Source: an optimization exercise on an open RTL-to-GDS flow (aim: small area and a short achievable clock period). Production flows keep margins and buffers that such runs may drop. Where RTL was checked, it was by simulation tests only, not by an equivalence proof against the original. The series may have gaps, and a smaller design here may also do less where the tests do not look. For runs 1, 19 and 20, only the layout was checked, not whether the RTL still works.

Run 1, congestion heat map:
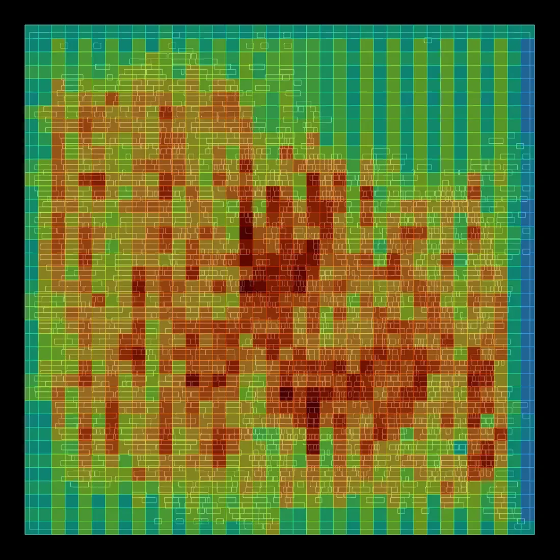
Run 1, floorplan with the power grid:
Drawn at 2 px/um. Pins as bars on the die edge.
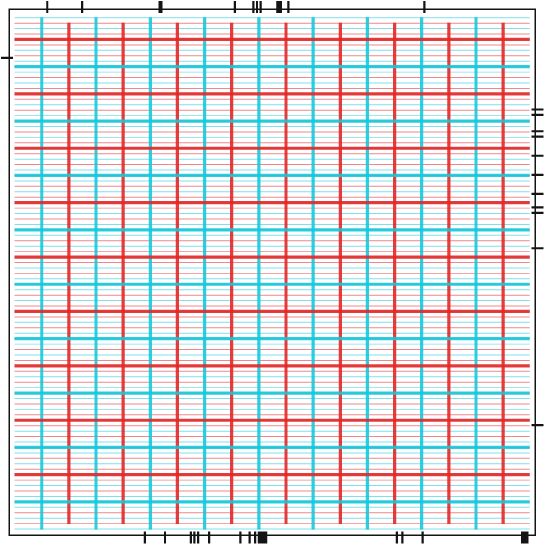
Run 1, signal wires on met1:
Drawn at 2 px/um. Supply wires on this layer in gray.
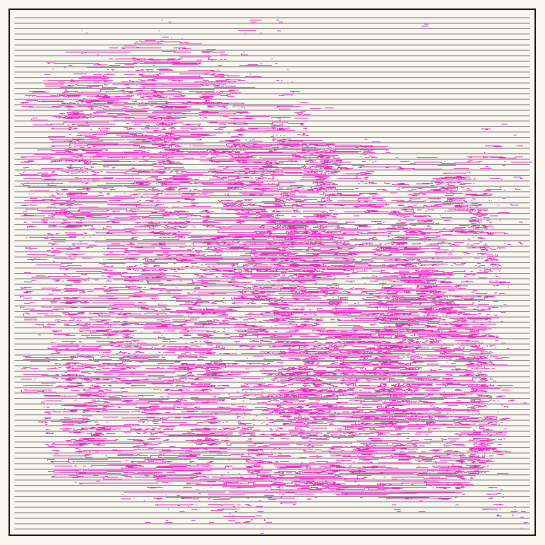
==> design.v <==
module simd_addsub(
input  [15:0] a,
input  [15:0] b,
input  [1:0]  w,
input         sub,
output [15:0] s
);
wire [15:0] y = sub ? ~b : b;
wire p1 = (w != 2'd0);
wire p2 = (w == 2'd2);
wire [20:0] fx = {a[15:12], p1 | sub, a[11:8], p2 | sub, a[7:4], p1 | sub, a[3:0], sub};
wire [20:0] fy = {y[15:12], ~p1 & sub, y[11:8], ~p2 & sub, y[7:4], ~p1 & sub, y[3:0], sub};
wire [20:0] fs = fx + fy;
assign s = {fs[19:16], fs[14:11], fs[9:6], fs[4:1]};
endmodule
module simd_booth_enc(
  input  [15:0] b,
  input         m4, m8, m16,
  output [7:0]  one, two, neg
);
  wire nm4 = ~m4, nm8 = ~m8, nm16 = ~m16;
  assign one[0] = b[0];
  assign two[0] = b[1] & ~b[0];
  assign neg[0] = b[1];
  wire bm1 = b[1];
  assign one[1] = b[2] ^ bm1;
  assign two[1] = (b[3] & ~b[2] & ~bm1) | (~b[3] & b[2] & bm1);
  assign neg[1] = b[3];
  wire bm2 = (b[3] & nm4);
  assign one[2] = b[4] ^ bm2;
  assign two[2] = (b[5] & ~b[4] & ~bm2) | (~b[5] & b[4] & bm2);
  assign neg[2] = b[5];
  wire bm3 = b[5];
  assign one[3] = b[6] ^ bm3;
  assign two[3] = (b[7] & ~b[6] & ~bm3) | (~b[7] & b[6] & bm3);
  assign neg[3] = b[7];
  wire bm4 = (b[7] & m16);
  assign one[4] = b[8] ^ bm4;
  assign two[4] = (b[9] & ~b[8] & ~bm4) | (~b[9] & b[8] & bm4);
  assign neg[4] = b[9];
  wire bm5 = b[9];
  assign one[5] = b[10] ^ bm5;
  assign two[5] = (b[11] & ~b[10] & ~bm5) | (~b[11] & b[10] & bm5);
  assign neg[5] = b[11];
  wire bm6 = (b[11] & nm4);
  assign one[6] = b[12] ^ bm6;
  assign two[6] = (b[13] & ~b[12] & ~bm6) | (~b[13] & b[12] & bm6);
  assign neg[6] = b[13];
  wire bm7 = b[13];
  assign one[7] = b[14] ^ bm7;
  assign two[7] = (b[15] & ~b[14] & ~bm7) | (~b[15] & b[14] & bm7);
  assign neg[7] = b[15];
endmodule
module simd_mul(
  input  [15:0] a,
  input  [7:0]  one, two, neg,
  input  [31:0] x,
  input         en,
  input         m4, m8, m16,
  output [31:0] p
);
  wire nm4 = ~m4, nm8 = ~m8, nm16 = ~m16;
  wire t0 = (one[0] & a[0]) ^ neg[0];
  wire t1 = ((one[0] & a[1]) | (two[0] & a[0])) ^ neg[0];
  wire t2 = ((one[0] & a[2]) | (two[0] & a[1])) ^ neg[0];
  wire t3 = ((one[0] & a[3]) | (two[0] & a[2])) ^ neg[0];
  wire t4 = (m4 & (en & ~(((one[0] | two[0]) & a[3]) ^ neg[0]))) | (nm4 & (((one[0] & a[4]) | (two[0] & a[3])) ^ neg[0]));
  wire t5 = one[0] & nm4;
  wire t6 = two[0] & nm4;
  wire t7 = neg[0] & nm4;
  wire t8 = ((t5 & a[5]) | (t6 & a[4])) ^ t7;
  wire t9 = ((t5 & a[6]) | (t6 & a[5])) ^ t7;
  wire t10 = ((t5 & a[7]) | (t6 & a[6])) ^ t7;
  wire t11 = (m8 & (en & ~(((one[0] | two[0]) & a[7]) ^ neg[0]))) | (m16 & (((one[0] & a[8]) | (two[0] & a[7])) ^ neg[0]));
  wire t12 = one[0] & m16;
  wire t13 = two[0] & m16;
  wire t14 = neg[0] & m16;
  wire t15 = ((t12 & a[9]) | (t13 & a[8])) ^ t14;
  wire t16 = ((t12 & a[10]) | (t13 & a[9])) ^ t14;
  wire t17 = ((t12 & a[11]) | (t13 & a[10])) ^ t14;
  wire t18 = ((t12 & a[12]) | (t13 & a[11])) ^ t14;
  wire t19 = ((t12 & a[13]) | (t13 & a[12])) ^ t14;
  wire t20 = ((t12 & a[14]) | (t13 & a[13])) ^ t14;
  wire t21 = ((t12 & a[15]) | (t13 & a[14])) ^ t14;
  wire t22 = m16 & en & ~(((t12 | t13) & a[15]) ^ t14);
  wire t23 = (one[1] & a[0]) ^ neg[1];
  wire t24 = ((one[1] & a[1]) | (two[1] & a[0])) ^ neg[1];
  wire t25 = ((one[1] & a[2]) | (two[1] & a[1])) ^ neg[1];
  wire t26 = ((one[1] & a[3]) | (two[1] & a[2])) ^ neg[1];
  wire t27 = (m4 & (en & ~(((one[1] | two[1]) & a[3]) ^ neg[1]))) | (nm4 & (((one[1] & a[4]) | (two[1] & a[3])) ^ neg[1]));
  wire t28 = one[1] & nm4;
  wire t29 = two[1] & nm4;
  wire t30 = neg[1] & nm4;
  wire t31 = ((t28 & a[5]) | (t29 & a[4])) ^ t30;
  wire t32 = ((t28 & a[6]) | (t29 & a[5])) ^ t30;
  wire t33 = ((t28 & a[7]) | (t29 & a[6])) ^ t30;
  wire t34 = (m8 & (en & ~(((one[1] | two[1]) & a[7]) ^ neg[1]))) | (m16 & (((one[1] & a[8]) | (two[1] & a[7])) ^ neg[1]));
  wire t35 = one[1] & m16;
  wire t36 = two[1] & m16;
  wire t37 = neg[1] & m16;
  wire t38 = ((t35 & a[9]) | (t36 & a[8])) ^ t37;
  wire t39 = ((t35 & a[10]) | (t36 & a[9])) ^ t37;
  wire t40 = ((t35 & a[11]) | (t36 & a[10])) ^ t37;
  wire t41 = ((t35 & a[12]) | (t36 & a[11])) ^ t37;
  wire t42 = ((t35 & a[13]) | (t36 & a[12])) ^ t37;
  wire t43 = ((t35 & a[14]) | (t36 & a[13])) ^ t37;
  wire t44 = ((t35 & a[15]) | (t36 & a[14])) ^ t37;
  wire t45 = m16 & en & ~(((t35 | t36) & a[15]) ^ t37);
  wire t46 = one[2] & nm4;
  wire t47 = two[2] & nm4;
  wire t48 = neg[2] & nm4;
  wire t49 = (t46 & a[0]) ^ t48;
  wire t50 = ((t46 & a[1]) | (t47 & a[0])) ^ t48;
  wire t51 = ((t46 & a[2]) | (t47 & a[1])) ^ t48;
  wire t52 = ((t46 & a[3]) | (t47 & a[2])) ^ t48;
  wire t53 = (m4 & ((one[2] & a[4]) ^ neg[2])) | (nm4 & (((one[2] & a[4]) | (two[2] & a[3])) ^ neg[2]));
  wire t54 = ((one[2] & a[5]) | (two[2] & a[4])) ^ neg[2];
  wire t55 = ((one[2] & a[6]) | (two[2] & a[5])) ^ neg[2];
  wire t56 = ((one[2] & a[7]) | (two[2] & a[6])) ^ neg[2];
  wire t57 = (nm16 & (en & ~(((one[2] | two[2]) & a[7]) ^ neg[2]))) | (m16 & (((one[2] & a[8]) | (two[2] & a[7])) ^ neg[2]));
  wire t58 = one[2] & m16;
  wire t59 = two[2] & m16;
  wire t60 = neg[2] & m16;
  wire t61 = ((t58 & a[9]) | (t59 & a[8])) ^ t60;
  wire t62 = ((t58 & a[10]) | (t59 & a[9])) ^ t60;
  wire t63 = ((t58 & a[11]) | (t59 & a[10])) ^ t60;
  wire t64 = ((t58 & a[12]) | (t59 & a[11])) ^ t60;
  wire t65 = ((t58 & a[13]) | (t59 & a[12])) ^ t60;
  wire t66 = ((t58 & a[14]) | (t59 & a[13])) ^ t60;
  wire t67 = ((t58 & a[15]) | (t59 & a[14])) ^ t60;
  wire t68 = m16 & en & ~(((t58 | t59) & a[15]) ^ t60);
  wire t69 = one[3] & nm4;
  wire t70 = two[3] & nm4;
  wire t71 = neg[3] & nm4;
  wire t72 = (t69 & a[0]) ^ t71;
  wire t73 = ((t69 & a[1]) | (t70 & a[0])) ^ t71;
  wire t74 = ((t69 & a[2]) | (t70 & a[1])) ^ t71;
  wire t75 = ((t69 & a[3]) | (t70 & a[2])) ^ t71;
  wire t76 = (m4 & ((one[3] & a[4]) ^ neg[3])) | (nm4 & (((one[3] & a[4]) | (two[3] & a[3])) ^ neg[3]));
  wire t77 = ((one[3] & a[5]) | (two[3] & a[4])) ^ neg[3];
  wire t78 = ((one[3] & a[6]) | (two[3] & a[5])) ^ neg[3];
  wire t79 = ((one[3] & a[7]) | (two[3] & a[6])) ^ neg[3];
  wire t80 = (nm16 & (en & ~(((one[3] | two[3]) & a[7]) ^ neg[3]))) | (m16 & (((one[3] & a[8]) | (two[3] & a[7])) ^ neg[3]));
  wire t81 = one[3] & m16;
  wire t82 = two[3] & m16;
  wire t83 = neg[3] & m16;
  wire t84 = ((t81 & a[9]) | (t82 & a[8])) ^ t83;
  wire t85 = ((t81 & a[10]) | (t82 & a[9])) ^ t83;
  wire t86 = ((t81 & a[11]) | (t82 & a[10])) ^ t83;
  wire t87 = ((t81 & a[12]) | (t82 & a[11])) ^ t83;
  wire t88 = ((t81 & a[13]) | (t82 & a[12])) ^ t83;
  wire t89 = ((t81 & a[14]) | (t82 & a[13])) ^ t83;
  wire t90 = ((t81 & a[15]) | (t82 & a[14])) ^ t83;
  wire t91 = m16 & en & ~(((t81 | t82) & a[15]) ^ t83);
  wire t92 = one[4] & m16;
  wire t93 = two[4] & m16;
  wire t94 = neg[4] & m16;
  wire t95 = (t92 & a[0]) ^ t94;
  wire t96 = ((t92 & a[1]) | (t93 & a[0])) ^ t94;
  wire t97 = ((t92 & a[2]) | (t93 & a[1])) ^ t94;
  wire t98 = ((t92 & a[3]) | (t93 & a[2])) ^ t94;
  wire t99 = ((t92 & a[4]) | (t93 & a[3])) ^ t94;
  wire t100 = ((t92 & a[5]) | (t93 & a[4])) ^ t94;
  wire t101 = ((t92 & a[6]) | (t93 & a[5])) ^ t94;
  wire t102 = ((t92 & a[7]) | (t93 & a[6])) ^ t94;
  wire t103 = (nm16 & ((one[4] & a[8]) ^ neg[4])) | (m16 & (((one[4] & a[8]) | (two[4] & a[7])) ^ neg[4]));
  wire t104 = ((one[4] & a[9]) | (two[4] & a[8])) ^ neg[4];
  wire t105 = ((one[4] & a[10]) | (two[4] & a[9])) ^ neg[4];
  wire t106 = ((one[4] & a[11]) | (two[4] & a[10])) ^ neg[4];
  wire t107 = (m4 & (en & ~(((one[4] | two[4]) & a[11]) ^ neg[4]))) | (nm4 & (((one[4] & a[12]) | (two[4] & a[11])) ^ neg[4]));
  wire t108 = one[4] & nm4;
  wire t109 = two[4] & nm4;
  wire t110 = neg[4] & nm4;
  wire t111 = ((t108 & a[13]) | (t109 & a[12])) ^ t110;
  wire t112 = ((t108 & a[14]) | (t109 & a[13])) ^ t110;
  wire t113 = ((t108 & a[15]) | (t109 & a[14])) ^ t110;
  wire t114 = nm4 & en & ~(((t108 | t109) & a[15]) ^ t110);
  wire t115 = one[5] & m16;
  wire t116 = two[5] & m16;
  wire t117 = neg[5] & m16;
  wire t118 = (t115 & a[0]) ^ t117;
  wire t119 = ((t115 & a[1]) | (t116 & a[0])) ^ t117;
  wire t120 = ((t115 & a[2]) | (t116 & a[1])) ^ t117;
  wire t121 = ((t115 & a[3]) | (t116 & a[2])) ^ t117;
  wire t122 = ((t115 & a[4]) | (t116 & a[3])) ^ t117;
  wire t123 = ((t115 & a[5]) | (t116 & a[4])) ^ t117;
  wire t124 = ((t115 & a[6]) | (t116 & a[5])) ^ t117;
  wire t125 = ((t115 & a[7]) | (t116 & a[6])) ^ t117;
  wire t126 = (nm16 & ((one[5] & a[8]) ^ neg[5])) | (m16 & (((one[5] & a[8]) | (two[5] & a[7])) ^ neg[5]));
  wire t127 = ((one[5] & a[9]) | (two[5] & a[8])) ^ neg[5];
  wire t128 = ((one[5] & a[10]) | (two[5] & a[9])) ^ neg[5];
  wire t129 = ((one[5] & a[11]) | (two[5] & a[10])) ^ neg[5];
  wire t130 = (m4 & (en & ~(((one[5] | two[5]) & a[11]) ^ neg[5]))) | (nm4 & (((one[5] & a[12]) | (two[5] & a[11])) ^ neg[5]));
  wire t131 = one[5] & nm4;
  wire t132 = two[5] & nm4;
  wire t133 = neg[5] & nm4;
  wire t134 = ((t131 & a[13]) | (t132 & a[12])) ^ t133;
  wire t135 = ((t131 & a[14]) | (t132 & a[13])) ^ t133;
  wire t136 = ((t131 & a[15]) | (t132 & a[14])) ^ t133;
  wire t137 = nm4 & en & ~(((t131 | t132) & a[15]) ^ t133);
  wire t138 = one[6] & m16;
  wire t139 = two[6] & m16;
  wire t140 = neg[6] & m16;
  wire t141 = (t138 & a[0]) ^ t140;
  wire t142 = ((t138 & a[1]) | (t139 & a[0])) ^ t140;
  wire t143 = ((t138 & a[2]) | (t139 & a[1])) ^ t140;
  wire t144 = ((t138 & a[3]) | (t139 & a[2])) ^ t140;
  wire t145 = ((t138 & a[4]) | (t139 & a[3])) ^ t140;
  wire t146 = ((t138 & a[5]) | (t139 & a[4])) ^ t140;
  wire t147 = ((t138 & a[6]) | (t139 & a[5])) ^ t140;
  wire t148 = ((t138 & a[7]) | (t139 & a[6])) ^ t140;
  wire t149 = (m8 & ((one[6] & a[8]) ^ neg[6])) | (m16 & (((one[6] & a[8]) | (two[6] & a[7])) ^ neg[6]));
  wire t150 = one[6] & nm4;
  wire t151 = two[6] & nm4;
  wire t152 = neg[6] & nm4;
  wire t153 = ((t150 & a[9]) | (t151 & a[8])) ^ t152;
  wire t154 = ((t150 & a[10]) | (t151 & a[9])) ^ t152;
  wire t155 = ((t150 & a[11]) | (t151 & a[10])) ^ t152;
  wire t156 = (m4 & ((one[6] & a[12]) ^ neg[6])) | (nm4 & (((one[6] & a[12]) | (two[6] & a[11])) ^ neg[6]));
  wire t157 = ((one[6] & a[13]) | (two[6] & a[12])) ^ neg[6];
  wire t158 = ((one[6] & a[14]) | (two[6] & a[13])) ^ neg[6];
  wire t159 = ((one[6] & a[15]) | (two[6] & a[14])) ^ neg[6];
  wire t160 = en & ~(((one[6] | two[6]) & a[15]) ^ neg[6]);
  wire t161 = one[7] & m16;
  wire t162 = two[7] & m16;
  wire t163 = neg[7] & m16;
  wire t164 = (t161 & a[0]) ^ t163;
  wire t165 = ((t161 & a[1]) | (t162 & a[0])) ^ t163;
  wire t166 = ((t161 & a[2]) | (t162 & a[1])) ^ t163;
  wire t167 = ((t161 & a[3]) | (t162 & a[2])) ^ t163;
  wire t168 = ((t161 & a[4]) | (t162 & a[3])) ^ t163;
  wire t169 = ((t161 & a[5]) | (t162 & a[4])) ^ t163;
  wire t170 = ((t161 & a[6]) | (t162 & a[5])) ^ t163;
  wire t171 = ((t161 & a[7]) | (t162 & a[6])) ^ t163;
  wire t172 = (m8 & ((one[7] & a[8]) ^ neg[7])) | (m16 & (((one[7] & a[8]) | (two[7] & a[7])) ^ neg[7]));
  wire t173 = one[7] & nm4;
  wire t174 = two[7] & nm4;
  wire t175 = neg[7] & nm4;
  wire t176 = ((t173 & a[9]) | (t174 & a[8])) ^ t175;
  wire t177 = ((t173 & a[10]) | (t174 & a[9])) ^ t175;
  wire t178 = ((t173 & a[11]) | (t174 & a[10])) ^ t175;
  wire t179 = (m4 & ((one[7] & a[12]) ^ neg[7])) | (nm4 & (((one[7] & a[12]) | (two[7] & a[11])) ^ neg[7]));
  wire t180 = ((one[7] & a[13]) | (two[7] & a[12])) ^ neg[7];
  wire t181 = ((one[7] & a[14]) | (two[7] & a[13])) ^ neg[7];
  wire t182 = ((one[7] & a[15]) | (two[7] & a[14])) ^ neg[7];
  wire t183 = en & ~(((one[7] | two[7]) & a[15]) ^ neg[7]);
  wire t184 = (m4 & neg[0]) | (m8 & neg[0]) | (m16 & neg[0]);
  wire t185 = (m4 & neg[1]) | (m8 & neg[1]) | (m16 & neg[1]);
  wire t186 = (m8 & neg[2]) | (m16 & neg[2]);
  wire t187 = (m8 & neg[3]) | (m16 & neg[3]);
  wire t188 = (m4 & neg[2]) | (m16 & neg[4]);
  wire t189 = (m4 & neg[3]) | (m16 & neg[5]);
  wire t190 = (m16 & neg[6]);
  wire t191 = (m16 & neg[7]);
  wire t192 = (m4 & neg[4]) | (m8 & neg[4]);
  wire t193 = (m4 & neg[5]) | (m8 & neg[5]);
  wire t194 = (m8 & neg[6]);
  wire t195 = (m8 & neg[7]);
  wire t196 = (m4 & neg[6]);
  wire t197 = (m4 & neg[7]);
  wire t198 = x[0] ^ t184;
  wire t199 = x[0] & t184;
  wire t200 = x[1] ^ t1;
  wire t201 = x[1] & t1;
  wire fs202, fc202;
  assign {fc202, fs202} = {1'b0, x[2]} + {1'b0, t185} + {1'b0, t2};
  wire t203 = t23 ^ t201;
  wire t204 = t23 & t201;
  wire fs205, fc205;
  assign {fc205, fs205} = {1'b0, x[3]} + {1'b0, t3} + {1'b0, t24};
  wire t206 = fc202 ^ t204;
  wire t207 = fc202 & t204;
  wire fs208, fc208;
  assign {fc208, fs208} = {1'b0, x[4]} + {1'b0, t186} + {1'b0, t25};
  wire fs209, fc209;
  assign {fc209, fs209} = {1'b0, t49} + {1'b0, t4} + {1'b0, fc205};
  wire t210 = fs208 ^ t207;
  wire t211 = fs208 & t207;
  wire fs212, fc212;
  assign {fc212, fs212} = {1'b0, x[5]} + {1'b0, t8} + {1'b0, t26};
  wire fs213, fc213;
  assign {fc213, fs213} = {1'b0, t50} + {1'b0, fc208} + {1'b0, fs212};
  wire t214 = fc209 ^ t211;
  wire t215 = fc209 & t211;
  wire fs216, fc216;
  assign {fc216, fs216} = {1'b0, x[6]} + {1'b0, t187} + {1'b0, t9};
  wire fs217, fc217;
  assign {fc217, fs217} = {1'b0, t51} + {1'b0, t72} + {1'b0, t27};
  wire fs218, fc218;
  assign {fc218, fs218} = {1'b0, fc212} + {1'b0, fs216} + {1'b0, fs217};
  wire t219 = fc213 ^ t215;
  wire t220 = fc213 & t215;
  wire fs221, fc221;
  assign {fc221, fs221} = {1'b0, x[7]} + {1'b0, t10} + {1'b0, t31};
  wire t222 = fc221 & nm4;
  wire fs223, fc223;
  assign {fc223, fs223} = {1'b0, t52} + {1'b0, t73} + {1'b0, fc216};
  wire t224 = fc223 & nm4;
  wire fs225, fc225;
  assign {fc225, fs225} = {1'b0, fs221} + {1'b0, fc217} + {1'b0, fs223};
  wire t226 = fc225 & nm4;
  wire t227 = fc218 ^ t220;
  wire t228 = fc218 & t220;
  wire t229 = t228 & nm4;
  wire fs230, fc230;
  assign {fc230, fs230} = {1'b0, x[8]} + {1'b0, t188} + {1'b0, t32};
  wire fs231, fc231;
  assign {fc231, fs231} = {1'b0, t74} + {1'b0, t95} + {1'b0, t11};
  wire fs232, fc232;
  assign {fc232, fs232} = {1'b0, t53} + {1'b0, fs230} + {1'b0, t222};
  wire fs233, fc233;
  assign {fc233, fs233} = {1'b0, fs231} + {1'b0, t224} + {1'b0, fs232};
  wire t234 = t226 ^ fs233;
  wire t235 = t226 & fs233;
  wire fs236, fc236;
  assign {fc236, fs236} = {1'b0, x[9]} + {1'b0, t15} + {1'b0, t33};
  wire fs237, fc237;
  assign {fc237, fs237} = {1'b0, t54} + {1'b0, t75} + {1'b0, t96};
  wire fs238, fc238;
  assign {fc238, fs238} = {1'b0, fc230} + {1'b0, fs236} + {1'b0, fs237};
  wire fs239, fc239;
  assign {fc239, fs239} = {1'b0, fc231} + {1'b0, fs238} + {1'b0, fc232};
  wire t240 = fc233 ^ fs239;
  wire t241 = fc233 & fs239;
  wire fs242, fc242;
  assign {fc242, fs242} = {1'b0, x[10]} + {1'b0, t189} + {1'b0, t16};
  wire fs243, fc243;
  assign {fc243, fs243} = {1'b0, t55} + {1'b0, t97} + {1'b0, t118};
  wire fs244, fc244;
  assign {fc244, fs244} = {1'b0, t34} + {1'b0, t76} + {1'b0, fc236};
  wire fs245, fc245;
  assign {fc245, fs245} = {1'b0, fc237} + {1'b0, fs242} + {1'b0, fs243};
  wire fs246, fc246;
  assign {fc246, fs246} = {1'b0, fc238} + {1'b0, fs244} + {1'b0, fs245};
  wire t247 = fs246 ^ fc239;
  wire t248 = fs246 & fc239;
  wire fs249, fc249;
  assign {fc249, fs249} = {1'b0, x[11]} + {1'b0, t17} + {1'b0, t38};
  wire fs250, fc250;
  assign {fc250, fs250} = {1'b0, t56} + {1'b0, t77} + {1'b0, t98};
  wire fs251, fc251;
  assign {fc251, fs251} = {1'b0, t119} + {1'b0, fc242} + {1'b0, fc243};
  wire fs252, fc252;
  assign {fc252, fs252} = {1'b0, fs249} + {1'b0, fs250} + {1'b0, fc244};
  wire fs253, fc253;
  assign {fc253, fs253} = {1'b0, fc245} + {1'b0, fs251} + {1'b0, fc246};
  wire t254 = fs252 ^ t248;
  wire t255 = fs252 & t248;
  wire fs256, fc256;
  assign {fc256, fs256} = {1'b0, x[12]} + {1'b0, t190} + {1'b0, t18};
  wire fs257, fc257;
  assign {fc257, fs257} = {1'b0, t39} + {1'b0, t78} + {1'b0, t99};
  wire fs258, fc258;
  assign {fc258, fs258} = {1'b0, t120} + {1'b0, t141} + {1'b0, t57};
  wire fs259, fc259;
  assign {fc259, fs259} = {1'b0, fc249} + {1'b0, fc250} + {1'b0, fs256};
  wire fs260, fc260;
  assign {fc260, fs260} = {1'b0, fs257} + {1'b0, fs258} + {1'b0, fc251};
  wire fs261, fc261;
  assign {fc261, fs261} = {1'b0, fs259} + {1'b0, fc252} + {1'b0, fs260};
  wire t262 = fc253 ^ fs261;
  wire t263 = fc253 & fs261;
  wire fs264, fc264;
  assign {fc264, fs264} = {1'b0, x[13]} + {1'b0, t19} + {1'b0, t40};
  wire fs265, fc265;
  assign {fc265, fs265} = {1'b0, t61} + {1'b0, t79} + {1'b0, t100};
  wire fs266, fc266;
  assign {fc266, fs266} = {1'b0, t121} + {1'b0, t142} + {1'b0, fc256};
  wire fs267, fc267;
  assign {fc267, fs267} = {1'b0, fc257} + {1'b0, fs264} + {1'b0, fs265};
  wire fs268, fc268;
  assign {fc268, fs268} = {1'b0, fc258} + {1'b0, fc259} + {1'b0, fs266};
  wire fs269, fc269;
  assign {fc269, fs269} = {1'b0, fs267} + {1'b0, fc260} + {1'b0, fs268};
  wire t270 = fc261 ^ fs269;
  wire t271 = fc261 & fs269;
  wire fs272, fc272;
  assign {fc272, fs272} = {1'b0, x[14]} + {1'b0, t191} + {1'b0, t20};
  wire fs273, fc273;
  assign {fc273, fs273} = {1'b0, t41} + {1'b0, t62} + {1'b0, t101};
  wire fs274, fc274;
  assign {fc274, fs274} = {1'b0, t122} + {1'b0, t143} + {1'b0, t164};
  wire fs275, fc275;
  assign {fc275, fs275} = {1'b0, t80} + {1'b0, fc264} + {1'b0, fc265};
  wire fs276, fc276;
  assign {fc276, fs276} = {1'b0, fs272} + {1'b0, fs273} + {1'b0, fs274};
  wire fs277, fc277;
  assign {fc277, fs277} = {1'b0, fc266} + {1'b0, fc267} + {1'b0, fs275};
  wire fs278, fc278;
  assign {fc278, fs278} = {1'b0, fs276} + {1'b0, fc268} + {1'b0, fs277};
  wire t279 = fc269 ^ fs278;
  wire t280 = fc269 & fs278;
  wire fs281, fc281;
  assign {fc281, fs281} = {1'b0, x[15]} + {1'b0, t21} + {1'b0, t42};
  wire t282 = fc281 & m16;
  wire fs283, fc283;
  assign {fc283, fs283} = {1'b0, t63} + {1'b0, t84} + {1'b0, t102};
  wire t284 = fc283 & m16;
  wire fs285, fc285;
  assign {fc285, fs285} = {1'b0, t123} + {1'b0, t144} + {1'b0, t165};
  wire t286 = fc285 & m16;
  wire fs287, fc287;
  assign {fc287, fs287} = {1'b0, fc272} + {1'b0, fc273} + {1'b0, fc274};
  wire t288 = fc287 & m16;
  wire fs289, fc289;
  assign {fc289, fs289} = {1'b0, fs281} + {1'b0, fs283} + {1'b0, fs285};
  wire t290 = fc289 & m16;
  wire fs291, fc291;
  assign {fc291, fs291} = {1'b0, fc275} + {1'b0, fc276} + {1'b0, fs287};
  wire t292 = fc291 & m16;
  wire fs293, fc293;
  assign {fc293, fs293} = {1'b0, fs289} + {1'b0, fc277} + {1'b0, fs291};
  wire t294 = fc293 & m16;
  wire t295 = fc278 ^ fs293;
  wire t296 = fc278 & fs293;
  wire t297 = t296 & m16;
  wire fs298, fc298;
  assign {fc298, fs298} = {1'b0, x[16]} + {1'b0, t192} + {1'b0, t22};
  wire fs299, fc299;
  assign {fc299, fs299} = {1'b0, t43} + {1'b0, t64} + {1'b0, t85};
  wire fs300, fc300;
  assign {fc300, fs300} = {1'b0, t124} + {1'b0, t145} + {1'b0, t166};
  wire fs301, fc301;
  assign {fc301, fs301} = {1'b0, t103} + {1'b0, fs298} + {1'b0, fs299};
  wire fs302, fc302;
  assign {fc302, fs302} = {1'b0, fs300} + {1'b0, t282} + {1'b0, t284};
  wire fs303, fc303;
  assign {fc303, fs303} = {1'b0, t286} + {1'b0, fs301} + {1'b0, t288};
  wire fs304, fc304;
  assign {fc304, fs304} = {1'b0, t290} + {1'b0, fs302} + {1'b0, t292};
  wire fs305, fc305;
  assign {fc305, fs305} = {1'b0, fs303} + {1'b0, t294} + {1'b0, fs304};
  wire fs306, fc306;
  assign {fc306, fs306} = {1'b0, x[17]} + {1'b0, t44} + {1'b0, t65};
  wire fs307, fc307;
  assign {fc307, fs307} = {1'b0, t86} + {1'b0, t104} + {1'b0, t125};
  wire fs308, fc308;
  assign {fc308, fs308} = {1'b0, t146} + {1'b0, t167} + {1'b0, fc298};
  wire fs309, fc309;
  assign {fc309, fs309} = {1'b0, fc299} + {1'b0, fc300} + {1'b0, fs306};
  wire fs310, fc310;
  assign {fc310, fs310} = {1'b0, fs307} + {1'b0, fc301} + {1'b0, fs308};
  wire fs311, fc311;
  assign {fc311, fs311} = {1'b0, fs309} + {1'b0, fc302} + {1'b0, fs310};
  wire fs312, fc312;
  assign {fc312, fs312} = {1'b0, fc303} + {1'b0, fs311} + {1'b0, fc304};
  wire fs313, fc313;
  assign {fc313, fs313} = {1'b0, x[18]} + {1'b0, t193} + {1'b0, t45};
  wire fs314, fc314;
  assign {fc314, fs314} = {1'b0, t66} + {1'b0, t87} + {1'b0, t105};
  wire fs315, fc315;
  assign {fc315, fs315} = {1'b0, t147} + {1'b0, t168} + {1'b0, t126};
  wire fs316, fc316;
  assign {fc316, fs316} = {1'b0, fc306} + {1'b0, fc307} + {1'b0, fs313};
  wire fs317, fc317;
  assign {fc317, fs317} = {1'b0, fs314} + {1'b0, fs315} + {1'b0, fc308};
  wire fs318, fc318;
  assign {fc318, fs318} = {1'b0, fc309} + {1'b0, fs316} + {1'b0, fc310};
  wire fs319, fc319;
  assign {fc319, fs319} = {1'b0, fs317} + {1'b0, fc311} + {1'b0, fs318};
  wire fs320, fc320;
  assign {fc320, fs320} = {1'b0, x[19]} + {1'b0, t67} + {1'b0, t88};
  wire fs321, fc321;
  assign {fc321, fs321} = {1'b0, t106} + {1'b0, t127} + {1'b0, t148};
  wire fs322, fc322;
  assign {fc322, fs322} = {1'b0, t169} + {1'b0, fc313} + {1'b0, fc314};
  wire fs323, fc323;
  assign {fc323, fs323} = {1'b0, fs320} + {1'b0, fs321} + {1'b0, fc315};
  wire fs324, fc324;
  assign {fc324, fs324} = {1'b0, fc316} + {1'b0, fs322} + {1'b0, fs323};
  wire fs325, fc325;
  assign {fc325, fs325} = {1'b0, fc317} + {1'b0, fs324} + {1'b0, fc318};
  wire fs326, fc326;
  assign {fc326, fs326} = {1'b0, x[20]} + {1'b0, t194} + {1'b0, t68};
  wire fs327, fc327;
  assign {fc327, fs327} = {1'b0, t89} + {1'b0, t128} + {1'b0, t170};
  wire fs328, fc328;
  assign {fc328, fs328} = {1'b0, t107} + {1'b0, t149} + {1'b0, fc320};
  wire fs329, fc329;
  assign {fc329, fs329} = {1'b0, fc321} + {1'b0, fs326} + {1'b0, fs327};
  wire fs330, fc330;
  assign {fc330, fs330} = {1'b0, fc322} + {1'b0, fs328} + {1'b0, fs329};
  wire fs331, fc331;
  assign {fc331, fs331} = {1'b0, fc323} + {1'b0, fs330} + {1'b0, fc324};
  wire fs332, fc332;
  assign {fc332, fs332} = {1'b0, x[21]} + {1'b0, t90} + {1'b0, t111};
  wire fs333, fc333;
  assign {fc333, fs333} = {1'b0, t129} + {1'b0, t153} + {1'b0, t171};
  wire fs334, fc334;
  assign {fc334, fs334} = {1'b0, fc326} + {1'b0, fc327} + {1'b0, fs332};
  wire fs335, fc335;
  assign {fc335, fs335} = {1'b0, fs333} + {1'b0, fc328} + {1'b0, fc329};
  wire fs336, fc336;
  assign {fc336, fs336} = {1'b0, fs334} + {1'b0, fc330} + {1'b0, fs335};
  wire fs337, fc337;
  assign {fc337, fs337} = {1'b0, x[22]} + {1'b0, t195} + {1'b0, t91};
  wire fs338, fc338;
  assign {fc338, fs338} = {1'b0, t112} + {1'b0, t154} + {1'b0, t130};
  wire fs339, fc339;
  assign {fc339, fs339} = {1'b0, t172} + {1'b0, fc332} + {1'b0, fc333};
  wire fs340, fc340;
  assign {fc340, fs340} = {1'b0, fs337} + {1'b0, fs338} + {1'b0, fc334};
  wire fs341, fc341;
  assign {fc341, fs341} = {1'b0, fs339} + {1'b0, fc335} + {1'b0, fs340};
  wire fs342, fc342;
  assign {fc342, fs342} = {1'b0, x[23]} + {1'b0, t113} + {1'b0, t134};
  wire t343 = fc342 & nm4;
  wire fs344, fc344;
  assign {fc344, fs344} = {1'b0, t155} + {1'b0, t176} + {1'b0, fc337};
  wire t345 = fc344 & nm4;
  wire fs346, fc346;
  assign {fc346, fs346} = {1'b0, fs342} + {1'b0, fc338} + {1'b0, fc339};
  wire t347 = fc346 & nm4;
  wire fs348, fc348;
  assign {fc348, fs348} = {1'b0, fs344} + {1'b0, fc340} + {1'b0, fs346};
  wire t349 = fc348 & nm4;
  wire fs350, fc350;
  assign {fc350, fs350} = {1'b0, x[24]} + {1'b0, t196} + {1'b0, t114};
  wire fs351, fc351;
  assign {fc351, fs351} = {1'b0, t135} + {1'b0, t177} + {1'b0, t156};
  wire fs352, fc352;
  assign {fc352, fs352} = {1'b0, fs350} + {1'b0, t343} + {1'b0, fs351};
  wire fs353, fc353;
  assign {fc353, fs353} = {1'b0, t345} + {1'b0, fs352} + {1'b0, t347};
  wire fs354, fc354;
  assign {fc354, fs354} = {1'b0, x[25]} + {1'b0, t136} + {1'b0, t157};
  wire fs355, fc355;
  assign {fc355, fs355} = {1'b0, t178} + {1'b0, fc350} + {1'b0, fs354};
  wire fs356, fc356;
  assign {fc356, fs356} = {1'b0, fc351} + {1'b0, fs355} + {1'b0, fc352};
  wire fs357, fc357;
  assign {fc357, fs357} = {1'b0, x[26]} + {1'b0, t197} + {1'b0, t137};
  wire fs358, fc358;
  assign {fc358, fs358} = {1'b0, t158} + {1'b0, t179} + {1'b0, fc354};
  wire fs359, fc359;
  assign {fc359, fs359} = {1'b0, fs357} + {1'b0, fc355} + {1'b0, fs358};
  wire fs360, fc360;
  assign {fc360, fs360} = {1'b0, x[27]} + {1'b0, t159} + {1'b0, t180};
  wire fs361, fc361;
  assign {fc361, fs361} = {1'b0, fc357} + {1'b0, fs360} + {1'b0, fc358};
  wire fs362, fc362;
  assign {fc362, fs362} = {1'b0, x[28]} + {1'b0, t160} + {1'b0, t181};
  wire t363 = fc360 ^ fs362;
  wire t364 = fc360 & fs362;
  wire fs365, fc365;
  assign {fc365, fs365} = {1'b0, x[29]} + {1'b0, t182} + {1'b0, fc362};
  wire t366 = x[30] ^ t183;
  wire t367 = x[30] & t183;
  wire [34:0] fx = {x[31], fc365, t364, fc361, fc359, fc356, fc353, t349, nm4, fc341, fc336, fc331, fc325, fc319, fc312, fc305, t297, m16, t280, t271, t263, t255, fs253, t241, t235, t229, nm4, fs225, fs218, fs213, fs209, fs205, fs202, t199, t0};
  wire [34:0] fy = {t367, t366, fs365, t363, fs361, fs359, fs356, fs353, 1'b0, fs348, fs341, fs336, fs331, fs325, fs319, fs312, fs305, 1'b0, t295, t279, t270, t262, t254, t247, t240, t234, 1'b0, t227, t219, t214, t210, t206, t203, t200, t198};
  wire [34:0] fs = fx + fy;
  assign p = {fs[34:27], fs[25:18], fs[16:9], fs[7:0]};
endmodule
module simd_shift(
input  [15:0] d,
input  [1:0]  w,
input         right,
input         arith,
output [15:0] q
);
wire s4 = (w == 2'd0);
wire s16 = (w == 2'd2);
wire [15:0] tops = {1'b1, 3'b0, s4, 3'b0, ~s16, 3'b0, s4, 3'b0};
wire [15:0] bots = {3'b0, s4, 3'b0, ~s16, 3'b0, s4, 3'b0, 1'b1};
wire [15:0] rsh = ({1'b0, d[15:1]} & ~tops) | (d & tops & {16{arith}});
wire [15:0] lsh = {d[14:0], 1'b0} & ~bots;
assign q = right ? rsh : lsh;
endmodule
module SIMD(
input [11:0] instruction,
input clk,
input rst,
output [31:0] outputvalue
);
reg  [11:0] cmd;             
reg  rst_d;                  
reg  [255:0] rf;             
reg  [15:0] ra;              
reg  [7:0]  e_one, e_two, e_neg;    
reg  [31:0] e_x;             
reg  e_mul, e_m4, e_m8, e_m16;
reg  [3:0] e_dst;
reg  [15:0] res_l, res_h, out_l, out_h;
wire [3:0] op = cmd[11:8];
wire [1:0] w  = cmd[7:6];
wire [1:0] fc = cmd[5:4];
wire [1:0] fb = cmd[3:2];
wire [1:0] fa = cmd[1:0];
wire is_logic = (op[3:2] == 2'b10);
wire nop = rst | rst_d;
wire mul = ~nop & (op[3:1] == 3'd1);
wire [3:0] addr_a = is_logic ? {fb, fa} : {w, fa};
wire [15:0] bank0 = rf[16*{w,2'd0} +: 16];
wire [15:0] bank1 = rf[16*{w,2'd1} +: 16];
wire [15:0] bank2 = rf[16*{w,2'd2} +: 16];
wire [15:0] bank3 = rf[16*{w,2'd3} +: 16];
wire [15:0] rd_a = rf[16*addr_a +: 16];
wire [15:0] rd_b = fb[1] ? (fb[0] ? bank3 : bank2) : (fb[0] ? bank1 : bank0);
wire [15:0] rd_c = fc[1] ? (fc[0] ? bank3 : bank2) : (fc[0] ? bank1 : bank0);
wire [15:0] as_out;
simd_addsub as(.a(rd_a), .b(rd_b), .w(w), .sub(op == 4'd1), .s(as_out));
wire [15:0] sh_out;
simd_shift sh(.d(rd_a), .w(w), .right(fb[0]), .arith(op == 4'd6), .q(sh_out));
wire [15:0] pre = ({16{~nop & (op[3:1] == 3'd0)}} & as_out)
                | ({16{~nop & ((op == 4'd4) | (op == 4'd6))}} & sh_out)
                | ({16{~nop & (op == 4'd8)}}  & (rd_a & rd_c))
                | ({16{~nop & (op == 4'd9)}}  & (rd_a | rd_c))
                | ({16{~nop & (op == 4'd10)}} & (rd_a ^ rd_c))
                | ({16{~nop & (op == 4'd11)}} & ~rd_a);
wire m4 = (w == 2'd0), m8 = (w == 2'd1), m16 = w[1];
wire [7:0] one, two, neg;
simd_booth_enc be(.b(rd_b), .m4(m4), .m8(m8), .m16(m16), .one(one), .two(two), .neg(neg));
wire [3:0] par4 = {^rd_b[15:12], ^rd_b[11:8], ^rd_b[7:4], ^rd_b[3:0]};
wire [1:0] par8 = {par4[3] ^ par4[2], par4[1] ^ par4[0]};
wire par16 = par8[1] ^ par8[0];
wire [3:0] q;
assign q[0] = ~(rd_a[3] & par4[0]);
assign q[1] = m4 ? ~(rd_a[7] & par4[1]) : ~(rd_a[7] & par8[0]);
assign q[2] = ~(rd_a[11] & par4[2]);
assign q[3] = m4 ? ~(rd_a[15] & par4[3]) : m8 ? ~(rd_a[15] & par8[1]) : ~(rd_a[15] & par16);
wire [15:0] c = (op == 4'd3) ? rd_c : 16'd0;
wire [31:0] x4 = {q[3], 1'b0, 1'b1, ~c[15], c[15:12], q[2], 1'b0, 1'b1, ~c[11], c[11:8],
                  q[1], 1'b0, 1'b1, ~c[7],  c[7:4],   q[0], 1'b0, 1'b1, ~c[3],  c[3:0]};
wire [31:0] x8 = {q[3], 1'b0, 1'b1, 1'b0, 1'b1, 1'b0, 1'b1, ~c[15], c[15:8],
                  q[1], 1'b0, 1'b1, 1'b0, 1'b1, 1'b0, 1'b1, ~c[7],  c[7:0]};
wire [31:0] x16 = {q[3], 1'b0, 1'b1, 1'b0, 1'b1, 1'b0, 1'b1, 1'b0, 1'b1, 1'b0, 1'b1,
                   1'b0, 1'b1, 1'b0, 1'b1, ~c[15], c[15:0]};
wire [31:0] x = ~mul ? {16'd0, pre} : m4 ? x4 : m8 ? x8 : x16;
always @(posedge clk) begin
  ra <= rd_a;
  e_one <= one & {8{mul}};
  e_two <= two & {8{mul}};
  e_neg <= neg & {8{mul}};
  e_x <= x;
  e_mul <= mul;
  e_m4 <= m4;
  e_m8 <= m8;
  e_m16 <= m16;
  e_dst <= nop ? 4'd0 : {w, fc};
  rst_d <= rst;
  cmd <= instruction;
end
wire [31:0] prod;
simd_mul mu(.a(ra), .one(e_one), .two(e_two), .neg(e_neg), .x(e_x), .en(e_mul),
            .m4(e_m4), .m8(e_m8), .m16(e_m16), .p(prod));
wire [15:0] res = prod[15:0];
wire [15:0] wd0 = res & ~{16{rst}};
wire [15:0] wd1 = res | {16{rst}};
integer i;
always @(posedge clk) begin
  res_l <= res;
  res_h <= prod[31:16];
  out_l <= res_l;
  out_h <= res_h;
  for (i = 0; i < 16; i = i + 1)
    if (rst | (e_dst == i))
      rf[16*i +: 16] <= (wd1 & rf_init(i)) | (wd0 & ~rf_init(i));
end
function [15:0] rf_init(input integer r);
  case (r)
    1:  rf_init = 16'b0001_1000_1000_0100;
    2:  rf_init = 16'b1110_0110_0110_1100;
    4:  rf_init = 16'b0010_0111_0100_1100;
    5:  rf_init = 16'b1101_1000_1000_0101;
    8:  rf_init = 16'b0001_0110_0100_1010;
    9:  rf_init = 16'b1111_1010_1010_0100;
    13: rf_init = 16'b0001_1000_1000_0100;
    default: rf_init = 16'b0;
  endcase
endfunction
assign outputvalue = {out_h, out_l};
endmodule
==> run.sh <==
#!/bin/bash
# synth_recipe.tcl (not shown) runs the flow's synth.tcl, then flattens the netlist and writes it again
# the make line also repeats each setting of config.mk as NAME=value (left out here)
make -C /OpenROAD-flow-scripts/flow DESIGN_CONFIG=/design/flow/config.mk WORK_HOME=/design/flow/orfs CLKGATE_MAP_FILE= SYNTH_SCRIPT=/design/flow/synth_recipe.tcl finish
==> config.mk <==
export PLATFORM = sky130hd
export DESIGN_NAME = SIMD
export DESIGN_NICKNAME = SIMD
export VERILOG_FILES = /design/flow/design.v
export SDC_FILE = /design/flow/constraint.sdc
export NUM_CORES = 4
export LEC_CHECK = 0
export CAP_MARGIN = 20
export CORE_MARGIN = 2
export CORE_UTILIZATION = 40
export SETUP_SLACK_MARGIN = 5
export SLEW_MARGIN = 20
==> constraint.sdc <==
create_clock -name core_clock -period 10.0 [get_ports {clk}]
set_input_delay 2.0000 -clock core_clock [delete_from_list [all_inputs] [get_ports {clk}]]
set_output_delay 2.0000 -clock core_clock [all_outputs]
set_load 0.01 [all_outputs]
==> results by group, run 1 <==
Detailed routing
  – Remaining antenna violation count after routing: 0
  – DRC violation count after routing: 0
  – Wire per inst: around 26 um

Outcome
  – Result of the run: finished clean

Clock network
  – CTS tree: done
  – Insertion delay to the later sink of the worst-skew pair: 0.61 ns
  – TritonCTS Sinks: around 400
  – Maximum clock insertion buffer count: 3
  – Clk slew on worst S/H paths: around 0.06 ns
  – Number of buffers inserted for hold repair after clock tree synthesis: 0
  – Clock buffer count from CTS: 45

STA
  – Worst slew margin: 27.6%
  – Clock period minus final worst setup slack: 5.35 ns
  – Setup repair after global routing missed its margin: yes
  – Final sum of negative setup slack: 0 ns
  – Setup Skew: between 0.05 and 0.06 ns

Critical path
  – Slowest stage cell, crit path: sky130_fd_sc_hd__fa_2
  – Buffer and inverter count on the worst path: 12
  – Largest stage delay, worst path: between 0.5 and 0.6 ns
  – Kind of critical path: reg2reg
  – Kind of cell adding the most delay to the critical path: adder cells
  – Kind of start point of the critical path: register

Global route
  – Number of antenna violations at the first check in global routing: 1
  – Number of global-route vias before repair: roughly 19000
  – First-pass GRT wire length: around 120000 um
  – Maximum number of pins on one net before global-route repair: 53

Yosys
  – Post-synthesis register bit count: between 400 and 500
  – Yosys top cell area share: between 20% and 30%
  – Per-instance average area after synthesis: approximately 12 sq um
  – Cell count after synthesis: about 2200
  – Fraction of registers with async set or reset after synthesis: 0%
  – Area of the mapped netlist: around 0.027 sq mm
  – Count of flip-flops with a built-in enable after synthesis: 256
  – Top cells by area, synth: sky130_fd_sc_hd__edfxtp_1 (29%), sky130_fd_sc_hd__mux4_2 (14%), sky130_fd_sc_hd__dfxtp_1 (12%), sky130_fd_sc_hd__fa_1 (8.9%), sky130_fd_sc_hd__ha_1 (5.2%)
  – Post-synthesis cell type with the largest combined area: sky130_fd_sc_hd__edfxtp_1
  – Seq/Total Area, Yosys: between 40% and 50%
  – Post-synthesis cell type count: 72
  – Net count after synthesis: between 2000 and 2500

Cells and area
  – Number of diodes: 0
  – Most common cell after layout, fill and taps aside: sky130_fd_sc_hd__edfxtp_1
  – Fraction of final layout cells with drive strength greater than 1: around 26%

Place
  – Quantity of I/O buffers inserted on ports: 45
  – Final GP Congestion: between 0.9 and 1
  – Post-DP HPWL: around 54000 um

Die
  – Starting utilization of the core area: 40.5%
  – Rows: between 90 and 100

Run
  – Max Cap Viol: 0
## Picture notes: 'congestion heat map'
met2 global-route usage: 38.9%
layer carrying the most global-route usage: met2
combined global-route utilization of all metal layers: 23.4%

## Picture notes: 'floorplan with the power grid'
color	net
cyan	VSS
red	VDD
rows	94
met5 straps	18
core area: 0.0659 sq mm
Die Y-Extent: 262 um
die width: 262 um

## Picture notes: 'signal wires on met1'
nets with wire on the layer	2378
main direction	horizontal
longest straight run	72.2 um
share of all routed wire	39%
wire length on this layer	32.0 mm

## run 1: cell families (layout without fill, tap and decap cells)
| logic type | after synthesis | in the layout | synth area share, % |
|---|---|---|---|
| buf+inv | 343 | 469 | 5.21 |
| mux | 209 | 209 | 15.7 |
| xor+xnor | 210 | 210 | 6.89 |
| compound gates | 409 | 409 | 10.6 |
| flops | 412 | 412 | 40.5 |
| simple gates | 398 | 401 | 7.00 |
| fa+ha+maj | 229 | 229 | 14.1 |
## run 1: metal layers
metal	up-vias	routed length, um	share of wire, %	track usage, %
met5	-	0	0	0
met4	0	4330	5.2	11.6
met3	214	6210	7.5	3.43
met2	955	39900	48	38.9
met1	9663	32000	39	29.9
li1	8210	-	-	-
## run 1: cell type report
type	instances	area, sq um
Timing Repair Buffer	217	2060
Fill cell	5803	34200
Clock buffer	57	1240
Timing Repair inverter	1	5.00
Sequential cell	412	10900
Inverter	168	636
Clock inverter	26	315
Multi-Input combinational cell	1458	15300
Tap cell	864	1080
## run 1: through the flow
step | setup WS (ns)
after CTS | 4.73
after global routing | 4.54
after floorplan | 4.76
after global placement | 3.78
final | 4.65
after detailed placement | 3.71
## run 1: final timing paths
path,slack [ns],to,depth (start not counted)
worst max register to register,4.65,res_h[4]$_DFF_P_,27
worst max-delay path,4.65,res_h[4]$_DFF_P_,27
worst min-delay path,0.31,out_l[8]$_DFF_P_,0
worst min register to register,0.31,out_l[8]$_DFF_P_,0
## run 1: sequential cells by signal, indices dropped and copies added (netlist names), 8 cells and up
register  cells
e_two         8
res_h        16
e_one         8
cmd          12
ra           16
rf          256
out_h        16
out_l        16
res_l        16
e_neg         8
e_x          31
## run 1: repair_timing
item / 4_1_cts / 5_1_grt
setup buffers: 81 / 32
gates resized for setup: 198 / 39
pin swaps: 64 / 39
setup endpoints to repair: 151 / 132
endpoints found under the hold margin: 0 / 0
cloned: 6 / 1
==> inputs of run 2 (changes only) <==
--- a/design.v
+++ b/design.v
@@ -59,3 +59,5 @@
   input         m4, m8, m16,
-  output [31:0] p
+  output [15:0] pl,
+  output [15:0] hx, hy,
+  output        hc
 );
@@ -548,6 +550,9 @@
   wire t367 = x[30] & t183;
-  wire [34:0] fx = {x[31], fc365, t364, fc361, fc359, fc356, fc353, t349, nm4, fc341, fc336, fc331, fc325, fc319, fc312, fc305, t297, m16, t280, t271, t263, t255, fs253, t241, t235, t229, nm4, fs225, fs218, fs213, fs209, fs205, fs202, t199, t0};
-  wire [34:0] fy = {t367, t366, fs365, t363, fs361, fs359, fs356, fs353, 1'b0, fs348, fs341, fs336, fs331, fs325, fs319, fs312, fs305, 1'b0, t295, t279, t270, t262, t254, t247, t240, t234, 1'b0, t227, t219, t214, t210, t206, t203, t200, t198};
-  wire [34:0] fs = fx + fy;
-  assign p = {fs[34:27], fs[25:18], fs[16:9], fs[7:0]};
+  wire [17:0] fx = {1'b0, t280, t271, t263, t255, fs253, t241, t235, t229, nm4, fs225, fs218, fs213, fs209, fs205, fs202, t199, t0};
+  wire [17:0] fy = {1'b0, t295, t279, t270, t262, t254, t247, t240, t234, 1'b0, t227, t219, t214, t210, t206, t203, t200, t198};
+  wire [17:0] fs = fx + fy;
+  assign pl = {fs[16:9], fs[7:0]};
+  assign hc = fs[17] & m16;
+  assign hx = {x[31], fc365, t364, fc361, fc359, fc356, fc353, t349, fc341, fc336, fc331, fc325, fc319, fc312, fc305, t297};
+  assign hy = {t367, t366, fs365, t363, fs361, fs359, fs356, fs353, fs348, fs341, fs336, fs331, fs325, fs319, fs312, fs305};
 endmodule
@@ -582,3 +587,5 @@
 reg  [3:0] e_dst;
-reg  [15:0] res_l, res_h, out_l, out_h;
+reg  [15:0] res_l, out_l, out_h;
+reg  [15:0] w_hx, w_hy;      
+reg  w_hc, w_k24;            
 wire [3:0] op = cmd[11:8];
@@ -642,6 +649,7 @@
 end
-wire [31:0] prod;
+wire [15:0] res, hx, hy;
+wire hc;
 simd_mul mu(.a(ra), .one(e_one), .two(e_two), .neg(e_neg), .x(e_x), .en(e_mul),
-            .m4(e_m4), .m8(e_m8), .m16(e_m16), .p(prod));
-wire [15:0] res = prod[15:0];
+            .m4(e_m4), .m8(e_m8), .m16(e_m16), .pl(res), .hx(hx), .hy(hy), .hc(hc));
+wire [17:0] hs = {w_hx[15:8], w_k24, w_hx[7:0], w_hc} + {w_hy[15:8], 1'b0, w_hy[7:0], w_hc};
 wire [15:0] wd0 = res & ~{16{rst}};
@@ -651,5 +659,8 @@
   res_l <= res;
-  res_h <= prod[31:16];
+  w_hx <= hx;
+  w_hy <= hy;
+  w_hc <= hc;
+  w_k24 <= ~e_m4;
   out_l <= res_l;
-  out_h <= res_h;
+  out_h <= {hs[17:10], hs[8:1]};
   for (i = 0; i < 16; i = i + 1)
--- a/config.mk
+++ b/config.mk
@@ -12 +12,2 @@
 export SLEW_MARGIN = 20
+export TNS_END_PERCENT = 5
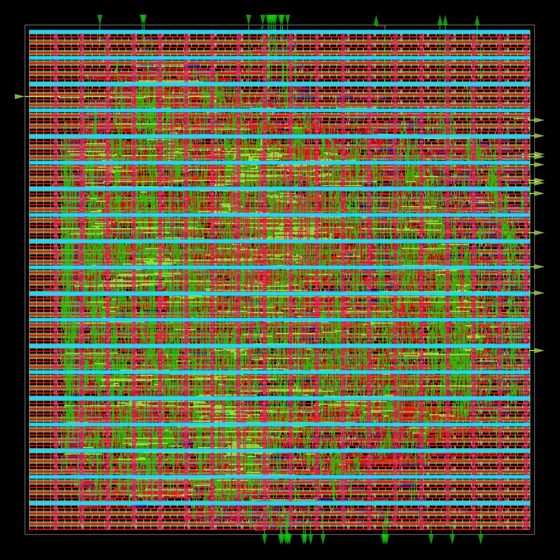
Run 2: full-chip view from the flow's report step
non-filler instance count after layout: 3141
die area: 0.0700 sq mm
cell area after layout: 0.0304 sq mm
number of primary I/O pins: 46
Die Y-Extent: 265 um

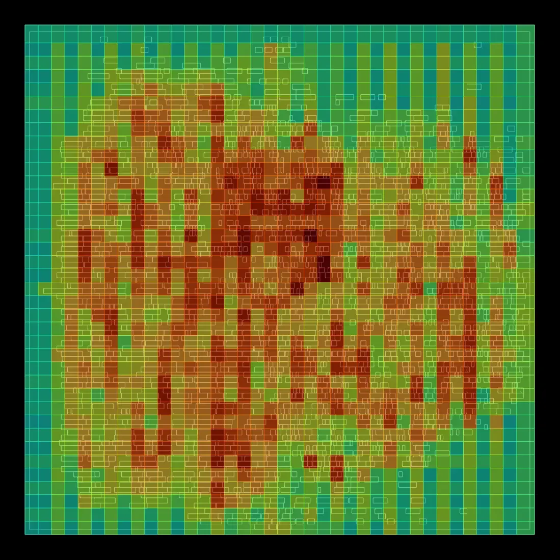
Run 2: congestion heat map
Layout Utilization: 45.3%
met2 global-route usage: 38.8%
combined global-route utilization of all metal layers: 22.8%
met1 capacity usage during global routing: 28.1%
wire per inst: 25.3 um

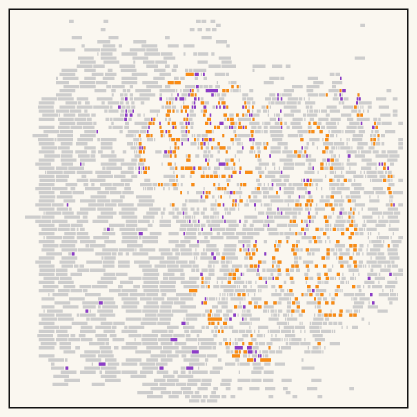
Run 2: selected gate families
Drawn at 1.5 px/um.
color	family	cells	most used
purple	nor cells	168	nor2_1
orange	aoi and oai cells	344	a22oi_1
multi-input logic portion of the cell area: 48.5%
most common cell after layout, fill and taps aside: sky130_fd_sc_hd__edfxtp_1

==> run 2 against run 1 <==
Cell area down 3.9%. Die area is 1.8% higher. Cell count fell by 1.9%. Non-clock buffer count shrank 106.
==> results by group, run 2 <==
Place
  – Post-DP HPWL: 55800 um (was 54100 um)
  – Final GP Congestion: 0.969 (was 0.926)
  – Place WS: 4.07 ns (was 3.71 ns)

STA
  – Final sum of negative setup slack: 0 ns (unchanged)
  – Final setup margin: 4.99 ns (was 4.65 ns)
  – Setup Skew: 0.0271 ns (was 0.0525 ns)
  – Clock period minus final worst setup slack: 5.01 ns (was 5.35 ns)
  – Setup repair after global routing missed its margin: yes (unchanged)

Critical path
  – Slowest stage cell, crit path: sky130_fd_sc_hd__fa_1 (was sky130_fd_sc_hd__fa_2)
  – Kind of start point of the critical path: register (unchanged)
  – Buffer and inverter count on the worst path: 2 (was 12)
  – Largest stage delay, worst path: 0.56 ns (was 0.53 ns)
  – Kind of cell adding the most delay to the critical path: adder cells (unchanged)
  – Register-to-Register Setup Slack: 4.99 ns (was 4.65 ns)
  – Kind of critical path: reg2reg (unchanged)

Global route
  – Number of global-route vias before repair: 18800 (was 19200)
  – Number of antenna violations at the first check in global routing: 1 (unchanged)
  – First-pass GRT wire length: 120000 um (was 122000 um)
  – Maximum number of pins on one net before global-route repair: 88 (was 53)

Yosys
  – Area of the mapped netlist: 0.0272 sq mm (was 0.0267 sq mm)
  – Count of flip-flops with a built-in enable after synthesis: 256 (unchanged)
  – Main combinational cell family by area after synthesis: multiplexers (unchanged)
  – Fraction of registers with async set or reset after synthesis: 0% (unchanged)
  – Yosys top cell area share: 28.3% (was 28.8%)
  – Post-synthesis cell type with the largest combined area: sky130_fd_sc_hd__edfxtp_1 (unchanged)
  – Cell count after synthesis: 2236 (was 2210)
  – Top cells by area, synth: sky130_fd_sc_hd__edfxtp_1 (28%), sky130_fd_sc_hd__mux4_2 (13%), sky130_fd_sc_hd__dfxtp_1 (13%), sky130_fd_sc_hd__fa_1 (8.8%), sky130_fd_sc_hd__ha_1 (5.1%) (was sky130_fd_sc_hd__edfxtp_1 (29%), sky130_fd_sc_hd__mux4_2 (14%), sky130_fd_sc_hd__dfxtp_1 (12%), sky130_fd_sc_hd__fa_1 (8.9%), sky130_fd_sc_hd__ha_1 (5.2%))
  – Multiplexer fraction of the synthesized cell area: 15.8% (was 15.7%)
  – Synth Area in Compound Gates: 10.3% (was 10.6%)
  – Post-synthesis register bit count: 429 (was 412)
  – Post-synthesis cell type count: 82 (was 72)
  – Seq/Total Area, Yosys: 41.0% (was 40.5%)
  – XOR/XNOR Fraction of Synth Area: 6.51% (was 6.89%)
  – Per-instance average area after synthesis: 12.2 sq um (was 12.1 sq um)

Clock network
  – Number of buffers inserted for hold repair after clock tree synthesis: 0 (unchanged)
  – CTS tree: done (unchanged)
  – TritonCTS Sinks: 429 (was 412)
  – Clk slew on worst S/H paths: 0.06 ns (about the same)
  – Clock buffer count from CTS: 49 (was 45)
  – Maximum clock insertion buffer count: 3 (unchanged)

Outcome
  – Result of the run: finished clean (unchanged)

Cells and area
  – Number of fill cells: 5959 (was 5803)
  – Area used by sequential logic in the layout: 0.0112 sq mm (was 0.0109 sq mm)
  – Number of diodes: 0 (unchanged)
  – Fraction of final layout cells with drive strength greater than 1: 18.0% (was 26.0%)
  – Area taken by multi-input logic gates: 0.0147 sq mm (was 0.0153 sq mm)
  – Max reg flops: 256 (unchanged)
  – Most flops, register: rf (unchanged)

Die
  – Die width: 265 um (was 262 um)
  – Starting utilization of the core area: 40.5% (about the same)
  – Rows: 95 (was 94)

Run
  – Max Cap Viol: 0 (unchanged)

Detailed routing
  – DRC violation count after routing: 0 (unchanged)
## run 2: how the worst min path moves through the flow
stage	from	to	slack, ns	depth (start not counted)
after floorplan	res_l[0]$_DFF_P_	out_l[0]$_DFF_P_	0.31	0
after global placement	res_l[0]$_DFF_P_	out_l[0]$_DFF_P_	0.31	0
after detailed placement	res_l[0]$_DFF_P_	out_l[0]$_DFF_P_	0.31	0
after CTS	res_l[6]$_DFF_P_	out_l[6]$_DFF_P_	0.32	0
after global routing	res_l[6]$_DFF_P_	out_l[6]$_DFF_P_	0.33	0
final	res_l[11]$_DFF_P_	out_l[11]$_DFF_P_	0.32	0
## run 2: metrics by stage
stage	util, %	std cells	hold WS, ns	instance area (sq um)
after floorplan	-	2236	0.310	27200
final	45.3	3141	0.324	30400
after global routing	45.3	3141	0.326	30400
after CTS	45.0	3139	0.324	30200
after global placement	42.3	3044	0.311	28400
after detailed placement	42.3	3044	0.312	28400
## run 2: final cells by class
class / instances / share of cell area [%]
Timing Repair Buffer: 111 / 3.38
Multi-Input combinational cell: 1463 / 48.5
Clock buffer: 69 / 4.55
Sequential cell: 429 / 37.0
Clock inverter: 22 / 0.881
Inverter: 174 / 2.15
Tap cell: 873 / 3.59
## run 2: cell families after synthesis
group	Yosys count
flip-flops	429
AND/OR/NAND/NOR	403
AO/OA/AOI/OAI	402
buffers and inverters	346
adder cells (fa/ha/maj)	230
multiplexers	224
XOR/XNOR	202
## run 2: timing repair
item,in CTS,in global routing
gates resized for setup,41,37
setup endpoints to repair,127,126
pin swaps,1,3
gates cloned,2,0
buffers inserted,2,2
## run 2: layer usage
metal | vias up | track usage, % | share of wire (%)
met3 | 203 | 4.14 | 6.8
met4 | 0 | 10.6 | 5.1
met1 | 9246 | 28.1 | 39
met5 | - | 0 | 0
met2 | 790 | 38.8 | 49
li1 | 8078 | - | -
==> inputs of run 3 (changes only) <==
--- a/config.mk
+++ b/config.mk
@@ -9,5 +9,4 @@
 export CORE_MARGIN = 2
-export CORE_UTILIZATION = 40
+export CORE_UTILIZATION = 60
 export SETUP_SLACK_MARGIN = 5
 export SLEW_MARGIN = 20
-export TNS_END_PERCENT = 5
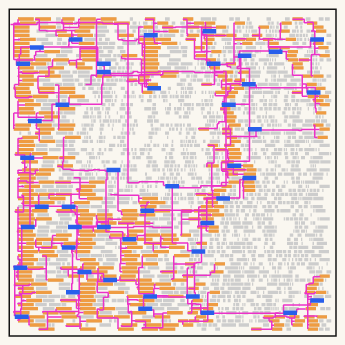
Run 3: clock network drawn from the DEF
Drawn at 1.5 px/um.
[magenta] clock wires | length: 5000 um
[orange] flip-flops | count: 429
[blue] clock-net drivers | count: 45
routed clock nets	46
flops lie	spread over the die

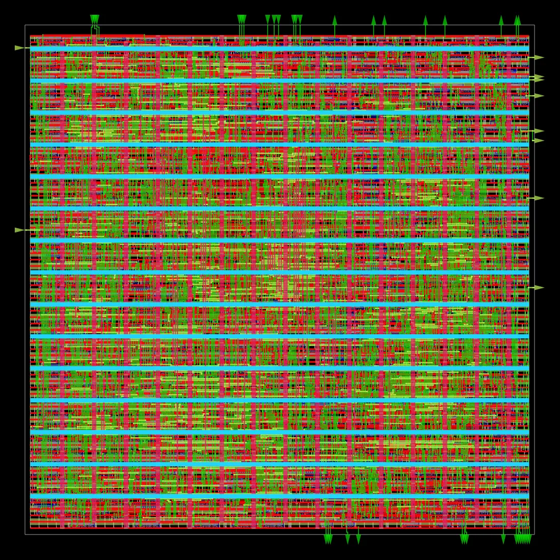
Run 3: full-chip view from the flow's report step
Die Y-Extent: 217 um
non-filler instance count after layout: 2867
Final Routed Wirelength: 78200 um
die width: 217 um
Layout Utilization: 68.0%

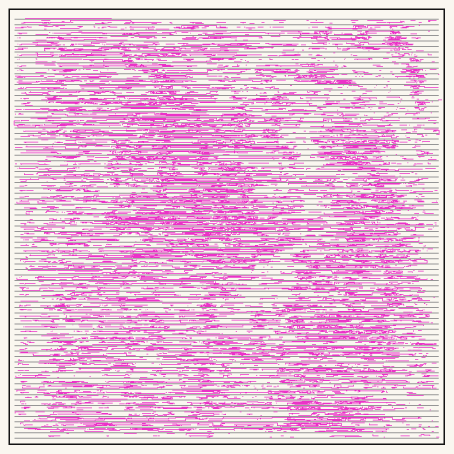
Run 3: signal wires on met1
Drawn at 2 px/um. Supply wires on this layer in gray.
nets with wire on the layer	2322
main direction	horizontal
longest straight run	62.1 um
wire length on this layer	29.7 mm
share of all routed wire	38%
met1 capacity usage during global routing: 43.8%
DR vias: 18600

==> run 3 against run 2 <==
Utilization is 23 points higher. First-iteration DRC count is 12% higher. Synthesized cell count stayed put. Clock skew is 0.0013 ns lower. Fmax is 2.5% higher. Worst hold slack better by 0.0023 ns. Cell count is 8.7% lower. Register-to-register slack better by 0.12 ns. Critical path type unchanged. Highest routed layer unchanged.
==> results by group, run 3 <==
Clock network
  – CTS tree: done (unchanged)
  – Number of buffers inserted for hold repair after clock tree synthesis: 0 (unchanged)
  – Maximum clock insertion buffer count: 3 (unchanged)
  – Postcts setup bufs: 1 (was 2)

Global route
  – Combined global-route utilization of all metal layers: 33.5% (was 22.8%)
  – First-pass GRT wire length: 116000 um (was 120000 um)
  – Number of antenna violations at the first check in global routing: 2 (was 1)

Cells and area
  – Most flops, register: rf (unchanged)
  – Number of fill cells: 3230 (was 5959)
  – Area taken by multi-input logic gates: 0.0148 sq mm (was 0.0147 sq mm)
  – Number of diodes: 0 (unchanged)
  – Fraction of final layout cells with drive strength greater than 1: 19.5% (was 18.0%)
  – Max reg flops: 256 (unchanged)
  – Largest registers: rf (256), e_x (31) (unchanged)

Place
  – Final GP Congestion: 0.992 (was 0.969)
  – Number of cells in the design after placement: 2759 (was 3044)

Outcome
  – Result of the run: finished clean (unchanged)

STA
  – Worst slew margin: 21.7% (was 19.7%)
  – Final setup margin: 5.11 ns (was 4.99 ns)

Detailed routing
  – Remaining antenna violation count after routing: 0 (unchanged)

Yosys
  – Count of flip-flops with a built-in enable after synthesis: 256 (unchanged)
  – Net count after synthesis: 2480 (unchanged)
  – Top cells by area, synth: sky130_fd_sc_hd__edfxtp_1 (28%), sky130_fd_sc_hd__mux4_2 (13%), sky130_fd_sc_hd__dfxtp_1 (13%), sky130_fd_sc_hd__fa_1 (8.8%), sky130_fd_sc_hd__ha_1 (5.1%) (unchanged)
  – Post-synthesis register bit count: 429 (unchanged)
  – Fraction of registers with async set or reset after synthesis: 0% (unchanged)
  – Seq/Total Area, Yosys: 41.0% (unchanged)
  – Per-instance average area after synthesis: 12.2 sq um (unchanged)
  – Area of the mapped netlist: 0.0272 sq mm (unchanged)

Critical path
  – Kind of critical path: reg2reg (unchanged)

Die
  – Number of primary I/O pins: 46 (unchanged)
  – Starting utilization of the core area: 61.2% (was 40.5%)
  – Die area: 0.0470 sq mm (was 0.0700 sq mm)

Run
  – Max Cap Viol: 0 (unchanged)
## run 3: cell counts after synthesis
No cell type changed its count.
## run 3: worst paths after layout
| kind | start | endpoint | slack, ns | cells after the start |
|---|---|---|---|---|
| worst max-delay path | ra[12]$_DFF_P_ | rf[63]$_DFFE_PP_ | 5.11 | 16 |
| worst min-delay path | res_l[4]$_DFF_P_ | out_l[4]$_DFF_P_ | 0.33 | 0 |
| worst max register to register | ra[12]$_DFF_P_ | rf[63]$_DFFE_PP_ | 5.11 | 16 |
| worst min register to register | res_l[4]$_DFF_P_ | out_l[4]$_DFF_P_ | 0.33 | 0 |
## run 3: critical path, stage by stage, from the launching register on
cell and delay (ns):
sky130_fd_sc_hd__dfxtp_4 0.42, sky130_fd_sc_hd__a22oi_1 0.25, sky130_fd_sc_hd__xnor2_1 0.15, sky130_fd_sc_hd__nand2_1 0.09
sky130_fd_sc_hd__fa_1 0.45, sky130_fd_sc_hd__fa_1 0.53, sky130_fd_sc_hd__fa_1 0.55, sky130_fd_sc_hd__inv_1 0.05
sky130_fd_sc_hd__fa_1 0.49, sky130_fd_sc_hd__ha_1 0.36, sky130_fd_sc_hd__ha_4 0.32, sky130_fd_sc_hd__nor2_1 0.05
sky130_fd_sc_hd__nor2_1 0.16, sky130_fd_sc_hd__nor2_1 0.11, sky130_fd_sc_hd__or3_4 0.41, sky130_fd_sc_hd__a21oi_4 0.19
sky130_fd_sc_hd__buf_12 0.16
## run 3: logic make-up (layout without fill, tap and decap cells)
group	Yosys count	in the layout	synth area share (%)
flip-flops	429	429	41.0
AND/OR/NAND/NOR	403	405	7.14
AO/OA/AOI/OAI	402	402	10.3
buffers and inverters	346	383	5.31
adder cells (fa/ha/maj)	230	230	13.9
multiplexers	224	224	15.8
XOR/XNOR	202	202	6.51
## run 3: area by class of cell
cell class	count	area share (%)
multi-input combinational	1463	49.2
sequential	429	37.3
clock buffer	58	4.04
timing repair buffer	125	3.85
tap	592	2.45
inverter	174	2.19
clock inverter	26	1.01
## run 3: routing by layer
layer | global-route usage, % | routed length, um | vias to the layer above
met3 | 6.97 | 7240 | 192
li1 | - | - | 8103
met1 | 43.8 | 29700 | 9279
met4 | 14.8 | 3860 | 0
met2 | 54.4 | 37400 | 1014
met5 | 0 | 0 | -
==> inputs of run 4 (changes only) <==
--- a/config.mk
+++ b/config.mk
@@ -9,4 +9,4 @@
 export CORE_MARGIN = 2
-export CORE_UTILIZATION = 60
-export SETUP_SLACK_MARGIN = 5
+export CORE_UTILIZATION = 40
+export SETUP_SLACK_MARGIN = 4
 export SLEW_MARGIN = 20
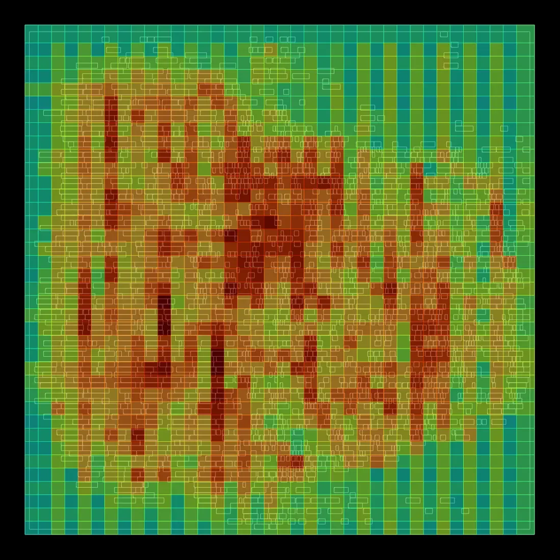
Run 4: congestion heat map
combined global-route utilization of all metal layers: 22.7%
met3 track demand over resource: 3.60%
Layout Utilization: 45.1%
met1 capacity usage during global routing: 28.0%
wire per inst: 25.1 um

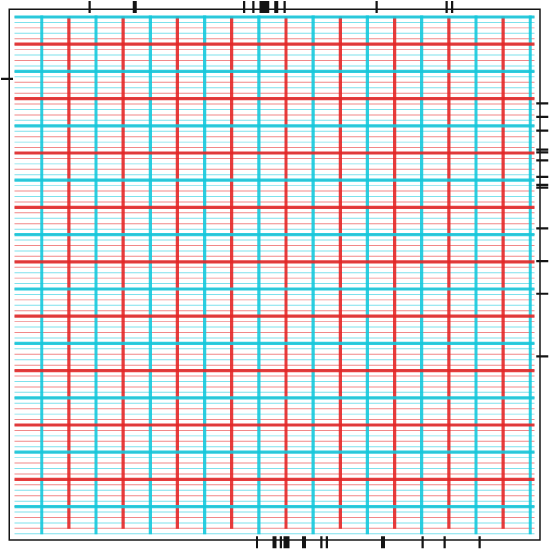
Run 4: floorplan with the power grid
Drawn at 2 px/um. Pins as bars on the die edge.
color	net
cyan	VSS
red	VDD
met1 rails	96
met5 straps	19
rows	95
met4 straps	19
core area: 0.0672 sq mm
die width: 265 um
Die Y-Extent: 265 um

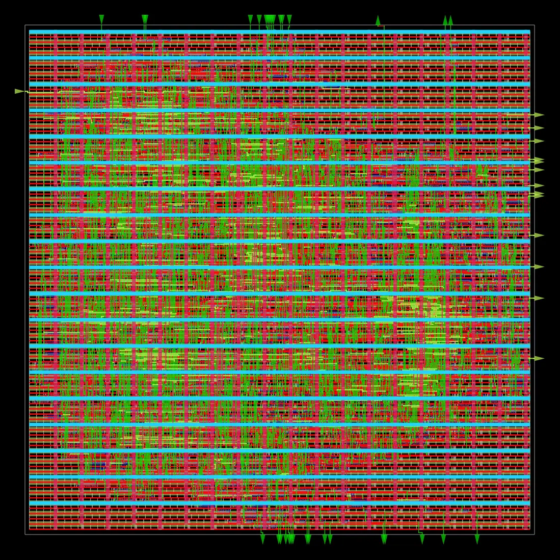
Run 4: full-chip view from the flow's report step
non-filler instance count after layout: 3134
Rows: 95
Final Routed Wirelength: 78600 um

==> run 4 against run 3 <==
Utilization decreased by 23 points. Worst hold slack barely moved. Via count decreased by 1.7%. Global-route usage fell by 11 points. Critical endpoint is now rf[222]$_DFFE_PP_. Highest routed layer unchanged.
==> results by group, run 4 <==
Clock network
  – Maximum clock insertion buffer count: 3 (unchanged)
  – Insertion delay to the later sink of the worst-skew pair: 0.62 ns (was 0.61 ns)
  – Resized Gates After CTS: 0 (was 47)
  – CTS tree: done (unchanged)

Yosys
  – Post-synthesis cell type with the largest combined area: sky130_fd_sc_hd__edfxtp_1 (unchanged)
  – Top cells by area, synth: sky130_fd_sc_hd__edfxtp_1 (28%), sky130_fd_sc_hd__mux4_2 (13%), sky130_fd_sc_hd__dfxtp_1 (13%), sky130_fd_sc_hd__fa_1 (8.8%), sky130_fd_sc_hd__ha_1 (5.1%) (unchanged)
  – Net count after synthesis: 2480 (unchanged)
  – Per-instance average area after synthesis: 12.2 sq um (unchanged)
  – Area of the mapped netlist: 0.0272 sq mm (unchanged)
  – Fraction of registers with async set or reset after synthesis: 0% (unchanged)
  – Yosys top cell area share: 28.3% (unchanged)

Outcome
  – Result of the run: finished clean (unchanged)

Place
  – Post-DP HPWL: 56400 um (was 54300 um)

Die
  – Starting utilization of the core area: 40.5% (was 61.2%)
  – Number of primary I/O pins: 46 (unchanged)

STA
  – Worst slew margin: 29.8% (was 21.7%)

Critical path
  – Timing endpoint of the critical path: rf[222]$_DFFE_PP_ (was rf[63]$_DFFE_PP_)
  – R2r endpoint: rf[222]$_DFFE_PP_ (was rf[63]$_DFFE_PP_)
  – Register-to-Register Setup Slack: 4.23 ns (was 5.11 ns)
  – Slowest stage cell, crit path: sky130_fd_sc_hd__dfxtp_1 (was sky130_fd_sc_hd__fa_1)
  – Chain of cells forming the critical path: a22oi_1 -> xor2_1 -> fa_1 -> fa_1 -> fa_1 -> fa_1 -> inv_1 -> ha_1 -> ha_1 -> nand2_1 -> or2_2 -> nor3_1 -> o31ai_1 -> a31oi_1 -> nor2b_2 (was a22oi_1 -> xnor2_1 -> nand2_1 -> fa_1 -> fa_1 -> fa_1 -> inv_1 -> fa_1 -> ha_1 -> ha_4 -> nor2_1 -> nor2_1 -> nor2_1 -> or3_4 -> a21oi_4 -> buf_12)

Min path
  – Hold Crit Endpoint: out_l[0]$_DFF_P_ (was out_l[4]$_DFF_P_)

Detailed routing
  – DR vias: 18300 (was 18600)

Cells and area
  – Max reg flops: 256 (unchanged)
  – Most flops, register: rf (unchanged)
  – Most common cell after layout, fill and taps aside: sky130_fd_sc_hd__edfxtp_1 (unchanged)

Global route
  – Number of antenna violations at the first check in global routing: 2 (unchanged)
[run 4: cell count changes in the layout (fill, tap and decap cells not counted), moves of 6 or more]
cell | before | now
sky130_fd_sc_hd__buf_6 | 8 | 0
sky130_fd_sc_hd__clkbuf_1 | 8 | 2
sky130_fd_sc_hd__clkbuf_16 | 46 | 58
sky130_fd_sc_hd__dfxtp_1 | 141 | 166
sky130_fd_sc_hd__dfxtp_4 | 27 | 3
sky130_fd_sc_hd__nor2b_4 | 7 | 1
[run 4: routing by layer]
metal / vias up / share of wire, % / track usage, % / wire length [um]
met5: - / 0 / 0 / 0
met1: 9226 / 39 / 28.0 / 30700
met3: 198 / 6.8 / 3.60 / 5340
met2: 787 / 50 / 39.4 / 39000
met4: 0 / 4.5 / 9.78 / 3570
li1: 8067 / - / - / -
[run 4: per-stage QoR]
stage          util, %  cell area, sq um  std cells
2_1_floorplan        -             27200       2236
3_3_place_gp      42.3             28400       3041
3_5_place_dp      42.3             28400       3042
4_1_cts           45.0             30200       3133
5_1_grt           45.1             30300       3133
6_report          45.1             30300       3134
[run 4: area by class of cell]
class	count	area (sq um)
inverters	174	653
well taps	873	1090
diodes	1	2.50
multi-input cells	1461	14600
repair buffers	105	893
flip-flops and latches	429	11200
clock inverters	29	379
clock buffers	62	1490
fillers	6031	36900
[run 4: worst max-delay path, delay by kind of cell (launching register included)]
family / cells / cell delay, ns
fa+ha+maj: 6 / 2.55
flops: 1 / 0.78
buf+inv: 1 / 0.05
compound gates: 3 / 0.70
simple gates: 4 / 1.21
xor+xnor: 1 / 0.20
[run 4: kinds of logic after synthesis]
group | after synthesis
flops | 429
simple gates | 403
compound gates | 402
buf+inv | 346
fa+ha+maj | 230
mux | 224
xor+xnor | 202
==> inputs of run 5 (changes only) <==
==> flow/run.sh (new file) <==
#!/bin/bash
set -euo pipefail
bash standard.sh SETUP_SLACK_MARGIN=7 finish > make_finish.log 2>&1
==> standard.sh (new file) <==
#!/bin/bash
# synth_recipe.tcl (not shown) runs the flow's synth.tcl, then flattens the netlist and writes it again
# the make line also repeats each setting of config.mk as NAME=value (left out here)
make -C /OpenROAD-flow-scripts/flow DESIGN_CONFIG=/design/flow/config.mk WORK_HOME=/design/flow/orfs CLKGATE_MAP_FILE= SYNTH_SCRIPT=/design/flow/synth_recipe.tcl "${@:-finish}"
--- a/config.mk
+++ b/config.mk
@@ -10,3 +10,2 @@
 export CORE_UTILIZATION = 40
-export SETUP_SLACK_MARGIN = 4
 export SLEW_MARGIN = 20
removed: run.sh
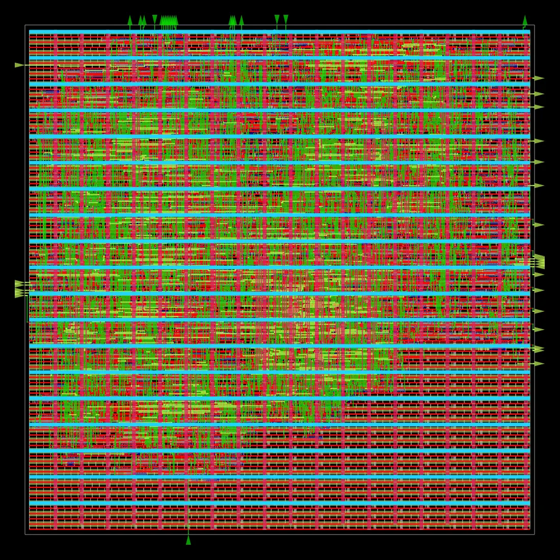
Run 5: full-chip view from the flow's report step
non-filler instance count after layout: 3321
Final Routed Wirelength: 87600 um

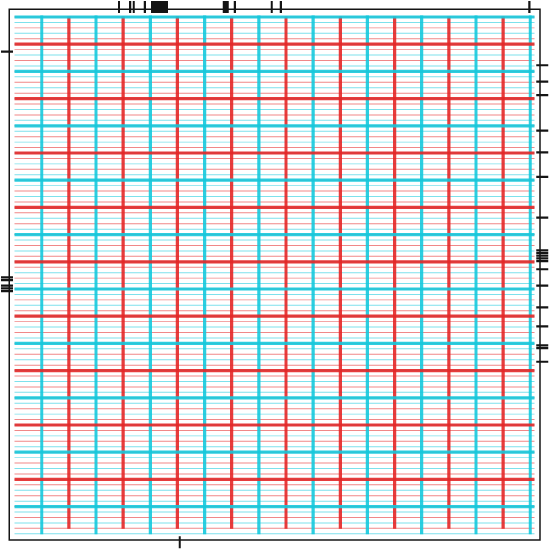
Run 5: floorplan with the power grid
Drawn at 2 px/um. Pins as bars on the die edge.
color	net
red	VDD
cyan	VSS
met5 straps	19
met4 straps	19
met1 rails	96
signal pins	46

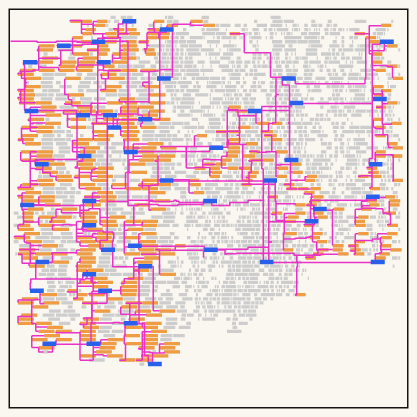
Run 5: clock network drawn from the DEF
Drawn at 1.5 px/um.
[blue] clock-net drivers | count: 46
[magenta] clock wires | length: 5840 um
[orange] flip-flops | count: 429
routed clock nets	47
flops lie	spread over the die

==> run 5 against run 4 <==
Cell area is 14% higher. Sequential cell count stayed put. Largest cell class unchanged. Utilization is 6.3 points higher. Global-route usage is 1.6 points higher. Worst hold slack worse by 0.0034 ns. Die area stayed put. Still clean on timing, DRC and antenna. Cell count is 6.0% higher. Clock skew is 0.018 ns lower. Register-to-register slack better by 1.2 ns.
==> results by group, run 5 <==
Outcome
  – Result of the run: finished clean (unchanged)

Clock network
  – Resized Gates After CTS: 458 (was 0)
  – Clock buffer count from CTS: 46 (was 49)
  – Number of buffers inserted for hold repair after clock tree synthesis: 0 (unchanged)
  – Insertion delay to the later sink of the worst-skew pair: 0.63 ns (was 0.62 ns)

Global route
  – Maximum number of pins on one net before global-route repair: 65 (was 88)

Critical path
  – Kind of start point of the critical path: register (unchanged)

STA
  – Setup Skew: 0.0195 ns (was 0.0376 ns)
  – Final sum of negative setup slack: 0 ns (unchanged)

Cells and area
  – Most common cell after layout, fill and taps aside: sky130_fd_sc_hd__edfxtp_1 (unchanged)
  – Largest registers: rf (256), e_x (31) (unchanged)
  – Cell area after layout: 0.0345 sq mm (was 0.0303 sq mm)
  – Area used by sequential logic in the layout: 0.0113 sq mm (was 0.0112 sq mm)
  – Area taken by multi-input logic gates: 0.0167 sq mm (was 0.0146 sq mm)

Die
  – Rows: 95 (unchanged)
  – Number of primary I/O pins: 46 (unchanged)
  – Die width: 265 um (unchanged)

Place
  – Number of cells in the design after placement: 3033 (was 3042)
  – Post-DP HPWL: 53700 um (was 56400 um)
  – Final GP Congestion: 0.918 (was 0.962)

Yosys
  – Basic-gate share of the synthesized area counting and, or, nand and nor cells: 7.14% (unchanged)
  – Net count after synthesis: 2480 (unchanged)
  – Post-synthesis cell type with the largest combined area: sky130_fd_sc_hd__edfxtp_1 (unchanged)
  – Top cells by area, synth: sky130_fd_sc_hd__edfxtp_1 (28%), sky130_fd_sc_hd__mux4_2 (13%), sky130_fd_sc_hd__dfxtp_1 (13%), sky130_fd_sc_hd__fa_1 (8.8%), sky130_fd_sc_hd__ha_1 (5.1%) (unchanged)

Run
  – Max Cap Viol: 0 (unchanged)
## run 5: logic make-up after synthesis
logic type                 Yosys count
xor gates and xnor gates           202
adders and majority gates          230
AOI/OAI and AO/OA                  402
buffers and inverters              346
and+or+nand+nor                    403
muxes                              224
DFF                                429
## run 5: per-layer routing
layer	share of wire, %	routed length [um]	GRT usage [%]	up-vias
met5	0	0	0	-
met4	5.4	4710	11.8	0
met3	8.1	7130	4.19	258
met2	48	42400	41.0	1063
met1	38	33400	30.2	9995
li1	-	-	-	8459
## run 5: metrics by stage
step	setup slack [ns]	util, %
2_1_floorplan	5.55	-
3_3_place_gp	4.82	43.2
3_5_place_dp	4.70	43.2
4_1_cts	5.43	49.4
5_1_grt	5.25	51.4
6_report	5.40	51.4
## run 5: path summary, 6_finish.rpt
| check | to | slack, ns | depth (start not counted) |
|---|---|---|---|
| min | out_l[6]$_DFF_P_ | 0.32 | 0 |
| max reg2reg | rf[63]$_DFFE_PP_ | 5.40 | 19 |
| min reg2reg | out_l[6]$_DFF_P_ | 0.32 | 0 |
| max | rf[63]$_DFFE_PP_ | 5.40 | 19 |
## run 5: final cells by class
class,instances,area share (%)
diodes,3,0.0218
clock inverters,28,1.02
well taps,873,3.17
flip-flops and latches,429,32.6
repair buffers,292,9.19
clock buffers,57,3.58
inverters,174,1.94
multi-input cells,1465,48.5
## run 5: worst max-delay path: stages (launching register included)
cell	delay, ns
sky130_fd_sc_hd__dfxtp_4	0.39
sky130_fd_sc_hd__buf_6	0.14
sky130_fd_sc_hd__a22oi_2	0.18
sky130_fd_sc_hd__xnor2_1	0.08
sky130_fd_sc_hd__and2_1	0.16
sky130_fd_sc_hd__fa_2	0.55
sky130_fd_sc_hd__inv_2	0.04
sky130_fd_sc_hd__fa_2	0.34
sky130_fd_sc_hd__fa_1	0.53
sky130_fd_sc_hd__inv_1	0.05
sky130_fd_sc_hd__ha_2	0.19
sky130_fd_sc_hd__ha_4	0.22
sky130_fd_sc_hd__ha_4	0.28
sky130_fd_sc_hd__nand2_4	0.05
sky130_fd_sc_hd__or2_4	0.28
sky130_fd_sc_hd__a21oi_4	0.14
sky130_fd_sc_hd__nor3_2	0.07
sky130_fd_sc_hd__or3_4	0.44
sky130_fd_sc_hd__a21oi_4	0.18
sky130_fd_sc_hd__buf_12	0.15
==> inputs of run 6 (changes only) <==
==> run.sh (new file) <==
#!/bin/bash
# synth_recipe.tcl (not shown) runs the flow's synth.tcl, then flattens the netlist and writes it again
# the make line also repeats each setting of config.mk as NAME=value (left out here)
make -C /OpenROAD-flow-scripts/flow DESIGN_CONFIG=/design/flow/config.mk WORK_HOME=/design/flow/orfs CLKGATE_MAP_FILE= SYNTH_SCRIPT=/design/flow/synth_recipe.tcl finish
--- a/config.mk
+++ b/config.mk
@@ -10,2 +10,4 @@
 export CORE_UTILIZATION = 40
+export CTS_BUF_LIST = sky130_fd_sc_hd__clkbuf_4 sky130_fd_sc_hd__clkbuf_8
+export SETUP_SLACK_MARGIN = 5
 export SLEW_MARGIN = 20
removed: flow/run.sh
removed: standard.sh
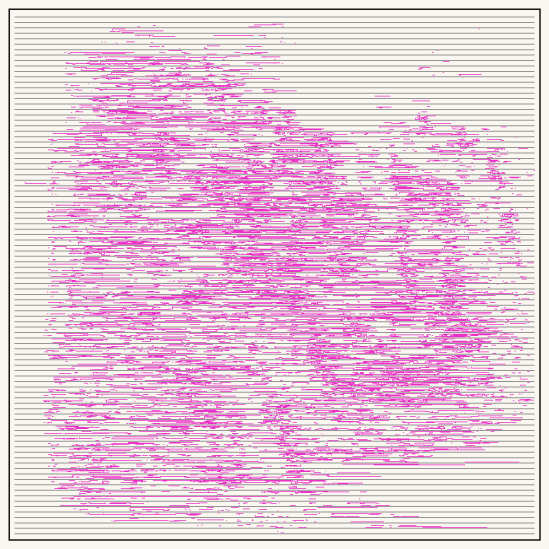
Run 6: signal wires on met1
Drawn at 2 px/um. Supply wires on this layer in gray.
share of all routed wire	39%
wire length on this layer	31.3 mm
main direction	horizontal
nets with wire on the layer	2358
met1 capacity usage during global routing: 28.9%
DR vias: 18800
Final Routed Wirelength: 80700 um

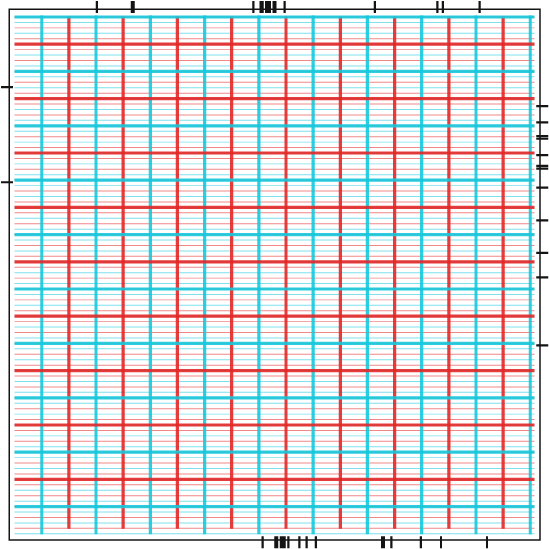
Run 6: floorplan with the power grid
Drawn at 2 px/um. Pins as bars on the die edge.
color	net
red	VDD
cyan	VSS
signal pins	46
met4 straps	19
rows	95
met5 straps	19

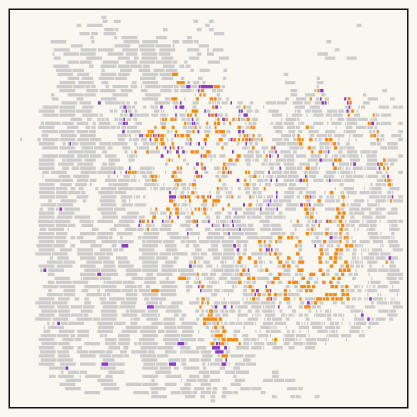
Run 6: selected gate families
Drawn at 1.5 px/um.
color	family	cells	most used
purple	nor cells	166	nor2_1
orange	aoi and oai cells	345	a22oi_1
multi-input logic portion of the cell area: 48.4%
non-filler instance count after layout: 3203

==> run 6 against run 5 <==
Cell count is 3.6% lower. Worst hold slack gained 0.0019 ns. Utilization fell by 5.7 points. Critical path type unchanged. Setup slack worse by 0.28 ns. Synthesized area stayed put. Sequential share of layout area grew 4.0 points. First-iteration DRC count decreased by 18%. Synthesized cell count stayed put.
==> results by group, run 6 <==
Outcome
  – Result of the run: finished clean (unchanged)

Global route
  – First-pass GRT wire length: 123000 um (was 127000 um)
  – Combined global-route utilization of all metal layers: 23.2% (was 24.3%)
  – Number of global-route vias before repair: 19200 (was 20000)
  – Number of antenna violations at the first check in global routing: 5 (was 1)

Die
  – Rows: 95 (unchanged)
  – Starting utilization of the core area: 40.5% (unchanged)
  – Core area: 0.0672 sq mm (unchanged)
  – Number of primary I/O pins: 46 (unchanged)
  – Die area: 0.0700 sq mm (unchanged)
  – Die width: 265 um (unchanged)

Cells and area
  – Fraction of final layout cells with drive strength greater than 1: 21.4% (was 38.0%)
  – Most common cell after layout, fill and taps aside: sky130_fd_sc_hd__edfxtp_1 (unchanged)
  – Layout Utilization: 45.7% (was 51.4%)
  – Max reg flops: 256 (unchanged)
  – Largest registers: rf (256), e_x (31) (unchanged)
  – Cell area after layout: 0.0307 sq mm (was 0.0345 sq mm)

Yosys
  – Main combinational cell family by area after synthesis: multiplexers (unchanged)
  – Yosys top cell area share: 28.3% (unchanged)
  – Basic-gate share of the synthesized area counting and, or, nand and nor cells: 7.14% (unchanged)
  – Fraction of registers with async set or reset after synthesis: 0% (unchanged)
  – Cell count after synthesis: 2236 (unchanged)
  – Multiplexer fraction of the synthesized cell area: 15.8% (unchanged)
  – Net count after synthesis: 2480 (unchanged)
  – Post-synthesis register bit count: 429 (unchanged)

STA
  – Clock period minus final worst setup slack: 4.88 ns (was 4.60 ns)
  – Final worst hold slack: 0.324 ns (was 0.322 ns)
  – Worst slew margin: 26.3% (was 18.2%)
  – Setup repair after global routing missed its margin: yes (unchanged)

Clock network
  – TritonCTS Sinks: 429 (unchanged)
  – Clock buffer count from CTS: 76 (was 46)
  – Clk slew on worst S/H paths: 0.07 ns (about the same)

Run
  – Max Cap Viol: 0 (unchanged)

Critical path
  – Kind of critical path: reg2reg (unchanged)

Place
  – Final GP Congestion: 0.967 (was 0.918)
  – Quantity of I/O buffers inserted on ports: 45 (unchanged)
run 6: changes by cell type in the layout (fill, tap and decap cells not counted), sizes merged:
| cell | before | now |
|---|---|---|
| nor2b | 44 | 40 |
| clkbuf | 61 | 106 |
| clkinvlp | 6 | 3 |
| buf | 272 | 79 |
| diode | 3 | 1 |
| bufbuf | 4 | 0 |
| clkinv | 17 | 27 |
| a21oi | 77 | 78 |
| clkdlybuf4s50 | 12 | 44 |
run 6: repair_timing:
item	in CTS	in global routing
hold endpoints to repair	0	0
pin swaps	2	7
cloned	1	0
setup endpoints to repair	112	120
resized for setup	51	61
buffers inserted	4	14
run 6: layout make-up:
type,instances,area [sq um]
Tap cell,873,1090
Antenna cell,1,2.50
Multi-Input combinational cell,1462,14800
Fill cell,5968,36500
Inverter,174,656
Sequential cell,429,11200
Clock buffer,105,1320
Timing Repair Buffer,124,1150
Clock inverter,35,362
run 6: routing by layer:
layer | track usage [%] | wire length (um) | part of all wire (%)
met2 | 39.1 | 39300 | 49
met4 | 11.0 | 4120 | 5.1
met3 | 4.46 | 5930 | 7.3
met5 | 0 | 29 | 0.036
met1 | 28.9 | 31300 | 39
run 6: worst paths after layout:
kind	startpoint	to	slack [ns]	cells past startpoint
hold / removal	res_l[3]$_DFF_P_	out_l[3]$_DFF_P_	0.32	0
setup / recovery	ra[1]$_DFF_P_	rf[207]$_DFFE_PP_	5.12	16
setup reg to reg	ra[1]$_DFF_P_	rf[207]$_DFFE_PP_	5.12	16
hold reg to reg	res_l[3]$_DFF_P_	out_l[3]$_DFF_P_	0.32	0
run 6: logic make-up after synthesis:
family,after synthesis
compound gates,402
simple gates,403
mux,224
flops,429
fa+ha+maj,230
buf+inv,346
xor+xnor,202
run 6: critical path, delay by kind of cell (launching register included):
kind / cells / cell delay (ns)
xor+xnor: 1 / 0.13
fa+ha+maj: 6 / 2.48
flops: 1 / 0.41
compound gates: 3 / 0.58
simple gates: 5 / 1.03
buf+inv: 1 / 0.05
==> inputs of run 7 (changes only) <==
--- a/config.mk
+++ b/config.mk
@@ -10,3 +10,3 @@
 export CORE_UTILIZATION = 40
-export CTS_BUF_LIST = sky130_fd_sc_hd__clkbuf_4 sky130_fd_sc_hd__clkbuf_8
+export CTS_CLUSTER_SIZE = 30
 export SETUP_SLACK_MARGIN = 5
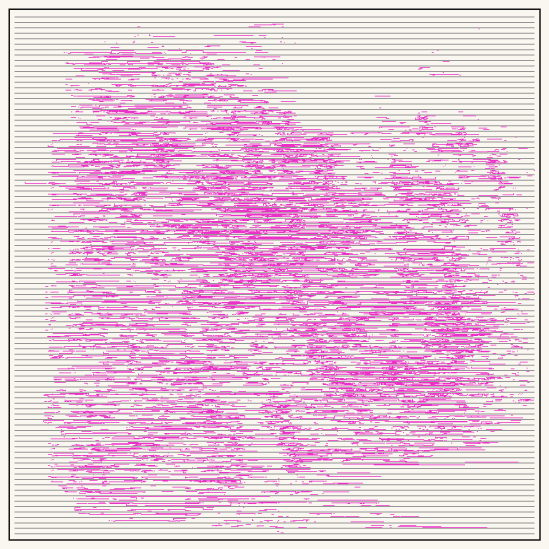
Run 7: signal wires on met1
Drawn at 2 px/um. Supply wires on this layer in gray.
longest straight run	66.2 um
wire length on this layer	32.0 mm
DR vias: 18600
met1 capacity usage during global routing: 29.3%
Final Routed Wirelength: 80600 um

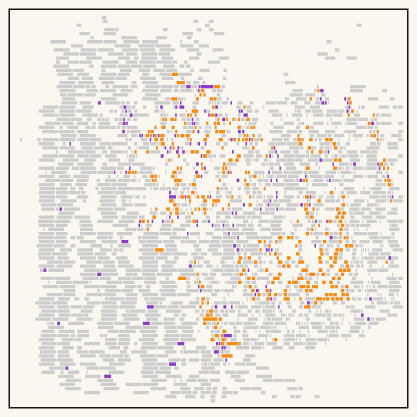
Run 7: selected gate families
Drawn at 1.5 px/um.
color	family	cells	most used
purple	nor cells	167	nor2_1
orange	aoi and oai cells	345	a22oi_1

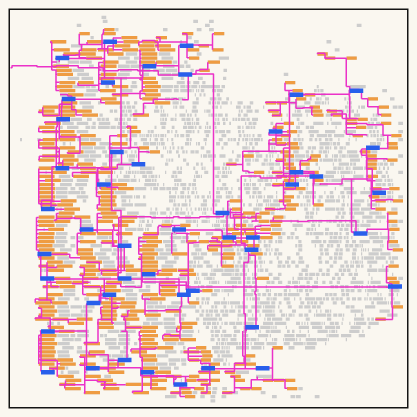
Run 7: clock network drawn from the DEF
Drawn at 1.5 px/um.
[orange] flip-flops | count: 429
[magenta] clock wires | length: 5570 um
[blue] clock-net drivers | count: 47
flops lie	spread over the die
routed clock nets	48

==> run 7 against run 6 <==
Die area unchanged. Utilization increased by 0.14 points. Routed wire length about the same. Via count decreased by 0.94%. Still clean on timing, DRC and antenna. Cell area increased by 0.31%. Highest routed layer unchanged.
==> results by group, run 7 <==
Outcome
  – Result of the run: finished clean (unchanged)

Clock network
  – TritonCTS Sinks: 429 (unchanged)
  – Maximum clock insertion buffer count: 3 (unchanged)
  – Clk slew on worst S/H paths: 0.06 ns (was 0.07 ns)
  – Insertion delay to the later sink of the worst-skew pair: 0.61 ns (was 0.71 ns)
  – CTS tree: done (unchanged)

STA
  – Worst slew margin: 24.4% (was 26.3%)
  – Setup repair after global routing missed its margin: no (was yes)
  – Final sum of negative setup slack: 0 ns (unchanged)
  – Setup Skew: 0.0382 ns (was 0.0456 ns)

Yosys
  – Post-synthesis register bit count: 429 (unchanged)
  – Seq/Total Area, Yosys: 41.0% (unchanged)
  – Cell count after synthesis: 2236 (unchanged)
  – Fraction of registers with async set or reset after synthesis: 0% (unchanged)
  – Post-synthesis cell type with the largest combined area: sky130_fd_sc_hd__edfxtp_1 (unchanged)
  – Area of the mapped netlist: 0.0272 sq mm (unchanged)
  – Yosys top cell area share: 28.3% (unchanged)
  – Count of flip-flops with a built-in enable after synthesis: 256 (unchanged)

Critical path
  – R2r endpoint: rf[158]$_DFFE_PP_ (was rf[207]$_DFFE_PP_)
  – Kind of cell adding the most delay to the critical path: adder cells (unchanged)
  – Timing endpoint of the critical path: rf[158]$_DFFE_PP_ (was rf[207]$_DFFE_PP_)
  – Start point of the critical path: e_two[4]$_DFF_P_ (was ra[1]$_DFF_P_)
  – Register-to-Register Setup Slack: 5.12 ns (about the same)
  – Largest stage delay, worst path: 0.55 ns (about the same)
  – Chain of cells forming the critical path: a22oi_2 -> xnor2_1 -> nand2_1 -> fa_2 -> fa_2 -> fa_1 -> fa_1 -> inv_1 -> ha_1 -> ha_1 -> nand2_1 -> or2_2 -> nor3_4 -> o41a_1 -> a31oi_4 -> or2_2 (was a22oi_2 -> xnor2_1 -> nand2_1 -> fa_2 -> fa_2 -> fa_1 -> fa_1 -> inv_1 -> ha_1 -> ha_4 -> nand2_1 -> or2_2 -> a21oi_4 -> nor3_4 -> or3_4 -> a21oi_4)
  – Launch point of the worst reg-to-reg path: e_two[4]$_DFF_P_ (was ra[1]$_DFF_P_)
  – Kind of start point of the critical path: register (unchanged)
  – Slowest stage cell, crit path: sky130_fd_sc_hd__fa_1 (unchanged)
  – Kind of critical path: reg2reg (unchanged)
  – Number of cells on the critical path: 16 (unchanged)

Die
  – Die width: 265 um (unchanged)
  – Die Y-Extent: 265 um (unchanged)
  – Die area: 0.0700 sq mm (unchanged)
  – Rows: 95 (unchanged)
  – Starting utilization of the core area: 40.5% (unchanged)
  – Core area: 0.0672 sq mm (unchanged)

Cells and area
  – Layout Utilization: 45.8% (was 45.7%)
  – Cell area after layout: 0.0308 sq mm (was 0.0307 sq mm)
  – Max reg flops: 256 (unchanged)
  – Largest registers: rf (256), e_x (31) (unchanged)
  – Number of fill cells: 5944 (was 5968)
  – Most flops, register: rf (unchanged)
  – Fraction of final layout cells with drive strength greater than 1: 20.0% (was 21.4%)

Detailed routing
  – DRC violation count after routing: 0 (unchanged)
  – Wire per inst: 25.5 um (was 25.2 um)

Min path
  – Hold Crit Endpoint: out_l[9]$_DFF_P_ (was out_l[3]$_DFF_P_)

Global route
  – Number of global-route vias before repair: 19000 (was 19200)
  – First-pass GRT wire length: 122000 um (was 123000 um)
  – Number of antenna violations at the first check in global routing: 3 (was 5)

Place
  – Post-DP HPWL: 55900 um (unchanged)
  – Final GP Congestion: 0.967 (unchanged)

Run
  – Max Cap Viol: 0 (unchanged)
-- run 7: changes by cell type in the layout (fill, tap and decap cells not counted), moves of 6 or more --
cell / before / now
sky130_fd_sc_hd__clkbuf_4: 21 / 0
sky130_fd_sc_hd__buf_4: 62 / 71
sky130_fd_sc_hd__clkinv_2: 12 / 5
sky130_fd_sc_hd__clkbuf_8: 85 / 6
sky130_fd_sc_hd__clkbuf_1: 0 / 6
sky130_fd_sc_hd__clkbuf_16: 0 / 49
-- run 7: per-stage QoR --
step | hold slack (ns) | setup slack (ns)
CTS | 0.326 | 5.00
detailed placement | 0.312 | 4.29
floorplan | 0.310 | 4.99
global placement | 0.312 | 4.45
finish | 0.318 | 5.12
global route | 0.329 | 4.96
-- run 7: metal layers --
| metal | vias to the layer above | part of all wire [%] | GRT usage [%] |
|---|---|---|---|
| li1 | 8150 | - | - |
| met1 | 9497 | 40 | 29.3 |
| met2 | 787 | 49 | 39.0 |
| met3 | 191 | 7.0 | 3.86 |
| met4 | 2 | 4.5 | 9.49 |
| met5 | - | 0.016 | 0 |
-- run 7: kinds of logic (layout without fill, tap and decap cells) --
kind of cell / after synthesis / in the layout / share of synthesized area, %
DFF: 429 / 429 / 41.0
and+or+nand+nor: 403 / 404 / 7.14
AOI/OAI and AO/OA: 402 / 403 / 10.3
buffers and inverters: 346 / 397 / 5.31
adders and majority gates: 230 / 230 / 13.9
muxes: 224 / 224 / 15.8
xor gates and xnor gates: 202 / 202 / 6.51
-- run 7: final cells by class --
type	instances	area (sq um)	share of cell area, %
well taps	873	1090	3.55
inverters	174	656	2.13
clock inverters	27	339	1.10
flip-flops and latches	429	11200	36.6
multi-input cells	1463	14800	48.2
clock buffers	60	1310	4.25
repair buffers	136	1280	4.18
-- run 7: what timing repair did --
| item | in CTS | in global routing |
|---|---|---|
| setup buffers | 3 | 26 |
| cloned | 2 | 1 |
| setup endpoints to repair | 117 | 125 |
| pin swaps | 3 | 8 |
| gates resized for setup | 57 | 61 |
==> inputs of run 8 (changes only) <==
--- a/config.mk
+++ b/config.mk
@@ -10,3 +10,2 @@
 export CORE_UTILIZATION = 40
-export CTS_CLUSTER_SIZE = 30
 export SETUP_SLACK_MARGIN = 5
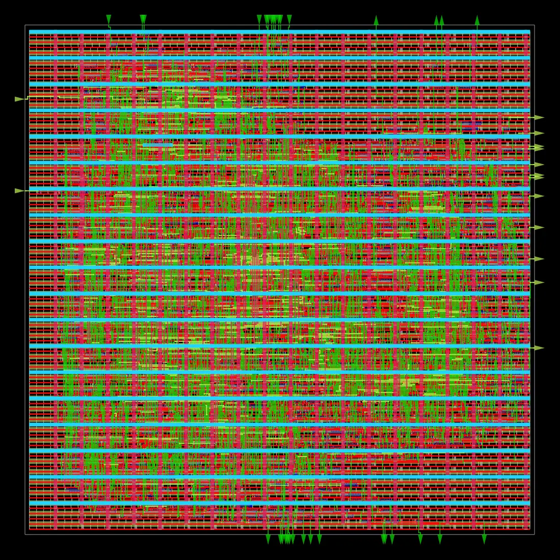
Run 8: full-chip view from the flow's report step
non-filler instance count after layout: 3162
cell area after layout: 0.0308 sq mm

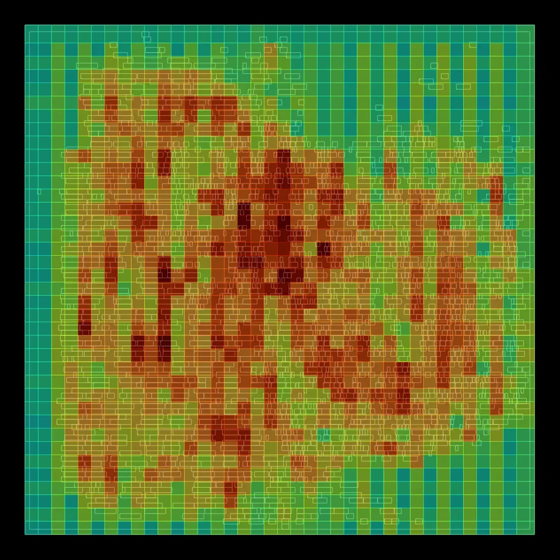
Run 8: congestion heat map
met2 global-route usage: 39.0%
met3 track demand over resource: 3.86%
wire per inst: 25.5 um
Layout Utilization: 45.8%
combined global-route utilization of all metal layers: 23.0%

==> run 8 against run 7 <==
Critical path depth stayed put. Global-route usage stayed put. Worst hold slack stayed put. Routed wire length stayed put. Sequential share of layout area stayed put. Utilization stayed put. Synthesized cell count stayed put. Synthesized area stayed put. Via count stayed put. Setup slack stayed put.
==> results by group, run 8 <==
Yosys
  – Top cells by area, synth: sky130_fd_sc_hd__edfxtp_1 (28%), sky130_fd_sc_hd__mux4_2 (13%), sky130_fd_sc_hd__dfxtp_1 (13%), sky130_fd_sc_hd__fa_1 (8.8%), sky130_fd_sc_hd__ha_1 (5.1%) (unchanged)
  – Per-instance average area after synthesis: 12.2 sq um (unchanged)
  – Net count after synthesis: 2480 (unchanged)
  – Area of the mapped netlist: 0.0272 sq mm (unchanged)
  – Cell count after synthesis: 2236 (unchanged)
  – Post-synthesis cell type count: 82 (unchanged)
  – Post-synthesis register bit count: 429 (unchanged)
  – Count of flip-flops with a built-in enable after synthesis: 256 (unchanged)

Place
  – Quantity of I/O buffers inserted on ports: 45 (unchanged)
  – Post-DP HPWL: 55900 um (unchanged)
  – Place WS: 4.29 ns (unchanged)
  – Number of cells in the design after placement: 3043 (unchanged)

Cells and area
  – Fraction of final layout cells with drive strength greater than 1: 20.0% (unchanged)
  – Number of fill cells: 5944 (unchanged)
  – Max reg flops: 256 (unchanged)
  – Most flops, register: rf (unchanged)
  – Area used by sequential logic in the layout: 0.0112 sq mm (unchanged)

STA
  – Final sum of negative setup slack: 0 ns (unchanged)
  – Setup Skew: 0.0382 ns (unchanged)
  – Setup repair after global routing missed its margin: no (unchanged)

Detailed routing
  – DR vias: 18600 (unchanged)
  – Remaining antenna violation count after routing: 0 (unchanged)
  – DRC violation count after routing: 0 (unchanged)

Critical path
  – Kind of critical path: reg2reg (unchanged)
  – Reg2reg path depth: 16 (unchanged)
  – Register-to-Register Setup Slack: 5.12 ns (about the same)
  – Launch point of the worst reg-to-reg path: e_two[4]$_DFF_P_ (unchanged)
  – Start point of the critical path: e_two[4]$_DFF_P_ (unchanged)
  – R2r endpoint: rf[158]$_DFFE_PP_ (unchanged)
  – Timing endpoint of the critical path: rf[158]$_DFFE_PP_ (unchanged)

Clock network
  – Clk slew on worst S/H paths: 0.06 ns (about the same)
  – Clock buffer count from CTS: 47 (unchanged)
  – CTS tree: done (unchanged)
  – Maximum clock insertion buffer count: 3 (unchanged)

Die
  – Die width: 265 um (unchanged)
  – Die Y-Extent: 265 um (unchanged)
  – Rows: 95 (unchanged)
  – Number of primary I/O pins: 46 (unchanged)
  – Core area: 0.0672 sq mm (unchanged)

Global route
  – Number of antenna violations at the first check in global routing: 3 (unchanged)
  – First-pass GRT wire length: 122000 um (unchanged)

Outcome
  – Result of the run: finished clean (unchanged)

Min path
  – Beginning of the worst hold path: res_l[9]$_DFF_P_ (unchanged)
  – Cells on Worst Hold Path: 0 (unchanged)
  – Hold Crit Endpoint: out_l[9]$_DFF_P_ (unchanged)

Run
  – Max Cap Viol: 0 (unchanged)
-- run 8: cell counts in the layout (fill, tap and decap cells not counted) --
No cell type changed its count.
-- run 8: layer usage --
layer | vias to the layer above | share of wire (%) | GRT usage [%]
li1 | 8150 | - | -
met1 | 9497 | 40 | 29.3
met2 | 787 | 49 | 39.0
met3 | 191 | 7.0 | 3.86
met4 | 2 | 4.5 | 9.49
met5 | - | 0.016 | 0
-- run 8: worst max-delay path: stages (launching register included) --
cell                      delay, ns
sky130_fd_sc_hd__dfxtp_4       0.41
sky130_fd_sc_hd__a22oi_2       0.21
sky130_fd_sc_hd__xnor2_1       0.13
sky130_fd_sc_hd__nand2_1       0.10
sky130_fd_sc_hd__fa_2          0.42
sky130_fd_sc_hd__fa_2          0.40
sky130_fd_sc_hd__fa_1          0.49
sky130_fd_sc_hd__fa_1          0.55
sky130_fd_sc_hd__inv_1         0.05
sky130_fd_sc_hd__ha_1          0.27
sky130_fd_sc_hd__ha_1          0.32
sky130_fd_sc_hd__nand2_1       0.08
sky130_fd_sc_hd__or2_2         0.32
sky130_fd_sc_hd__nor3_4        0.22
sky130_fd_sc_hd__o41a_1        0.26
sky130_fd_sc_hd__a31oi_4       0.08
sky130_fd_sc_hd__or2_2         0.33
-- run 8: repair_timing --
item                                    4_1_cts  5_1_grt
cloned                                        2        1
gates resized for setup                      57       61
setup buffers                                 3       26
endpoints found under the setup margin      117      125
hold endpoints to repair                      0        0
pin swaps                                     3        8
-- run 8: logic make-up (layout without fill, tap and decap cells) --
group / after synthesis / after routing / synth area share [%]
and+or+nand+nor: 403 / 404 / 7.14
buffers and inverters: 346 / 397 / 5.31
muxes: 224 / 224 / 15.8
AOI/OAI and AO/OA: 402 / 403 / 10.3
adders and majority gates: 230 / 230 / 13.9
xor gates and xnor gates: 202 / 202 / 6.51
DFF: 429 / 429 / 41.0
-- run 8: cell type report --
class                           instances  share of cell area, %
Clock inverter                         27                   1.10
Inverter                              174                   2.13
Timing Repair Buffer                  136                   4.18
Clock buffer                           60                   4.25
Multi-Input combinational cell       1463                   48.2
Sequential cell                       429                   36.6
Tap cell                              873                   3.55
==> inputs of run 9 (changes only) <==
--- a/config.mk
+++ b/config.mk
@@ -9,3 +9,5 @@
 export CORE_MARGIN = 2
-export CORE_UTILIZATION = 40
+export CORE_UTILIZATION = 60
+export CTS_BUF_LIST = sky130_fd_sc_hd__clkbuf_8 sky130_fd_sc_hd__clkbuf_16
+export CTS_CLUSTER_SIZE = 40
 export SETUP_SLACK_MARGIN = 5
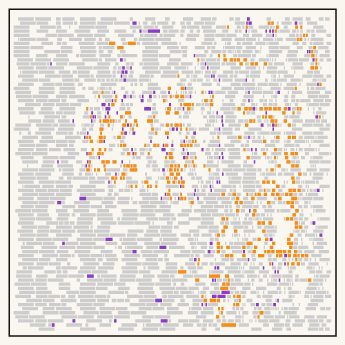
Run 9: selected gate families
Drawn at 1.5 px/um.
color	family	cells	most used
purple	nor cells	168	nor2_1
orange	aoi and oai cells	344	a22oi_1
non-filler instance count after layout: 2859
multi-input logic portion of the cell area: 49.3%

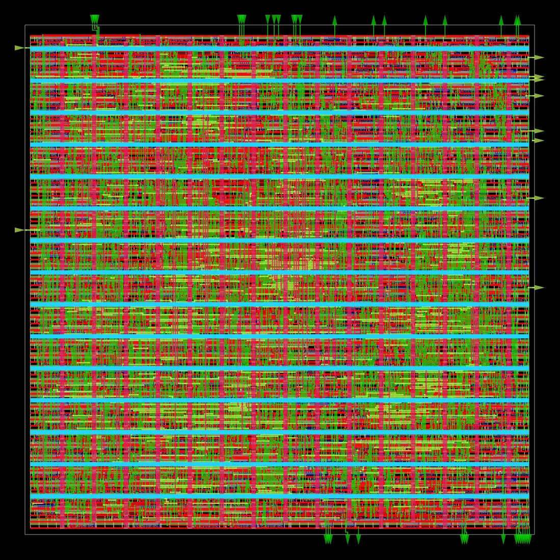
Run 9: full-chip view from the flow's report step
Layout Utilization: 67.8%
cell area after layout: 0.0301 sq mm
die width: 217 um
Rows: 77
Final Routed Wirelength: 77800 um

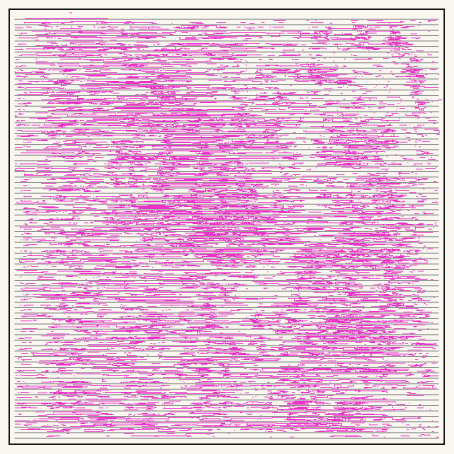
Run 9: signal wires on met1
Drawn at 2 px/um. Supply wires on this layer in gray.
main direction	horizontal
wire length on this layer	29.7 mm
met1 capacity usage during global routing: 44.0%
DR vias: 18600

==> run 9 against run 8 <==
Still clean on timing, DRC and antenna. Die area decreased by 33%. Cell area fell by 2.1%. Worst hold slack better by 0.0087 ns. First-iteration DRC count unchanged. Sequential cell count is the same. Cell count shrank 9.6%. Critical path depth is 1 higher. Critical endpoint is now rf[63]$_DFFE_PP_. Highest routed layer is now met4.
==> results by group, run 9 <==
Outcome
  – Result of the run: finished clean (unchanged)

Global route
  – Number of antenna violations at the first check in global routing: 0 (was 3)
  – Combined global-route utilization of all metal layers: 33.4% (was 23.0%)
  – Number of global-route vias before repair: 18400 (was 19000)

STA
  – Final worst hold slack: 0.326 ns (was 0.318 ns)
  – Setup repair after global routing missed its margin: yes (was no)
  – Worst slew margin: 19.3% (was 24.4%)
  – Final setup margin: 5.12 ns (about the same)
  – Number of pins exceeding their max-slew limit in the final report: 0 (unchanged)
  – Final sum of negative setup slack: 0 ns (unchanged)

Yosys
  – Post-synthesis register bit count: 429 (unchanged)
  – Post-synthesis cell type with the largest combined area: sky130_fd_sc_hd__edfxtp_1 (unchanged)
  – Fraction of registers with async set or reset after synthesis: 0% (unchanged)
  – Top cells by area, synth: sky130_fd_sc_hd__edfxtp_1 (28%), sky130_fd_sc_hd__mux4_2 (13%), sky130_fd_sc_hd__dfxtp_1 (13%), sky130_fd_sc_hd__fa_1 (8.8%), sky130_fd_sc_hd__ha_1 (5.1%) (unchanged)
  – Per-instance average area after synthesis: 12.2 sq um (unchanged)
  – Cell count after synthesis: 2236 (unchanged)
  – Yosys top cell area share: 28.3% (unchanged)
  – Count of flip-flops with a built-in enable after synthesis: 256 (unchanged)
  – Net count after synthesis: 2480 (unchanged)
  – Area of the mapped netlist: 0.0272 sq mm (unchanged)
  – Post-synthesis cell type count: 82 (unchanged)

Run
  – Max Cap Viol: 0 (unchanged)

Clock network
  – Clock buffer count from CTS: 45 (was 47)
  – Maximum clock insertion buffer count: 3 (unchanged)
  – Clk slew on worst S/H paths: 0.06 ns (about the same)
  – CTS tree: done (unchanged)

Place
  – Post-DP HPWL: 54300 um (was 55900 um)
  – Quantity of I/O buffers inserted on ports: 45 (unchanged)
  – Place WS: 3.96 ns (was 4.29 ns)

Cells and area
  – Most common cell after layout, fill and taps aside: sky130_fd_sc_hd__edfxtp_1 (unchanged)
  – Max reg flops: 256 (unchanged)
  – Number of fill cells: 3225 (was 5944)
  – Largest registers: rf (256), e_x (31) (unchanged)
  – Number of diodes: 0 (unchanged)
  – Most flops, register: rf (unchanged)

Critical path
  – Kind of start point of the critical path: register (unchanged)
  – Kind of critical path: reg2reg (unchanged)

Detailed routing
  – Wire per inst: 27.2 um (was 25.5 um)

Die
  – Number of primary I/O pins: 46 (unchanged)
run 9: worst max-delay path, cell delays in order (launching register included):
cell and delay [ns]:
sky130_fd_sc_hd__dfxtp_1 0.31, sky130_fd_sc_hd__buf_4 0.23, sky130_fd_sc_hd__a22oi_1 0.14, sky130_fd_sc_hd__xnor2_1 0.14
sky130_fd_sc_hd__and2_1 0.17, sky130_fd_sc_hd__fa_1 0.51, sky130_fd_sc_hd__inv_1 0.07, sky130_fd_sc_hd__fa_1 0.38
sky130_fd_sc_hd__fa_1 0.48, sky130_fd_sc_hd__fa_1 0.57, sky130_fd_sc_hd__inv_1 0.05, sky130_fd_sc_hd__ha_1 0.27
sky130_fd_sc_hd__ha_2 0.22, sky130_fd_sc_hd__or3_4 0.41, sky130_fd_sc_hd__nor3_4 0.23, sky130_fd_sc_hd__or3_4 0.19
sky130_fd_sc_hd__a21oi_4 0.06, sky130_fd_sc_hd__buf_12 0.19
run 9: cell type report:
type                       instances  area [sq um]  area share (%)
clock buffer                      48          1180            3.91
clock inverter                    35           339            1.13
inverter                         174           661            2.19
multi-input combinational       1463         14800            49.3
sequential                       429         11300            37.3
tap                              592           741            2.46
timing repair buffer             118          1110            3.68
run 9: worst paths after layout:
path                          from  slack (ns)               end  depth (start not counted)
setup / recovery    ra[13]$_DFF_P_        5.12  rf[63]$_DFFE_PP_                         17
hold / removal    res_l[1]$_DFF_P_        0.33  out_l[1]$_DFF_P_                          0
setup reg to reg    ra[13]$_DFF_P_        5.12  rf[63]$_DFFE_PP_                         17
hold reg to reg   res_l[1]$_DFF_P_        0.33  out_l[1]$_DFF_P_                          0
run 9: logic make-up after synthesis:
group	share of synthesized area [%]
AO/OA/AOI/OAI	10.3
XOR/XNOR	6.51
multiplexers	15.8
adder cells (fa/ha/maj)	13.9
flip-flops	41.0
AND/OR/NAND/NOR	7.14
buffers and inverters	5.31
run 9: per-layer routing:
layer	vias to the layer above	GRT usage, %	share of wire [%]
met3	202	6.53	9.0
met1	9296	44.0	38
met5	-	0	0
met4	0	14.4	4.9
li1	8097	-	-
met2	961	54.5	48
==> inputs of run 10 (changes only) <==
--- a/config.mk
+++ b/config.mk
@@ -10,4 +10,4 @@
 export CORE_UTILIZATION = 60
-export CTS_BUF_LIST = sky130_fd_sc_hd__clkbuf_8 sky130_fd_sc_hd__clkbuf_16
-export CTS_CLUSTER_SIZE = 40
+export CTS_CLUSTER_DIAMETER = 150
+export CTS_CLUSTER_SIZE = 20
 export SETUP_SLACK_MARGIN = 5
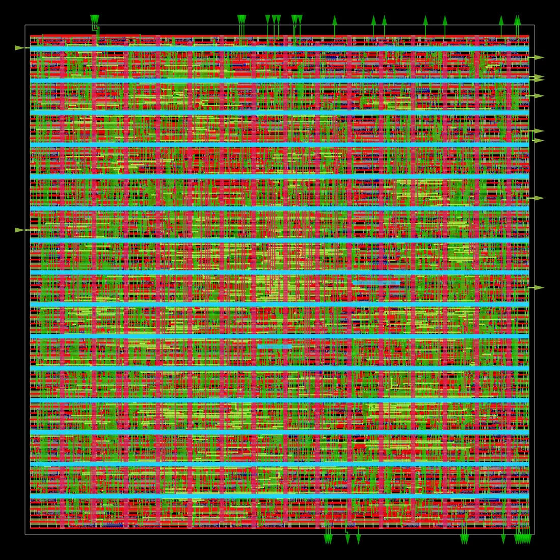
Run 10: full-chip view from the flow's report step
die area: 0.0470 sq mm
non-filler instance count after layout: 2813
Layout Utilization: 65.7%
Die Y-Extent: 217 um

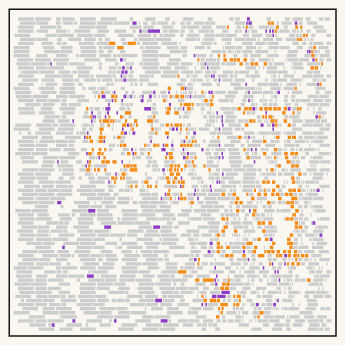
Run 10: selected gate families
Drawn at 1.5 px/um.
color	family	cells	most used
purple	nor cells	167	nor2_1
orange	aoi and oai cells	344	a22oi_1

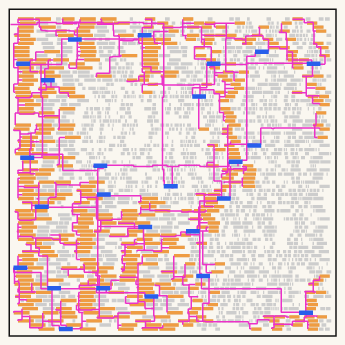
Run 10: clock network drawn from the DEF
Drawn at 1.5 px/um.
[blue] clock-net drivers | count: 25
[magenta] clock wires | length: 4560 um
[orange] flip-flops | count: 429
routed clock nets	26

==> run 10 against run 9 <==
Clock skew up 0.0056 ns. Cell area decreased by 3.1%. Clock-buffer cell count fell by 8. Synthesized area unchanged. Register-to-register slack worse by 0.09 ns. Synthesized cell count did not move. Sequential share of layout area rose by 1.2 points. Critical path depth did not move. Utilization fell by 2.1 points.
==> results by group, run 10 <==
Outcome
  – Result of the run: finished clean (unchanged)

STA
  – Clock period minus final worst setup slack: 4.97 ns (was 4.88 ns)
  – Setup repair after global routing missed its margin: yes (unchanged)
  – Final sum of negative setup slack: 0 ns (unchanged)
  – Worst slew margin: 19.5% (was 19.3%)
  – Setup Skew: 0.0367 ns (was 0.0311 ns)

Cells and area
  – Most flops, register: rf (unchanged)
  – Largest registers: rf (256), e_x (31) (unchanged)
  – Area taken by multi-input logic gates: 0.0148 sq mm (about the same)
  – Most common cell after layout, fill and taps aside: sky130_fd_sc_hd__edfxtp_1 (unchanged)
  – Area used by sequential logic in the layout: 0.0113 sq mm (unchanged)
  – Fraction of final layout cells with drive strength greater than 1: 17.1% (was 19.1%)
  – Number of fill cells: 3346 (was 3225)
  – Max reg flops: 256 (unchanged)

Critical path
  – Kind of critical path: reg2reg (unchanged)
  – Chain of cells forming the critical path: buf_4 -> a22oi_1 -> xnor2_1 -> and2_1 -> fa_1 -> inv_1 -> fa_1 -> fa_1 -> fa_1 -> inv_1 -> ha_1 -> ha_1 -> or3_1 -> nor3_4 -> or3_4 -> a21oi_4 -> buf_12 (was buf_4 -> a22oi_1 -> xnor2_1 -> and2_1 -> fa_1 -> inv_1 -> fa_1 -> fa_1 -> fa_1 -> inv_1 -> ha_1 -> ha_2 -> or3_4 -> nor3_4 -> or3_4 -> a21oi_4 -> buf_12)
  – Kind of start point of the critical path: register (unchanged)
  – Slowest stage cell, crit path: sky130_fd_sc_hd__fa_1 (unchanged)
  – Largest stage delay, worst path: 0.57 ns (about the same)
  – Buffer and inverter count on the worst path: 4 (unchanged)
  – Kind of cell adding the most delay to the critical path: adder cells (unchanged)

Yosys
  – Count of flip-flops with a built-in enable after synthesis: 256 (unchanged)
  – Area of the mapped netlist: 0.0272 sq mm (unchanged)
  – Net count after synthesis: 2480 (unchanged)
  – Post-synthesis cell type with the largest combined area: sky130_fd_sc_hd__edfxtp_1 (unchanged)
  – Top cells by area, synth: sky130_fd_sc_hd__edfxtp_1 (28%), sky130_fd_sc_hd__mux4_2 (13%), sky130_fd_sc_hd__dfxtp_1 (13%), sky130_fd_sc_hd__fa_1 (8.8%), sky130_fd_sc_hd__ha_1 (5.1%) (unchanged)
  – Cell count after synthesis: 2236 (unchanged)
  – Per-instance average area after synthesis: 12.2 sq um (unchanged)

Die
  – Starting utilization of the core area: 61.2% (unchanged)
  – Rows: 77 (unchanged)
  – Core area: 0.0444 sq mm (unchanged)
  – Die width: 217 um (unchanged)
  – Number of primary I/O pins: 46 (unchanged)

Global route
  – Maximum number of pins on one net before global-route repair: 54 (unchanged)
  – First-pass GRT wire length: 116000 um (about the same)
  – Number of antenna violations at the first check in global routing: 5 (was 0)
  – Number of global-route vias before repair: 18200 (was 18400)

Clock network
  – Insertion delay to the later sink of the worst-skew pair: 0.61 ns (about the same)
  – Clk slew on worst S/H paths: 0.09 ns (was 0.06 ns)
  – TritonCTS Sinks: 429 (unchanged)
  – Clock buffer count from CTS: 25 (was 45)

Detailed routing
  – DR vias: 18600 (about the same)
  – Final Routed Wirelength: 77000 um (was 77800 um)
  – DRC violation count after routing: 0 (unchanged)
  – Wire per inst: 27.4 um (was 27.2 um)

Place
  – Final GP Congestion: 0.992 (unchanged)
## run 10: through the flow
step	instances	cell area (sq um)	utilization [%]	setup WS, ns
after global placement	2758	28000	63.1	4.10
after detailed placement	2759	28000	63.1	3.96
after CTS	2804	28900	65.1	4.93
final	2813	29200	65.7	5.03
after floorplan	2236	27200	-	4.99
after global routing	2813	29200	65.7	4.93
## run 10: path summary, 6_finish.rpt
path	slack, ns	cells past startpoint	endpoint	startpoint
worst min-delay path	0.33	0	out_l[7]$_DFF_P_	res_l[7]$_DFF_P_
worst min register to register	0.33	0	out_l[7]$_DFF_P_	res_l[7]$_DFF_P_
worst max-delay path	5.03	17	rf[31]$_DFFE_PP_	ra[13]$_DFF_P_
worst max register to register	5.03	17	rf[31]$_DFFE_PP_	ra[13]$_DFF_P_
## run 10: cell type report
cell class	count	share of cell area (%)
Clock buffer	40	2.34
Clock inverter	3	0.124
Inverter	174	2.26
Multi-Input combinational cell	1462	50.6
Sequential cell	429	38.6
Tap cell	592	2.54
Timing Repair Buffer	113	3.59
## run 10: worst register-to-register path: cells and delay by family, from the launching register on
| kind | cells | cell delay, ns |
|---|---|---|
| adders and majority gates | 6 | 2.45 |
| and+or+nand+nor | 4 | 1.05 |
| buffers and inverters | 4 | 0.58 |
| DFF | 1 | 0.31 |
| AOI/OAI and AO/OA | 2 | 0.21 |
| xor gates and xnor gates | 1 | 0.14 |
## run 10: cells by family (layout without fill, tap and decap cells)
kind of cell,count (synthesis),after routing,share of synthesized area (%)
flops,429,429,41.0
mux,224,224,15.8
fa+ha+maj,230,230,13.9
compound gates,402,402,10.3
simple gates,403,404,7.14
xor+xnor,202,202,6.51
buf+inv,346,330,5.31
## run 10: timing repair
| action | 4_1_cts | 5_1_grt |
|---|---|---|
| hold buffers | 0 | 0 |
| pin swaps | 2 | 4 |
| gates cloned | 1 | 0 |
| setup endpoints to repair | 133 | 106 |
| setup buffers | 1 | 8 |
| gates resized for setup | 48 | 56 |
## run 10: per-layer routing
layer  up-vias  track usage (%)  share of wire (%)
li1       8020                -                  -
met1      9393             44.5                 38
met2       994             54.3                 48
met3       181             5.26                9.3
met4         4             12.7                4.9
met5         -                0              0.040
==> inputs of run 11 (changes only) <==
--- a/config.mk
+++ b/config.mk
@@ -11,3 +11,3 @@
 export CTS_CLUSTER_DIAMETER = 150
-export CTS_CLUSTER_SIZE = 20
+export CTS_CLUSTER_SIZE = 26
 export SETUP_SLACK_MARGIN = 5
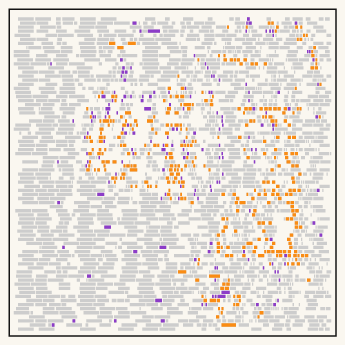
Run 11: selected gate families
Drawn at 1.5 px/um.
color	family	cells	most used
orange	aoi and oai cells	344	a22oi_1
purple	nor cells	168	nor2_1

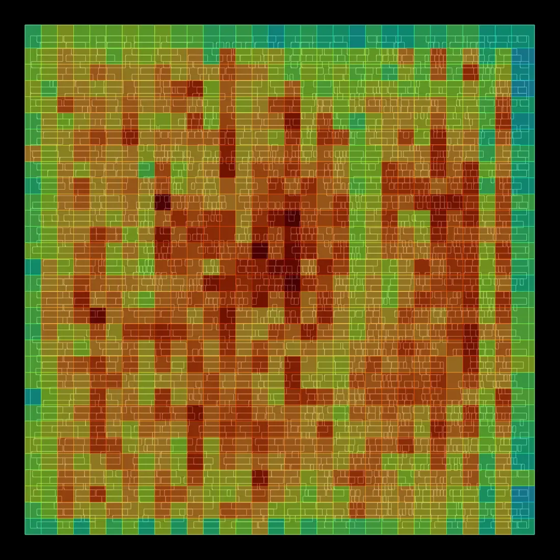
Run 11: congestion heat map
Layout Utilization: 65.6%
met2 global-route usage: 54.6%
combined global-route utilization of all metal layers: 32.9%
wire per inst: 27.5 um

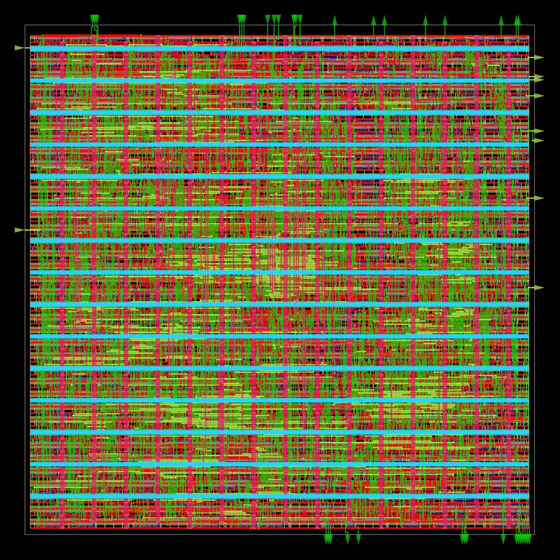
Run 11: full-chip view from the flow's report step
Final Routed Wirelength: 77400 um
non-filler instance count after layout: 2814
cell area after layout: 0.0291 sq mm

==> run 11 against run 10 <==
Still clean. Die area did not move. Synthesized area did not move. Critical endpoint is now rf[79]$_DFFE_PP_. Largest cell class unchanged.
==> results by group, run 11 <==
Critical path
  – Kind of cell adding the most delay to the critical path: adder cells (unchanged)
  – Largest stage delay, worst path: 0.57 ns (about the same)
  – Slowest stage cell, crit path: sky130_fd_sc_hd__fa_1 (unchanged)
  – Launch point of the worst reg-to-reg path: ra[8]$_DFF_P_ (was ra[13]$_DFF_P_)
  – Crit path top cell by count: sky130_fd_sc_hd__fa_1 (unchanged)
  – Kind of critical path: reg2reg (unchanged)
  – Chain of cells forming the critical path: buf_6 -> a22oi_1 -> xnor2_1 -> nand2_1 -> fa_1 -> fa_1 -> fa_1 -> fa_1 -> inv_1 -> ha_1 -> ha_1 -> or3_1 -> nor3_4 -> or3_4 -> a21oi_4 -> buf_12 (was buf_4 -> a22oi_1 -> xnor2_1 -> and2_1 -> fa_1 -> inv_1 -> fa_1 -> fa_1 -> fa_1 -> inv_1 -> ha_1 -> ha_1 -> or3_1 -> nor3_4 -> or3_4 -> a21oi_4 -> buf_12)

Yosys
  – Yosys top cell area share: 28.3% (unchanged)
  – Fraction of registers with async set or reset after synthesis: 0% (unchanged)
  – Main combinational cell family by area after synthesis: multiplexers (unchanged)
  – Top cells by area, synth: sky130_fd_sc_hd__edfxtp_1 (28%), sky130_fd_sc_hd__mux4_2 (13%), sky130_fd_sc_hd__dfxtp_1 (13%), sky130_fd_sc_hd__fa_1 (8.8%), sky130_fd_sc_hd__ha_1 (5.1%) (unchanged)
  – Multiplexer fraction of the synthesized cell area: 15.8% (unchanged)
  – Basic-gate share of the synthesized area counting and, or, nand and nor cells: 7.14% (unchanged)
  – Per-instance average area after synthesis: 12.2 sq um (unchanged)
  – Cell count after synthesis: 2236 (unchanged)

Die
  – Number of primary I/O pins: 46 (unchanged)
  – Die area: 0.0470 sq mm (unchanged)
  – Die Y-Extent: 217 um (unchanged)
  – Core area: 0.0444 sq mm (unchanged)

Detailed routing
  – Met2 routed WL: 37400 um (was 37000 um)
  – Routed met1 length: 29600 um (was 29100 um)
  – Highest metal used: met4 (was met5)

Cells and area
  – Max reg flops: 256 (unchanged)
  – Fraction of final layout cells with drive strength greater than 1: 17.3% (was 17.1%)

Place
  – Instance area at placement: 0.0280 sq mm (unchanged)

Global route
  – Met3 track demand over resource: 5.35% (was 5.26%)
  – First-pass GRT wire length: 116000 um (about the same)
  – Met1 capacity usage during global routing: 44.0% (was 44.5%)
  – Layer carrying the most global-route usage: met2 (unchanged)

Clock network
  – TritonCTS Sinks: 429 (unchanged)
  – Number of buffers inserted for hold repair after clock tree synthesis: 0 (unchanged)

STA
  – Number of pins exceeding their max-slew limit in the final report: 0 (unchanged)

Outcome
  – Result of the run: finished clean (unchanged)
[run 11: cell types whose count changed in the layout (fill, tap and decap cells not counted), moves of 3 or more]
cell and delta:
sky130_fd_sc_hd__clkbuf_16 -4, sky130_fd_sc_hd__clkbuf_1 -3, sky130_fd_sc_hd__buf_4 +7, sky130_fd_sc_hd__buf_6 +4
[run 11: layout make-up]
| type | count | area, sq um |
|---|---|---|
| Clock buffer | 32 | 546 |
| Clock inverter | 3 | 31.3 |
| Fill cell | 3353 | 15300 |
| Inverter | 174 | 661 |
| Multi-Input combinational cell | 1463 | 14800 |
| Sequential cell | 429 | 11300 |
| Tap cell | 592 | 741 |
| Timing Repair Buffer | 121 | 1110 |
[run 11: kinds of logic (layout without fill, tap and decap cells)]
family | Yosys count | after routing
AOI/OAI and AO/OA | 402 | 402
xor gates and xnor gates | 202 | 202
adders and majority gates | 230 | 230
buffers and inverters | 346 | 330
DFF | 429 | 429
muxes | 224 | 224
and+or+nand+nor | 403 | 405
[run 11: timing repair]
action | CTS | global route
endpoints found under the setup margin | 133 | 106
pin swaps | 2 | 3
setup buffers | 1 | 17
gates resized for setup | 49 | 51
gates cloned | 1 | 1
[run 11: worst min path at each step]
stage	from	endpoint	slack (ns)
detailed placement	res_l[7]$_DFF_P_	out_l[7]$_DFF_P_	0.31
floorplan	res_l[0]$_DFF_P_	out_l[0]$_DFF_P_	0.31
global route	res_l[7]$_DFF_P_	out_l[7]$_DFF_P_	0.34
finish	e_x[31]$_SDFF_PN0_	w_hx[15]$_DFF_P_	0.34
global placement	res_l[7]$_DFF_P_	out_l[7]$_DFF_P_	0.31
CTS	res_l[7]$_DFF_P_	out_l[7]$_DFF_P_	0.34
[run 11: per-stage QoR]
| stage | utilization (%) | setup WS, ns | hold WS, ns |
|---|---|---|---|
| 4_1_cts | 64.8 | 4.94 | 0.336 |
| 5_1_grt | 65.6 | 4.92 | 0.343 |
| 6_report | 65.6 | 5.05 | 0.337 |
| 3_3_place_gp | 63.1 | 4.10 | 0.310 |
| 2_1_floorplan | - | 4.99 | 0.310 |
| 3_5_place_dp | 63.1 | 3.96 | 0.312 |
==> inputs of run 12 (changes only) <==
--- a/design.v
+++ b/design.v
@@ -598,10 +598,31 @@
 wire mul = ~nop & (op[3:1] == 3'd1);
-wire [3:0] addr_a = is_logic ? {fb, fa} : {w, fa};
-wire [15:0] bank0 = rf[16*{w,2'd0} +: 16];
-wire [15:0] bank1 = rf[16*{w,2'd1} +: 16];
-wire [15:0] bank2 = rf[16*{w,2'd2} +: 16];
-wire [15:0] bank3 = rf[16*{w,2'd3} +: 16];
-wire [15:0] rd_a = rf[16*addr_a +: 16];
-wire [15:0] rd_b = fb[1] ? (fb[0] ? bank3 : bank2) : (fb[0] ? bank1 : bank0);
-wire [15:0] rd_c = fc[1] ? (fc[0] ? bank3 : bank2) : (fc[0] ? bank1 : bank0);
+reg  [15:0] sel_a;
+reg  [3:0]  sel_w, sel_b, sel_c;
+wire [11:0] ins = instruction;
+wire [3:0] ins_a = (ins[11:10] == 2'b10) ? {ins[3:2], ins[1:0]} : {ins[7:6], ins[1:0]};
+always @(posedge clk) begin
+  sel_a <= 16'd1 << ins_a;
+  sel_w <= 4'd1 << ins[7:6];
+  sel_b <= 4'd1 << ins[3:2];
+  sel_c <= 4'd1 << ins[5:4];
+end
+reg [15:0] rd_a, rd_b, rd_c;
+reg [15:0] bank [0:3];
+integer r, k;
+always @* begin
+  rd_a = 16'd0;
+  for (r = 0; r < 16; r = r + 1)
+    rd_a = rd_a | ({16{sel_a[r]}} & rf[16*r +: 16]);
+  for (k = 0; k < 4; k = k + 1) begin
+    bank[k] = 16'd0;
+    for (r = 0; r < 4; r = r + 1)
+      bank[k] = bank[k] | ({16{sel_w[r]}} & rf[16*(4*r+k) +: 16]);
+  end
+  rd_b = 16'd0;
+  rd_c = 16'd0;
+  for (k = 0; k < 4; k = k + 1) begin
+    rd_b = rd_b | ({16{sel_b[k]}} & bank[k]);
+    rd_c = rd_c | ({16{sel_c[k]}} & bank[k]);
+  end
+end
 wire [15:0] as_out;
--- a/config.mk
+++ b/config.mk
@@ -9,5 +9,3 @@
 export CORE_MARGIN = 2
-export CORE_UTILIZATION = 60
-export CTS_CLUSTER_DIAMETER = 150
-export CTS_CLUSTER_SIZE = 26
+export CORE_UTILIZATION = 40
 export SETUP_SLACK_MARGIN = 5
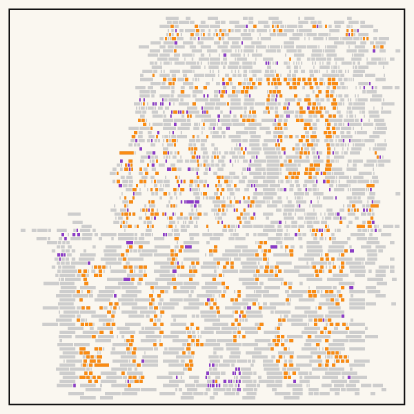
Run 12: selected gate families
Drawn at 1.5 px/um.
color	family	cells	most used
purple	nor cells	190	nor2_1
orange	aoi and oai cells	600	a22oi_1

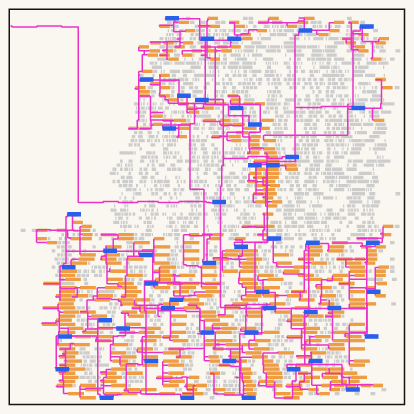
Run 12: clock network drawn from the DEF
Drawn at 1.5 px/um.
[orange] flip-flops | count: 454
[magenta] clock wires | length: 5800 um
[blue] clock-net drivers | count: 48
flops lie	spread over the die

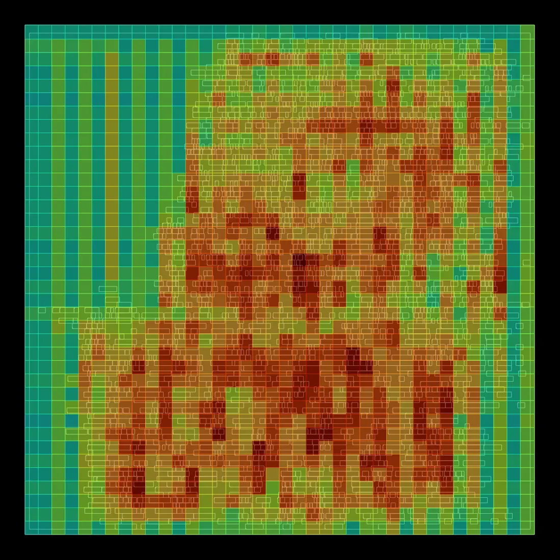
Run 12: congestion heat map
met3 track demand over resource: 5.18%
combined global-route utilization of all metal layers: 25.4%
met2 global-route usage: 38.2%

==> run 12 against run 11 <==
Still clean. Via count grew 16%. Sequential cell count grew 25. Die area up 47%. Highest routed layer is now met5.
==> results by group, run 12 <==
Clock network
  – Clk slew on worst S/H paths: 0.06 ns (was 0.10 ns)
  – CTS tree: done (unchanged)
  – Insertion delay to the later sink of the worst-skew pair: 0.63 ns (was 0.59 ns)
  – Clock buffer count from CTS: 48 (was 20)

Cells and area
  – Area taken by multi-input logic gates: 0.0140 sq mm (was 0.0148 sq mm)
  – Fraction of final layout cells with drive strength greater than 1: 11.6% (was 17.3%)
  – Most common cell after layout, fill and taps aside: sky130_fd_sc_hd__a22oi_1 (was sky130_fd_sc_hd__edfxtp_1)

Global route
  – Number of antenna violations at the first check in global routing: 4 (was 2)

Detailed routing
  – Wire per inst: 26.3 um (was 27.5 um)
  – DR vias: 21500 (was 18500)
  – Final Routed Wirelength: 90900 um (was 77400 um)
  – Remaining antenna violation count after routing: 0 (unchanged)

Critical path
  – Register-to-Register Setup Slack: 5.02 ns (was 5.05 ns)
  – Launch point of the worst reg-to-reg path: e_mul$_DFF_P_ (was ra[8]$_DFF_P_)
  – Kind of critical path: reg2reg (unchanged)
  – R2r endpoint: rf[107]$_DFFE_PP_ (was rf[79]$_DFFE_PP_)
  – Kind of start point of the critical path: register (unchanged)

STA
  – Number of pins exceeding their max-slew limit in the final report: 0 (unchanged)
  – Clock period minus final worst setup slack: 4.98 ns (was 4.95 ns)
  – Setup repair after global routing missed its margin: yes (unchanged)

Yosys
  – Seq/Total Area, Yosys: 43.6% (was 41.0%)
  – Yosys top cell area share: 28.7% (was 28.3%)
  – Post-synthesis cell type with the largest combined area: sky130_fd_sc_hd__edfxtp_1 (unchanged)

Outcome
  – Result of the run: finished clean (unchanged)

Place
  – Final GP Congestion: 0.937 (was 0.992)
  – Number of cells in the design after placement: 3319 (was 2759)

Die
  – Die width: 263 um (was 217 um)

Run
  – Max Cap Viol: 0 (unchanged)
[run 12: per-layer routing]
| metal | GRT usage (%) | vias up | share of wire (%) |
|---|---|---|---|
| met5 | 0 | - | 0.019 |
| met4 | 12.2 | 2 | 5.2 |
| met3 | 5.18 | 279 | 11 |
| met2 | 38.2 | 1426 | 43 |
| met1 | 35.0 | 10500 | 40 |
| li1 | - | 9243 | - |
[run 12: cell type report]
type | instances | share of cell area, %
multi-input cells | 1716 | 45.8
diodes | 4 | 0.0328
repair inverters | 1 | 0.0164
clock buffers | 65 | 4.52
well taps | 864 | 3.55
inverters | 175 | 2.17
flip-flops and latches | 454 | 38.6
repair buffers | 149 | 4.44
clock inverters | 25 | 0.870
[run 12: repair_timing]
action | CTS | global route
hold buffers | 0 | 0
gates cloned | 4 | 1
pin swaps | 2 | 22
buffers inserted | 2 | 33
resized for setup | 57 | 67
endpoints found under the setup margin | 137 | 128
[run 12: worst max path at each step]
stage                      from                end  slack, ns  depth (start not counted)
6_report          e_mul$_DFF_P_  rf[107]$_DFFE_PP_       5.02                         15
5_1_grt           ra[5]$_DFF_P_  rf[107]$_DFFE_PP_       4.80                         17
4_1_cts        e_one[4]$_DFF_P_   rf[46]$_DFFE_PP_       4.94                         17
3_5_place_dp      e_m16$_DFF_P_  rf[190]$_DFFE_PP_       3.96                         18
3_3_place_gp      e_m16$_DFF_P_  rf[190]$_DFFE_PP_       4.12                         16
2_1_floorplan  e_one[2]$_DFF_P_  rf[111]$_DFFE_PP_       5.01                         16
[run 12: cell families (layout without fill, tap and decap cells)]
group	Yosys count	count (layout)	share of synthesized area [%]
other	0	4	0
and+or+nand+nor	540	542	9.39
AOI/OAI and AO/OA	715	715	19.9
xor gates and xnor gates	200	200	6.55
DFF	454	454	43.6
buffers and inverters	379	415	5.39
adders and majority gates	230	230	14.1
muxes	29	29	1.09
[run 12: per-stage QoR]
stage                     area [sq um]  setup slack [ns]  hold slack [ns]  utilization [%]
final                            30500              5.02            0.324             46.2
after floorplan                  26800              5.01            0.310                -
after detailed placement         28000              3.96            0.313             42.5
after global placement           28000              4.12            0.311             42.4
after global routing             30500              4.80            0.327             46.2
after CTS                        29900              4.94            0.327             45.3
==> inputs of run 13 (changes only) <==
--- a/config.mk
+++ b/config.mk
@@ -9,3 +9,5 @@
 export CORE_MARGIN = 2
-export CORE_UTILIZATION = 40
+export CORE_UTILIZATION = 60
+export CTS_CLUSTER_DIAMETER = 150
+export CTS_CLUSTER_SIZE = 20
 export SETUP_SLACK_MARGIN = 5
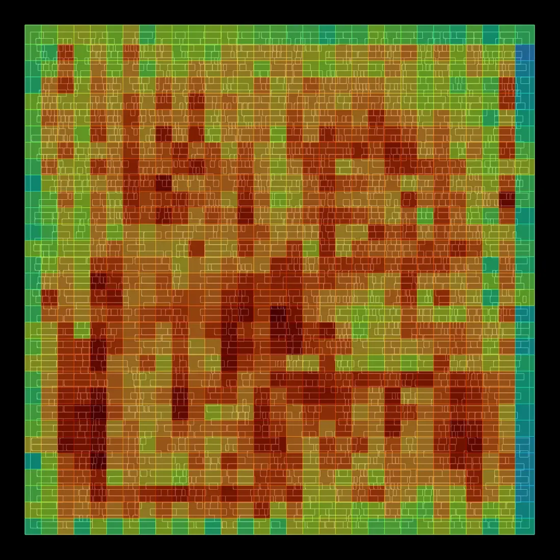
Run 13: congestion heat map
wire per inst: 28.9 um
met2 global-route usage: 55.6%
met3 track demand over resource: 9.47%
combined global-route utilization of all metal layers: 38.4%
met1 capacity usage during global routing: 54.1%

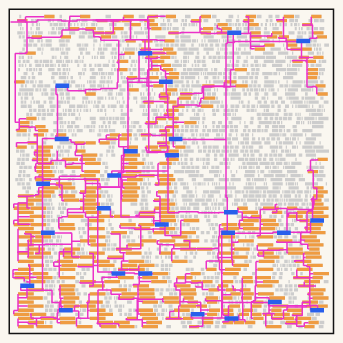
Run 13: clock network drawn from the DEF
Drawn at 1.5 px/um.
[orange] flip-flops | count: 454
[magenta] clock wires | length: 4980 um
[blue] clock-net drivers | count: 26
routed clock nets	27

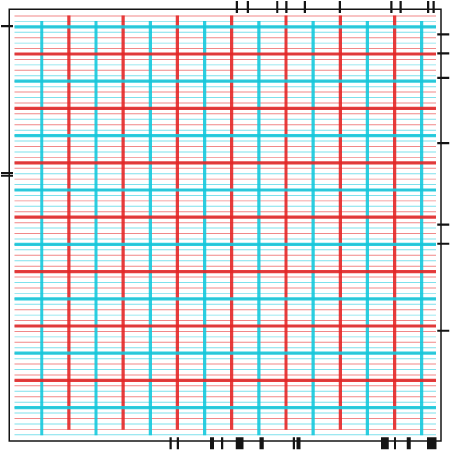
Run 13: floorplan with the power grid
Drawn at 2 px/um. Pins as bars on the die edge.
color	net
cyan	VSS
red	VDD
met1 rails	78
met5 straps	15
Die Y-Extent: 215 um
core area: 0.0441 sq mm

==> run 13 against run 12 <==
Still clean. Critical path depth decreased by 2. Fmax decreased by 2.2%. Synthesized cell count is the same. Critical path type unchanged. Highest routed layer unchanged.
==> results by group, run 13 <==
Clock network
  – Clock buffer count from CTS: 26 (was 48)
  – CTS tree: done (unchanged)
  – Maximum clock insertion buffer count: 3 (unchanged)
  – TritonCTS Sinks: 454 (unchanged)
  – Insertion delay to the later sink of the worst-skew pair: 0.62 ns (was 0.63 ns)
  – Clk slew on worst S/H paths: 0.09 ns (was 0.06 ns)

Yosys
  – Net count after synthesis: 2791 (unchanged)
  – XOR/XNOR Fraction of Synth Area: 6.55% (unchanged)
  – Top cells by area, synth: sky130_fd_sc_hd__edfxtp_1 (29%), sky130_fd_sc_hd__dfxtp_1 (15%), sky130_fd_sc_hd__a22oi_1 (9.3%), sky130_fd_sc_hd__fa_1 (9.0%), sky130_fd_sc_hd__ha_1 (5.1%) (unchanged)
  – Yosys top cell area share: 28.7% (unchanged)
  – Cell count after synthesis: 2547 (unchanged)
  – Fraction of registers with async set or reset after synthesis: 0% (unchanged)
  – Area of the mapped netlist: 0.0267 sq mm (unchanged)

STA
  – Number of pins exceeding their max-slew limit in the final report: 0 (unchanged)
  – Clock period minus final worst setup slack: 5.09 ns (was 4.98 ns)

Global route
  – First-pass GRT wire length: 133000 um (about the same)
  – Maximum number of pins on one net before global-route repair: 71 (was 65)
  – Number of global-route vias before repair: 20500 (about the same)
  – Number of antenna violations at the first check in global routing: 3 (was 4)

Critical path
  – Register-to-Register Setup Slack: 4.91 ns (was 5.02 ns)
  – Largest stage delay, worst path: 0.74 ns (was 0.75 ns)
  – Reg2reg path depth: 13 (was 15)
  – Number of cells on the critical path: 13 (was 15)
  – Buffer and inverter count on the worst path: 1 (was 2)
  – Timing endpoint of the critical path: rf[248]$_DFFE_PP_ (was rf[107]$_DFFE_PP_)

Cells and area
  – Cell area after layout: 0.0292 sq mm (was 0.0305 sq mm)
  – Most flops, register: rf (unchanged)
  – Fraction of final layout cells with drive strength greater than 1: 9.96% (was 11.6%)
  – Most common cell after layout, fill and taps aside: sky130_fd_sc_hd__a22oi_1 (unchanged)

Die
  – Number of primary I/O pins: 46 (unchanged)
  – Die width: 215 um (was 263 um)
  – Starting utilization of the core area: 60.6% (was 40.5%)

Detailed routing
  – Highest metal used: met5 (unchanged)
  – Met3 WL post-DR: 11900 um (was 9970 um)
  – Met2 routed WL: 38100 um (was 39400 um)

Place
  – Instance area at placement: 0.0276 sq mm (was 0.0280 sq mm)
  – Final GP Congestion: 0.949 (was 0.937)

Outcome
  – Result of the run: finished clean (unchanged)
## run 13: cell counts after synthesis
Identical to the previous run, type by type.
## run 13: layout make-up
type	count	area [sq um]
clock buffer	42	711
clock inverter	2	25.0
multi-input combinational	1717	14000
timing repair inverter	1	5.00
fill	3545	14900
timing repair buffer	148	1370
tap	592	741
antenna	3	7.51
sequential	454	11800
inverter	175	673
## run 13: worst min-delay path by stage
stage	slack (ns)	cells past startpoint	start	to
after floorplan	0.31	0	res_l[0]$_DFF_P_	out_l[0]$_DFF_P_
after global placement	0.31	0	res_l[6]$_DFF_P_	out_l[6]$_DFF_P_
after detailed placement	0.31	0	res_l[0]$_DFF_P_	out_l[0]$_DFF_P_
after CTS	0.33	0	e_x[31]$_SDFF_PN0_	w_hx[15]$_DFF_P_
after global routing	0.34	0	res_l[8]$_DFF_P_	out_l[8]$_DFF_P_
final	0.33	0	res_l[6]$_DFF_P_	out_l[6]$_DFF_P_
## run 13: metrics by stage
step           hold WS [ns]  utilization (%)  worst slack (ns)  std cells
4_1_cts               0.332             64.7              4.99       3090
5_1_grt               0.338             66.3              4.93       3131
3_5_place_dp          0.312             62.6              4.00       3042
3_3_place_gp          0.310             62.6              4.16       3042
6_report              0.330             66.3              4.91       3134
2_1_floorplan         0.310                -              5.01       2547
## run 13: repair_timing
action                                  CTS  global route
endpoints found under the setup margin  141           104
hold buffers                              0             0
resized for setup                        60            73
buffers inserted                          1            36
pin swaps                                 3            29
gates cloned                              3             3
## run 13: kinds of logic (layout without fill, tap and decap cells)
| kind of cell | after synthesis | after routing |
|---|---|---|
| AO/OA/AOI/OAI | 715 | 715 |
| AND/OR/NAND/NOR | 540 | 543 |
| flip-flops | 454 | 454 |
| buffers and inverters | 379 | 368 |
| adder cells (fa/ha/maj) | 230 | 230 |
| XOR/XNOR | 200 | 200 |
| multiplexers | 29 | 29 |
| other | 0 | 3 |
==> inputs of run 14 (changes only) <==
==> flow/run.sh (new file) <==
#!/bin/bash
set -euo pipefail
bash standard.sh SETUP_SLACK_MARGIN=6.0 finish > make_finish.log 2>&1
==> standard.sh (new file) <==
#!/bin/bash
# synth_recipe.tcl (not shown) runs the flow's synth.tcl, then flattens the netlist and writes it again
# the make line also repeats each setting of config.mk as NAME=value (left out here)
make -C /OpenROAD-flow-scripts/flow DESIGN_CONFIG=/design/flow/config.mk WORK_HOME=/design/flow/orfs CLKGATE_MAP_FILE= SYNTH_SCRIPT=/design/flow/synth_recipe.tcl "${@:-finish}"
--- a/config.mk
+++ b/config.mk
@@ -12,3 +12,2 @@
 export CTS_CLUSTER_SIZE = 20
-export SETUP_SLACK_MARGIN = 5
 export SLEW_MARGIN = 20
removed: run.sh
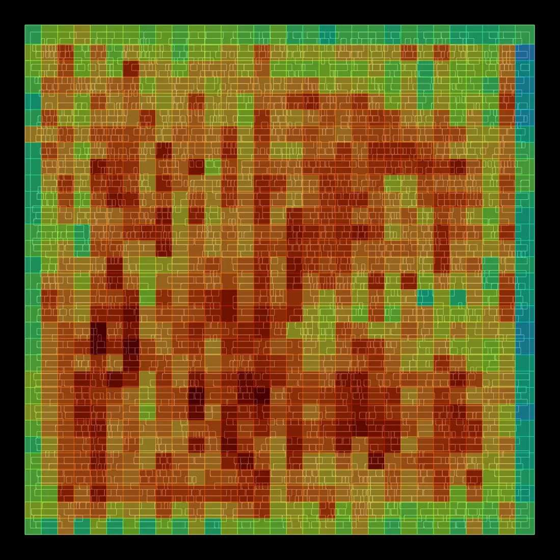
Run 14: congestion heat map
wire per inst: 29.2 um
Layout Utilization: 68.6%
met2 global-route usage: 56.9%
met3 track demand over resource: 11.5%

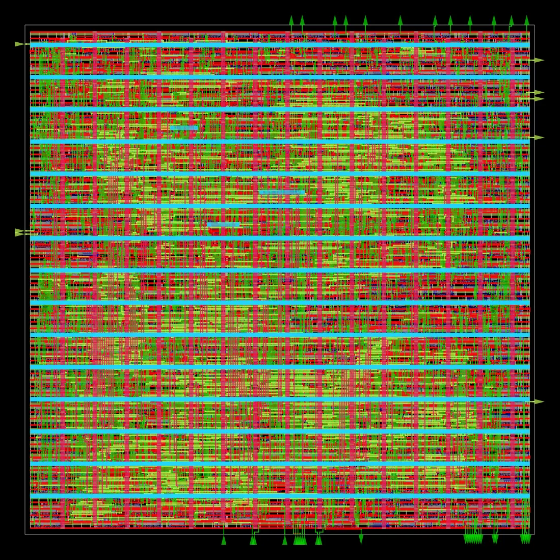
Run 14: full-chip view from the flow's report step
non-filler instance count after layout: 3175
die width: 215 um

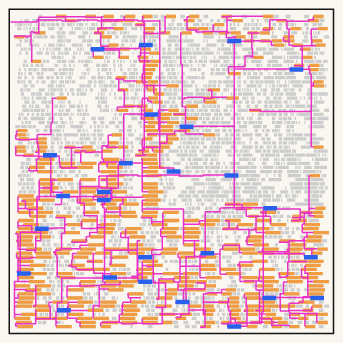
Run 14: clock network drawn from the DEF
Drawn at 1.5 px/um.
[magenta] clock wires | length: 5070 um
[blue] clock-net drivers | count: 26
[orange] flip-flops | count: 454
routed clock nets	27
flops lie	spread over the die

==> run 14 against run 13 <==
Utilization is 2.3 points higher. First-iteration DRC count down 0.68%. Cell count grew 1.3%. Cell area grew 3.5%. Worst hold slack improved by 0.00099 ns. Clock skew fell by 0.024 ns. Largest cell class unchanged.
==> results by group, run 14 <==
Place
  – Quantity of I/O buffers inserted on ports: 45 (unchanged)
  – Instance area at placement: 0.0279 sq mm (was 0.0276 sq mm)
  – Number of cells in the design after placement: 3045 (was 3042)
  – Final GP Congestion: 0.948 (was 0.949)

Cells and area
  – Largest registers: rf (256), e_x (31) (unchanged)
  – Most common cell after layout, fill and taps aside: sky130_fd_sc_hd__a22oi_1 (unchanged)
  – Fraction of final layout cells with drive strength greater than 1: 15.2% (was 9.96%)
  – Max reg flops: 256 (unchanged)

Critical path
  – Crit path top cell by count: sky130_fd_sc_hd__fa_1 (unchanged)
  – Kind of critical path: reg2reg (unchanged)
  – R2r endpoint: rf[94]$_DFFE_PP_ (was rf[248]$_DFFE_PP_)
  – Chain of cells forming the critical path: a22oi_2 -> xor2_1 -> nor2_1 -> fa_1 -> inv_2 -> fa_1 -> fa_1 -> inv_2 -> ha_4 -> ha_4 -> a21o_1 -> a21o_1 -> or3_4 -> a21oi_4 -> o41ai_2 -> a21oi_2 -> xnor2_4 -> or2_4 (was nand2_1 -> a2bb2oi_1 -> fa_1 -> fa_1 -> inv_1 -> ha_1 -> a21o_1 -> nor3_1 -> o21ai_0 -> a31oi_1 -> nor2_1 -> xnor2_1 -> nor2_2)
  – Register-to-Register Setup Slack: 5.21 ns (was 4.91 ns)
  – Reg2reg path depth: 18 (was 13)
  – Launch point of the worst reg-to-reg path: e_one[0]$_DFF_P_ (was e_mul$_DFF_P_)
  – Slowest stage cell, crit path: sky130_fd_sc_hd__fa_1 (was sky130_fd_sc_hd__dfxtp_1)
  – Kind of start point of the critical path: register (unchanged)

STA
  – Final worst hold slack: 0.331 ns (was 0.330 ns)
  – Setup Skew: 0.0173 ns (was 0.0414 ns)
  – Worst slew margin: 20.1% (was 22.0%)
  – Setup repair after global routing missed its margin: yes (unchanged)
  – Number of pins exceeding their max-slew limit in the final report: 0 (unchanged)
  – Clock period minus final worst setup slack: 4.79 ns (was 5.09 ns)

Die
  – Die area: 0.0463 sq mm (unchanged)
  – Starting utilization of the core area: 60.6% (unchanged)
  – Rows: 77 (unchanged)
  – Core area: 0.0441 sq mm (unchanged)

Detailed routing
  – Final Routed Wirelength: 92700 um (was 90600 um)
  – DRC violation count after routing: 0 (unchanged)
  – DR vias: 21800 (was 21400)

Clock network
  – Maximum clock insertion buffer count: 3 (unchanged)
  – TritonCTS Sinks: 454 (unchanged)
  – Clk slew on worst S/H paths: 0.09 ns (about the same)

Yosys
  – Seq/Total Area, Yosys: 43.6% (unchanged)
  – Net count after synthesis: 2791 (unchanged)
  – Post-synthesis cell type with the largest combined area: sky130_fd_sc_hd__edfxtp_1 (unchanged)
  – Yosys top cell area share: 28.7% (unchanged)
  – Count of flip-flops with a built-in enable after synthesis: 256 (unchanged)
  – Area of the mapped netlist: 0.0267 sq mm (unchanged)
  – Top cells by area, synth: sky130_fd_sc_hd__edfxtp_1 (29%), sky130_fd_sc_hd__dfxtp_1 (15%), sky130_fd_sc_hd__a22oi_1 (9.3%), sky130_fd_sc_hd__fa_1 (9.0%), sky130_fd_sc_hd__ha_1 (5.1%) (unchanged)

Min path
  – Hold Crit Endpoint: out_l[3]$_DFF_P_ (was out_l[6]$_DFF_P_)
  – Cells on Worst Hold Path: 0 (unchanged)

Global route
  – Maximum number of pins on one net before global-route repair: 69 (was 71)
  – Number of global-route vias before repair: 20800 (was 20500)
  – First-pass GRT wire length: 135000 um (was 133000 um)

Outcome
  – Result of the run: finished clean (unchanged)

Run
  – Max Cap Viol: 0 (unchanged)
[run 14: how the worst max path moves through the flow]
stage                                 from  slack [ns]           endpoint  cells past startpoint
final                     e_one[0]$_DFF_P_        5.21   rf[94]$_DFFE_PP_                     18
after CTS                    ra[6]$_DFF_P_        5.28   rf[47]$_DFFE_PP_                     17
after global placement        e_m4$_DFF_P_        4.44  rf[111]$_DFFE_PP_                     15
after detailed placement      e_m4$_DFF_P_        4.37  rf[239]$_DFFE_PP_                     15
after floorplan           e_two[0]$_DFF_P_        5.38  rf[158]$_DFFE_PP_                     20
after global routing      e_two[4]$_DFF_P_        5.07   rf[94]$_DFFE_PP_                     18
[run 14: cell type report]
cell class	instances	area [sq um]	share of cell area, %
Clock inverter	2	25.0	0.0827
Sequential cell	454	11800	38.8
Antenna cell	7	17.5	0.0579
Multi-Input combinational cell	1718	14600	48.2
Clock buffer	42	711	2.35
Timing Repair inverter	1	5.00	0.0165
Timing Repair Buffer	184	1750	5.78
Inverter	175	676	2.23
Tap cell	592	741	2.45
[run 14: routing by layer]
metal  wire length [um]  up-vias  GRT usage, %
li1                   -     9255             -
met1              35000    10600          54.2
met2              38600     1685          56.9
met3              13300      346          11.5
met4               5810        6          19.3
met5                 39        -             0
[run 14: logic make-up (layout without fill, tap and decap cells)]
| group | Yosys count | in the layout | synth area share (%) |
|---|---|---|---|
| AO/OA/AOI/OAI | 715 | 715 | 19.9 |
| AND/OR/NAND/NOR | 540 | 544 | 9.39 |
| flip-flops | 454 | 454 | 43.6 |
| buffers and inverters | 379 | 404 | 5.39 |
| adder cells (fa/ha/maj) | 230 | 230 | 14.1 |
| XOR/XNOR | 200 | 200 | 6.55 |
| multiplexers | 29 | 29 | 1.09 |
| other | 0 | 7 | 0 |
[run 14: what timing repair did]
item                                    4_1_cts  5_1_grt
pin swaps                                    27       45
endpoints found under the setup margin      209      201
gates cloned                                  3        3
setup buffers                                44       28
resized for setup                           131       92
==> inputs of run 15 (changes only) <==
==> flow/run.sh (replaced) <==
#!/bin/bash
set -euo pipefail
bash standard.sh SETUP_SLACK_MARGIN=5.5 finish > make_finish.log 2>&1
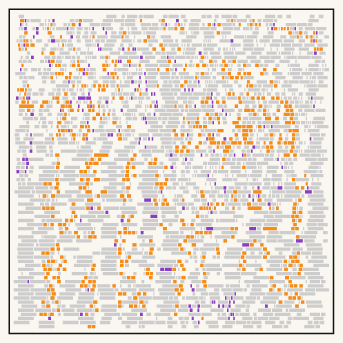
Run 15: selected gate families
Drawn at 1.5 px/um.
color	family	cells	most used	where
purple	nor cells	191	nor2_1	spread over the die
orange	aoi and oai cells	600	a22oi_1	spread over the die
multi-input logic portion of the cell area: 47.7%
non-filler instance count after layout: 3152
most common cell after layout, fill and taps aside: sky130_fd_sc_hd__a22oi_1

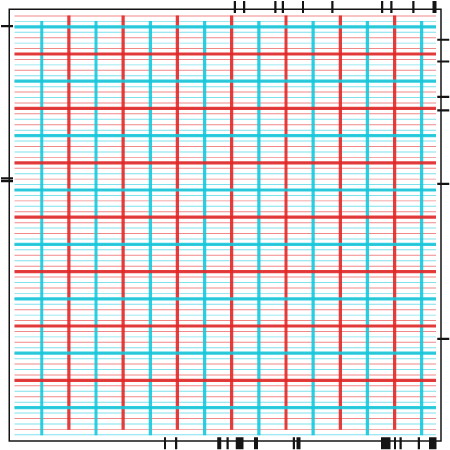
Run 15: floorplan with the power grid
Drawn at 2 px/um. Pins as bars on the die edge.
color	net
red	VDD
cyan	VSS
rows	77
met4 straps	15
signal pins	46
met1 rails	78

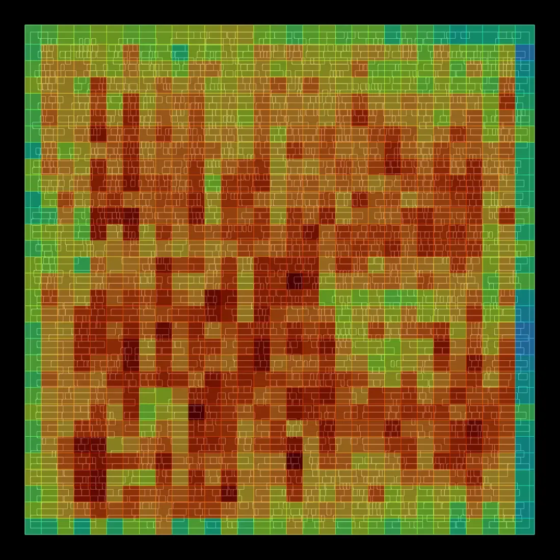
Run 15: congestion heat map
met3 track demand over resource: 8.49%
combined global-route utilization of all metal layers: 39.5%

==> run 15 against run 14 <==
Synthesized cell count unchanged. Critical endpoint is now rf[46]$_DFFE_PP_. Sequential share of layout area is 0.77 points higher. Critical path depth grew 1.
==> results by group, run 15 <==
Outcome
  – Result of the run: finished clean (unchanged)

Yosys
  – Area of the mapped netlist: 0.0267 sq mm (unchanged)
  – Cell count after synthesis: 2547 (unchanged)
  – Yosys top cell area share: 28.7% (unchanged)
  – Count of flip-flops with a built-in enable after synthesis: 256 (unchanged)
  – Post-synthesis register bit count: 454 (unchanged)
  – Post-synthesis cell type count: 76 (unchanged)
  – Net count after synthesis: 2791 (unchanged)

Die
  – Die Y-Extent: 215 um (unchanged)
  – Die width: 215 um (unchanged)
  – Starting utilization of the core area: 60.6% (unchanged)
  – Core area: 0.0441 sq mm (unchanged)
  – Number of primary I/O pins: 46 (unchanged)

Place
  – Quantity of I/O buffers inserted on ports: 45 (unchanged)
  – Post-DP HPWL: 61800 um (was 60700 um)
  – Final GP Congestion: 0.948 (about the same)
  – Instance area at placement: 0.0278 sq mm (was 0.0279 sq mm)

Critical path
  – Register-to-Register Setup Slack: 5.21 ns (about the same)
  – Start point of the critical path: e_one[1]$_DFF_P_ (was e_one[0]$_DFF_P_)
  – Kind of critical path: reg2reg (unchanged)
  – R2r endpoint: rf[46]$_DFFE_PP_ (was rf[94]$_DFFE_PP_)
  – Launch point of the worst reg-to-reg path: e_one[1]$_DFF_P_ (was e_one[0]$_DFF_P_)
  – Crit path top cell by count: sky130_fd_sc_hd__fa_1 (unchanged)
  – Slowest stage cell, crit path: sky130_fd_sc_hd__fa_1 (unchanged)
  – Chain of cells forming the critical path: a22oi_1 -> xor2_1 -> nor2_1 -> fa_1 -> inv_1 -> fa_1 -> fa_1 -> inv_2 -> ha_4 -> ha_4 -> a21o_1 -> a21o_1 -> or3_1 -> a21oi_2 -> o41ai_2 -> a21oi_1 -> buf_4 -> xnor2_4 -> or2_4 (was a22oi_2 -> xor2_1 -> nor2_1 -> fa_1 -> inv_2 -> fa_1 -> fa_1 -> inv_2 -> ha_4 -> ha_4 -> a21o_1 -> a21o_1 -> or3_4 -> a21oi_4 -> o41ai_2 -> a21oi_2 -> xnor2_4 -> or2_4)
  – Buffer and inverter count on the worst path: 3 (was 2)
  – Largest stage delay, worst path: 0.51 ns (was 0.53 ns)

Cells and area
  – Most flops, register: rf (unchanged)
  – Largest registers: rf (256), e_x (31) (unchanged)
  – Fraction of final layout cells with drive strength greater than 1: 11.8% (was 15.2%)
  – Number of fill cells: 3471 (was 3401)

Global route
  – Number of antenna violations at the first check in global routing: 3 (was 8)

Detailed routing
  – Remaining antenna violation count after routing: 0 (unchanged)
  – Wire per inst: 29.5 um (was 29.2 um)
  – DRC violation count after routing: 0 (unchanged)

Clock network
  – Number of buffers inserted for hold repair after clock tree synthesis: 0 (unchanged)
  – CTS tree: done (unchanged)
  – Maximum clock insertion buffer count: 3 (unchanged)
  – Insertion delay to the later sink of the worst-skew pair: 0.62 ns (was 0.60 ns)
  – TritonCTS Sinks: 454 (unchanged)
  – Clock buffer count from CTS: 26 (unchanged)

STA
  – Number of pins exceeding their max-slew limit in the final report: 0 (unchanged)
  – Final sum of negative setup slack: 0 ns (unchanged)
  – Clock period minus final worst setup slack: 4.79 ns (about the same)
  – Worst slew margin: 23.0% (was 20.1%)
  – Setup Skew: 0.0460 ns (was 0.0173 ns)

Run
  – Max Cap Viol: 0 (unchanged)
## run 15: cell counts after synthesis
Identical to the previous run, type by type.
## run 15: layout make-up
class                      count  area [sq um]  share of cell area, %
antenna                        2          5.00                 0.0169
clock buffer                  43           714                   2.41
clock inverter                 2          25.0                 0.0844
inverter                     175           668                   2.25
multi-input combinational   1717         14100                   47.7
sequential                   454         11700                   39.6
tap                          592           741                   2.50
timing repair buffer         166          1600                   5.41
timing repair inverter         1          5.00                 0.0169
## run 15: cells by family after synthesis
group | count (synthesis) | share of synthesized area, %
compound gates | 715 | 19.9
simple gates | 540 | 9.39
flops | 454 | 43.6
buf+inv | 379 | 5.39
fa+ha+maj | 230 | 14.1
xor+xnor | 200 | 6.55
mux | 29 | 1.09
## run 15: worst min path at each step
stage,endpoint,cells past startpoint,from,slack [ns]
2_1_floorplan,out_l[0]$_DFF_P_,0,res_l[0]$_DFF_P_,0.31
3_3_place_gp,out_l[0]$_DFF_P_,0,res_l[0]$_DFF_P_,0.31
3_5_place_dp,out_l[2]$_DFF_P_,0,res_l[2]$_DFF_P_,0.31
4_1_cts,out_l[2]$_DFF_P_,0,res_l[2]$_DFF_P_,0.33
5_1_grt,w_hx[15]$_DFF_P_,0,e_x[31]$_SDFF_PN0_,0.34
6_report,out_l[2]$_DFF_P_,0,res_l[2]$_DFF_P_,0.33
## run 15: repair_timing
| action | CTS | global route |
|---|---|---|
| pin swaps | 20 | 14 |
| buffers inserted | 34 | 20 |
| resized for setup | 112 | 30 |
| gates cloned | 6 | 0 |
| endpoints found under the setup margin | 168 | 145 |
## run 15: metrics by stage
stage / hold WS [ns] / setup WS (ns) / instances / utilization, %
floorplan: 0.310 / 5.38 / 2547 / -
finish: 0.334 / 5.21 / 3152 / 67.2
CTS: 0.332 / 5.32 / 3129 / 66.5
global route: 0.341 / 5.09 / 3150 / 67.2
detailed placement: 0.313 / 4.40 / 3044 / 63.1
global placement: 0.310 / 4.50 / 3043 / 63.1
## run 15: routing by layer
metal	GRT usage (%)	vias to the layer above	routed length, um
met5	0	-	32
met4	18.6	4	5770
met3	8.49	363	12700
met2	58.2	1732	38900
met1	55.9	10600	35500
li1	-	9197	-
==> inputs of run 16 (changes only) <==
--- a/config.mk
+++ b/config.mk
@@ -9,3 +9,3 @@
 export CORE_MARGIN = 2
-export CORE_UTILIZATION = 60
+export CORE_UTILIZATION = 70
 export CTS_CLUSTER_DIAMETER = 150
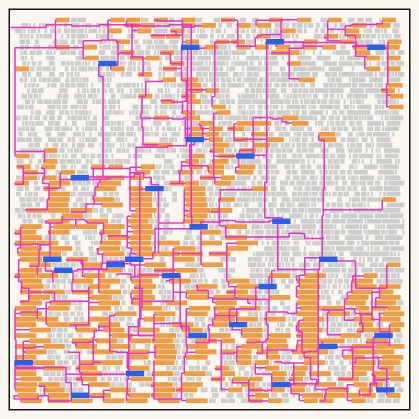
Run 16: clock network drawn from the DEF
Drawn at 2 px/um.
[blue] clock-net drivers | count: 26
[magenta] clock wires | length: 4870 um
[orange] flip-flops | count: 454
flops lie	spread over the die
routed clock nets	27
insertion delay to the later sink of the worst-skew pair: 0.62 ns
Setup Skew: 0.0435 ns

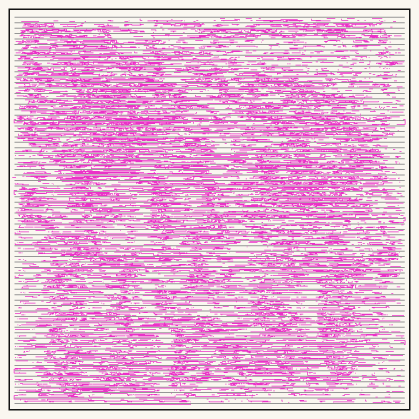
Run 16: signal wires on met1
Drawn at 2 px/um. Supply wires on this layer in gray.
nets with wire on the layer	2596
share of all routed wire	34%
longest straight run	67.6 um
wire length on this layer	30.8 mm
main direction	horizontal

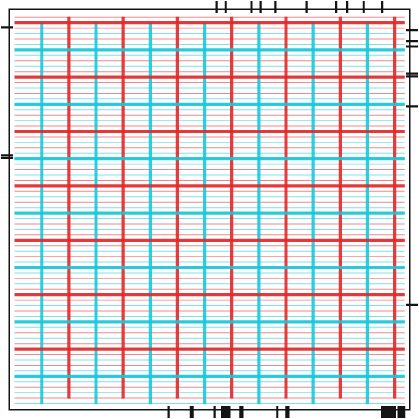
Run 16: floorplan with the power grid
Drawn at 2 px/um. Pins as bars on the die edge.
color	net
red	VDD
cyan	VSS
met4 straps	14
met5 straps	14
rows	71
signal pins	46
met1 rails	72
core area: 0.0377 sq mm
Die Y-Extent: 199 um

==> run 16 against run 15 <==
Setup slack got worse by 0.040 ns. Routed wire length decreased by 3.4%. Synthesized cell count unchanged. Cell count decreased by 3.2%. Non-clock buffer count decreased by 21. Via count increased by 1.1%. Clock-buffer cell count decreased by 1.
==> results by group, run 16 <==
Clock network
  – TritonCTS Sinks: 454 (unchanged)
  – Clk slew on worst S/H paths: 0.08 ns (was 0.09 ns)
  – Clock buffer count from CTS: 26 (unchanged)

Global route
  – Combined global-route utilization of all metal layers: 45.1% (was 39.5%)
  – First-pass GRT wire length: 130000 um (was 136000 um)
  – Maximum number of pins on one net before global-route repair: 65 (unchanged)

Die
  – Starting utilization of the core area: 71.0% (was 60.6%)
  – Number of primary I/O pins: 46 (unchanged)
  – Die width: 199 um (was 215 um)
  – Rows: 71 (was 77)
  – Die area: 0.0398 sq mm (was 0.0463 sq mm)

Yosys
  – Area of the mapped netlist: 0.0267 sq mm (unchanged)
  – Seq/Total Area, Yosys: 43.6% (unchanged)
  – Main combinational cell family by area after synthesis: compound AO/OA/AOI/OAI gates (unchanged)
  – Fraction of registers with async set or reset after synthesis: 0% (unchanged)
  – XOR/XNOR Fraction of Synth Area: 6.55% (unchanged)
  – Yosys top cell area share: 28.7% (unchanged)
  – Top cells by area, synth: sky130_fd_sc_hd__edfxtp_1 (29%), sky130_fd_sc_hd__dfxtp_1 (15%), sky130_fd_sc_hd__a22oi_1 (9.3%), sky130_fd_sc_hd__fa_1 (9.0%), sky130_fd_sc_hd__ha_1 (5.1%) (unchanged)
  – Multiplexer fraction of the synthesized cell area: 1.09% (unchanged)
  – Net count after synthesis: 2791 (unchanged)
  – Count of flip-flops with a built-in enable after synthesis: 256 (unchanged)
  – Post-synthesis cell type with the largest combined area: sky130_fd_sc_hd__edfxtp_1 (unchanged)
  – Cell count after synthesis: 2547 (unchanged)

Outcome
  – Result of the run: finished clean (unchanged)

Cells and area
  – Most common cell after layout, fill and taps aside: sky130_fd_sc_hd__a22oi_1 (unchanged)
  – Most flops, register: rf (unchanged)
  – Max reg flops: 256 (unchanged)
  – Non-filler instance count after layout: 3051 (was 3152)
  – Layout Utilization: 77.9% (was 67.2%)

Critical path
  – Reg2reg path depth: 17 (was 19)
  – Largest stage delay, worst path: 0.57 ns (was 0.51 ns)
  – Kind of critical path: reg2reg (unchanged)
  – Chain of cells forming the critical path: buf_6 -> xnor2_1 -> nand2_1 -> fa_1 -> fa_1 -> fa_1 -> inv_2 -> ha_4 -> ha_4 -> a21o_1 -> a21o_1 -> or3_1 -> a21oi_2 -> o41ai_2 -> a21oi_2 -> xnor2_4 -> nor2b_4 (was a22oi_1 -> xor2_1 -> nor2_1 -> fa_1 -> inv_1 -> fa_1 -> fa_1 -> inv_2 -> ha_4 -> ha_4 -> a21o_1 -> a21o_1 -> or3_1 -> a21oi_2 -> o41ai_2 -> a21oi_1 -> buf_4 -> xnor2_4 -> or2_4)
  – Slowest stage cell, crit path: sky130_fd_sc_hd__fa_1 (unchanged)
  – Buffer and inverter count on the worst path: 2 (was 3)
  – Kind of start point of the critical path: register (unchanged)
  – Kind of cell adding the most delay to the critical path: adder cells (unchanged)
  – Number of cells on the critical path: 17 (was 19)

Detailed routing
  – Final Routed Wirelength: 89700 um (was 92900 um)
  – DRC violation count after routing: 0 (unchanged)
  – DR vias: 22200 (was 21900)
  – Remaining antenna violation count after routing: 0 (unchanged)

STA
  – Final worst hold slack: 0.331 ns (was 0.334 ns)
  – Setup repair after global routing missed its margin: yes (unchanged)
  – Worst slew margin: 17.9% (was 23.0%)
  – Final sum of negative setup slack: 0 ns (unchanged)
  – Number of pins exceeding their max-slew limit in the final report: 0 (unchanged)

Place
  – Post-DP HPWL: 58900 um (was 61800 um)
  – Final GP Congestion: 0.993 (was 0.948)

Run
  – Max Cap Viol: 0 (unchanged)
==> run 16: cell counts after synthesis <==
Identical to the previous run, type by type.
==> run 16: worst paths after layout <==
path	from	to	slack, ns
worst max-delay path	e_neg[4]$_DFF_P_	rf[222]$_DFFE_PP_	5.17
worst min-delay path	res_l[1]$_DFF_P_	out_l[1]$_DFF_P_	0.33
worst max register to register	e_neg[4]$_DFF_P_	rf[222]$_DFFE_PP_	5.17
worst min register to register	res_l[1]$_DFF_P_	out_l[1]$_DFF_P_	0.33
==> run 16: logic make-up (layout without fill, tap and decap cells) <==
logic type	after synthesis	after routing
AO/OA/AOI/OAI	715	715
buffers and inverters	379	365
AND/OR/NAND/NOR	540	544
XOR/XNOR	200	200
other	0	3
adder cells (fa/ha/maj)	230	230
multiplexers	29	29
flip-flops	454	454
==> run 16: through the flow <==
step	instance area, sq um
after floorplan	27200
after global placement	27700
after detailed placement	27700
after CTS	29100
after global routing	29300
final	29300
==> run 16: area by class of cell <==
cell class	instances	area, sq um	share of cell area [%]
Clock buffer	42	711	2.42
Sequential cell	454	11800	40.0
Timing Repair inverter	1	5.00	0.0171
Tap cell	511	639	2.18
Inverter	175	662	2.26
Multi-Input combinational cell	1718	14200	48.3
Clock inverter	2	25.0	0.0853
Timing Repair Buffer	145	1370	4.65
Antenna cell	3	7.51	0.0256
==> run 16: metal layers <==
metal	share of wire, %	GRT usage [%]	vias to the layer above
met1	34	59.5	10400
met3	17	16.6	492
met4	7.4	26.6	10
li1	-	-	9157
met2	41	63.9	2087
met5	0.080	0	-
==> run 16: worst reg2reg max path, delay by kind of cell (launching register included) <==
kind | cells | cell delay [ns]
AOI/OAI and AO/OA | 5 | 0.89
xor gates and xnor gates | 2 | 0.39
adders and majority gates | 5 | 1.97
buffers and inverters | 2 | 0.32
DFF | 1 | 0.33
and+or+nand+nor | 3 | 0.73
==> run 16: repair_timing <==
item                                    CTS  global route
cloned                                    5             2
endpoints found under the setup margin  149           144
pin swaps                                31            13
setup buffers                            26            13
resized for setup                       109            20
==> inputs of run 17 (changes only) <==
==> flow/run.sh (replaced) <==
#!/bin/bash
set -euo pipefail
bash standard.sh SETUP_SLACK_MARGIN=5.25 finish > make_finish.log 2>&1
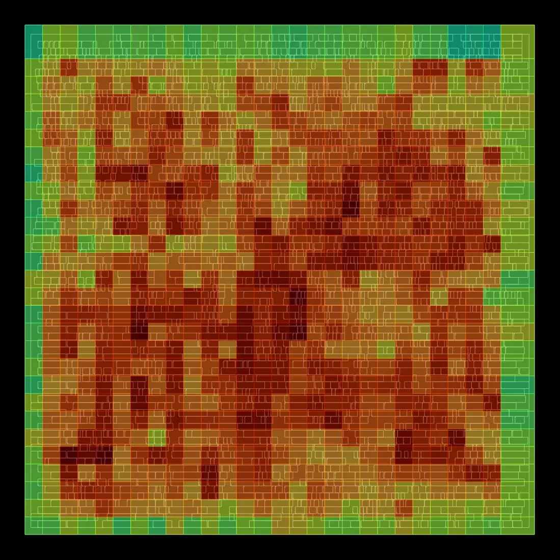
Run 17: congestion heat map
combined global-route utilization of all metal layers: 45.5%
met3 track demand over resource: 15.3%
met2 global-route usage: 65.5%
Layout Utilization: 78.2%
met1 capacity usage during global routing: 60.5%

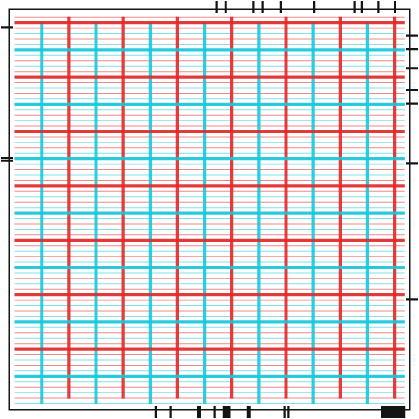
Run 17: floorplan with the power grid
Drawn at 2 px/um. Pins as bars on the die edge.
color	net
red	VDD
cyan	VSS
met1 rails	72
met4 straps	14
die width: 199 um

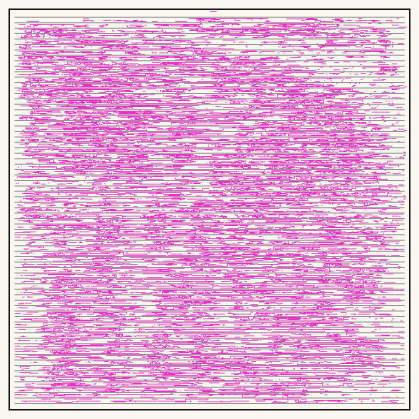
Run 17: signal wires on met1
Drawn at 2 px/um. Supply wires on this layer in gray.
wire length on this layer	31.4 mm
share of all routed wire	35%
DR vias: 22300
Final Routed Wirelength: 90600 um

==> run 17 against run 16 <==
Routed wire length up 0.99%. Sequential cell count unchanged. Utilization up 0.34 points. Clock skew down 0.026 ns. Sequential share of layout area down 0.18 points. Register-to-register slack worse by 0.13 ns. Global-route usage up 0.45 points. Synthesized area unchanged. Synthesized cell count unchanged. Largest cell class unchanged. Highest routed layer unchanged.
==> results by group, run 17 <==
Cells and area
  – Largest registers: rf (256), e_x (31) (unchanged)
  – Max reg flops: 256 (unchanged)
  – Cell area after layout: 0.0295 sq mm (was 0.0293 sq mm)
  – Most common cell after layout, fill and taps aside: sky130_fd_sc_hd__a22oi_1 (unchanged)
  – Area used by sequential logic in the layout: 0.0117 sq mm (was 0.0118 sq mm)
  – Area taken by multi-input logic gates: 0.0142 sq mm (about the same)
  – Fraction of final layout cells with drive strength greater than 1: 11.6% (was 11.1%)

Die
  – Number of primary I/O pins: 46 (unchanged)
  – Rows: 71 (unchanged)
  – Core area: 0.0377 sq mm (unchanged)
  – Die area: 0.0398 sq mm (unchanged)

Critical path
  – Register-to-Register Setup Slack: 5.04 ns (was 5.17 ns)
  – Buffer and inverter count on the worst path: 3 (was 2)
  – Largest stage delay, worst path: 0.53 ns (was 0.57 ns)
  – R2r endpoint: rf[15]$_DFFE_PP_ (was rf[222]$_DFFE_PP_)
  – Launch point of the worst reg-to-reg path: ra[6]$_DFF_P_ (was e_neg[4]$_DFF_P_)
  – Slowest stage cell, crit path: sky130_fd_sc_hd__fa_1 (unchanged)
  – Start point of the critical path: ra[6]$_DFF_P_ (was e_neg[4]$_DFF_P_)

Clock network
  – Maximum clock insertion buffer count: 3 (unchanged)
  – CTS tree: done (unchanged)
  – Clk slew on worst S/H paths: 0.09 ns (was 0.08 ns)
  – Clock buffer count from CTS: 26 (unchanged)
  – TritonCTS Sinks: 454 (unchanged)
  – Insertion delay to the later sink of the worst-skew pair: 0.60 ns (was 0.62 ns)

Yosys
  – Post-synthesis register bit count: 454 (unchanged)
  – Per-instance average area after synthesis: 10.5 sq um (unchanged)
  – Post-synthesis cell type count: 76 (unchanged)
  – Top cells by area, synth: sky130_fd_sc_hd__edfxtp_1 (29%), sky130_fd_sc_hd__dfxtp_1 (15%), sky130_fd_sc_hd__a22oi_1 (9.3%), sky130_fd_sc_hd__fa_1 (9.0%), sky130_fd_sc_hd__ha_1 (5.1%) (unchanged)
  – Fraction of registers with async set or reset after synthesis: 0% (unchanged)
  – Seq/Total Area, Yosys: 43.6% (unchanged)
  – Yosys top cell area share: 28.7% (unchanged)

STA
  – Setup Skew: 0.0178 ns (was 0.0435 ns)
  – Worst slew margin: 19.7% (was 17.9%)
  – Number of pins exceeding their max-slew limit in the final report: 0 (unchanged)
  – Setup repair after global routing missed its margin: yes (unchanged)
  – Final sum of negative setup slack: 0 ns (unchanged)

Global route
  – Number of global-route vias before repair: 21400 (was 20800)
  – First-pass GRT wire length: 133000 um (was 130000 um)
  – Maximum number of pins on one net before global-route repair: 65 (unchanged)

Detailed routing
  – Remaining antenna violation count after routing: 0 (unchanged)
  – Wire per inst: 29.6 um (was 29.4 um)
  – DRC violation count after routing: 0 (unchanged)

Place
  – Quantity of I/O buffers inserted on ports: 45 (unchanged)
  – Instance area at placement: 0.0276 sq mm (was 0.0277 sq mm)

Outcome
  – Result of the run: finished clean (unchanged)

Run
  – Max Cap Viol: 0 (unchanged)
==> run 17: cell counts after synthesis <==
No cell type changed its count.
==> run 17: cell families after synthesis <==
group	synth area share [%]
flops	43.6
compound gates	19.9
buf+inv	5.39
xor+xnor	6.55
simple gates	9.39
mux	1.09
fa+ha+maj	14.1
==> run 17: repair_timing <==
| item | CTS | global route |
|---|---|---|
| hold buffers | 0 | 0 |
| pin swaps | 13 | 19 |
| cloned | 5 | 2 |
| resized for setup | 126 | 41 |
| endpoints found under the setup margin | 158 | 137 |
| buffers inserted | 40 | 5 |
==> run 17: area by class of cell <==
| class | instances | area share, % |
|---|---|---|
| antenna | 7 | 0.0594 |
| clock buffer | 42 | 2.41 |
| clock inverter | 3 | 0.170 |
| inverter | 175 | 2.28 |
| multi-input combinational | 1717 | 48.1 |
| sequential | 454 | 39.9 |
| tap | 511 | 2.17 |
| timing repair buffer | 156 | 4.92 |
| timing repair inverter | 1 | 0.0170 |
==> run 17: per-layer routing <==
layer / vias up / GRT usage [%] / part of all wire (%)
met1: 10500 / 60.5 / 35
li1: 9171 / - / -
met5: - / 0 / 0.015
met2: 2103 / 65.5 / 41
met3: 468 / 15.3 / 17
met4: 2 / 26.2 / 7.4
==> run 17: worst max-delay path by stage <==
| stage | slack (ns) | to | depth (start not counted) |
|---|---|---|---|
| 2_1_floorplan | 5.26 | rf[159]$_DFFE_PP_ | 16 |
| 3_3_place_gp | 4.19 | rf[207]$_DFFE_PP_ | 15 |
| 3_5_place_dp | 4.02 | rf[127]$_DFFE_PP_ | 15 |
| 4_1_cts | 5.20 | rf[90]$_DFFE_PP_ | 17 |
| 5_1_grt | 4.99 | rf[15]$_DFFE_PP_ | 16 |
| 6_report | 5.04 | rf[15]$_DFFE_PP_ | 17 |
==> run 17: stage by stage <==
step / setup slack, ns / utilization (%) / hold slack [ns] / instances
3_3_place_gp: 4.19 / 73.1 / 0.311 / 2960
2_1_floorplan: 5.26 / - / 0.310 / 2547
3_5_place_dp: 4.02 / 73.2 / 0.314 / 2961
4_1_cts: 5.20 / 77.5 / 0.330 / 3051
6_report: 5.04 / 78.2 / 0.329 / 3066
5_1_grt: 4.99 / 78.2 / 0.332 / 3059
==> inputs of run 18 (changes only) <==
==> flow/run.sh (replaced) <==
#!/bin/bash
set -euo pipefail
bash standard.sh SETUP_SLACK_MARGIN=5.75 finish > make_finish.log 2>&1
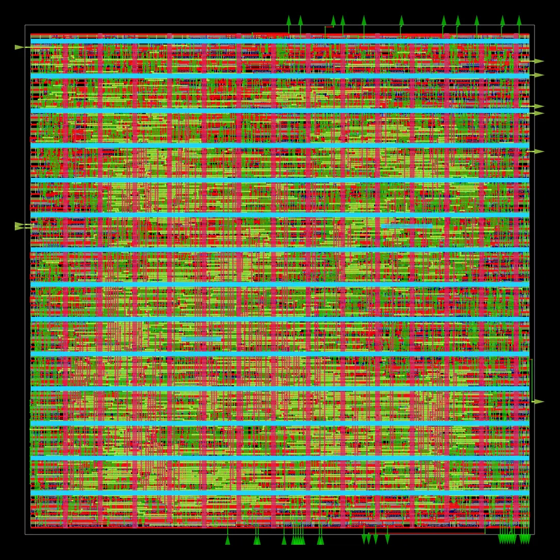
Run 18: full-chip view from the flow's report step
die area: 0.0398 sq mm
Final Routed Wirelength: 89500 um
cell area after layout: 0.0297 sq mm

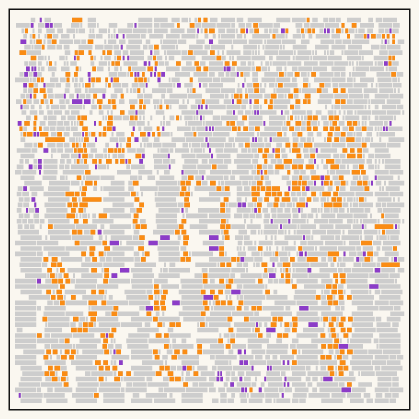
Run 18: selected gate families
Drawn at 2 px/um.
color	family	cells	most used	where
orange	aoi and oai cells	600	a22oi_1	spread over the die
purple	nor cells	196	nor2_1	spread over the die

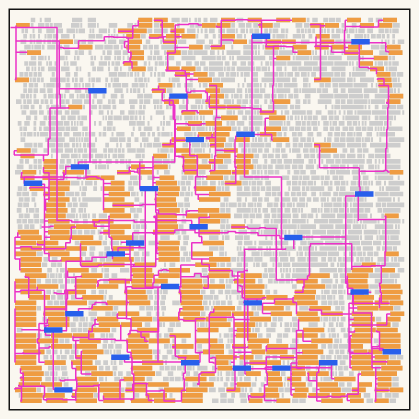
Run 18: clock network drawn from the DEF
Drawn at 2 px/um.
[orange] flip-flops | count: 454
[blue] clock-net drivers | count: 26
[magenta] clock wires | length: 4850 um
routed clock nets	27

==> run 18 against run 17 <==
Routed wire length down 1.3%. Register-to-register slack better by 0.08 ns. Non-clock buffer count up 8. Cell area up 0.65%. Sequential cell count unchanged. Synthesized cell count unchanged. Setup slack better by 0.083 ns. Sequential share of layout area down 0.27 points. Synthesized area unchanged. Worst hold slack about the same. Largest cell class unchanged.
==> results by group, run 18 <==
Clock network
  – Insertion delay to the later sink of the worst-skew pair: 0.61 ns (was 0.60 ns)
  – Clk slew on worst S/H paths: 0.09 ns (about the same)
  – Clock buffer count from CTS: 26 (unchanged)
  – TritonCTS Sinks: 454 (unchanged)

Global route
  – Number of global-route vias before repair: 21000 (was 21400)
  – Layer carrying the most global-route usage: met2 (unchanged)
  – Met3 track demand over resource: 14.1% (was 15.3%)
  – Met2 global-route usage: 65.9% (was 65.5%)
  – Number of antenna violations at the first check in global routing: 5 (was 3)

Critical path
  – Reg2reg path depth: 18 (was 17)
  – Launch point of the worst reg-to-reg path: e_one[3]$_DFF_P_ (was ra[6]$_DFF_P_)
  – Buffer and inverter count on the worst path: 2 (was 3)
  – Kind of critical path: reg2reg (unchanged)

Yosys
  – Post-synthesis cell type with the largest combined area: sky130_fd_sc_hd__edfxtp_1 (unchanged)
  – Seq/Total Area, Yosys: 43.6% (unchanged)
  – Top cells by area, synth: sky130_fd_sc_hd__edfxtp_1 (29%), sky130_fd_sc_hd__dfxtp_1 (15%), sky130_fd_sc_hd__a22oi_1 (9.3%), sky130_fd_sc_hd__fa_1 (9.0%), sky130_fd_sc_hd__ha_1 (5.1%) (unchanged)
  – Area of the mapped netlist: 0.0267 sq mm (unchanged)
  – Cell count after synthesis: 2547 (unchanged)
  – Fraction of registers with async set or reset after synthesis: 0% (unchanged)

Detailed routing
  – Met2 routed WL: 37600 um (was 37400 um)
  – Highest metal used: met5 (unchanged)
  – DRC violation count after routing: 0 (unchanged)

Cells and area
  – Number of fill cells: 2392 (was 2441)
  – Area taken by multi-input logic gates: 0.0144 sq mm (was 0.0142 sq mm)
  – Most common cell after layout, fill and taps aside: sky130_fd_sc_hd__a22oi_1 (unchanged)

STA
  – Clock period minus final worst setup slack: 4.88 ns (was 4.96 ns)
  – Final sum of negative setup slack: 0 ns (unchanged)
  – Worst slew margin: 16.5% (was 19.7%)

Place
  – Quantity of I/O buffers inserted on ports: 45 (unchanged)

Die
  – Die Y-Extent: 199 um (unchanged)

Outcome
  – Result of the run: finished clean (unchanged)
-- run 18: cell types whose count changed in the layout (fill, tap and decap cells not counted), sizes merged --
cell	change
buf	+9
bufinv	-1
clkbuf	+1
clkinv	+1
diode	-5
inv	-1
nor2	+1
nor2b	+4
-- run 18: layout make-up --
cell class                      count  share of cell area, %
Timing Repair Buffer              164                   5.01
Clock buffer                       44                   2.42
Timing Repair inverter              1                 0.0169
Multi-Input combinational cell   1722                   48.4
Clock inverter                      2                 0.0844
Antenna cell                        2                 0.0169
Inverter                          175                   2.27
Tap cell                          511                   2.16
Sequential cell                   454                   39.6
-- run 18: through the flow --
| stage | hold slack [ns] | instance area, sq um | util (%) | cells |
|---|---|---|---|---|
| 2_1_floorplan | 0.310 | 27200 | - | 2547 |
| 3_3_place_gp | 0.311 | 27800 | 73.8 | 2962 |
| 5_1_grt | 0.343 | 29700 | 78.7 | 3073 |
| 4_1_cts | 0.332 | 29400 | 78.1 | 3063 |
| 3_5_place_dp | 0.313 | 27800 | 73.8 | 2962 |
| 6_report | 0.330 | 29700 | 78.7 | 3075 |
-- run 18: what timing repair did --
item	CTS	global route
resized for setup	116	35
buffers inserted	47	7
pin swaps	35	11
setup endpoints to repair	185	185
cloned	8	3
-- run 18: how the worst max path moves through the flow --
| stage | startpoint | endpoint | slack (ns) | cells after the start |
|---|---|---|---|---|
| finish | e_one[3]$_DFF_P_ | rf[94]$_DFFE_PP_ | 5.12 | 18 |
| CTS | e_one[0]$_DFF_P_ | rf[158]$_DFFE_PP_ | 5.20 | 18 |
| global placement | e_m16$_DFF_P_ | rf[126]$_DFFE_PP_ | 4.37 | 16 |
| floorplan | e_two[0]$_DFF_P_ | rf[158]$_DFFE_PP_ | 5.38 | 20 |
| global route | e_one[0]$_DFF_P_ | rf[94]$_DFFE_PP_ | 4.95 | 18 |
| detailed placement | e_m16$_DFF_P_ | rf[62]$_DFFE_PP_ | 4.26 | 16 |
-- run 18: cell families (layout without fill, tap and decap cells) --
family          after synthesis  in the layout  synth area share, %
flops                       454            454                 43.6
buf+inv                     379            386                 5.39
fa+ha+maj                   230            230                 14.1
mux                          29             29                 1.09
simple gates                540            548                 9.39
compound gates              715            715                 19.9
other cells                   0              2                    0
xor+xnor                    200            200                 6.55
==> inputs of run 19 (changes only) <==
--- a/design.v
+++ b/design.v
@@ -57,3 +57,2 @@
   input  [31:0] x,
-  input         en,
   input         m4, m8, m16,
@@ -68,3 +67,3 @@
   wire t3 = ((one[0] & a[3]) | (two[0] & a[2])) ^ neg[0];
-  wire t4 = (m4 & (en & ~(((one[0] | two[0]) & a[3]) ^ neg[0]))) | (nm4 & (((one[0] & a[4]) | (two[0] & a[3])) ^ neg[0]));
+  wire t4 = (m4 & (~(((one[0] | two[0]) & a[3]) ^ neg[0]))) | (nm4 & (((one[0] & a[4]) | (two[0] & a[3])) ^ neg[0]));
   wire t5 = one[0] & nm4;
@@ -75,3 +74,3 @@
   wire t10 = ((t5 & a[7]) | (t6 & a[6])) ^ t7;
-  wire t11 = (m8 & (en & ~(((one[0] | two[0]) & a[7]) ^ neg[0]))) | (m16 & (((one[0] & a[8]) | (two[0] & a[7])) ^ neg[0]));
+  wire t11 = (m8 & (~(((one[0] | two[0]) & a[7]) ^ neg[0]))) | (m16 & (((one[0] & a[8]) | (two[0] & a[7])) ^ neg[0]));
   wire t12 = one[0] & m16;
@@ -86,3 +85,3 @@
   wire t21 = ((t12 & a[15]) | (t13 & a[14])) ^ t14;
-  wire t22 = m16 & en & ~(((t12 | t13) & a[15]) ^ t14);
+  wire t22 = m16 & ~(((t12 | t13) & a[15]) ^ t14);
   wire t23 = (one[1] & a[0]) ^ neg[1];
@@ -91,3 +90,3 @@
   wire t26 = ((one[1] & a[3]) | (two[1] & a[2])) ^ neg[1];
-  wire t27 = (m4 & (en & ~(((one[1] | two[1]) & a[3]) ^ neg[1]))) | (nm4 & (((one[1] & a[4]) | (two[1] & a[3])) ^ neg[1]));
+  wire t27 = (m4 & (~(((one[1] | two[1]) & a[3]) ^ neg[1]))) | (nm4 & (((one[1] & a[4]) | (two[1] & a[3])) ^ neg[1]));
   wire t28 = one[1] & nm4;
@@ -98,3 +97,3 @@
   wire t33 = ((t28 & a[7]) | (t29 & a[6])) ^ t30;
-  wire t34 = (m8 & (en & ~(((one[1] | two[1]) & a[7]) ^ neg[1]))) | (m16 & (((one[1] & a[8]) | (two[1] & a[7])) ^ neg[1]));
+  wire t34 = (m8 & (~(((one[1] | two[1]) & a[7]) ^ neg[1]))) | (m16 & (((one[1] & a[8]) | (two[1] & a[7])) ^ neg[1]));
   wire t35 = one[1] & m16;
@@ -109,3 +108,3 @@
   wire t44 = ((t35 & a[15]) | (t36 & a[14])) ^ t37;
-  wire t45 = m16 & en & ~(((t35 | t36) & a[15]) ^ t37);
+  wire t45 = m16 & ~(((t35 | t36) & a[15]) ^ t37);
   wire t46 = one[2] & nm4;
@@ -121,3 +120,3 @@
   wire t56 = ((one[2] & a[7]) | (two[2] & a[6])) ^ neg[2];
-  wire t57 = (nm16 & (en & ~(((one[2] | two[2]) & a[7]) ^ neg[2]))) | (m16 & (((one[2] & a[8]) | (two[2] & a[7])) ^ neg[2]));
+  wire t57 = (nm16 & (~(((one[2] | two[2]) & a[7]) ^ neg[2]))) | (m16 & (((one[2] & a[8]) | (two[2] & a[7])) ^ neg[2]));
   wire t58 = one[2] & m16;
@@ -132,3 +131,3 @@
   wire t67 = ((t58 & a[15]) | (t59 & a[14])) ^ t60;
-  wire t68 = m16 & en & ~(((t58 | t59) & a[15]) ^ t60);
+  wire t68 = m16 & ~(((t58 | t59) & a[15]) ^ t60);
   wire t69 = one[3] & nm4;
@@ -144,3 +143,3 @@
   wire t79 = ((one[3] & a[7]) | (two[3] & a[6])) ^ neg[3];
-  wire t80 = (nm16 & (en & ~(((one[3] | two[3]) & a[7]) ^ neg[3]))) | (m16 & (((one[3] & a[8]) | (two[3] & a[7])) ^ neg[3]));
+  wire t80 = (nm16 & (~(((one[3] | two[3]) & a[7]) ^ neg[3]))) | (m16 & (((one[3] & a[8]) | (two[3] & a[7])) ^ neg[3]));
   wire t81 = one[3] & m16;
@@ -155,3 +154,3 @@
   wire t90 = ((t81 & a[15]) | (t82 & a[14])) ^ t83;
-  wire t91 = m16 & en & ~(((t81 | t82) & a[15]) ^ t83);
+  wire t91 = m16 & ~(((t81 | t82) & a[15]) ^ t83);
   wire t92 = one[4] & m16;
@@ -171,3 +170,3 @@
   wire t106 = ((one[4] & a[11]) | (two[4] & a[10])) ^ neg[4];
-  wire t107 = (m4 & (en & ~(((one[4] | two[4]) & a[11]) ^ neg[4]))) | (nm4 & (((one[4] & a[12]) | (two[4] & a[11])) ^ neg[4]));
+  wire t107 = (m4 & (~(((one[4] | two[4]) & a[11]) ^ neg[4]))) | (nm4 & (((one[4] & a[12]) | (two[4] & a[11])) ^ neg[4]));
   wire t108 = one[4] & nm4;
@@ -178,3 +177,3 @@
   wire t113 = ((t108 & a[15]) | (t109 & a[14])) ^ t110;
-  wire t114 = nm4 & en & ~(((t108 | t109) & a[15]) ^ t110);
+  wire t114 = nm4 & ~(((t108 | t109) & a[15]) ^ t110);
   wire t115 = one[5] & m16;
@@ -194,3 +193,3 @@
   wire t129 = ((one[5] & a[11]) | (two[5] & a[10])) ^ neg[5];
-  wire t130 = (m4 & (en & ~(((one[5] | two[5]) & a[11]) ^ neg[5]))) | (nm4 & (((one[5] & a[12]) | (two[5] & a[11])) ^ neg[5]));
+  wire t130 = (m4 & (~(((one[5] | two[5]) & a[11]) ^ neg[5]))) | (nm4 & (((one[5] & a[12]) | (two[5] & a[11])) ^ neg[5]));
   wire t131 = one[5] & nm4;
@@ -201,3 +200,3 @@
   wire t136 = ((t131 & a[15]) | (t132 & a[14])) ^ t133;
-  wire t137 = nm4 & en & ~(((t131 | t132) & a[15]) ^ t133);
+  wire t137 = nm4 & ~(((t131 | t132) & a[15]) ^ t133);
   wire t138 = one[6] & m16;
@@ -224,3 +223,3 @@
   wire t159 = ((one[6] & a[15]) | (two[6] & a[14])) ^ neg[6];
-  wire t160 = en & ~(((one[6] | two[6]) & a[15]) ^ neg[6]);
+  wire t160 = ~(((one[6] | two[6]) & a[15]) ^ neg[6]);
   wire t161 = one[7] & m16;
@@ -247,3 +246,3 @@
   wire t182 = ((one[7] & a[15]) | (two[7] & a[14])) ^ neg[7];
-  wire t183 = en & ~(((one[7] | two[7]) & a[15]) ^ neg[7]);
+  wire t183 = ~(((one[7] | two[7]) & a[15]) ^ neg[7]);
   wire t184 = (m4 & neg[0]) | (m8 & neg[0]) | (m16 & neg[0]);
@@ -585,3 +584,3 @@
 reg  [31:0] e_x;             
-reg  e_mul, e_m4, e_m8, e_m16;
+reg  e_m4, e_m8, e_m16;       
 reg  [3:0] e_dst;
@@ -655,3 +654,3 @@
                    1'b0, 1'b1, 1'b0, 1'b1, ~c[15], c[15:0]};
-wire [31:0] x = ~mul ? {16'd0, pre} : m4 ? x4 : m8 ? x8 : x16;
+wire [31:0] x = ~mul ? {16'hAAAB, pre} : m4 ? x4 : m8 ? x8 : x16;
 always @(posedge clk) begin
@@ -662,6 +661,5 @@
   e_x <= x;
-  e_mul <= mul;
-  e_m4 <= m4;
-  e_m8 <= m8;
-  e_m16 <= m16;
+  e_m4 <= mul & m4;
+  e_m8 <= mul & m8;
+  e_m16 <= ~mul | m16;
   e_dst <= nop ? 4'd0 : {w, fc};
@@ -672,3 +670,3 @@
 wire hc;
-simd_mul mu(.a(ra), .one(e_one), .two(e_two), .neg(e_neg), .x(e_x), .en(e_mul),
+simd_mul mu(.a(ra), .one(e_one), .two(e_two), .neg(e_neg), .x(e_x),
             .m4(e_m4), .m8(e_m8), .m16(e_m16), .pl(res), .hx(hx), .hy(hy), .hc(hc));
==> flow/run.sh (replaced) <==
#!/bin/bash
set -euo pipefail
bash standard.sh SETUP_SLACK_MARGIN=5.5 finish > make_finish.log 2>&1
--- a/config.mk
+++ b/config.mk
@@ -9,3 +9,3 @@
 export CORE_MARGIN = 2
-export CORE_UTILIZATION = 70
+export CORE_UTILIZATION = 60
 export CTS_CLUSTER_DIAMETER = 150
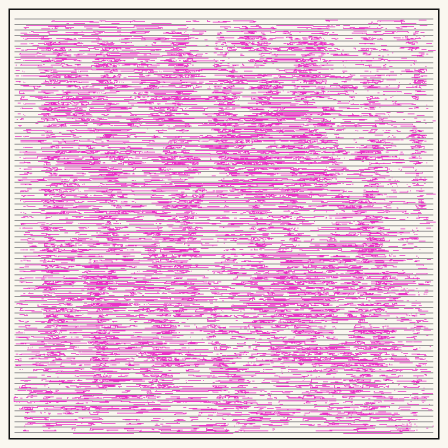
Run 19: signal wires on met1
Drawn at 2 px/um. Supply wires on this layer in gray.
nets with wire on the layer	2620
share of all routed wire	34%
wire length on this layer	30.6 mm
longest straight run	74.1 um
main direction	horizontal
met1 capacity usage during global routing: 45.3%
DR vias: 21100
Final Routed Wirelength: 89400 um

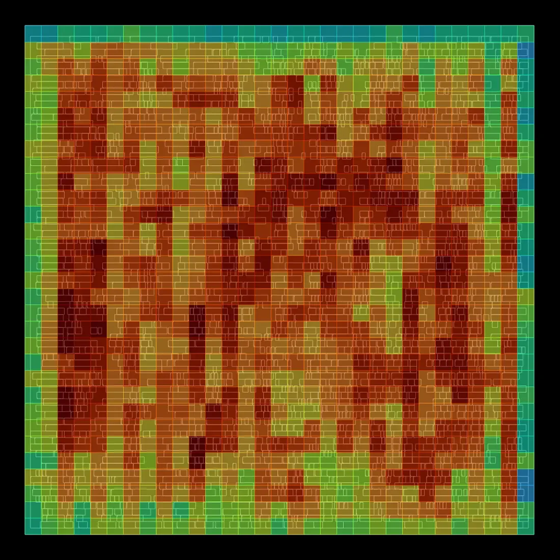
Run 19: congestion heat map
Layout Utilization: 68.3%
met2 global-route usage: 63.4%
wire per inst: 28.5 um

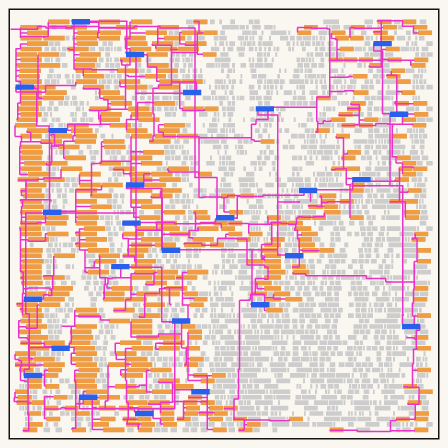
Run 19: clock network drawn from the DEF
Drawn at 2 px/um.
[magenta] clock wires | length: 5100 um
[blue] clock-net drivers | count: 26
[orange] flip-flops | count: 452
flops lie	spread over the die

==> run 19 against run 18 <==
Cell count rose by 2.0%. Utilization fell by 10 points. Largest cell class unchanged.
==> results by group, run 19 <==
Cells and area
  – Cell area after layout: 0.0296 sq mm (was 0.0297 sq mm)
  – Fraction of final layout cells with drive strength greater than 1: 13.1% (was 12.6%)
  – Max reg flops: 256 (unchanged)

Global route
  – Number of antenna violations at the first check in global routing: 4 (was 5)
  – Number of global-route vias before repair: 21200 (was 21000)

Die
  – Die Y-Extent: 214 um (was 199 um)
  – Die width: 214 um (was 199 um)
  – Rows: 76 (was 71)
  – Core area: 0.0433 sq mm (was 0.0377 sq mm)
  – Die area: 0.0458 sq mm (was 0.0398 sq mm)

Yosys
  – Fraction of registers with async set or reset after synthesis: 0% (unchanged)
  – Area of the mapped netlist: 0.0265 sq mm (was 0.0267 sq mm)
  – Per-instance average area after synthesis: 10.5 sq um (about the same)
  – Cell count after synthesis: 2519 (was 2547)
  – Post-synthesis cell type count: 64 (was 76)
  – Post-synthesis cell type with the largest combined area: sky130_fd_sc_hd__edfxtp_1 (unchanged)
  – Count of flip-flops with a built-in enable after synthesis: 256 (unchanged)

Min path
  – Cells on Worst Hold Path: 0 (unchanged)

Clock network
  – Clk slew on worst S/H paths: 0.10 ns (was 0.09 ns)
  – TritonCTS Sinks: 452 (was 454)

Critical path
  – Largest stage delay, worst path: 0.45 ns (was 0.51 ns)
  – Reg2reg path depth: 17 (was 18)
  – Launch point of the worst reg-to-reg path: e_two[0]$_DFF_P_ (was e_one[3]$_DFF_P_)

Place
  – Final GP Congestion: 0.977 (was 1.02)
  – Instance area at placement: 0.0277 sq mm (was 0.0278 sq mm)
  – Place WS: 4.51 ns (was 4.26 ns)
  – Quantity of I/O buffers inserted on ports: 45 (unchanged)

STA
  – Final setup margin: 5.36 ns (was 5.12 ns)
  – Clock period minus final worst setup slack: 4.64 ns (was 4.88 ns)
  – Setup Skew: 0.0411 ns (was 0.0368 ns)

Detailed routing
  – Remaining antenna violation count after routing: 0 (unchanged)
  – DRC violation count after routing: 0 (unchanged)

Outcome
  – Result of the run: finished clean (unchanged)
[run 19: critical path, delay by kind of cell, from the launching register on]
family,cells,cell delay (ns)
adder cells (fa/ha/maj),5,1.70
AND/OR/NAND/NOR,7,1.49
XOR/XNOR,2,0.36
buffers and inverters,2,0.24
AO/OA/AOI/OAI,1,0.20
flip-flops,1,0.38
[run 19: cell families (layout without fill, tap and decap cells)]
kind of cell / after synthesis / after routing / share of synthesized area, %
adders and majority gates: 230 / 230 / 14.3
AOI/OAI and AO/OA: 669 / 669 / 18.6
DFF: 452 / 452 / 43.9
muxes: 26 / 26 / 1.42
buffers and inverters: 372 / 399 / 5.31
and+or+nand+nor: 572 / 575 / 10.0
xor gates and xnor gates: 198 / 198 / 6.55
other: 0 / 2 / 0
[run 19: routing by layer]
metal / wire length, um / up-vias / GRT usage (%)
li1: - / 9076 / -
met1: 30600 / 10200 / 45.3
met2: 41600 / 1445 / 63.4
met3: 9560 / 430 / 7.81
met4: 7680 / 0 / 26.0
met5: 0 / - / 0
[run 19: worst max-delay path by stage]
stage | start | end | cells after the start
2_1_floorplan | e_one[2]$_DFF_P_ | rf[111]$_DFFE_PP_ | 15
3_3_place_gp | e_neg[0]$_DFF_P_ | rf[142]$_DFFE_PP_ | 15
3_5_place_dp | e_neg[0]$_DFF_P_ | rf[14]$_DFFE_PP_ | 14
4_1_cts | e_two[0]$_DFF_P_ | rf[159]$_DFFE_PP_ | 17
5_1_grt | e_two[0]$_DFF_P_ | rf[94]$_DFFE_PP_ | 17
6_report | e_two[0]$_DFF_P_ | rf[92]$_DFFE_PP_ | 17
[run 19: area by class of cell]
class                      count  area, sq um
multi-input combinational   1698        14100
fill                        3294        13700
sequential                   452        11700
timing repair buffer         177         1620
clock buffer                  43          736
tap                          585          732
inverter                     177          667
clock inverter                 2         35.0
antenna                        2         5.00
[run 19: repair_timing]
action | 4_1_cts | 5_1_grt
cloned | 4 | 0
pin swaps | 25 | 48
resized for setup | 110 | 42
setup buffers | 53 | 7
endpoints found under the setup margin | 147 | 144
hold buffers | 0 | 0
==> inputs of run 20 (changes only) <==
==> flow/run.sh (replaced) <==
#!/bin/bash
set -euo pipefail
bash standard.sh SETUP_SLACK_MARGIN=6 finish > make_finish.log 2>&1
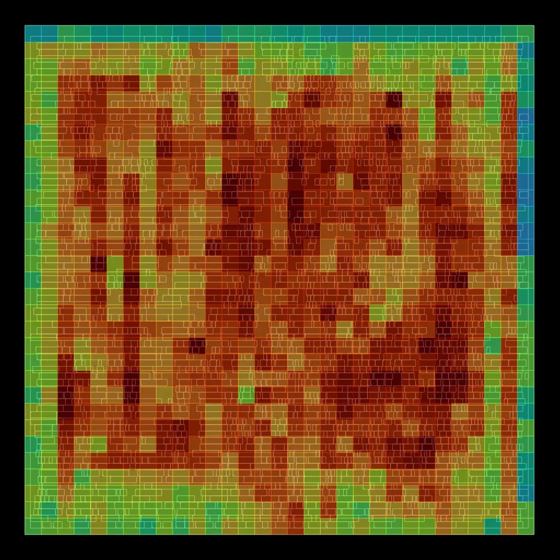
Run 20: congestion heat map
met3 track demand over resource: 7.30%
met1 capacity usage during global routing: 46.3%

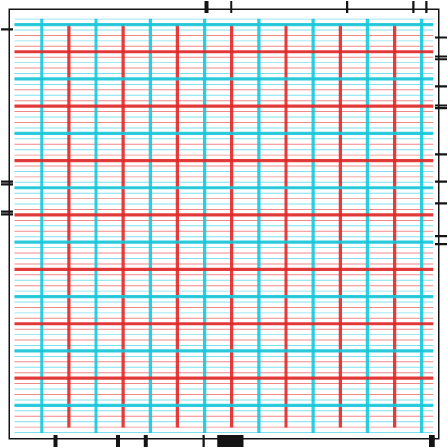
Run 20: floorplan with the power grid
Drawn at 2 px/um. Pins as bars on the die edge.
color	net
cyan	VSS
red	VDD
met1 rails	77
met4 straps	15
met5 straps	15
rows	76
Die Y-Extent: 214 um
die width: 214 um
core area: 0.0433 sq mm

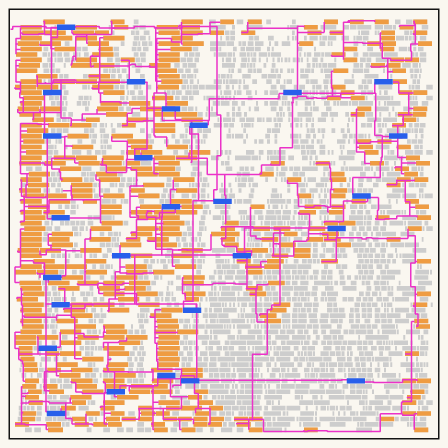
Run 20: clock network drawn from the DEF
Drawn at 2 px/um.
[orange] flip-flops | count: 452
[blue] clock-net drivers | count: 26
[magenta] clock wires | length: 5010 um
flops lie	spread over the die
routed clock nets	27

==> run 20 against run 19 <==
Synthesized area is the same. Synthesized cell count is the same. Clock-buffer cell count grew 2. Highest routed layer unchanged. Fmax shrank 0.15%. Critical endpoint is now rf[47]$_DFFE_PP_. Setup slack lost 0.0069 ns.
==> results by group, run 20 <==
Outcome
  – Result of the run: finished clean (unchanged)

Critical path
  – Crit path top cell by count: sky130_fd_sc_hd__fa_1
  – Start point of the critical path: ra[0]$_DFF_P_ (was e_two[0]$_DFF_P_)
  – Kind of start point of the critical path: register (unchanged)
  – Kind of critical path: reg2reg (unchanged)
  – Kind of cell adding the most delay to the critical path: adder cells (unchanged)

Detailed routing
  – Final Routed Wirelength: 91900 um (was 89400 um)
  – Remaining antenna violation count after routing: 0 (unchanged)
  – Met2 routed WL: 42500 um (was 41600 um)
  – Highest metal used: met4 (unchanged)

Global route
  – Maximum number of pins on one net before global-route repair: 65 (unchanged)
  – Number of antenna violations at the first check in global routing: 1 (was 4)
  – Number of global-route vias before repair: 21200 (about the same)
  – First-pass GRT wire length: 133000 um (was 132000 um)

Yosys
  – Net count after synthesis: 2763 (unchanged)
  – Per-instance average area after synthesis: 10.5 sq um (unchanged)
  – Area of the mapped netlist: 0.0265 sq mm (unchanged)

Place
  – Quantity of I/O buffers inserted on ports: 45 (unchanged)

STA
  – Setup repair after global routing missed its margin: yes (unchanged)
  – Clock period minus final worst setup slack: 4.64 ns (about the same)
  – Number of pins exceeding their max-slew limit in the final report: 0 (unchanged)

Cells and area
  – Most flops, register: rf (unchanged)
  – Fraction of final layout cells with drive strength greater than 1: 16.8% (was 13.1%)
  – Layout Utilization: 70.1% (was 68.3%)

Clock network
  – Clock buffer count from CTS: 26 (unchanged)

Min path
  – Beginning of the worst hold path: res_l[2]$_DFF_P_ (was res_l[6]$_DFF_P_)

Die
  – Rows: 76 (unchanged)
-- run 20: cell counts after synthesis --
Identical to the previous run, type by type.
-- run 20: cell families (layout without fill, tap and decap cells) --
family / after synthesis / after routing
muxes: 26 / 26
adders and majority gates: 230 / 230
and+or+nand+nor: 572 / 575
DFF: 452 / 452
buffers and inverters: 372 / 435
xor gates and xnor gates: 198 / 198
AOI/OAI and AO/OA: 669 / 669
-- run 20: per-stage QoR --
stage	setup WS (ns)	hold WS, ns	area [sq um]
after floorplan	5.55	0.310	27100
after global placement	4.66	0.311	27700
after detailed placement	4.53	0.312	27700
after CTS	5.41	0.325	29600
after global routing	5.21	0.340	30400
final	5.36	0.321	30400
-- run 20: area by class of cell --
cell class                      count  area share [%]
Multi-Input combinational cell   1698            47.6
Sequential cell                   452            38.6
Timing Repair Buffer              213            6.54
Clock buffer                       45            2.59
Tap cell                          585            2.41
Inverter                          177            2.20
-- run 20: final timing paths --
| check | end | slack [ns] | depth (start not counted) |
|---|---|---|---|
| max | rf[47]$_DFFE_PP_ | 5.36 | 18 |
| min | out_l[2]$_DFF_P_ | 0.32 | 0 |
| max reg2reg | rf[47]$_DFFE_PP_ | 5.36 | 18 |
| min reg2reg | out_l[2]$_DFF_P_ | 0.32 | 0 |
-- run 20: routing by layer --
layer | up-vias | GRT usage [%]
li1 | 9131 | -
met1 | 10300 | 46.3
met2 | 1672 | 63.0
met3 | 515 | 7.30
met4 | 0 | 28.0
met5 | - | 0
-- run 20: what timing repair did --
item,4_1_cts,5_1_grt
setup buffers,64,39
gates cloned,3,1
pin swaps,43,44
setup endpoints to repair,205,198
resized for setup,138,103
==> inputs of run 21 (changes only) <==
--- a/design.v
+++ b/design.v
@@ -578,3 +578,3 @@
 );
-reg  [11:0] cmd;             
+reg  [11:8] cmd;             
 reg  rst_d;                  
@@ -589,10 +589,2 @@
 reg  w_hc, w_k24;            
-wire [3:0] op = cmd[11:8];
-wire [1:0] w  = cmd[7:6];
-wire [1:0] fc = cmd[5:4];
-wire [1:0] fb = cmd[3:2];
-wire [1:0] fa = cmd[1:0];
-wire is_logic = (op[3:2] == 2'b10);
-wire nop = rst | rst_d;
-wire mul = ~nop & (op[3:1] == 3'd1);
 reg  [15:0] sel_a;
@@ -607,2 +599,8 @@
 end
+wire [3:0] op = cmd[11:8];
+wire [1:0] w  = {sel_w[2] | sel_w[3], sel_w[1] | sel_w[3]};
+wire [1:0] fc = {sel_c[2] | sel_c[3], sel_c[1] | sel_c[3]};
+wire       fb0 = sel_b[1] | sel_b[3];
+wire nop = rst | rst_d;
+wire mul = ~nop & (op[3:1] == 3'd1);
 reg [15:0] rd_a, rd_b, rd_c;
@@ -629,3 +627,3 @@
 wire [15:0] sh_out;
-simd_shift sh(.d(rd_a), .w(w), .right(fb[0]), .arith(op == 4'd6), .q(sh_out));
+simd_shift sh(.d(rd_a), .w(w), .right(fb0), .arith(op == 4'd6), .q(sh_out));
 wire [15:0] pre = ({16{~nop & (op[3:1] == 3'd0)}} & as_out)
@@ -636,3 +634,3 @@
                 | ({16{~nop & (op == 4'd11)}} & ~rd_a);
-wire m4 = (w == 2'd0), m8 = (w == 2'd1), m16 = w[1];
+wire m4 = sel_w[0], m8 = sel_w[1], m16 = sel_w[2] | sel_w[3];
 wire [7:0] one, two, neg;
@@ -666,3 +664,3 @@
   rst_d <= rst;
-  cmd <= instruction;
+  cmd <= instruction[11:8];
 end
==> flow/run.sh (replaced) <==
#!/bin/bash
set -euo pipefail
bash standard.sh SETUP_SLACK_MARGIN=5.5 finish > make_finish.log 2>&1
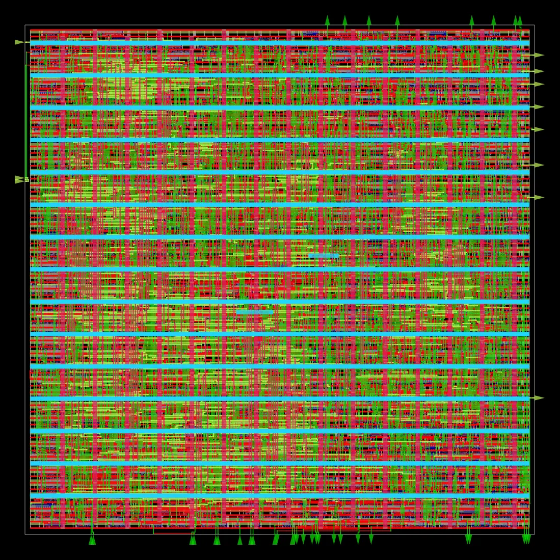
Run 21: full-chip view from the flow's report step
Final Routed Wirelength: 89800 um
cell area after layout: 0.0295 sq mm
non-filler instance count after layout: 3126

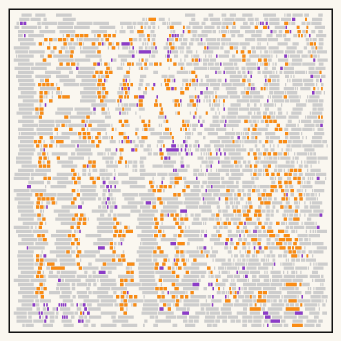
Run 21: selected gate families
Drawn at 1.5 px/um.
color	family	cells	most used	where
orange	aoi and oai cells	570	a22oi_1	spread over the die
purple	nor cells	206	nor2_1	spread over the die
multi-input logic portion of the cell area: 47.8%

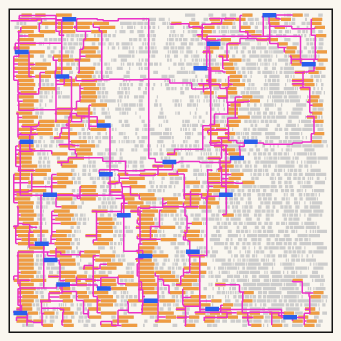
Run 21: clock network drawn from the DEF
Drawn at 1.5 px/um.
[blue] clock-net drivers | count: 26
[magenta] clock wires | length: 4730 um
[orange] flip-flops | count: 447
routed clock nets	27
flops lie	spread over the die
Setup Skew: 0.0488 ns

==> run 21 against run 20 <==
Still clean. Cell area decreased by 2.8%. Routed wire length down 2.3%. Setup slack improved by 0.025 ns. Die area increased by 0.27%. Sequential share of layout area rose by 0.78 points. Via count down 2.6%.
==> results by group, run 21 <==
Outcome
  – Result of the run: finished clean (unchanged)

Cells and area
  – Most flops, register: rf (unchanged)
  – Fraction of final layout cells with drive strength greater than 1: 13.4% (was 16.8%)
  – Number of diodes: 0 (unchanged)
  – Most common cell after layout, fill and taps aside: sky130_fd_sc_hd__a22oi_1 (unchanged)
  – Layout Utilization: 67.1% (was 70.1%)

Yosys
  – Yosys top cell area share: 29.0% (was 29.1%)
  – XOR/XNOR Fraction of Synth Area: 6.60% (was 6.55%)
  – Post-synthesis register bit count: 447 (was 452)
  – Main combinational cell family by area after synthesis: compound AO/OA/AOI/OAI gates (unchanged)
  – Basic-gate share of the synthesized area counting and, or, nand and nor cells: 9.87% (was 10.0%)
  – Top cells by area, synth: sky130_fd_sc_hd__edfxtp_1 (29%), sky130_fd_sc_hd__dfxtp_1 (14%), sky130_fd_sc_hd__a22oi_1 (10%), sky130_fd_sc_hd__fa_1 (9.0%), sky130_fd_sc_hd__ha_1 (5.2%) (was sky130_fd_sc_hd__edfxtp_1 (29%), sky130_fd_sc_hd__dfxtp_1 (15%), sky130_fd_sc_hd__a22oi_1 (11%), sky130_fd_sc_hd__fa_1 (9.0%), sky130_fd_sc_hd__ha_1 (5.2%))
  – Post-synthesis cell type count: 86 (was 64)
  – Count of flip-flops with a built-in enable after synthesis: 256 (unchanged)
  – Multiplexer fraction of the synthesized cell area: 1.42% (about the same)
  – Area of the mapped netlist: 0.0265 sq mm (about the same)
  – Fraction of registers with async set or reset after synthesis: 0% (unchanged)
  – Seq/Total Area, Yosys: 43.4% (was 43.9%)

Global route
  – Number of global-route vias before repair: 20900 (was 21200)
  – Combined global-route utilization of all metal layers: 38.7% (about the same)
  – First-pass GRT wire length: 133000 um (about the same)

Critical path
  – Largest stage delay, worst path: 0.59 ns (was 0.54 ns)
  – Buffer and inverter count on the worst path: 1 (was 2)
  – Kind of critical path: reg2reg (unchanged)
  – Crit path top cell by count: sky130_fd_sc_hd__fa_1 (unchanged)
  – Slowest stage cell, crit path: sky130_fd_sc_hd__fa_1 (unchanged)
  – Kind of start point of the critical path: register (unchanged)

Clock network
  – CTS tree: done (unchanged)
  – Number of buffers inserted for hold repair after clock tree synthesis: 0 (unchanged)

STA
  – Number of pins exceeding their max-slew limit in the final report: 0 (unchanged)
  – Final sum of negative setup slack: 0 ns (unchanged)
  – Final worst hold slack: 0.332 ns (was 0.321 ns)
  – Final setup margin: 5.38 ns (was 5.36 ns)
  – Setup repair after global routing missed its margin: yes (unchanged)
  – Clock period minus final worst setup slack: 4.62 ns (was 4.64 ns)

Place
  – Place WS: 4.47 ns (was 4.53 ns)
  – Quantity of I/O buffers inserted on ports: 45 (unchanged)
  – Number of cells in the design after placement: 3012 (was 3018)

Detailed routing
  – Wire per inst: 28.7 um (was 29.0 um)
  – DRC violation count after routing: 0 (unchanged)

Run
  – Max Cap Viol: 0 (unchanged)

Die
  – Core area: 0.0439 sq mm (was 0.0433 sq mm)
run 21: per-layer routing:
metal  vias to the layer above  GRT usage [%]  part of all wire [%]
li1                       9009              -                     -
met1                     10200           47.3                    36
met2                      1411           63.0                    46
met3                       420           8.11                    11
met4                         4           24.2                   7.7
met5                         -              0                 0.027
run 21: area by class of cell:
| class | instances | area, sq um |
|---|---|---|
| Fill cell | 3404 | 14400 |
| Multi-Input combinational cell | 1686 | 14100 |
| Tap cell | 592 | 741 |
| Timing Repair inverter | 1 | 5.00 |
| Clock buffer | 42 | 711 |
| Timing Repair Buffer | 175 | 1590 |
| Inverter | 181 | 683 |
| Clock inverter | 2 | 46.3 |
| Sequential cell | 447 | 11600 |
run 21: path summary, 6_finish.rpt:
| check | start | end | slack (ns) | cells after the start |
|---|---|---|---|---|
| min | res_l[8]$_DFF_P_ | out_l[8]$_DFF_P_ | 0.33 | 0 |
| max reg2reg | ra[12]$_DFF_P_ | rf[143]$_DFFE_PP_ | 5.38 | 15 |
| max | ra[12]$_DFF_P_ | rf[143]$_DFFE_PP_ | 5.38 | 15 |
| min reg2reg | res_l[8]$_DFF_P_ | out_l[8]$_DFF_P_ | 0.33 | 0 |
run 21: worst register-to-register path, cell delays in order, from the launching register on:
cell                      delay, ns
sky130_fd_sc_hd__dfxtp_4       0.38
sky130_fd_sc_hd__a22oi_2       0.21
sky130_fd_sc_hd__xnor2_1       0.17
sky130_fd_sc_hd__nand2_1       0.10
sky130_fd_sc_hd__fa_2          0.35
sky130_fd_sc_hd__fa_1          0.50
sky130_fd_sc_hd__fa_1          0.54
sky130_fd_sc_hd__fa_1          0.59
sky130_fd_sc_hd__inv_2         0.05
sky130_fd_sc_hd__ha_4          0.27
sky130_fd_sc_hd__ha_4          0.19
sky130_fd_sc_hd__or2_4         0.24
sky130_fd_sc_hd__a21oi_4       0.17
sky130_fd_sc_hd__a31oi_4       0.06
sky130_fd_sc_hd__xor2_4        0.30
sky130_fd_sc_hd__nor2b_4       0.31
run 21: timing repair:
action / 4_1_cts / 5_1_grt
pin swaps: 34 / 19
buffers inserted: 45 / 18
setup endpoints to repair: 155 / 138
resized for setup: 118 / 27
cloned: 6 / 1
==> inputs of run 22 (changes only) <==
--- a/design.v
+++ b/design.v
@@ -57,4 +57,5 @@
   input  [31:0] x,
+  input         r,
   input         m4, m8, m16,
-  output [15:0] pl,
+  output [15:0] pl, pl1,
   output [15:0] hx, hy,
@@ -549,7 +550,163 @@
   wire t367 = x[30] & t183;
-  wire [17:0] fx = {1'b0, t280, t271, t263, t255, fs253, t241, t235, t229, nm4, fs225, fs218, fs213, fs209, fs205, fs202, t199, t0};
-  wire [17:0] fy = {1'b0, t295, t279, t270, t262, t254, t247, t240, t234, 1'b0, t227, t219, t214, t210, t206, t203, t200, t198};
-  wire [17:0] fs = fx + fy;
-  assign pl = {fs[16:9], fs[7:0]};
-  assign hc = fs[17] & m16;
+  wire t368 = t0 & t198;
+  wire t369 = t199 & t200;
+  wire t370 = fs202 & t203;
+  wire t371 = fs205 & t206;
+  wire t372 = fs209 & t210;
+  wire t373 = fs213 & t214;
+  wire t374 = fs218 & t219;
+  wire t375 = fs225 & t227;
+  wire t376 = t229 & t234;
+  wire t377 = t235 & t240;
+  wire t378 = t241 & t247;
+  wire t379 = fs253 & t254;
+  wire t380 = t255 & t262;
+  wire t381 = t263 & t270;
+  wire t382 = t271 & t279;
+  wire t383 = t280 & t295;
+  wire t384 = t0 ^ t198;
+  wire t385 = t199 ^ t200;
+  wire t386 = fs202 ^ t203;
+  wire t387 = fs205 ^ t206;
+  wire t388 = fs209 ^ t210;
+  wire t389 = fs213 ^ t214;
+  wire t390 = fs218 ^ t219;
+  wire t391 = fs225 ^ t227;
+  wire t392 = t229 ^ t234;
+  wire t393 = t235 ^ t240;
+  wire t394 = t241 ^ t247;
+  wire t395 = fs253 ^ t254;
+  wire t396 = t255 ^ t262;
+  wire t397 = t263 ^ t270;
+  wire t398 = t271 ^ t279;
+  wire t399 = t280 ^ t295;
+  wire t400 = t369 | (t385 & t368);
+  wire t401 = t370 | (t386 & t369);
+  wire t402 = t386 & t385;
+  wire t403 = t371 | (t387 & t370);
+  wire t404 = t387 & t386;
+  wire t405 = t372 | (t388 & t371);
+  wire t406 = t388 & t387;
+  wire t407 = t373 | (t389 & t372);
+  wire t408 = t389 & t388;
+  wire t409 = t374 | (t390 & t373);
+  wire t410 = t390 & t389;
+  wire t411 = t375 | (t391 & t374);
+  wire t412 = t391 & t390;
+  wire t413 = 1'b0 | (nm4 & t375);
+  wire t414 = nm4 & t391;
+  wire t415 = t376 | (t392 & 1'b0);
+  wire t416 = t392 & nm4;
+  wire t417 = t377 | (t393 & t376);
+  wire t418 = t393 & t392;
+  wire t419 = t378 | (t394 & t377);
+  wire t420 = t394 & t393;
+  wire t421 = t379 | (t395 & t378);
+  wire t422 = t395 & t394;
+  wire t423 = t380 | (t396 & t379);
+  wire t424 = t396 & t395;
+  wire t425 = t381 | (t397 & t380);
+  wire t426 = t397 & t396;
+  wire t427 = t382 | (t398 & t381);
+  wire t428 = t398 & t397;
+  wire t429 = t383 | (t399 & t382);
+  wire t430 = t399 & t398;
+  wire t431 = t401 | (t402 & t368);
+  wire t432 = t403 | (t404 & t400);
+  wire t433 = t405 | (t406 & t401);
+  wire t434 = t406 & t402;
+  wire t435 = t407 | (t408 & t403);
+  wire t436 = t408 & t404;
+  wire t437 = t409 | (t410 & t405);
+  wire t438 = t410 & t406;
+  wire t439 = t411 | (t412 & t407);
+  wire t440 = t412 & t408;
+  wire t441 = t413 | (t414 & t409);
+  wire t442 = t414 & t410;
+  wire t443 = t415 | (t416 & t411);
+  wire t444 = t416 & t412;
+  wire t445 = t417 | (t418 & t413);
+  wire t446 = t418 & t414;
+  wire t447 = t419 | (t420 & t415);
+  wire t448 = t420 & t416;
+  wire t449 = t421 | (t422 & t417);
+  wire t450 = t422 & t418;
+  wire t451 = t423 | (t424 & t419);
+  wire t452 = t424 & t420;
+  wire t453 = t425 | (t426 & t421);
+  wire t454 = t426 & t422;
+  wire t455 = t427 | (t428 & t423);
+  wire t456 = t428 & t424;
+  wire t457 = t429 | (t430 & t425);
+  wire t458 = t430 & t426;
+  wire t459 = t433 | (t434 & t368);
+  wire t460 = t435 | (t436 & t400);
+  wire t461 = t437 | (t438 & t431);
+  wire t462 = t439 | (t440 & t432);
+  wire t463 = t441 | (t442 & t433);
+  wire t464 = t442 & t434;
+  wire t465 = t443 | (t444 & t435);
+  wire t466 = t444 & t436;
+  wire t467 = t445 | (t446 & t437);
+  wire t468 = t446 & t438;
+  wire t469 = t447 | (t448 & t439);
+  wire t470 = t448 & t440;
+  wire t471 = t449 | (t450 & t441);
+  wire t472 = t450 & t442;
+  wire t473 = t451 | (t452 & t443);
+  wire t474 = t452 & t444;
+  wire t475 = t453 | (t454 & t445);
+  wire t476 = t454 & t446;
+  wire t477 = t455 | (t456 & t447);
+  wire t478 = t456 & t448;
+  wire t479 = t457 | (t458 & t449);
+  wire t480 = t458 & t450;
+  wire t481 = t463 | (t464 & t368);
+  wire t482 = t465 | (t466 & t400);
+  wire t483 = t467 | (t468 & t431);
+  wire t484 = t469 | (t470 & t432);
+  wire t485 = t471 | (t472 & t459);
+  wire t486 = t473 | (t474 & t460);
+  wire t487 = t475 | (t476 & t461);
+  wire t488 = t477 | (t478 & t462);
+  wire t489 = t479 | (t480 & t463);
+  wire t490 = t480 & t464;
+  wire t491 = t489 | (t490 & t368);
+  wire t492 = t384 ^ 1'b0;
+  wire t493 = t385 ^ t368;
+  wire t494 = t386 ^ t400;
+  wire t495 = t387 ^ t431;
+  wire t496 = t388 ^ t432;
+  wire t497 = t389 ^ t459;
+  wire t498 = t390 ^ t460;
+  wire t499 = t391 ^ t461;
+  wire t500 = nm4 ^ t462;
+  wire t501 = t392 ^ t481;
+  wire t502 = t393 ^ t482;
+  wire t503 = t394 ^ t483;
+  wire t504 = t395 ^ t484;
+  wire t505 = t396 ^ t485;
+  wire t506 = t397 ^ t486;
+  wire t507 = t398 ^ t487;
+  wire t508 = t399 ^ t488;
+  wire t509 = (t384 | r) ^ 1'b0;
+  wire t510 = (t385 | r) ^ t368;
+  wire t511 = (t386 | r) ^ t400;
+  wire t512 = (t387 | r) ^ t431;
+  wire t513 = (t388 | r) ^ t432;
+  wire t514 = (t389 | r) ^ t459;
+  wire t515 = (t390 | r) ^ t460;
+  wire t516 = (t391 | r) ^ t461;
+  wire t517 = (nm4 | r) ^ t462;
+  wire t518 = (t392 | r) ^ t481;
+  wire t519 = (t393 | r) ^ t482;
+  wire t520 = (t394 | r) ^ t483;
+  wire t521 = (t395 | r) ^ t484;
+  wire t522 = (t396 | r) ^ t485;
+  wire t523 = (t397 | r) ^ t486;
+  wire t524 = (t398 | r) ^ t487;
+  wire t525 = (t399 | r) ^ t488;
+  assign pl = {t508, t507, t506, t505, t504, t503, t502, t501, t499, t498, t497, t496, t495, t494, t493, t492};
+  assign pl1 = {t525, t524, t523, t522, t521, t520, t519, t518, t516, t515, t514, t513, t512, t511, t510, t509};
+  assign hc = t491 & m16;
   assign hx = {x[31], fc365, t364, fc361, fc359, fc356, fc353, t349, fc341, fc336, fc331, fc325, fc319, fc312, fc305, t297};
@@ -666,9 +823,7 @@
 end
-wire [15:0] res, hx, hy;
+wire [15:0] res, res1, hx, hy;
 wire hc;
-simd_mul mu(.a(ra), .one(e_one), .two(e_two), .neg(e_neg), .x(e_x),
-            .m4(e_m4), .m8(e_m8), .m16(e_m16), .pl(res), .hx(hx), .hy(hy), .hc(hc));
+simd_mul mu(.a(ra), .one(e_one), .two(e_two), .neg(e_neg), .x(e_x), .r(rst_d),
+            .m4(e_m4), .m8(e_m8), .m16(e_m16), .pl(res), .pl1(res1), .hx(hx), .hy(hy), .hc(hc));
 wire [17:0] hs = {w_hx[15:8], w_k24, w_hx[7:0], w_hc} + {w_hy[15:8], 1'b0, w_hy[7:0], w_hc};
-wire [15:0] wd0 = res & ~{16{rst}};
-wire [15:0] wd1 = res | {16{rst}};
 integer i;
@@ -683,4 +838,4 @@
   for (i = 0; i < 16; i = i + 1)
-    if (rst | (e_dst == i))
-      rf[16*i +: 16] <= (wd1 & rf_init(i)) | (wd0 & ~rf_init(i));
+    if (rst_d | (e_dst == i))
+      rf[16*i +: 16] <= (res1 & rf_init(i)) | (res & ~rf_init(i));
 end
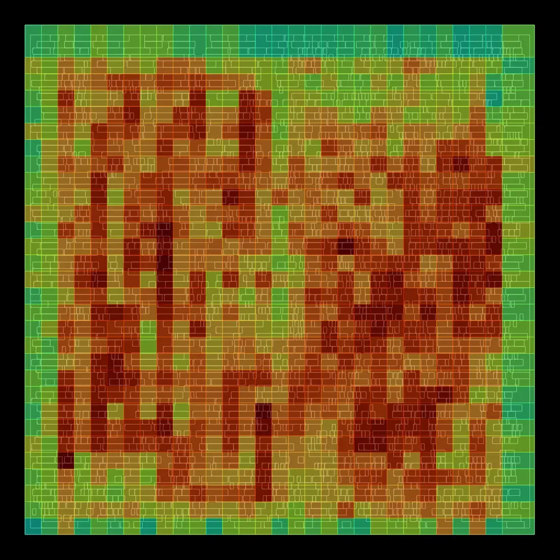
Run 22: congestion heat map
Layout Utilization: 67.9%
met2 global-route usage: 59.9%
met3 track demand over resource: 11.0%

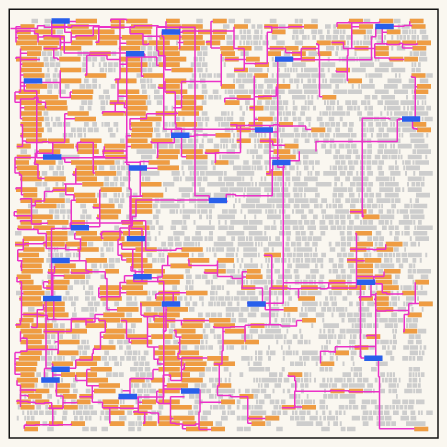
Run 22: clock network drawn from the DEF
Drawn at 2 px/um.
[magenta] clock wires | length: 5010 um
[blue] clock-net drivers | count: 26
[orange] flip-flops | count: 447
flops lie	spread over the die

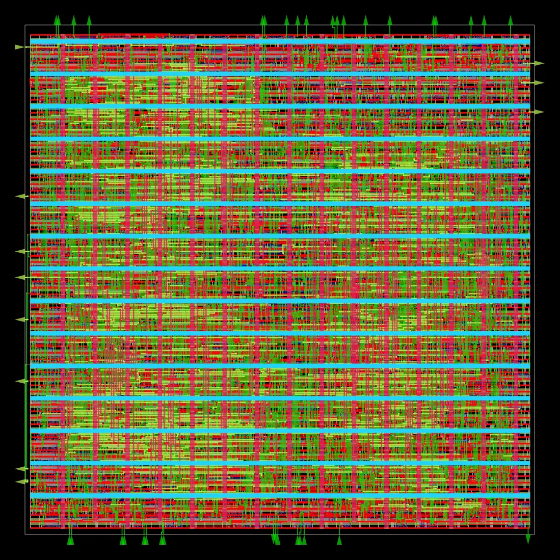
Run 22: full-chip view from the flow's report step
non-filler instance count after layout: 3094
die width: 214 um
die area: 0.0456 sq mm
Die Y-Extent: 214 um

==> run 22 against run 21 <==
Still clean. Non-clock buffer count increased by 2. Utilization increased by 0.78 points. Die area decreased by 0.63%. Cell count decreased by 1.0%. Worst hold slack improved by 0.00062 ns.
==> results by group, run 22 <==
Yosys
  – Seq/Total Area, Yosys: 43.7% (was 43.4%)
  – Per-instance average area after synthesis: 10.6 sq um (about the same)
  – Synth Area in Compound Gates: 18.8% (about the same)
  – Fraction of registers with async set or reset after synthesis: 0% (unchanged)
  – Yosys top cell area share: 29.2% (was 29.0%)
  – Multiplexer fraction of the synthesized cell area: 1.43% (was 1.42%)
  – Main combinational cell family by area after synthesis: compound AO/OA/AOI/OAI gates (unchanged)
  – Top cells by area, synth: sky130_fd_sc_hd__edfxtp_1 (29%), sky130_fd_sc_hd__dfxtp_1 (15%), sky130_fd_sc_hd__a22oi_1 (9.8%), sky130_fd_sc_hd__fa_1 (9.0%), sky130_fd_sc_hd__ha_1 (5.3%) (was sky130_fd_sc_hd__edfxtp_1 (29%), sky130_fd_sc_hd__dfxtp_1 (14%), sky130_fd_sc_hd__a22oi_1 (10%), sky130_fd_sc_hd__fa_1 (9.0%), sky130_fd_sc_hd__ha_1 (5.2%))
  – Post-synthesis cell type count: 69 (was 86)
  – Basic-gate share of the synthesized area counting and, or, nand and nor cells: 9.16% (was 9.87%)
  – Cell count after synthesis: 2487 (was 2505)
  – Count of flip-flops with a built-in enable after synthesis: 256 (unchanged)
  – Net count after synthesis: 2731 (was 2749)
  – XOR/XNOR Fraction of Synth Area: 7.28% (was 6.60%)

STA
  – Number of pins exceeding their max-slew limit in the final report: 0 (unchanged)
  – Final setup margin: 5.44 ns (was 5.38 ns)
  – Clock period minus final worst setup slack: 4.56 ns (was 4.62 ns)
  – Setup Skew: 0.0250 ns (was 0.0488 ns)
  – Setup repair after global routing missed its margin: yes (unchanged)
  – Final worst hold slack: 0.332 ns (about the same)
  – Final sum of negative setup slack: 0 ns (unchanged)

Clock network
  – TritonCTS Sinks: 447 (unchanged)
  – Clock buffer count from CTS: 26 (unchanged)
  – CTS tree: done (unchanged)
  – Insertion delay to the later sink of the worst-skew pair: 0.61 ns (was 0.62 ns)
  – Clk slew on worst S/H paths: 0.09 ns (was 0.08 ns)

Critical path
  – Kind of start point of the critical path: register (unchanged)
  – Largest stage delay, worst path: 0.52 ns (was 0.59 ns)
  – Buffer and inverter count on the worst path: 4 (was 1)
  – Chain of cells forming the critical path: buf_4 -> a22oi_2 -> xor2_1 -> fa_2 -> fa_1 -> fa_1 -> inv_1 -> ha_1 -> ha_4 -> ha_4 -> or3_4 -> a211oi_4 -> o31ai_2 -> a21oi_2 -> buf_6 -> xnor2_4 -> buf_12 (was a22oi_2 -> xnor2_1 -> nand2_1 -> fa_2 -> fa_1 -> fa_1 -> fa_1 -> inv_2 -> ha_4 -> ha_4 -> or2_4 -> a21oi_4 -> a31oi_4 -> xor2_4 -> nor2b_4)
  – Kind of critical path: reg2reg (unchanged)

Outcome
  – Result of the run: finished clean (unchanged)

Detailed routing
  – DRC violation count after routing: 0 (unchanged)
  – Met3 WL post-DR: 11900 um (was 9490 um)
  – Met2 routed WL: 39600 um (was 41500 um)
  – Final Routed Wirelength: 89700 um (was 89800 um)
  – DR vias: 21100 (was 21000)
  – Remaining antenna violation count after routing: 0 (unchanged)

Global route
  – Combined global-route utilization of all metal layers: 39.5% (was 38.7%)
  – Maximum number of pins on one net before global-route repair: 69 (was 74)
  – Number of global-route vias before repair: 20200 (was 20900)

Cells and area
  – Most common cell after layout, fill and taps aside: sky130_fd_sc_hd__a22oi_1 (unchanged)
  – Max reg flops: 256 (unchanged)
  – Number of diodes: 0 (unchanged)
  – Fraction of final layout cells with drive strength greater than 1: 12.5% (was 13.4%)
  – Cell area after layout: 0.0294 sq mm (was 0.0295 sq mm)

Place
  – Number of cells in the design after placement: 2983 (was 3012)
  – Place WS: 4.68 ns (was 4.47 ns)
  – Final GP Congestion: 0.947 (was 1.01)
  – Post-DP HPWL: 58800 um (was 59200 um)
  – Quantity of I/O buffers inserted on ports: 45 (unchanged)

Die
  – Starting utilization of the core area: 60.9% (was 60.4%)
==> run 22: cell count changes in the layout (fill, tap and decap cells not counted), moves of 8 or more <==
cell / previous run / this run
sky130_fd_sc_hd__a21oi_1: 43 / 53
sky130_fd_sc_hd__a22oi_1: 341 / 332
sky130_fd_sc_hd__a22o_1: 41 / 49
sky130_fd_sc_hd__inv_1: 175 / 167
sky130_fd_sc_hd__xnor2_1: 149 / 141
sky130_fd_sc_hd__a221oi_1: 38 / 47
sky130_fd_sc_hd__xor2_1: 46 / 63
==> run 22: area by class of cell <==
cell class                      instances  area [sq um]
Fill cell                            3365         13900
Timing Repair inverter                  1          5.00
Timing Repair Buffer                  177          1630
Sequential cell                       447         11600
Clock buffer                           42           711
Inverter                              169           638
Multi-Input combinational cell       1671         14000
Clock inverter                          2          46.3
Tap cell                              585           732
==> run 22: path summary, 6_finish.rpt <==
| path | start | to | slack, ns | depth (start not counted) |
|---|---|---|---|---|
| worst max-delay path | ra[5]$_DFF_P_ | rf[143]$_DFFE_PP_ | 5.44 | 17 |
| worst min-delay path | res_l[11]$_DFF_P_ | out_l[11]$_DFF_P_ | 0.33 | 0 |
| worst max register to register | ra[5]$_DFF_P_ | rf[143]$_DFFE_PP_ | 5.44 | 17 |
| worst min register to register | res_l[11]$_DFF_P_ | out_l[11]$_DFF_P_ | 0.33 | 0 |
==> run 22: repair_timing <==
| item | CTS | global route |
|---|---|---|
| buffers inserted | 48 | 15 |
| hold buffers | 0 | 0 |
| resized for setup | 106 | 45 |
| gates cloned | 3 | 1 |
| setup endpoints to repair | 156 | 140 |
| pin swaps | 18 | 34 |
==> run 22: logic make-up (layout without fill, tap and decap cells) <==
logic type      after synthesis  in the layout
flops                       447            447
fa+ha+maj                   230            230
xor+xnor                    219            219
simple gates                535            535
mux                          24             24
buf+inv                     369            391
compound gates              663            663
==> run 22: layer usage <==
layer,vias up,global-route usage (%)
li1,8954,-
met1,10200,51.6
met2,1515,59.9
met3,352,11.0
met4,0,21.3
met5,-,0
==> inputs of run 23 (changes only) <==
--- a/config.mk
+++ b/config.mk
@@ -12,2 +12,3 @@
 export CTS_CLUSTER_SIZE = 20
+export PLACE_DENSITY = 0.75
 export SLEW_MARGIN = 20
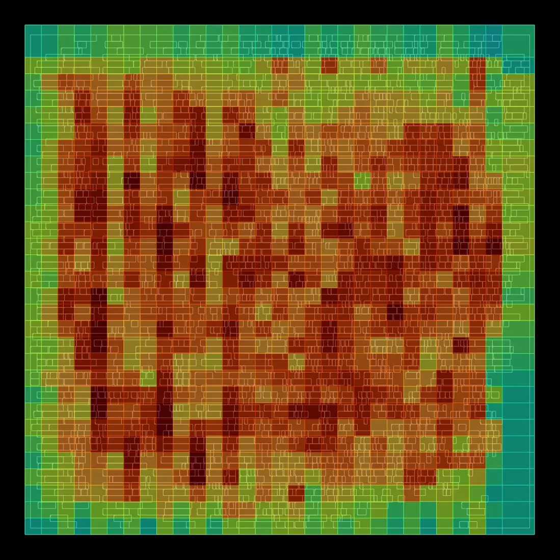
Run 23: congestion heat map
met2 global-route usage: 60.4%
Layout Utilization: 69.0%
combined global-route utilization of all metal layers: 39.2%
wire per inst: 28.6 um
met1 capacity usage during global routing: 50.8%

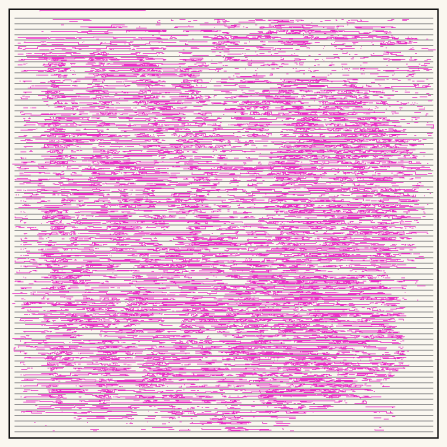
Run 23: signal wires on met1
Drawn at 2 px/um. Supply wires on this layer in gray.
main direction	horizontal
longest straight run	74.1 um
wire length on this layer	31.1 mm
DR vias: 21600
Final Routed Wirelength: 89300 um

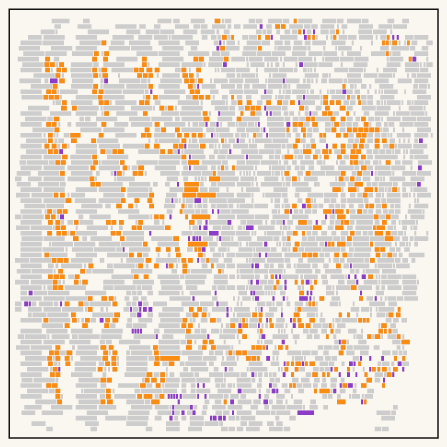
Run 23: selected gate families
Drawn at 2 px/um.
color	family	cells	most used
purple	nor cells	192	nor2_1
orange	aoi and oai cells	561	a22oi_1

==> run 23 against run 22 <==
Utilization up 1.1 points. Sequential share of layout area fell by 0.60 points. Global-route usage down 0.21 points. Fmax shrank 1.5%. Cell count increased by 0.97%. Clock skew is 0.0086 ns higher. First-iteration DRC count rose by 11%. Synthesized area stayed put.
==> results by group, run 23 <==
Cells and area
  – Area used by sequential logic in the layout: 0.0116 sq mm (about the same)
  – Non-filler instance count after layout: 3124 (was 3094)
  – Count of clock-net buffers in the final layout: 41 (was 42)
  – Number of signal-net inverters in the final layout: 170 (unchanged)

STA
  – Number of pins exceeding their max-slew limit in the final report: 0 (unchanged)
  – Final worst hold slack: 0.331 ns (was 0.332 ns)

Die
  – Core area: 0.0433 sq mm (unchanged)

Critical path
  – Kind of cell adding the most delay to the critical path: adder cells (unchanged)
  – Timing endpoint of the critical path: rf[110]$_DFFE_PP_ (was rf[143]$_DFFE_PP_)
  – Number of cells on the critical path: 14 (was 17)
  – Chain of cells forming the critical path: buf_6 -> a22oi_1 -> xnor2_1 -> nand2_1 -> fa_1 -> fa_1 -> fa_1 -> fa_1 -> inv_1 -> ha_1 -> ha_4 -> buf_4 -> xnor2_4 -> clkbuf_16 (was buf_4 -> a22oi_2 -> xor2_1 -> fa_2 -> fa_1 -> fa_1 -> inv_1 -> ha_1 -> ha_4 -> ha_4 -> or3_4 -> a211oi_4 -> o31ai_2 -> a21oi_2 -> buf_6 -> xnor2_4 -> buf_12)
  – Buffer and inverter count on the worst path: 4 (unchanged)
  – Kind of critical path: reg2reg (unchanged)
  – Register-to-Register Setup Slack: 5.37 ns (was 5.44 ns)

Place
  – Quantity of I/O buffers inserted on ports: 45 (unchanged)
  – Number of cells in the design after placement: 2975 (was 2983)
  – Final GP Congestion: 1.00 (was 0.947)

Yosys
  – Yosys top cell area share: 29.2% (unchanged)
  – Area of the mapped netlist: 0.0264 sq mm (unchanged)
  – Cell count after synthesis: 2487 (unchanged)
  – Seq/Total Area, Yosys: 43.7% (unchanged)
  – Per-instance average area after synthesis: 10.6 sq um (unchanged)

Global route
  – Maximum number of pins on one net before global-route repair: 69 (unchanged)
  – Number of global-route vias before repair: 20600 (was 20200)
  – Layer carrying the most global-route usage: met2 (unchanged)

Clock network
  – Number of buffers inserted for hold repair after clock tree synthesis: 0 (unchanged)
  – Clk slew on worst S/H paths: 0.09 ns (about the same)
  – Clock buffer count from CTS: 26 (unchanged)

Outcome
  – Result of the run: finished clean (unchanged)
[run 23: cell counts after synthesis]
No cell type changed its count.
[run 23: worst min-delay path by stage]
stage | from | end | slack, ns | cells past startpoint
4_1_cts | res_l[8]$_DFF_P_ | out_l[8]$_DFF_P_ | 0.33 | 0
2_1_floorplan | res_l[0]$_DFF_P_ | out_l[0]$_DFF_P_ | 0.31 | 0
6_report | res_l[8]$_DFF_P_ | out_l[8]$_DFF_P_ | 0.33 | 0
3_5_place_dp | res_l[8]$_DFF_P_ | out_l[8]$_DFF_P_ | 0.32 | 0
3_3_place_gp | res_l[1]$_DFF_P_ | out_l[1]$_DFF_P_ | 0.31 | 0
5_1_grt | res_l[11]$_DFF_P_ | out_l[11]$_DFF_P_ | 0.34 | 0
[run 23: logic make-up (layout without fill, tap and decap cells)]
| logic type | count (synthesis) | after routing | share of synthesized area (%) |
|---|---|---|---|
| AO/OA/AOI/OAI | 663 | 663 | 18.8 |
| XOR/XNOR | 219 | 220 | 7.28 |
| adder cells (fa/ha/maj) | 230 | 230 | 14.3 |
| buffers and inverters | 369 | 420 | 5.35 |
| flip-flops | 447 | 447 | 43.7 |
| multiplexers | 24 | 24 | 1.43 |
| AND/OR/NAND/NOR | 535 | 535 | 9.16 |
[run 23: per-layer routing]
layer  vias up  share of wire [%]
li1       9008                  -
met4         4                7.3
met3       438                 14
met1     10300                 35
met5         -              0.022
met2      1797                 44
[run 23: worst register-to-register path: stages (launching register included)]
cell                        delay [ns]
sky130_fd_sc_hd__dfxtp_4          0.37
sky130_fd_sc_hd__buf_6            0.14
sky130_fd_sc_hd__a22oi_1          0.24
sky130_fd_sc_hd__xnor2_1          0.18
sky130_fd_sc_hd__nand2_1          0.10
sky130_fd_sc_hd__fa_1             0.46
sky130_fd_sc_hd__fa_1             0.57
sky130_fd_sc_hd__fa_1             0.45
sky130_fd_sc_hd__fa_1             0.64
sky130_fd_sc_hd__inv_1            0.08
sky130_fd_sc_hd__ha_1             0.31
sky130_fd_sc_hd__ha_4             0.28
sky130_fd_sc_hd__buf_4            0.16
sky130_fd_sc_hd__xnor2_4          0.29
sky130_fd_sc_hd__clkbuf_16        0.21

==> notes/layouts.md <==
Pictures saved along the way, in no particular order.

Full-chip view from the flow's report step.
image #1
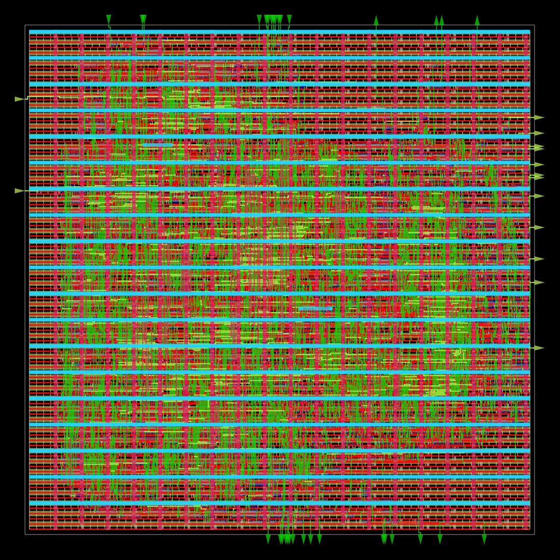
image #2
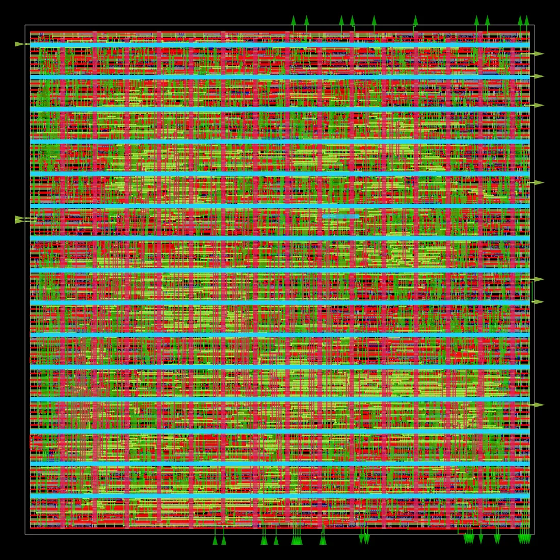
image #3
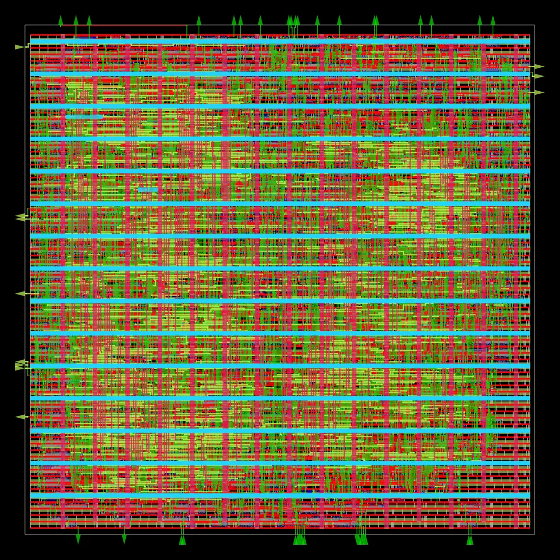
image #4
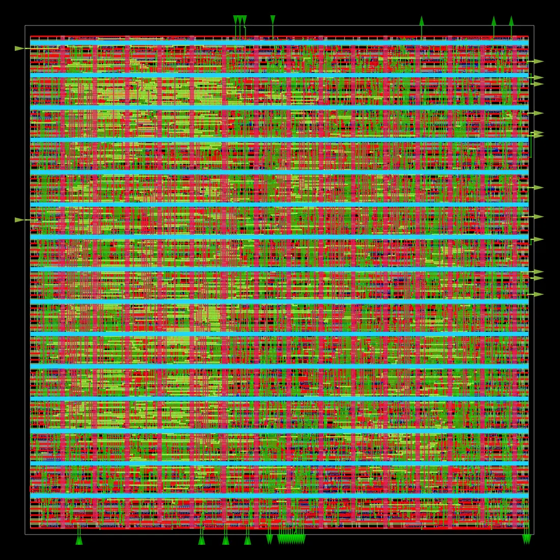
image #5
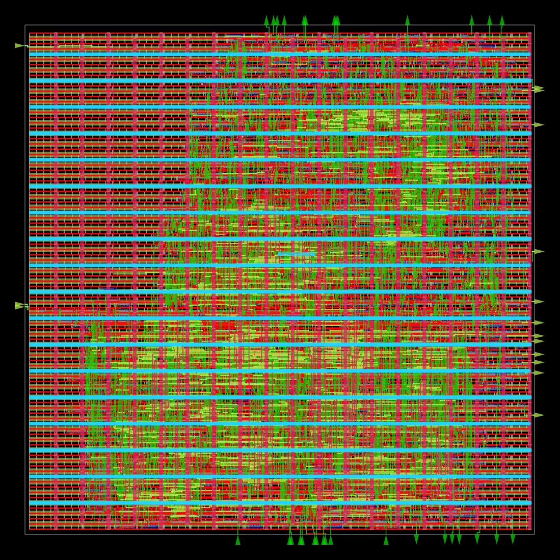
Image #2 comes from run 13.
Image #1 comes from run 6.
Image #5 comes from run 12.
Image #3 comes from run 23.
Image #4 comes from run 19.


==> layout pictures side by side <==
Signal wires on met1.
Drawn at 2 px/um. Supply wires on this layer in gray.
Plate I
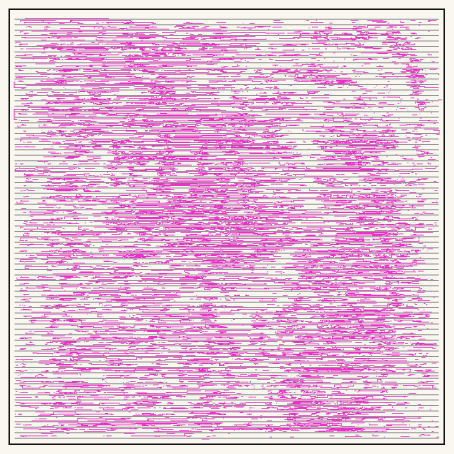
Plate II
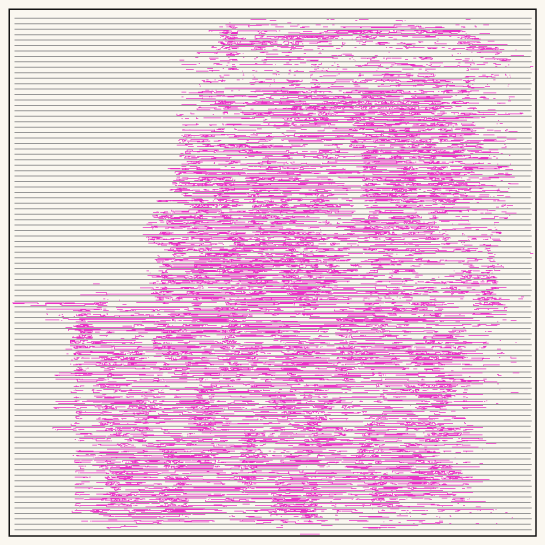
Plate III
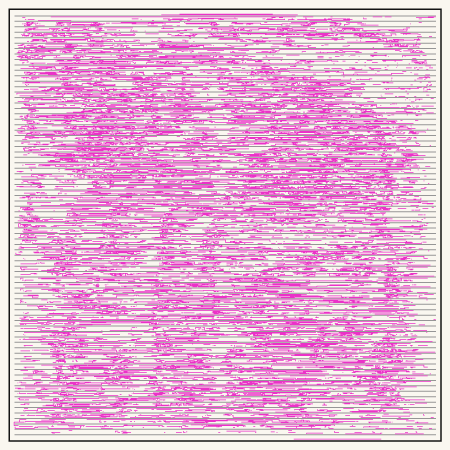
Plate IV
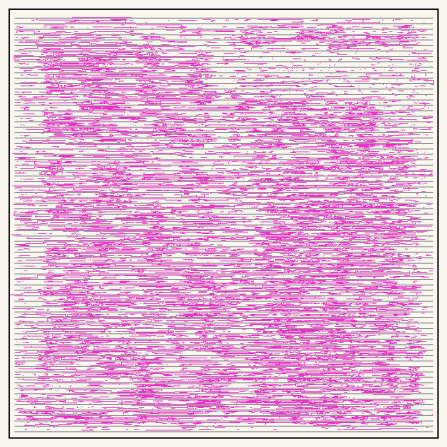
Plate V
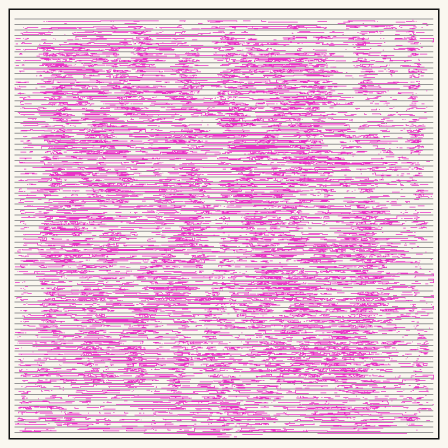
Plate VI
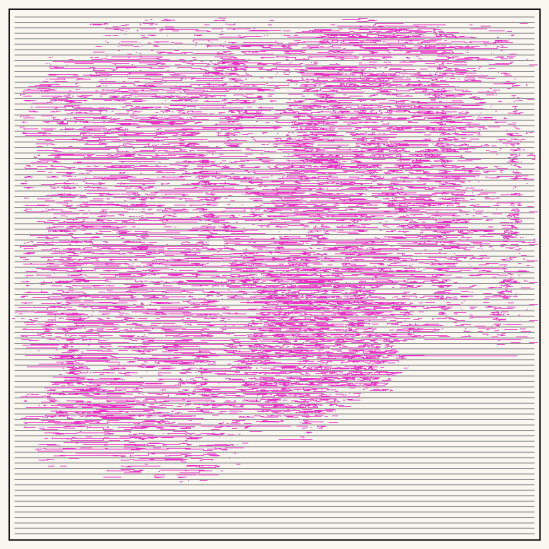
Plate V: run 20
Plate I: run 11
Plate VI: run 5
Plate III: run 15
Plate II: run 12
Plate IV: run 22

Key to Plate II:
main direction	horizontal
longest straight run	83.3 um
nets with wire on the layer	2600
wire length on this layer	36.8 mm

[separate check: timing with driven ports]
No port has a modelled driver above. Below, the same layouts with a new extraction and two added sets of constraints.
Step 1, drivers: a clkbuf_16 drives clk and a buf_2 each remaining input, both assumed.
Step 2 times the ports against the registers' clock, not the clock port: input delays grow and output delays shrink by t, the midpoint of the rising clock arrivals with the driver on.
Slacks: no drivers / after step 1 / after step 2; pairs: no drivers / after step 1.
run	t (ns)	setup WS [ns]	latest minus earliest clock arrival (ns)	slew at the worst register clock pin (ns)	worst data-port slew with drivers (ns)
run 1	0.652	4.651 / 4.651 / 4.651	0.053 / 0.052	0.07 / 0.07	0.05
run 2	0.668	4.992 / 4.992 / 4.931	0.028 / 0.028	0.07 / 0.07	0.05
run 3	0.655	5.113 / 5.113 / 5.113	0.025 / 0.025	0.07 / 0.07	0.04
run 4	0.669	4.230 / 4.230 / 4.230	0.039 / 0.039	0.06 / 0.06	0.04
run 5	0.680	5.400 / 5.400 / 5.400	0.020 / 0.021	0.08 / 0.08	0.05
run 6	0.740	5.123 / 5.123 / 4.554	0.051 / 0.051	0.07 / 0.07	0.04
run 7	0.652	5.120 / 5.120 / 4.542	0.038 / 0.038	0.06 / 0.06	0.04
run 8	0.652	5.120 / 5.120 / 4.542	0.038 / 0.038	0.06 / 0.06	0.04
run 9	0.655	5.118 / 5.118 / 5.118	0.031 / 0.031	0.07 / 0.07	0.04
run 10	0.649	5.031 / 5.031 / 5.031	0.037 / 0.038	0.09 / 0.09	0.04
run 11	0.623	5.046 / 5.046 / 5.046	0.042 / 0.043	0.11 / 0.11	0.04
run 12	0.670	5.019 / 5.019 / 4.596	0.040 / 0.040	0.07 / 0.07	0.07
run 13	0.656	4.906 / 4.906 / 4.776	0.043 / 0.044	0.11 / 0.11	0.05
run 14	0.653	5.207 / 5.207 / 5.207	0.023 / 0.023	0.09 / 0.09	0.06
run 15	0.659	5.214 / 5.214 / 4.856	0.047 / 0.047	0.11 / 0.11	0.05
run 16	0.650	5.174 / 5.174 / 4.641	0.044 / 0.044	0.11 / 0.11	0.04
run 17	0.651	5.039 / 5.039 / 4.885	0.019 / 0.019	0.10 / 0.10	0.07
run 18	0.649	5.122 / 5.122 / 5.122	0.037 / 0.037	0.12 / 0.12	0.06
run 19	0.670	5.363 / 5.363 / 5.184	0.041 / 0.041	0.11 / 0.11	0.04
run 20	0.653	5.356 / 5.356 / 5.356	0.043 / 0.044	0.11 / 0.11	0.04
run 21	0.658	5.382 / 5.382 / 5.035	0.049 / 0.050	0.11 / 0.11	0.06
run 22	0.656	5.444 / 5.444 / 5.444	0.026 / 0.026	0.10 / 0.10	0.03
run 23	0.659	5.375 / 5.375 / 5.375	0.034 / 0.034	0.09 / 0.09	0.04
After both steps setup and hold are still met in every run listed.
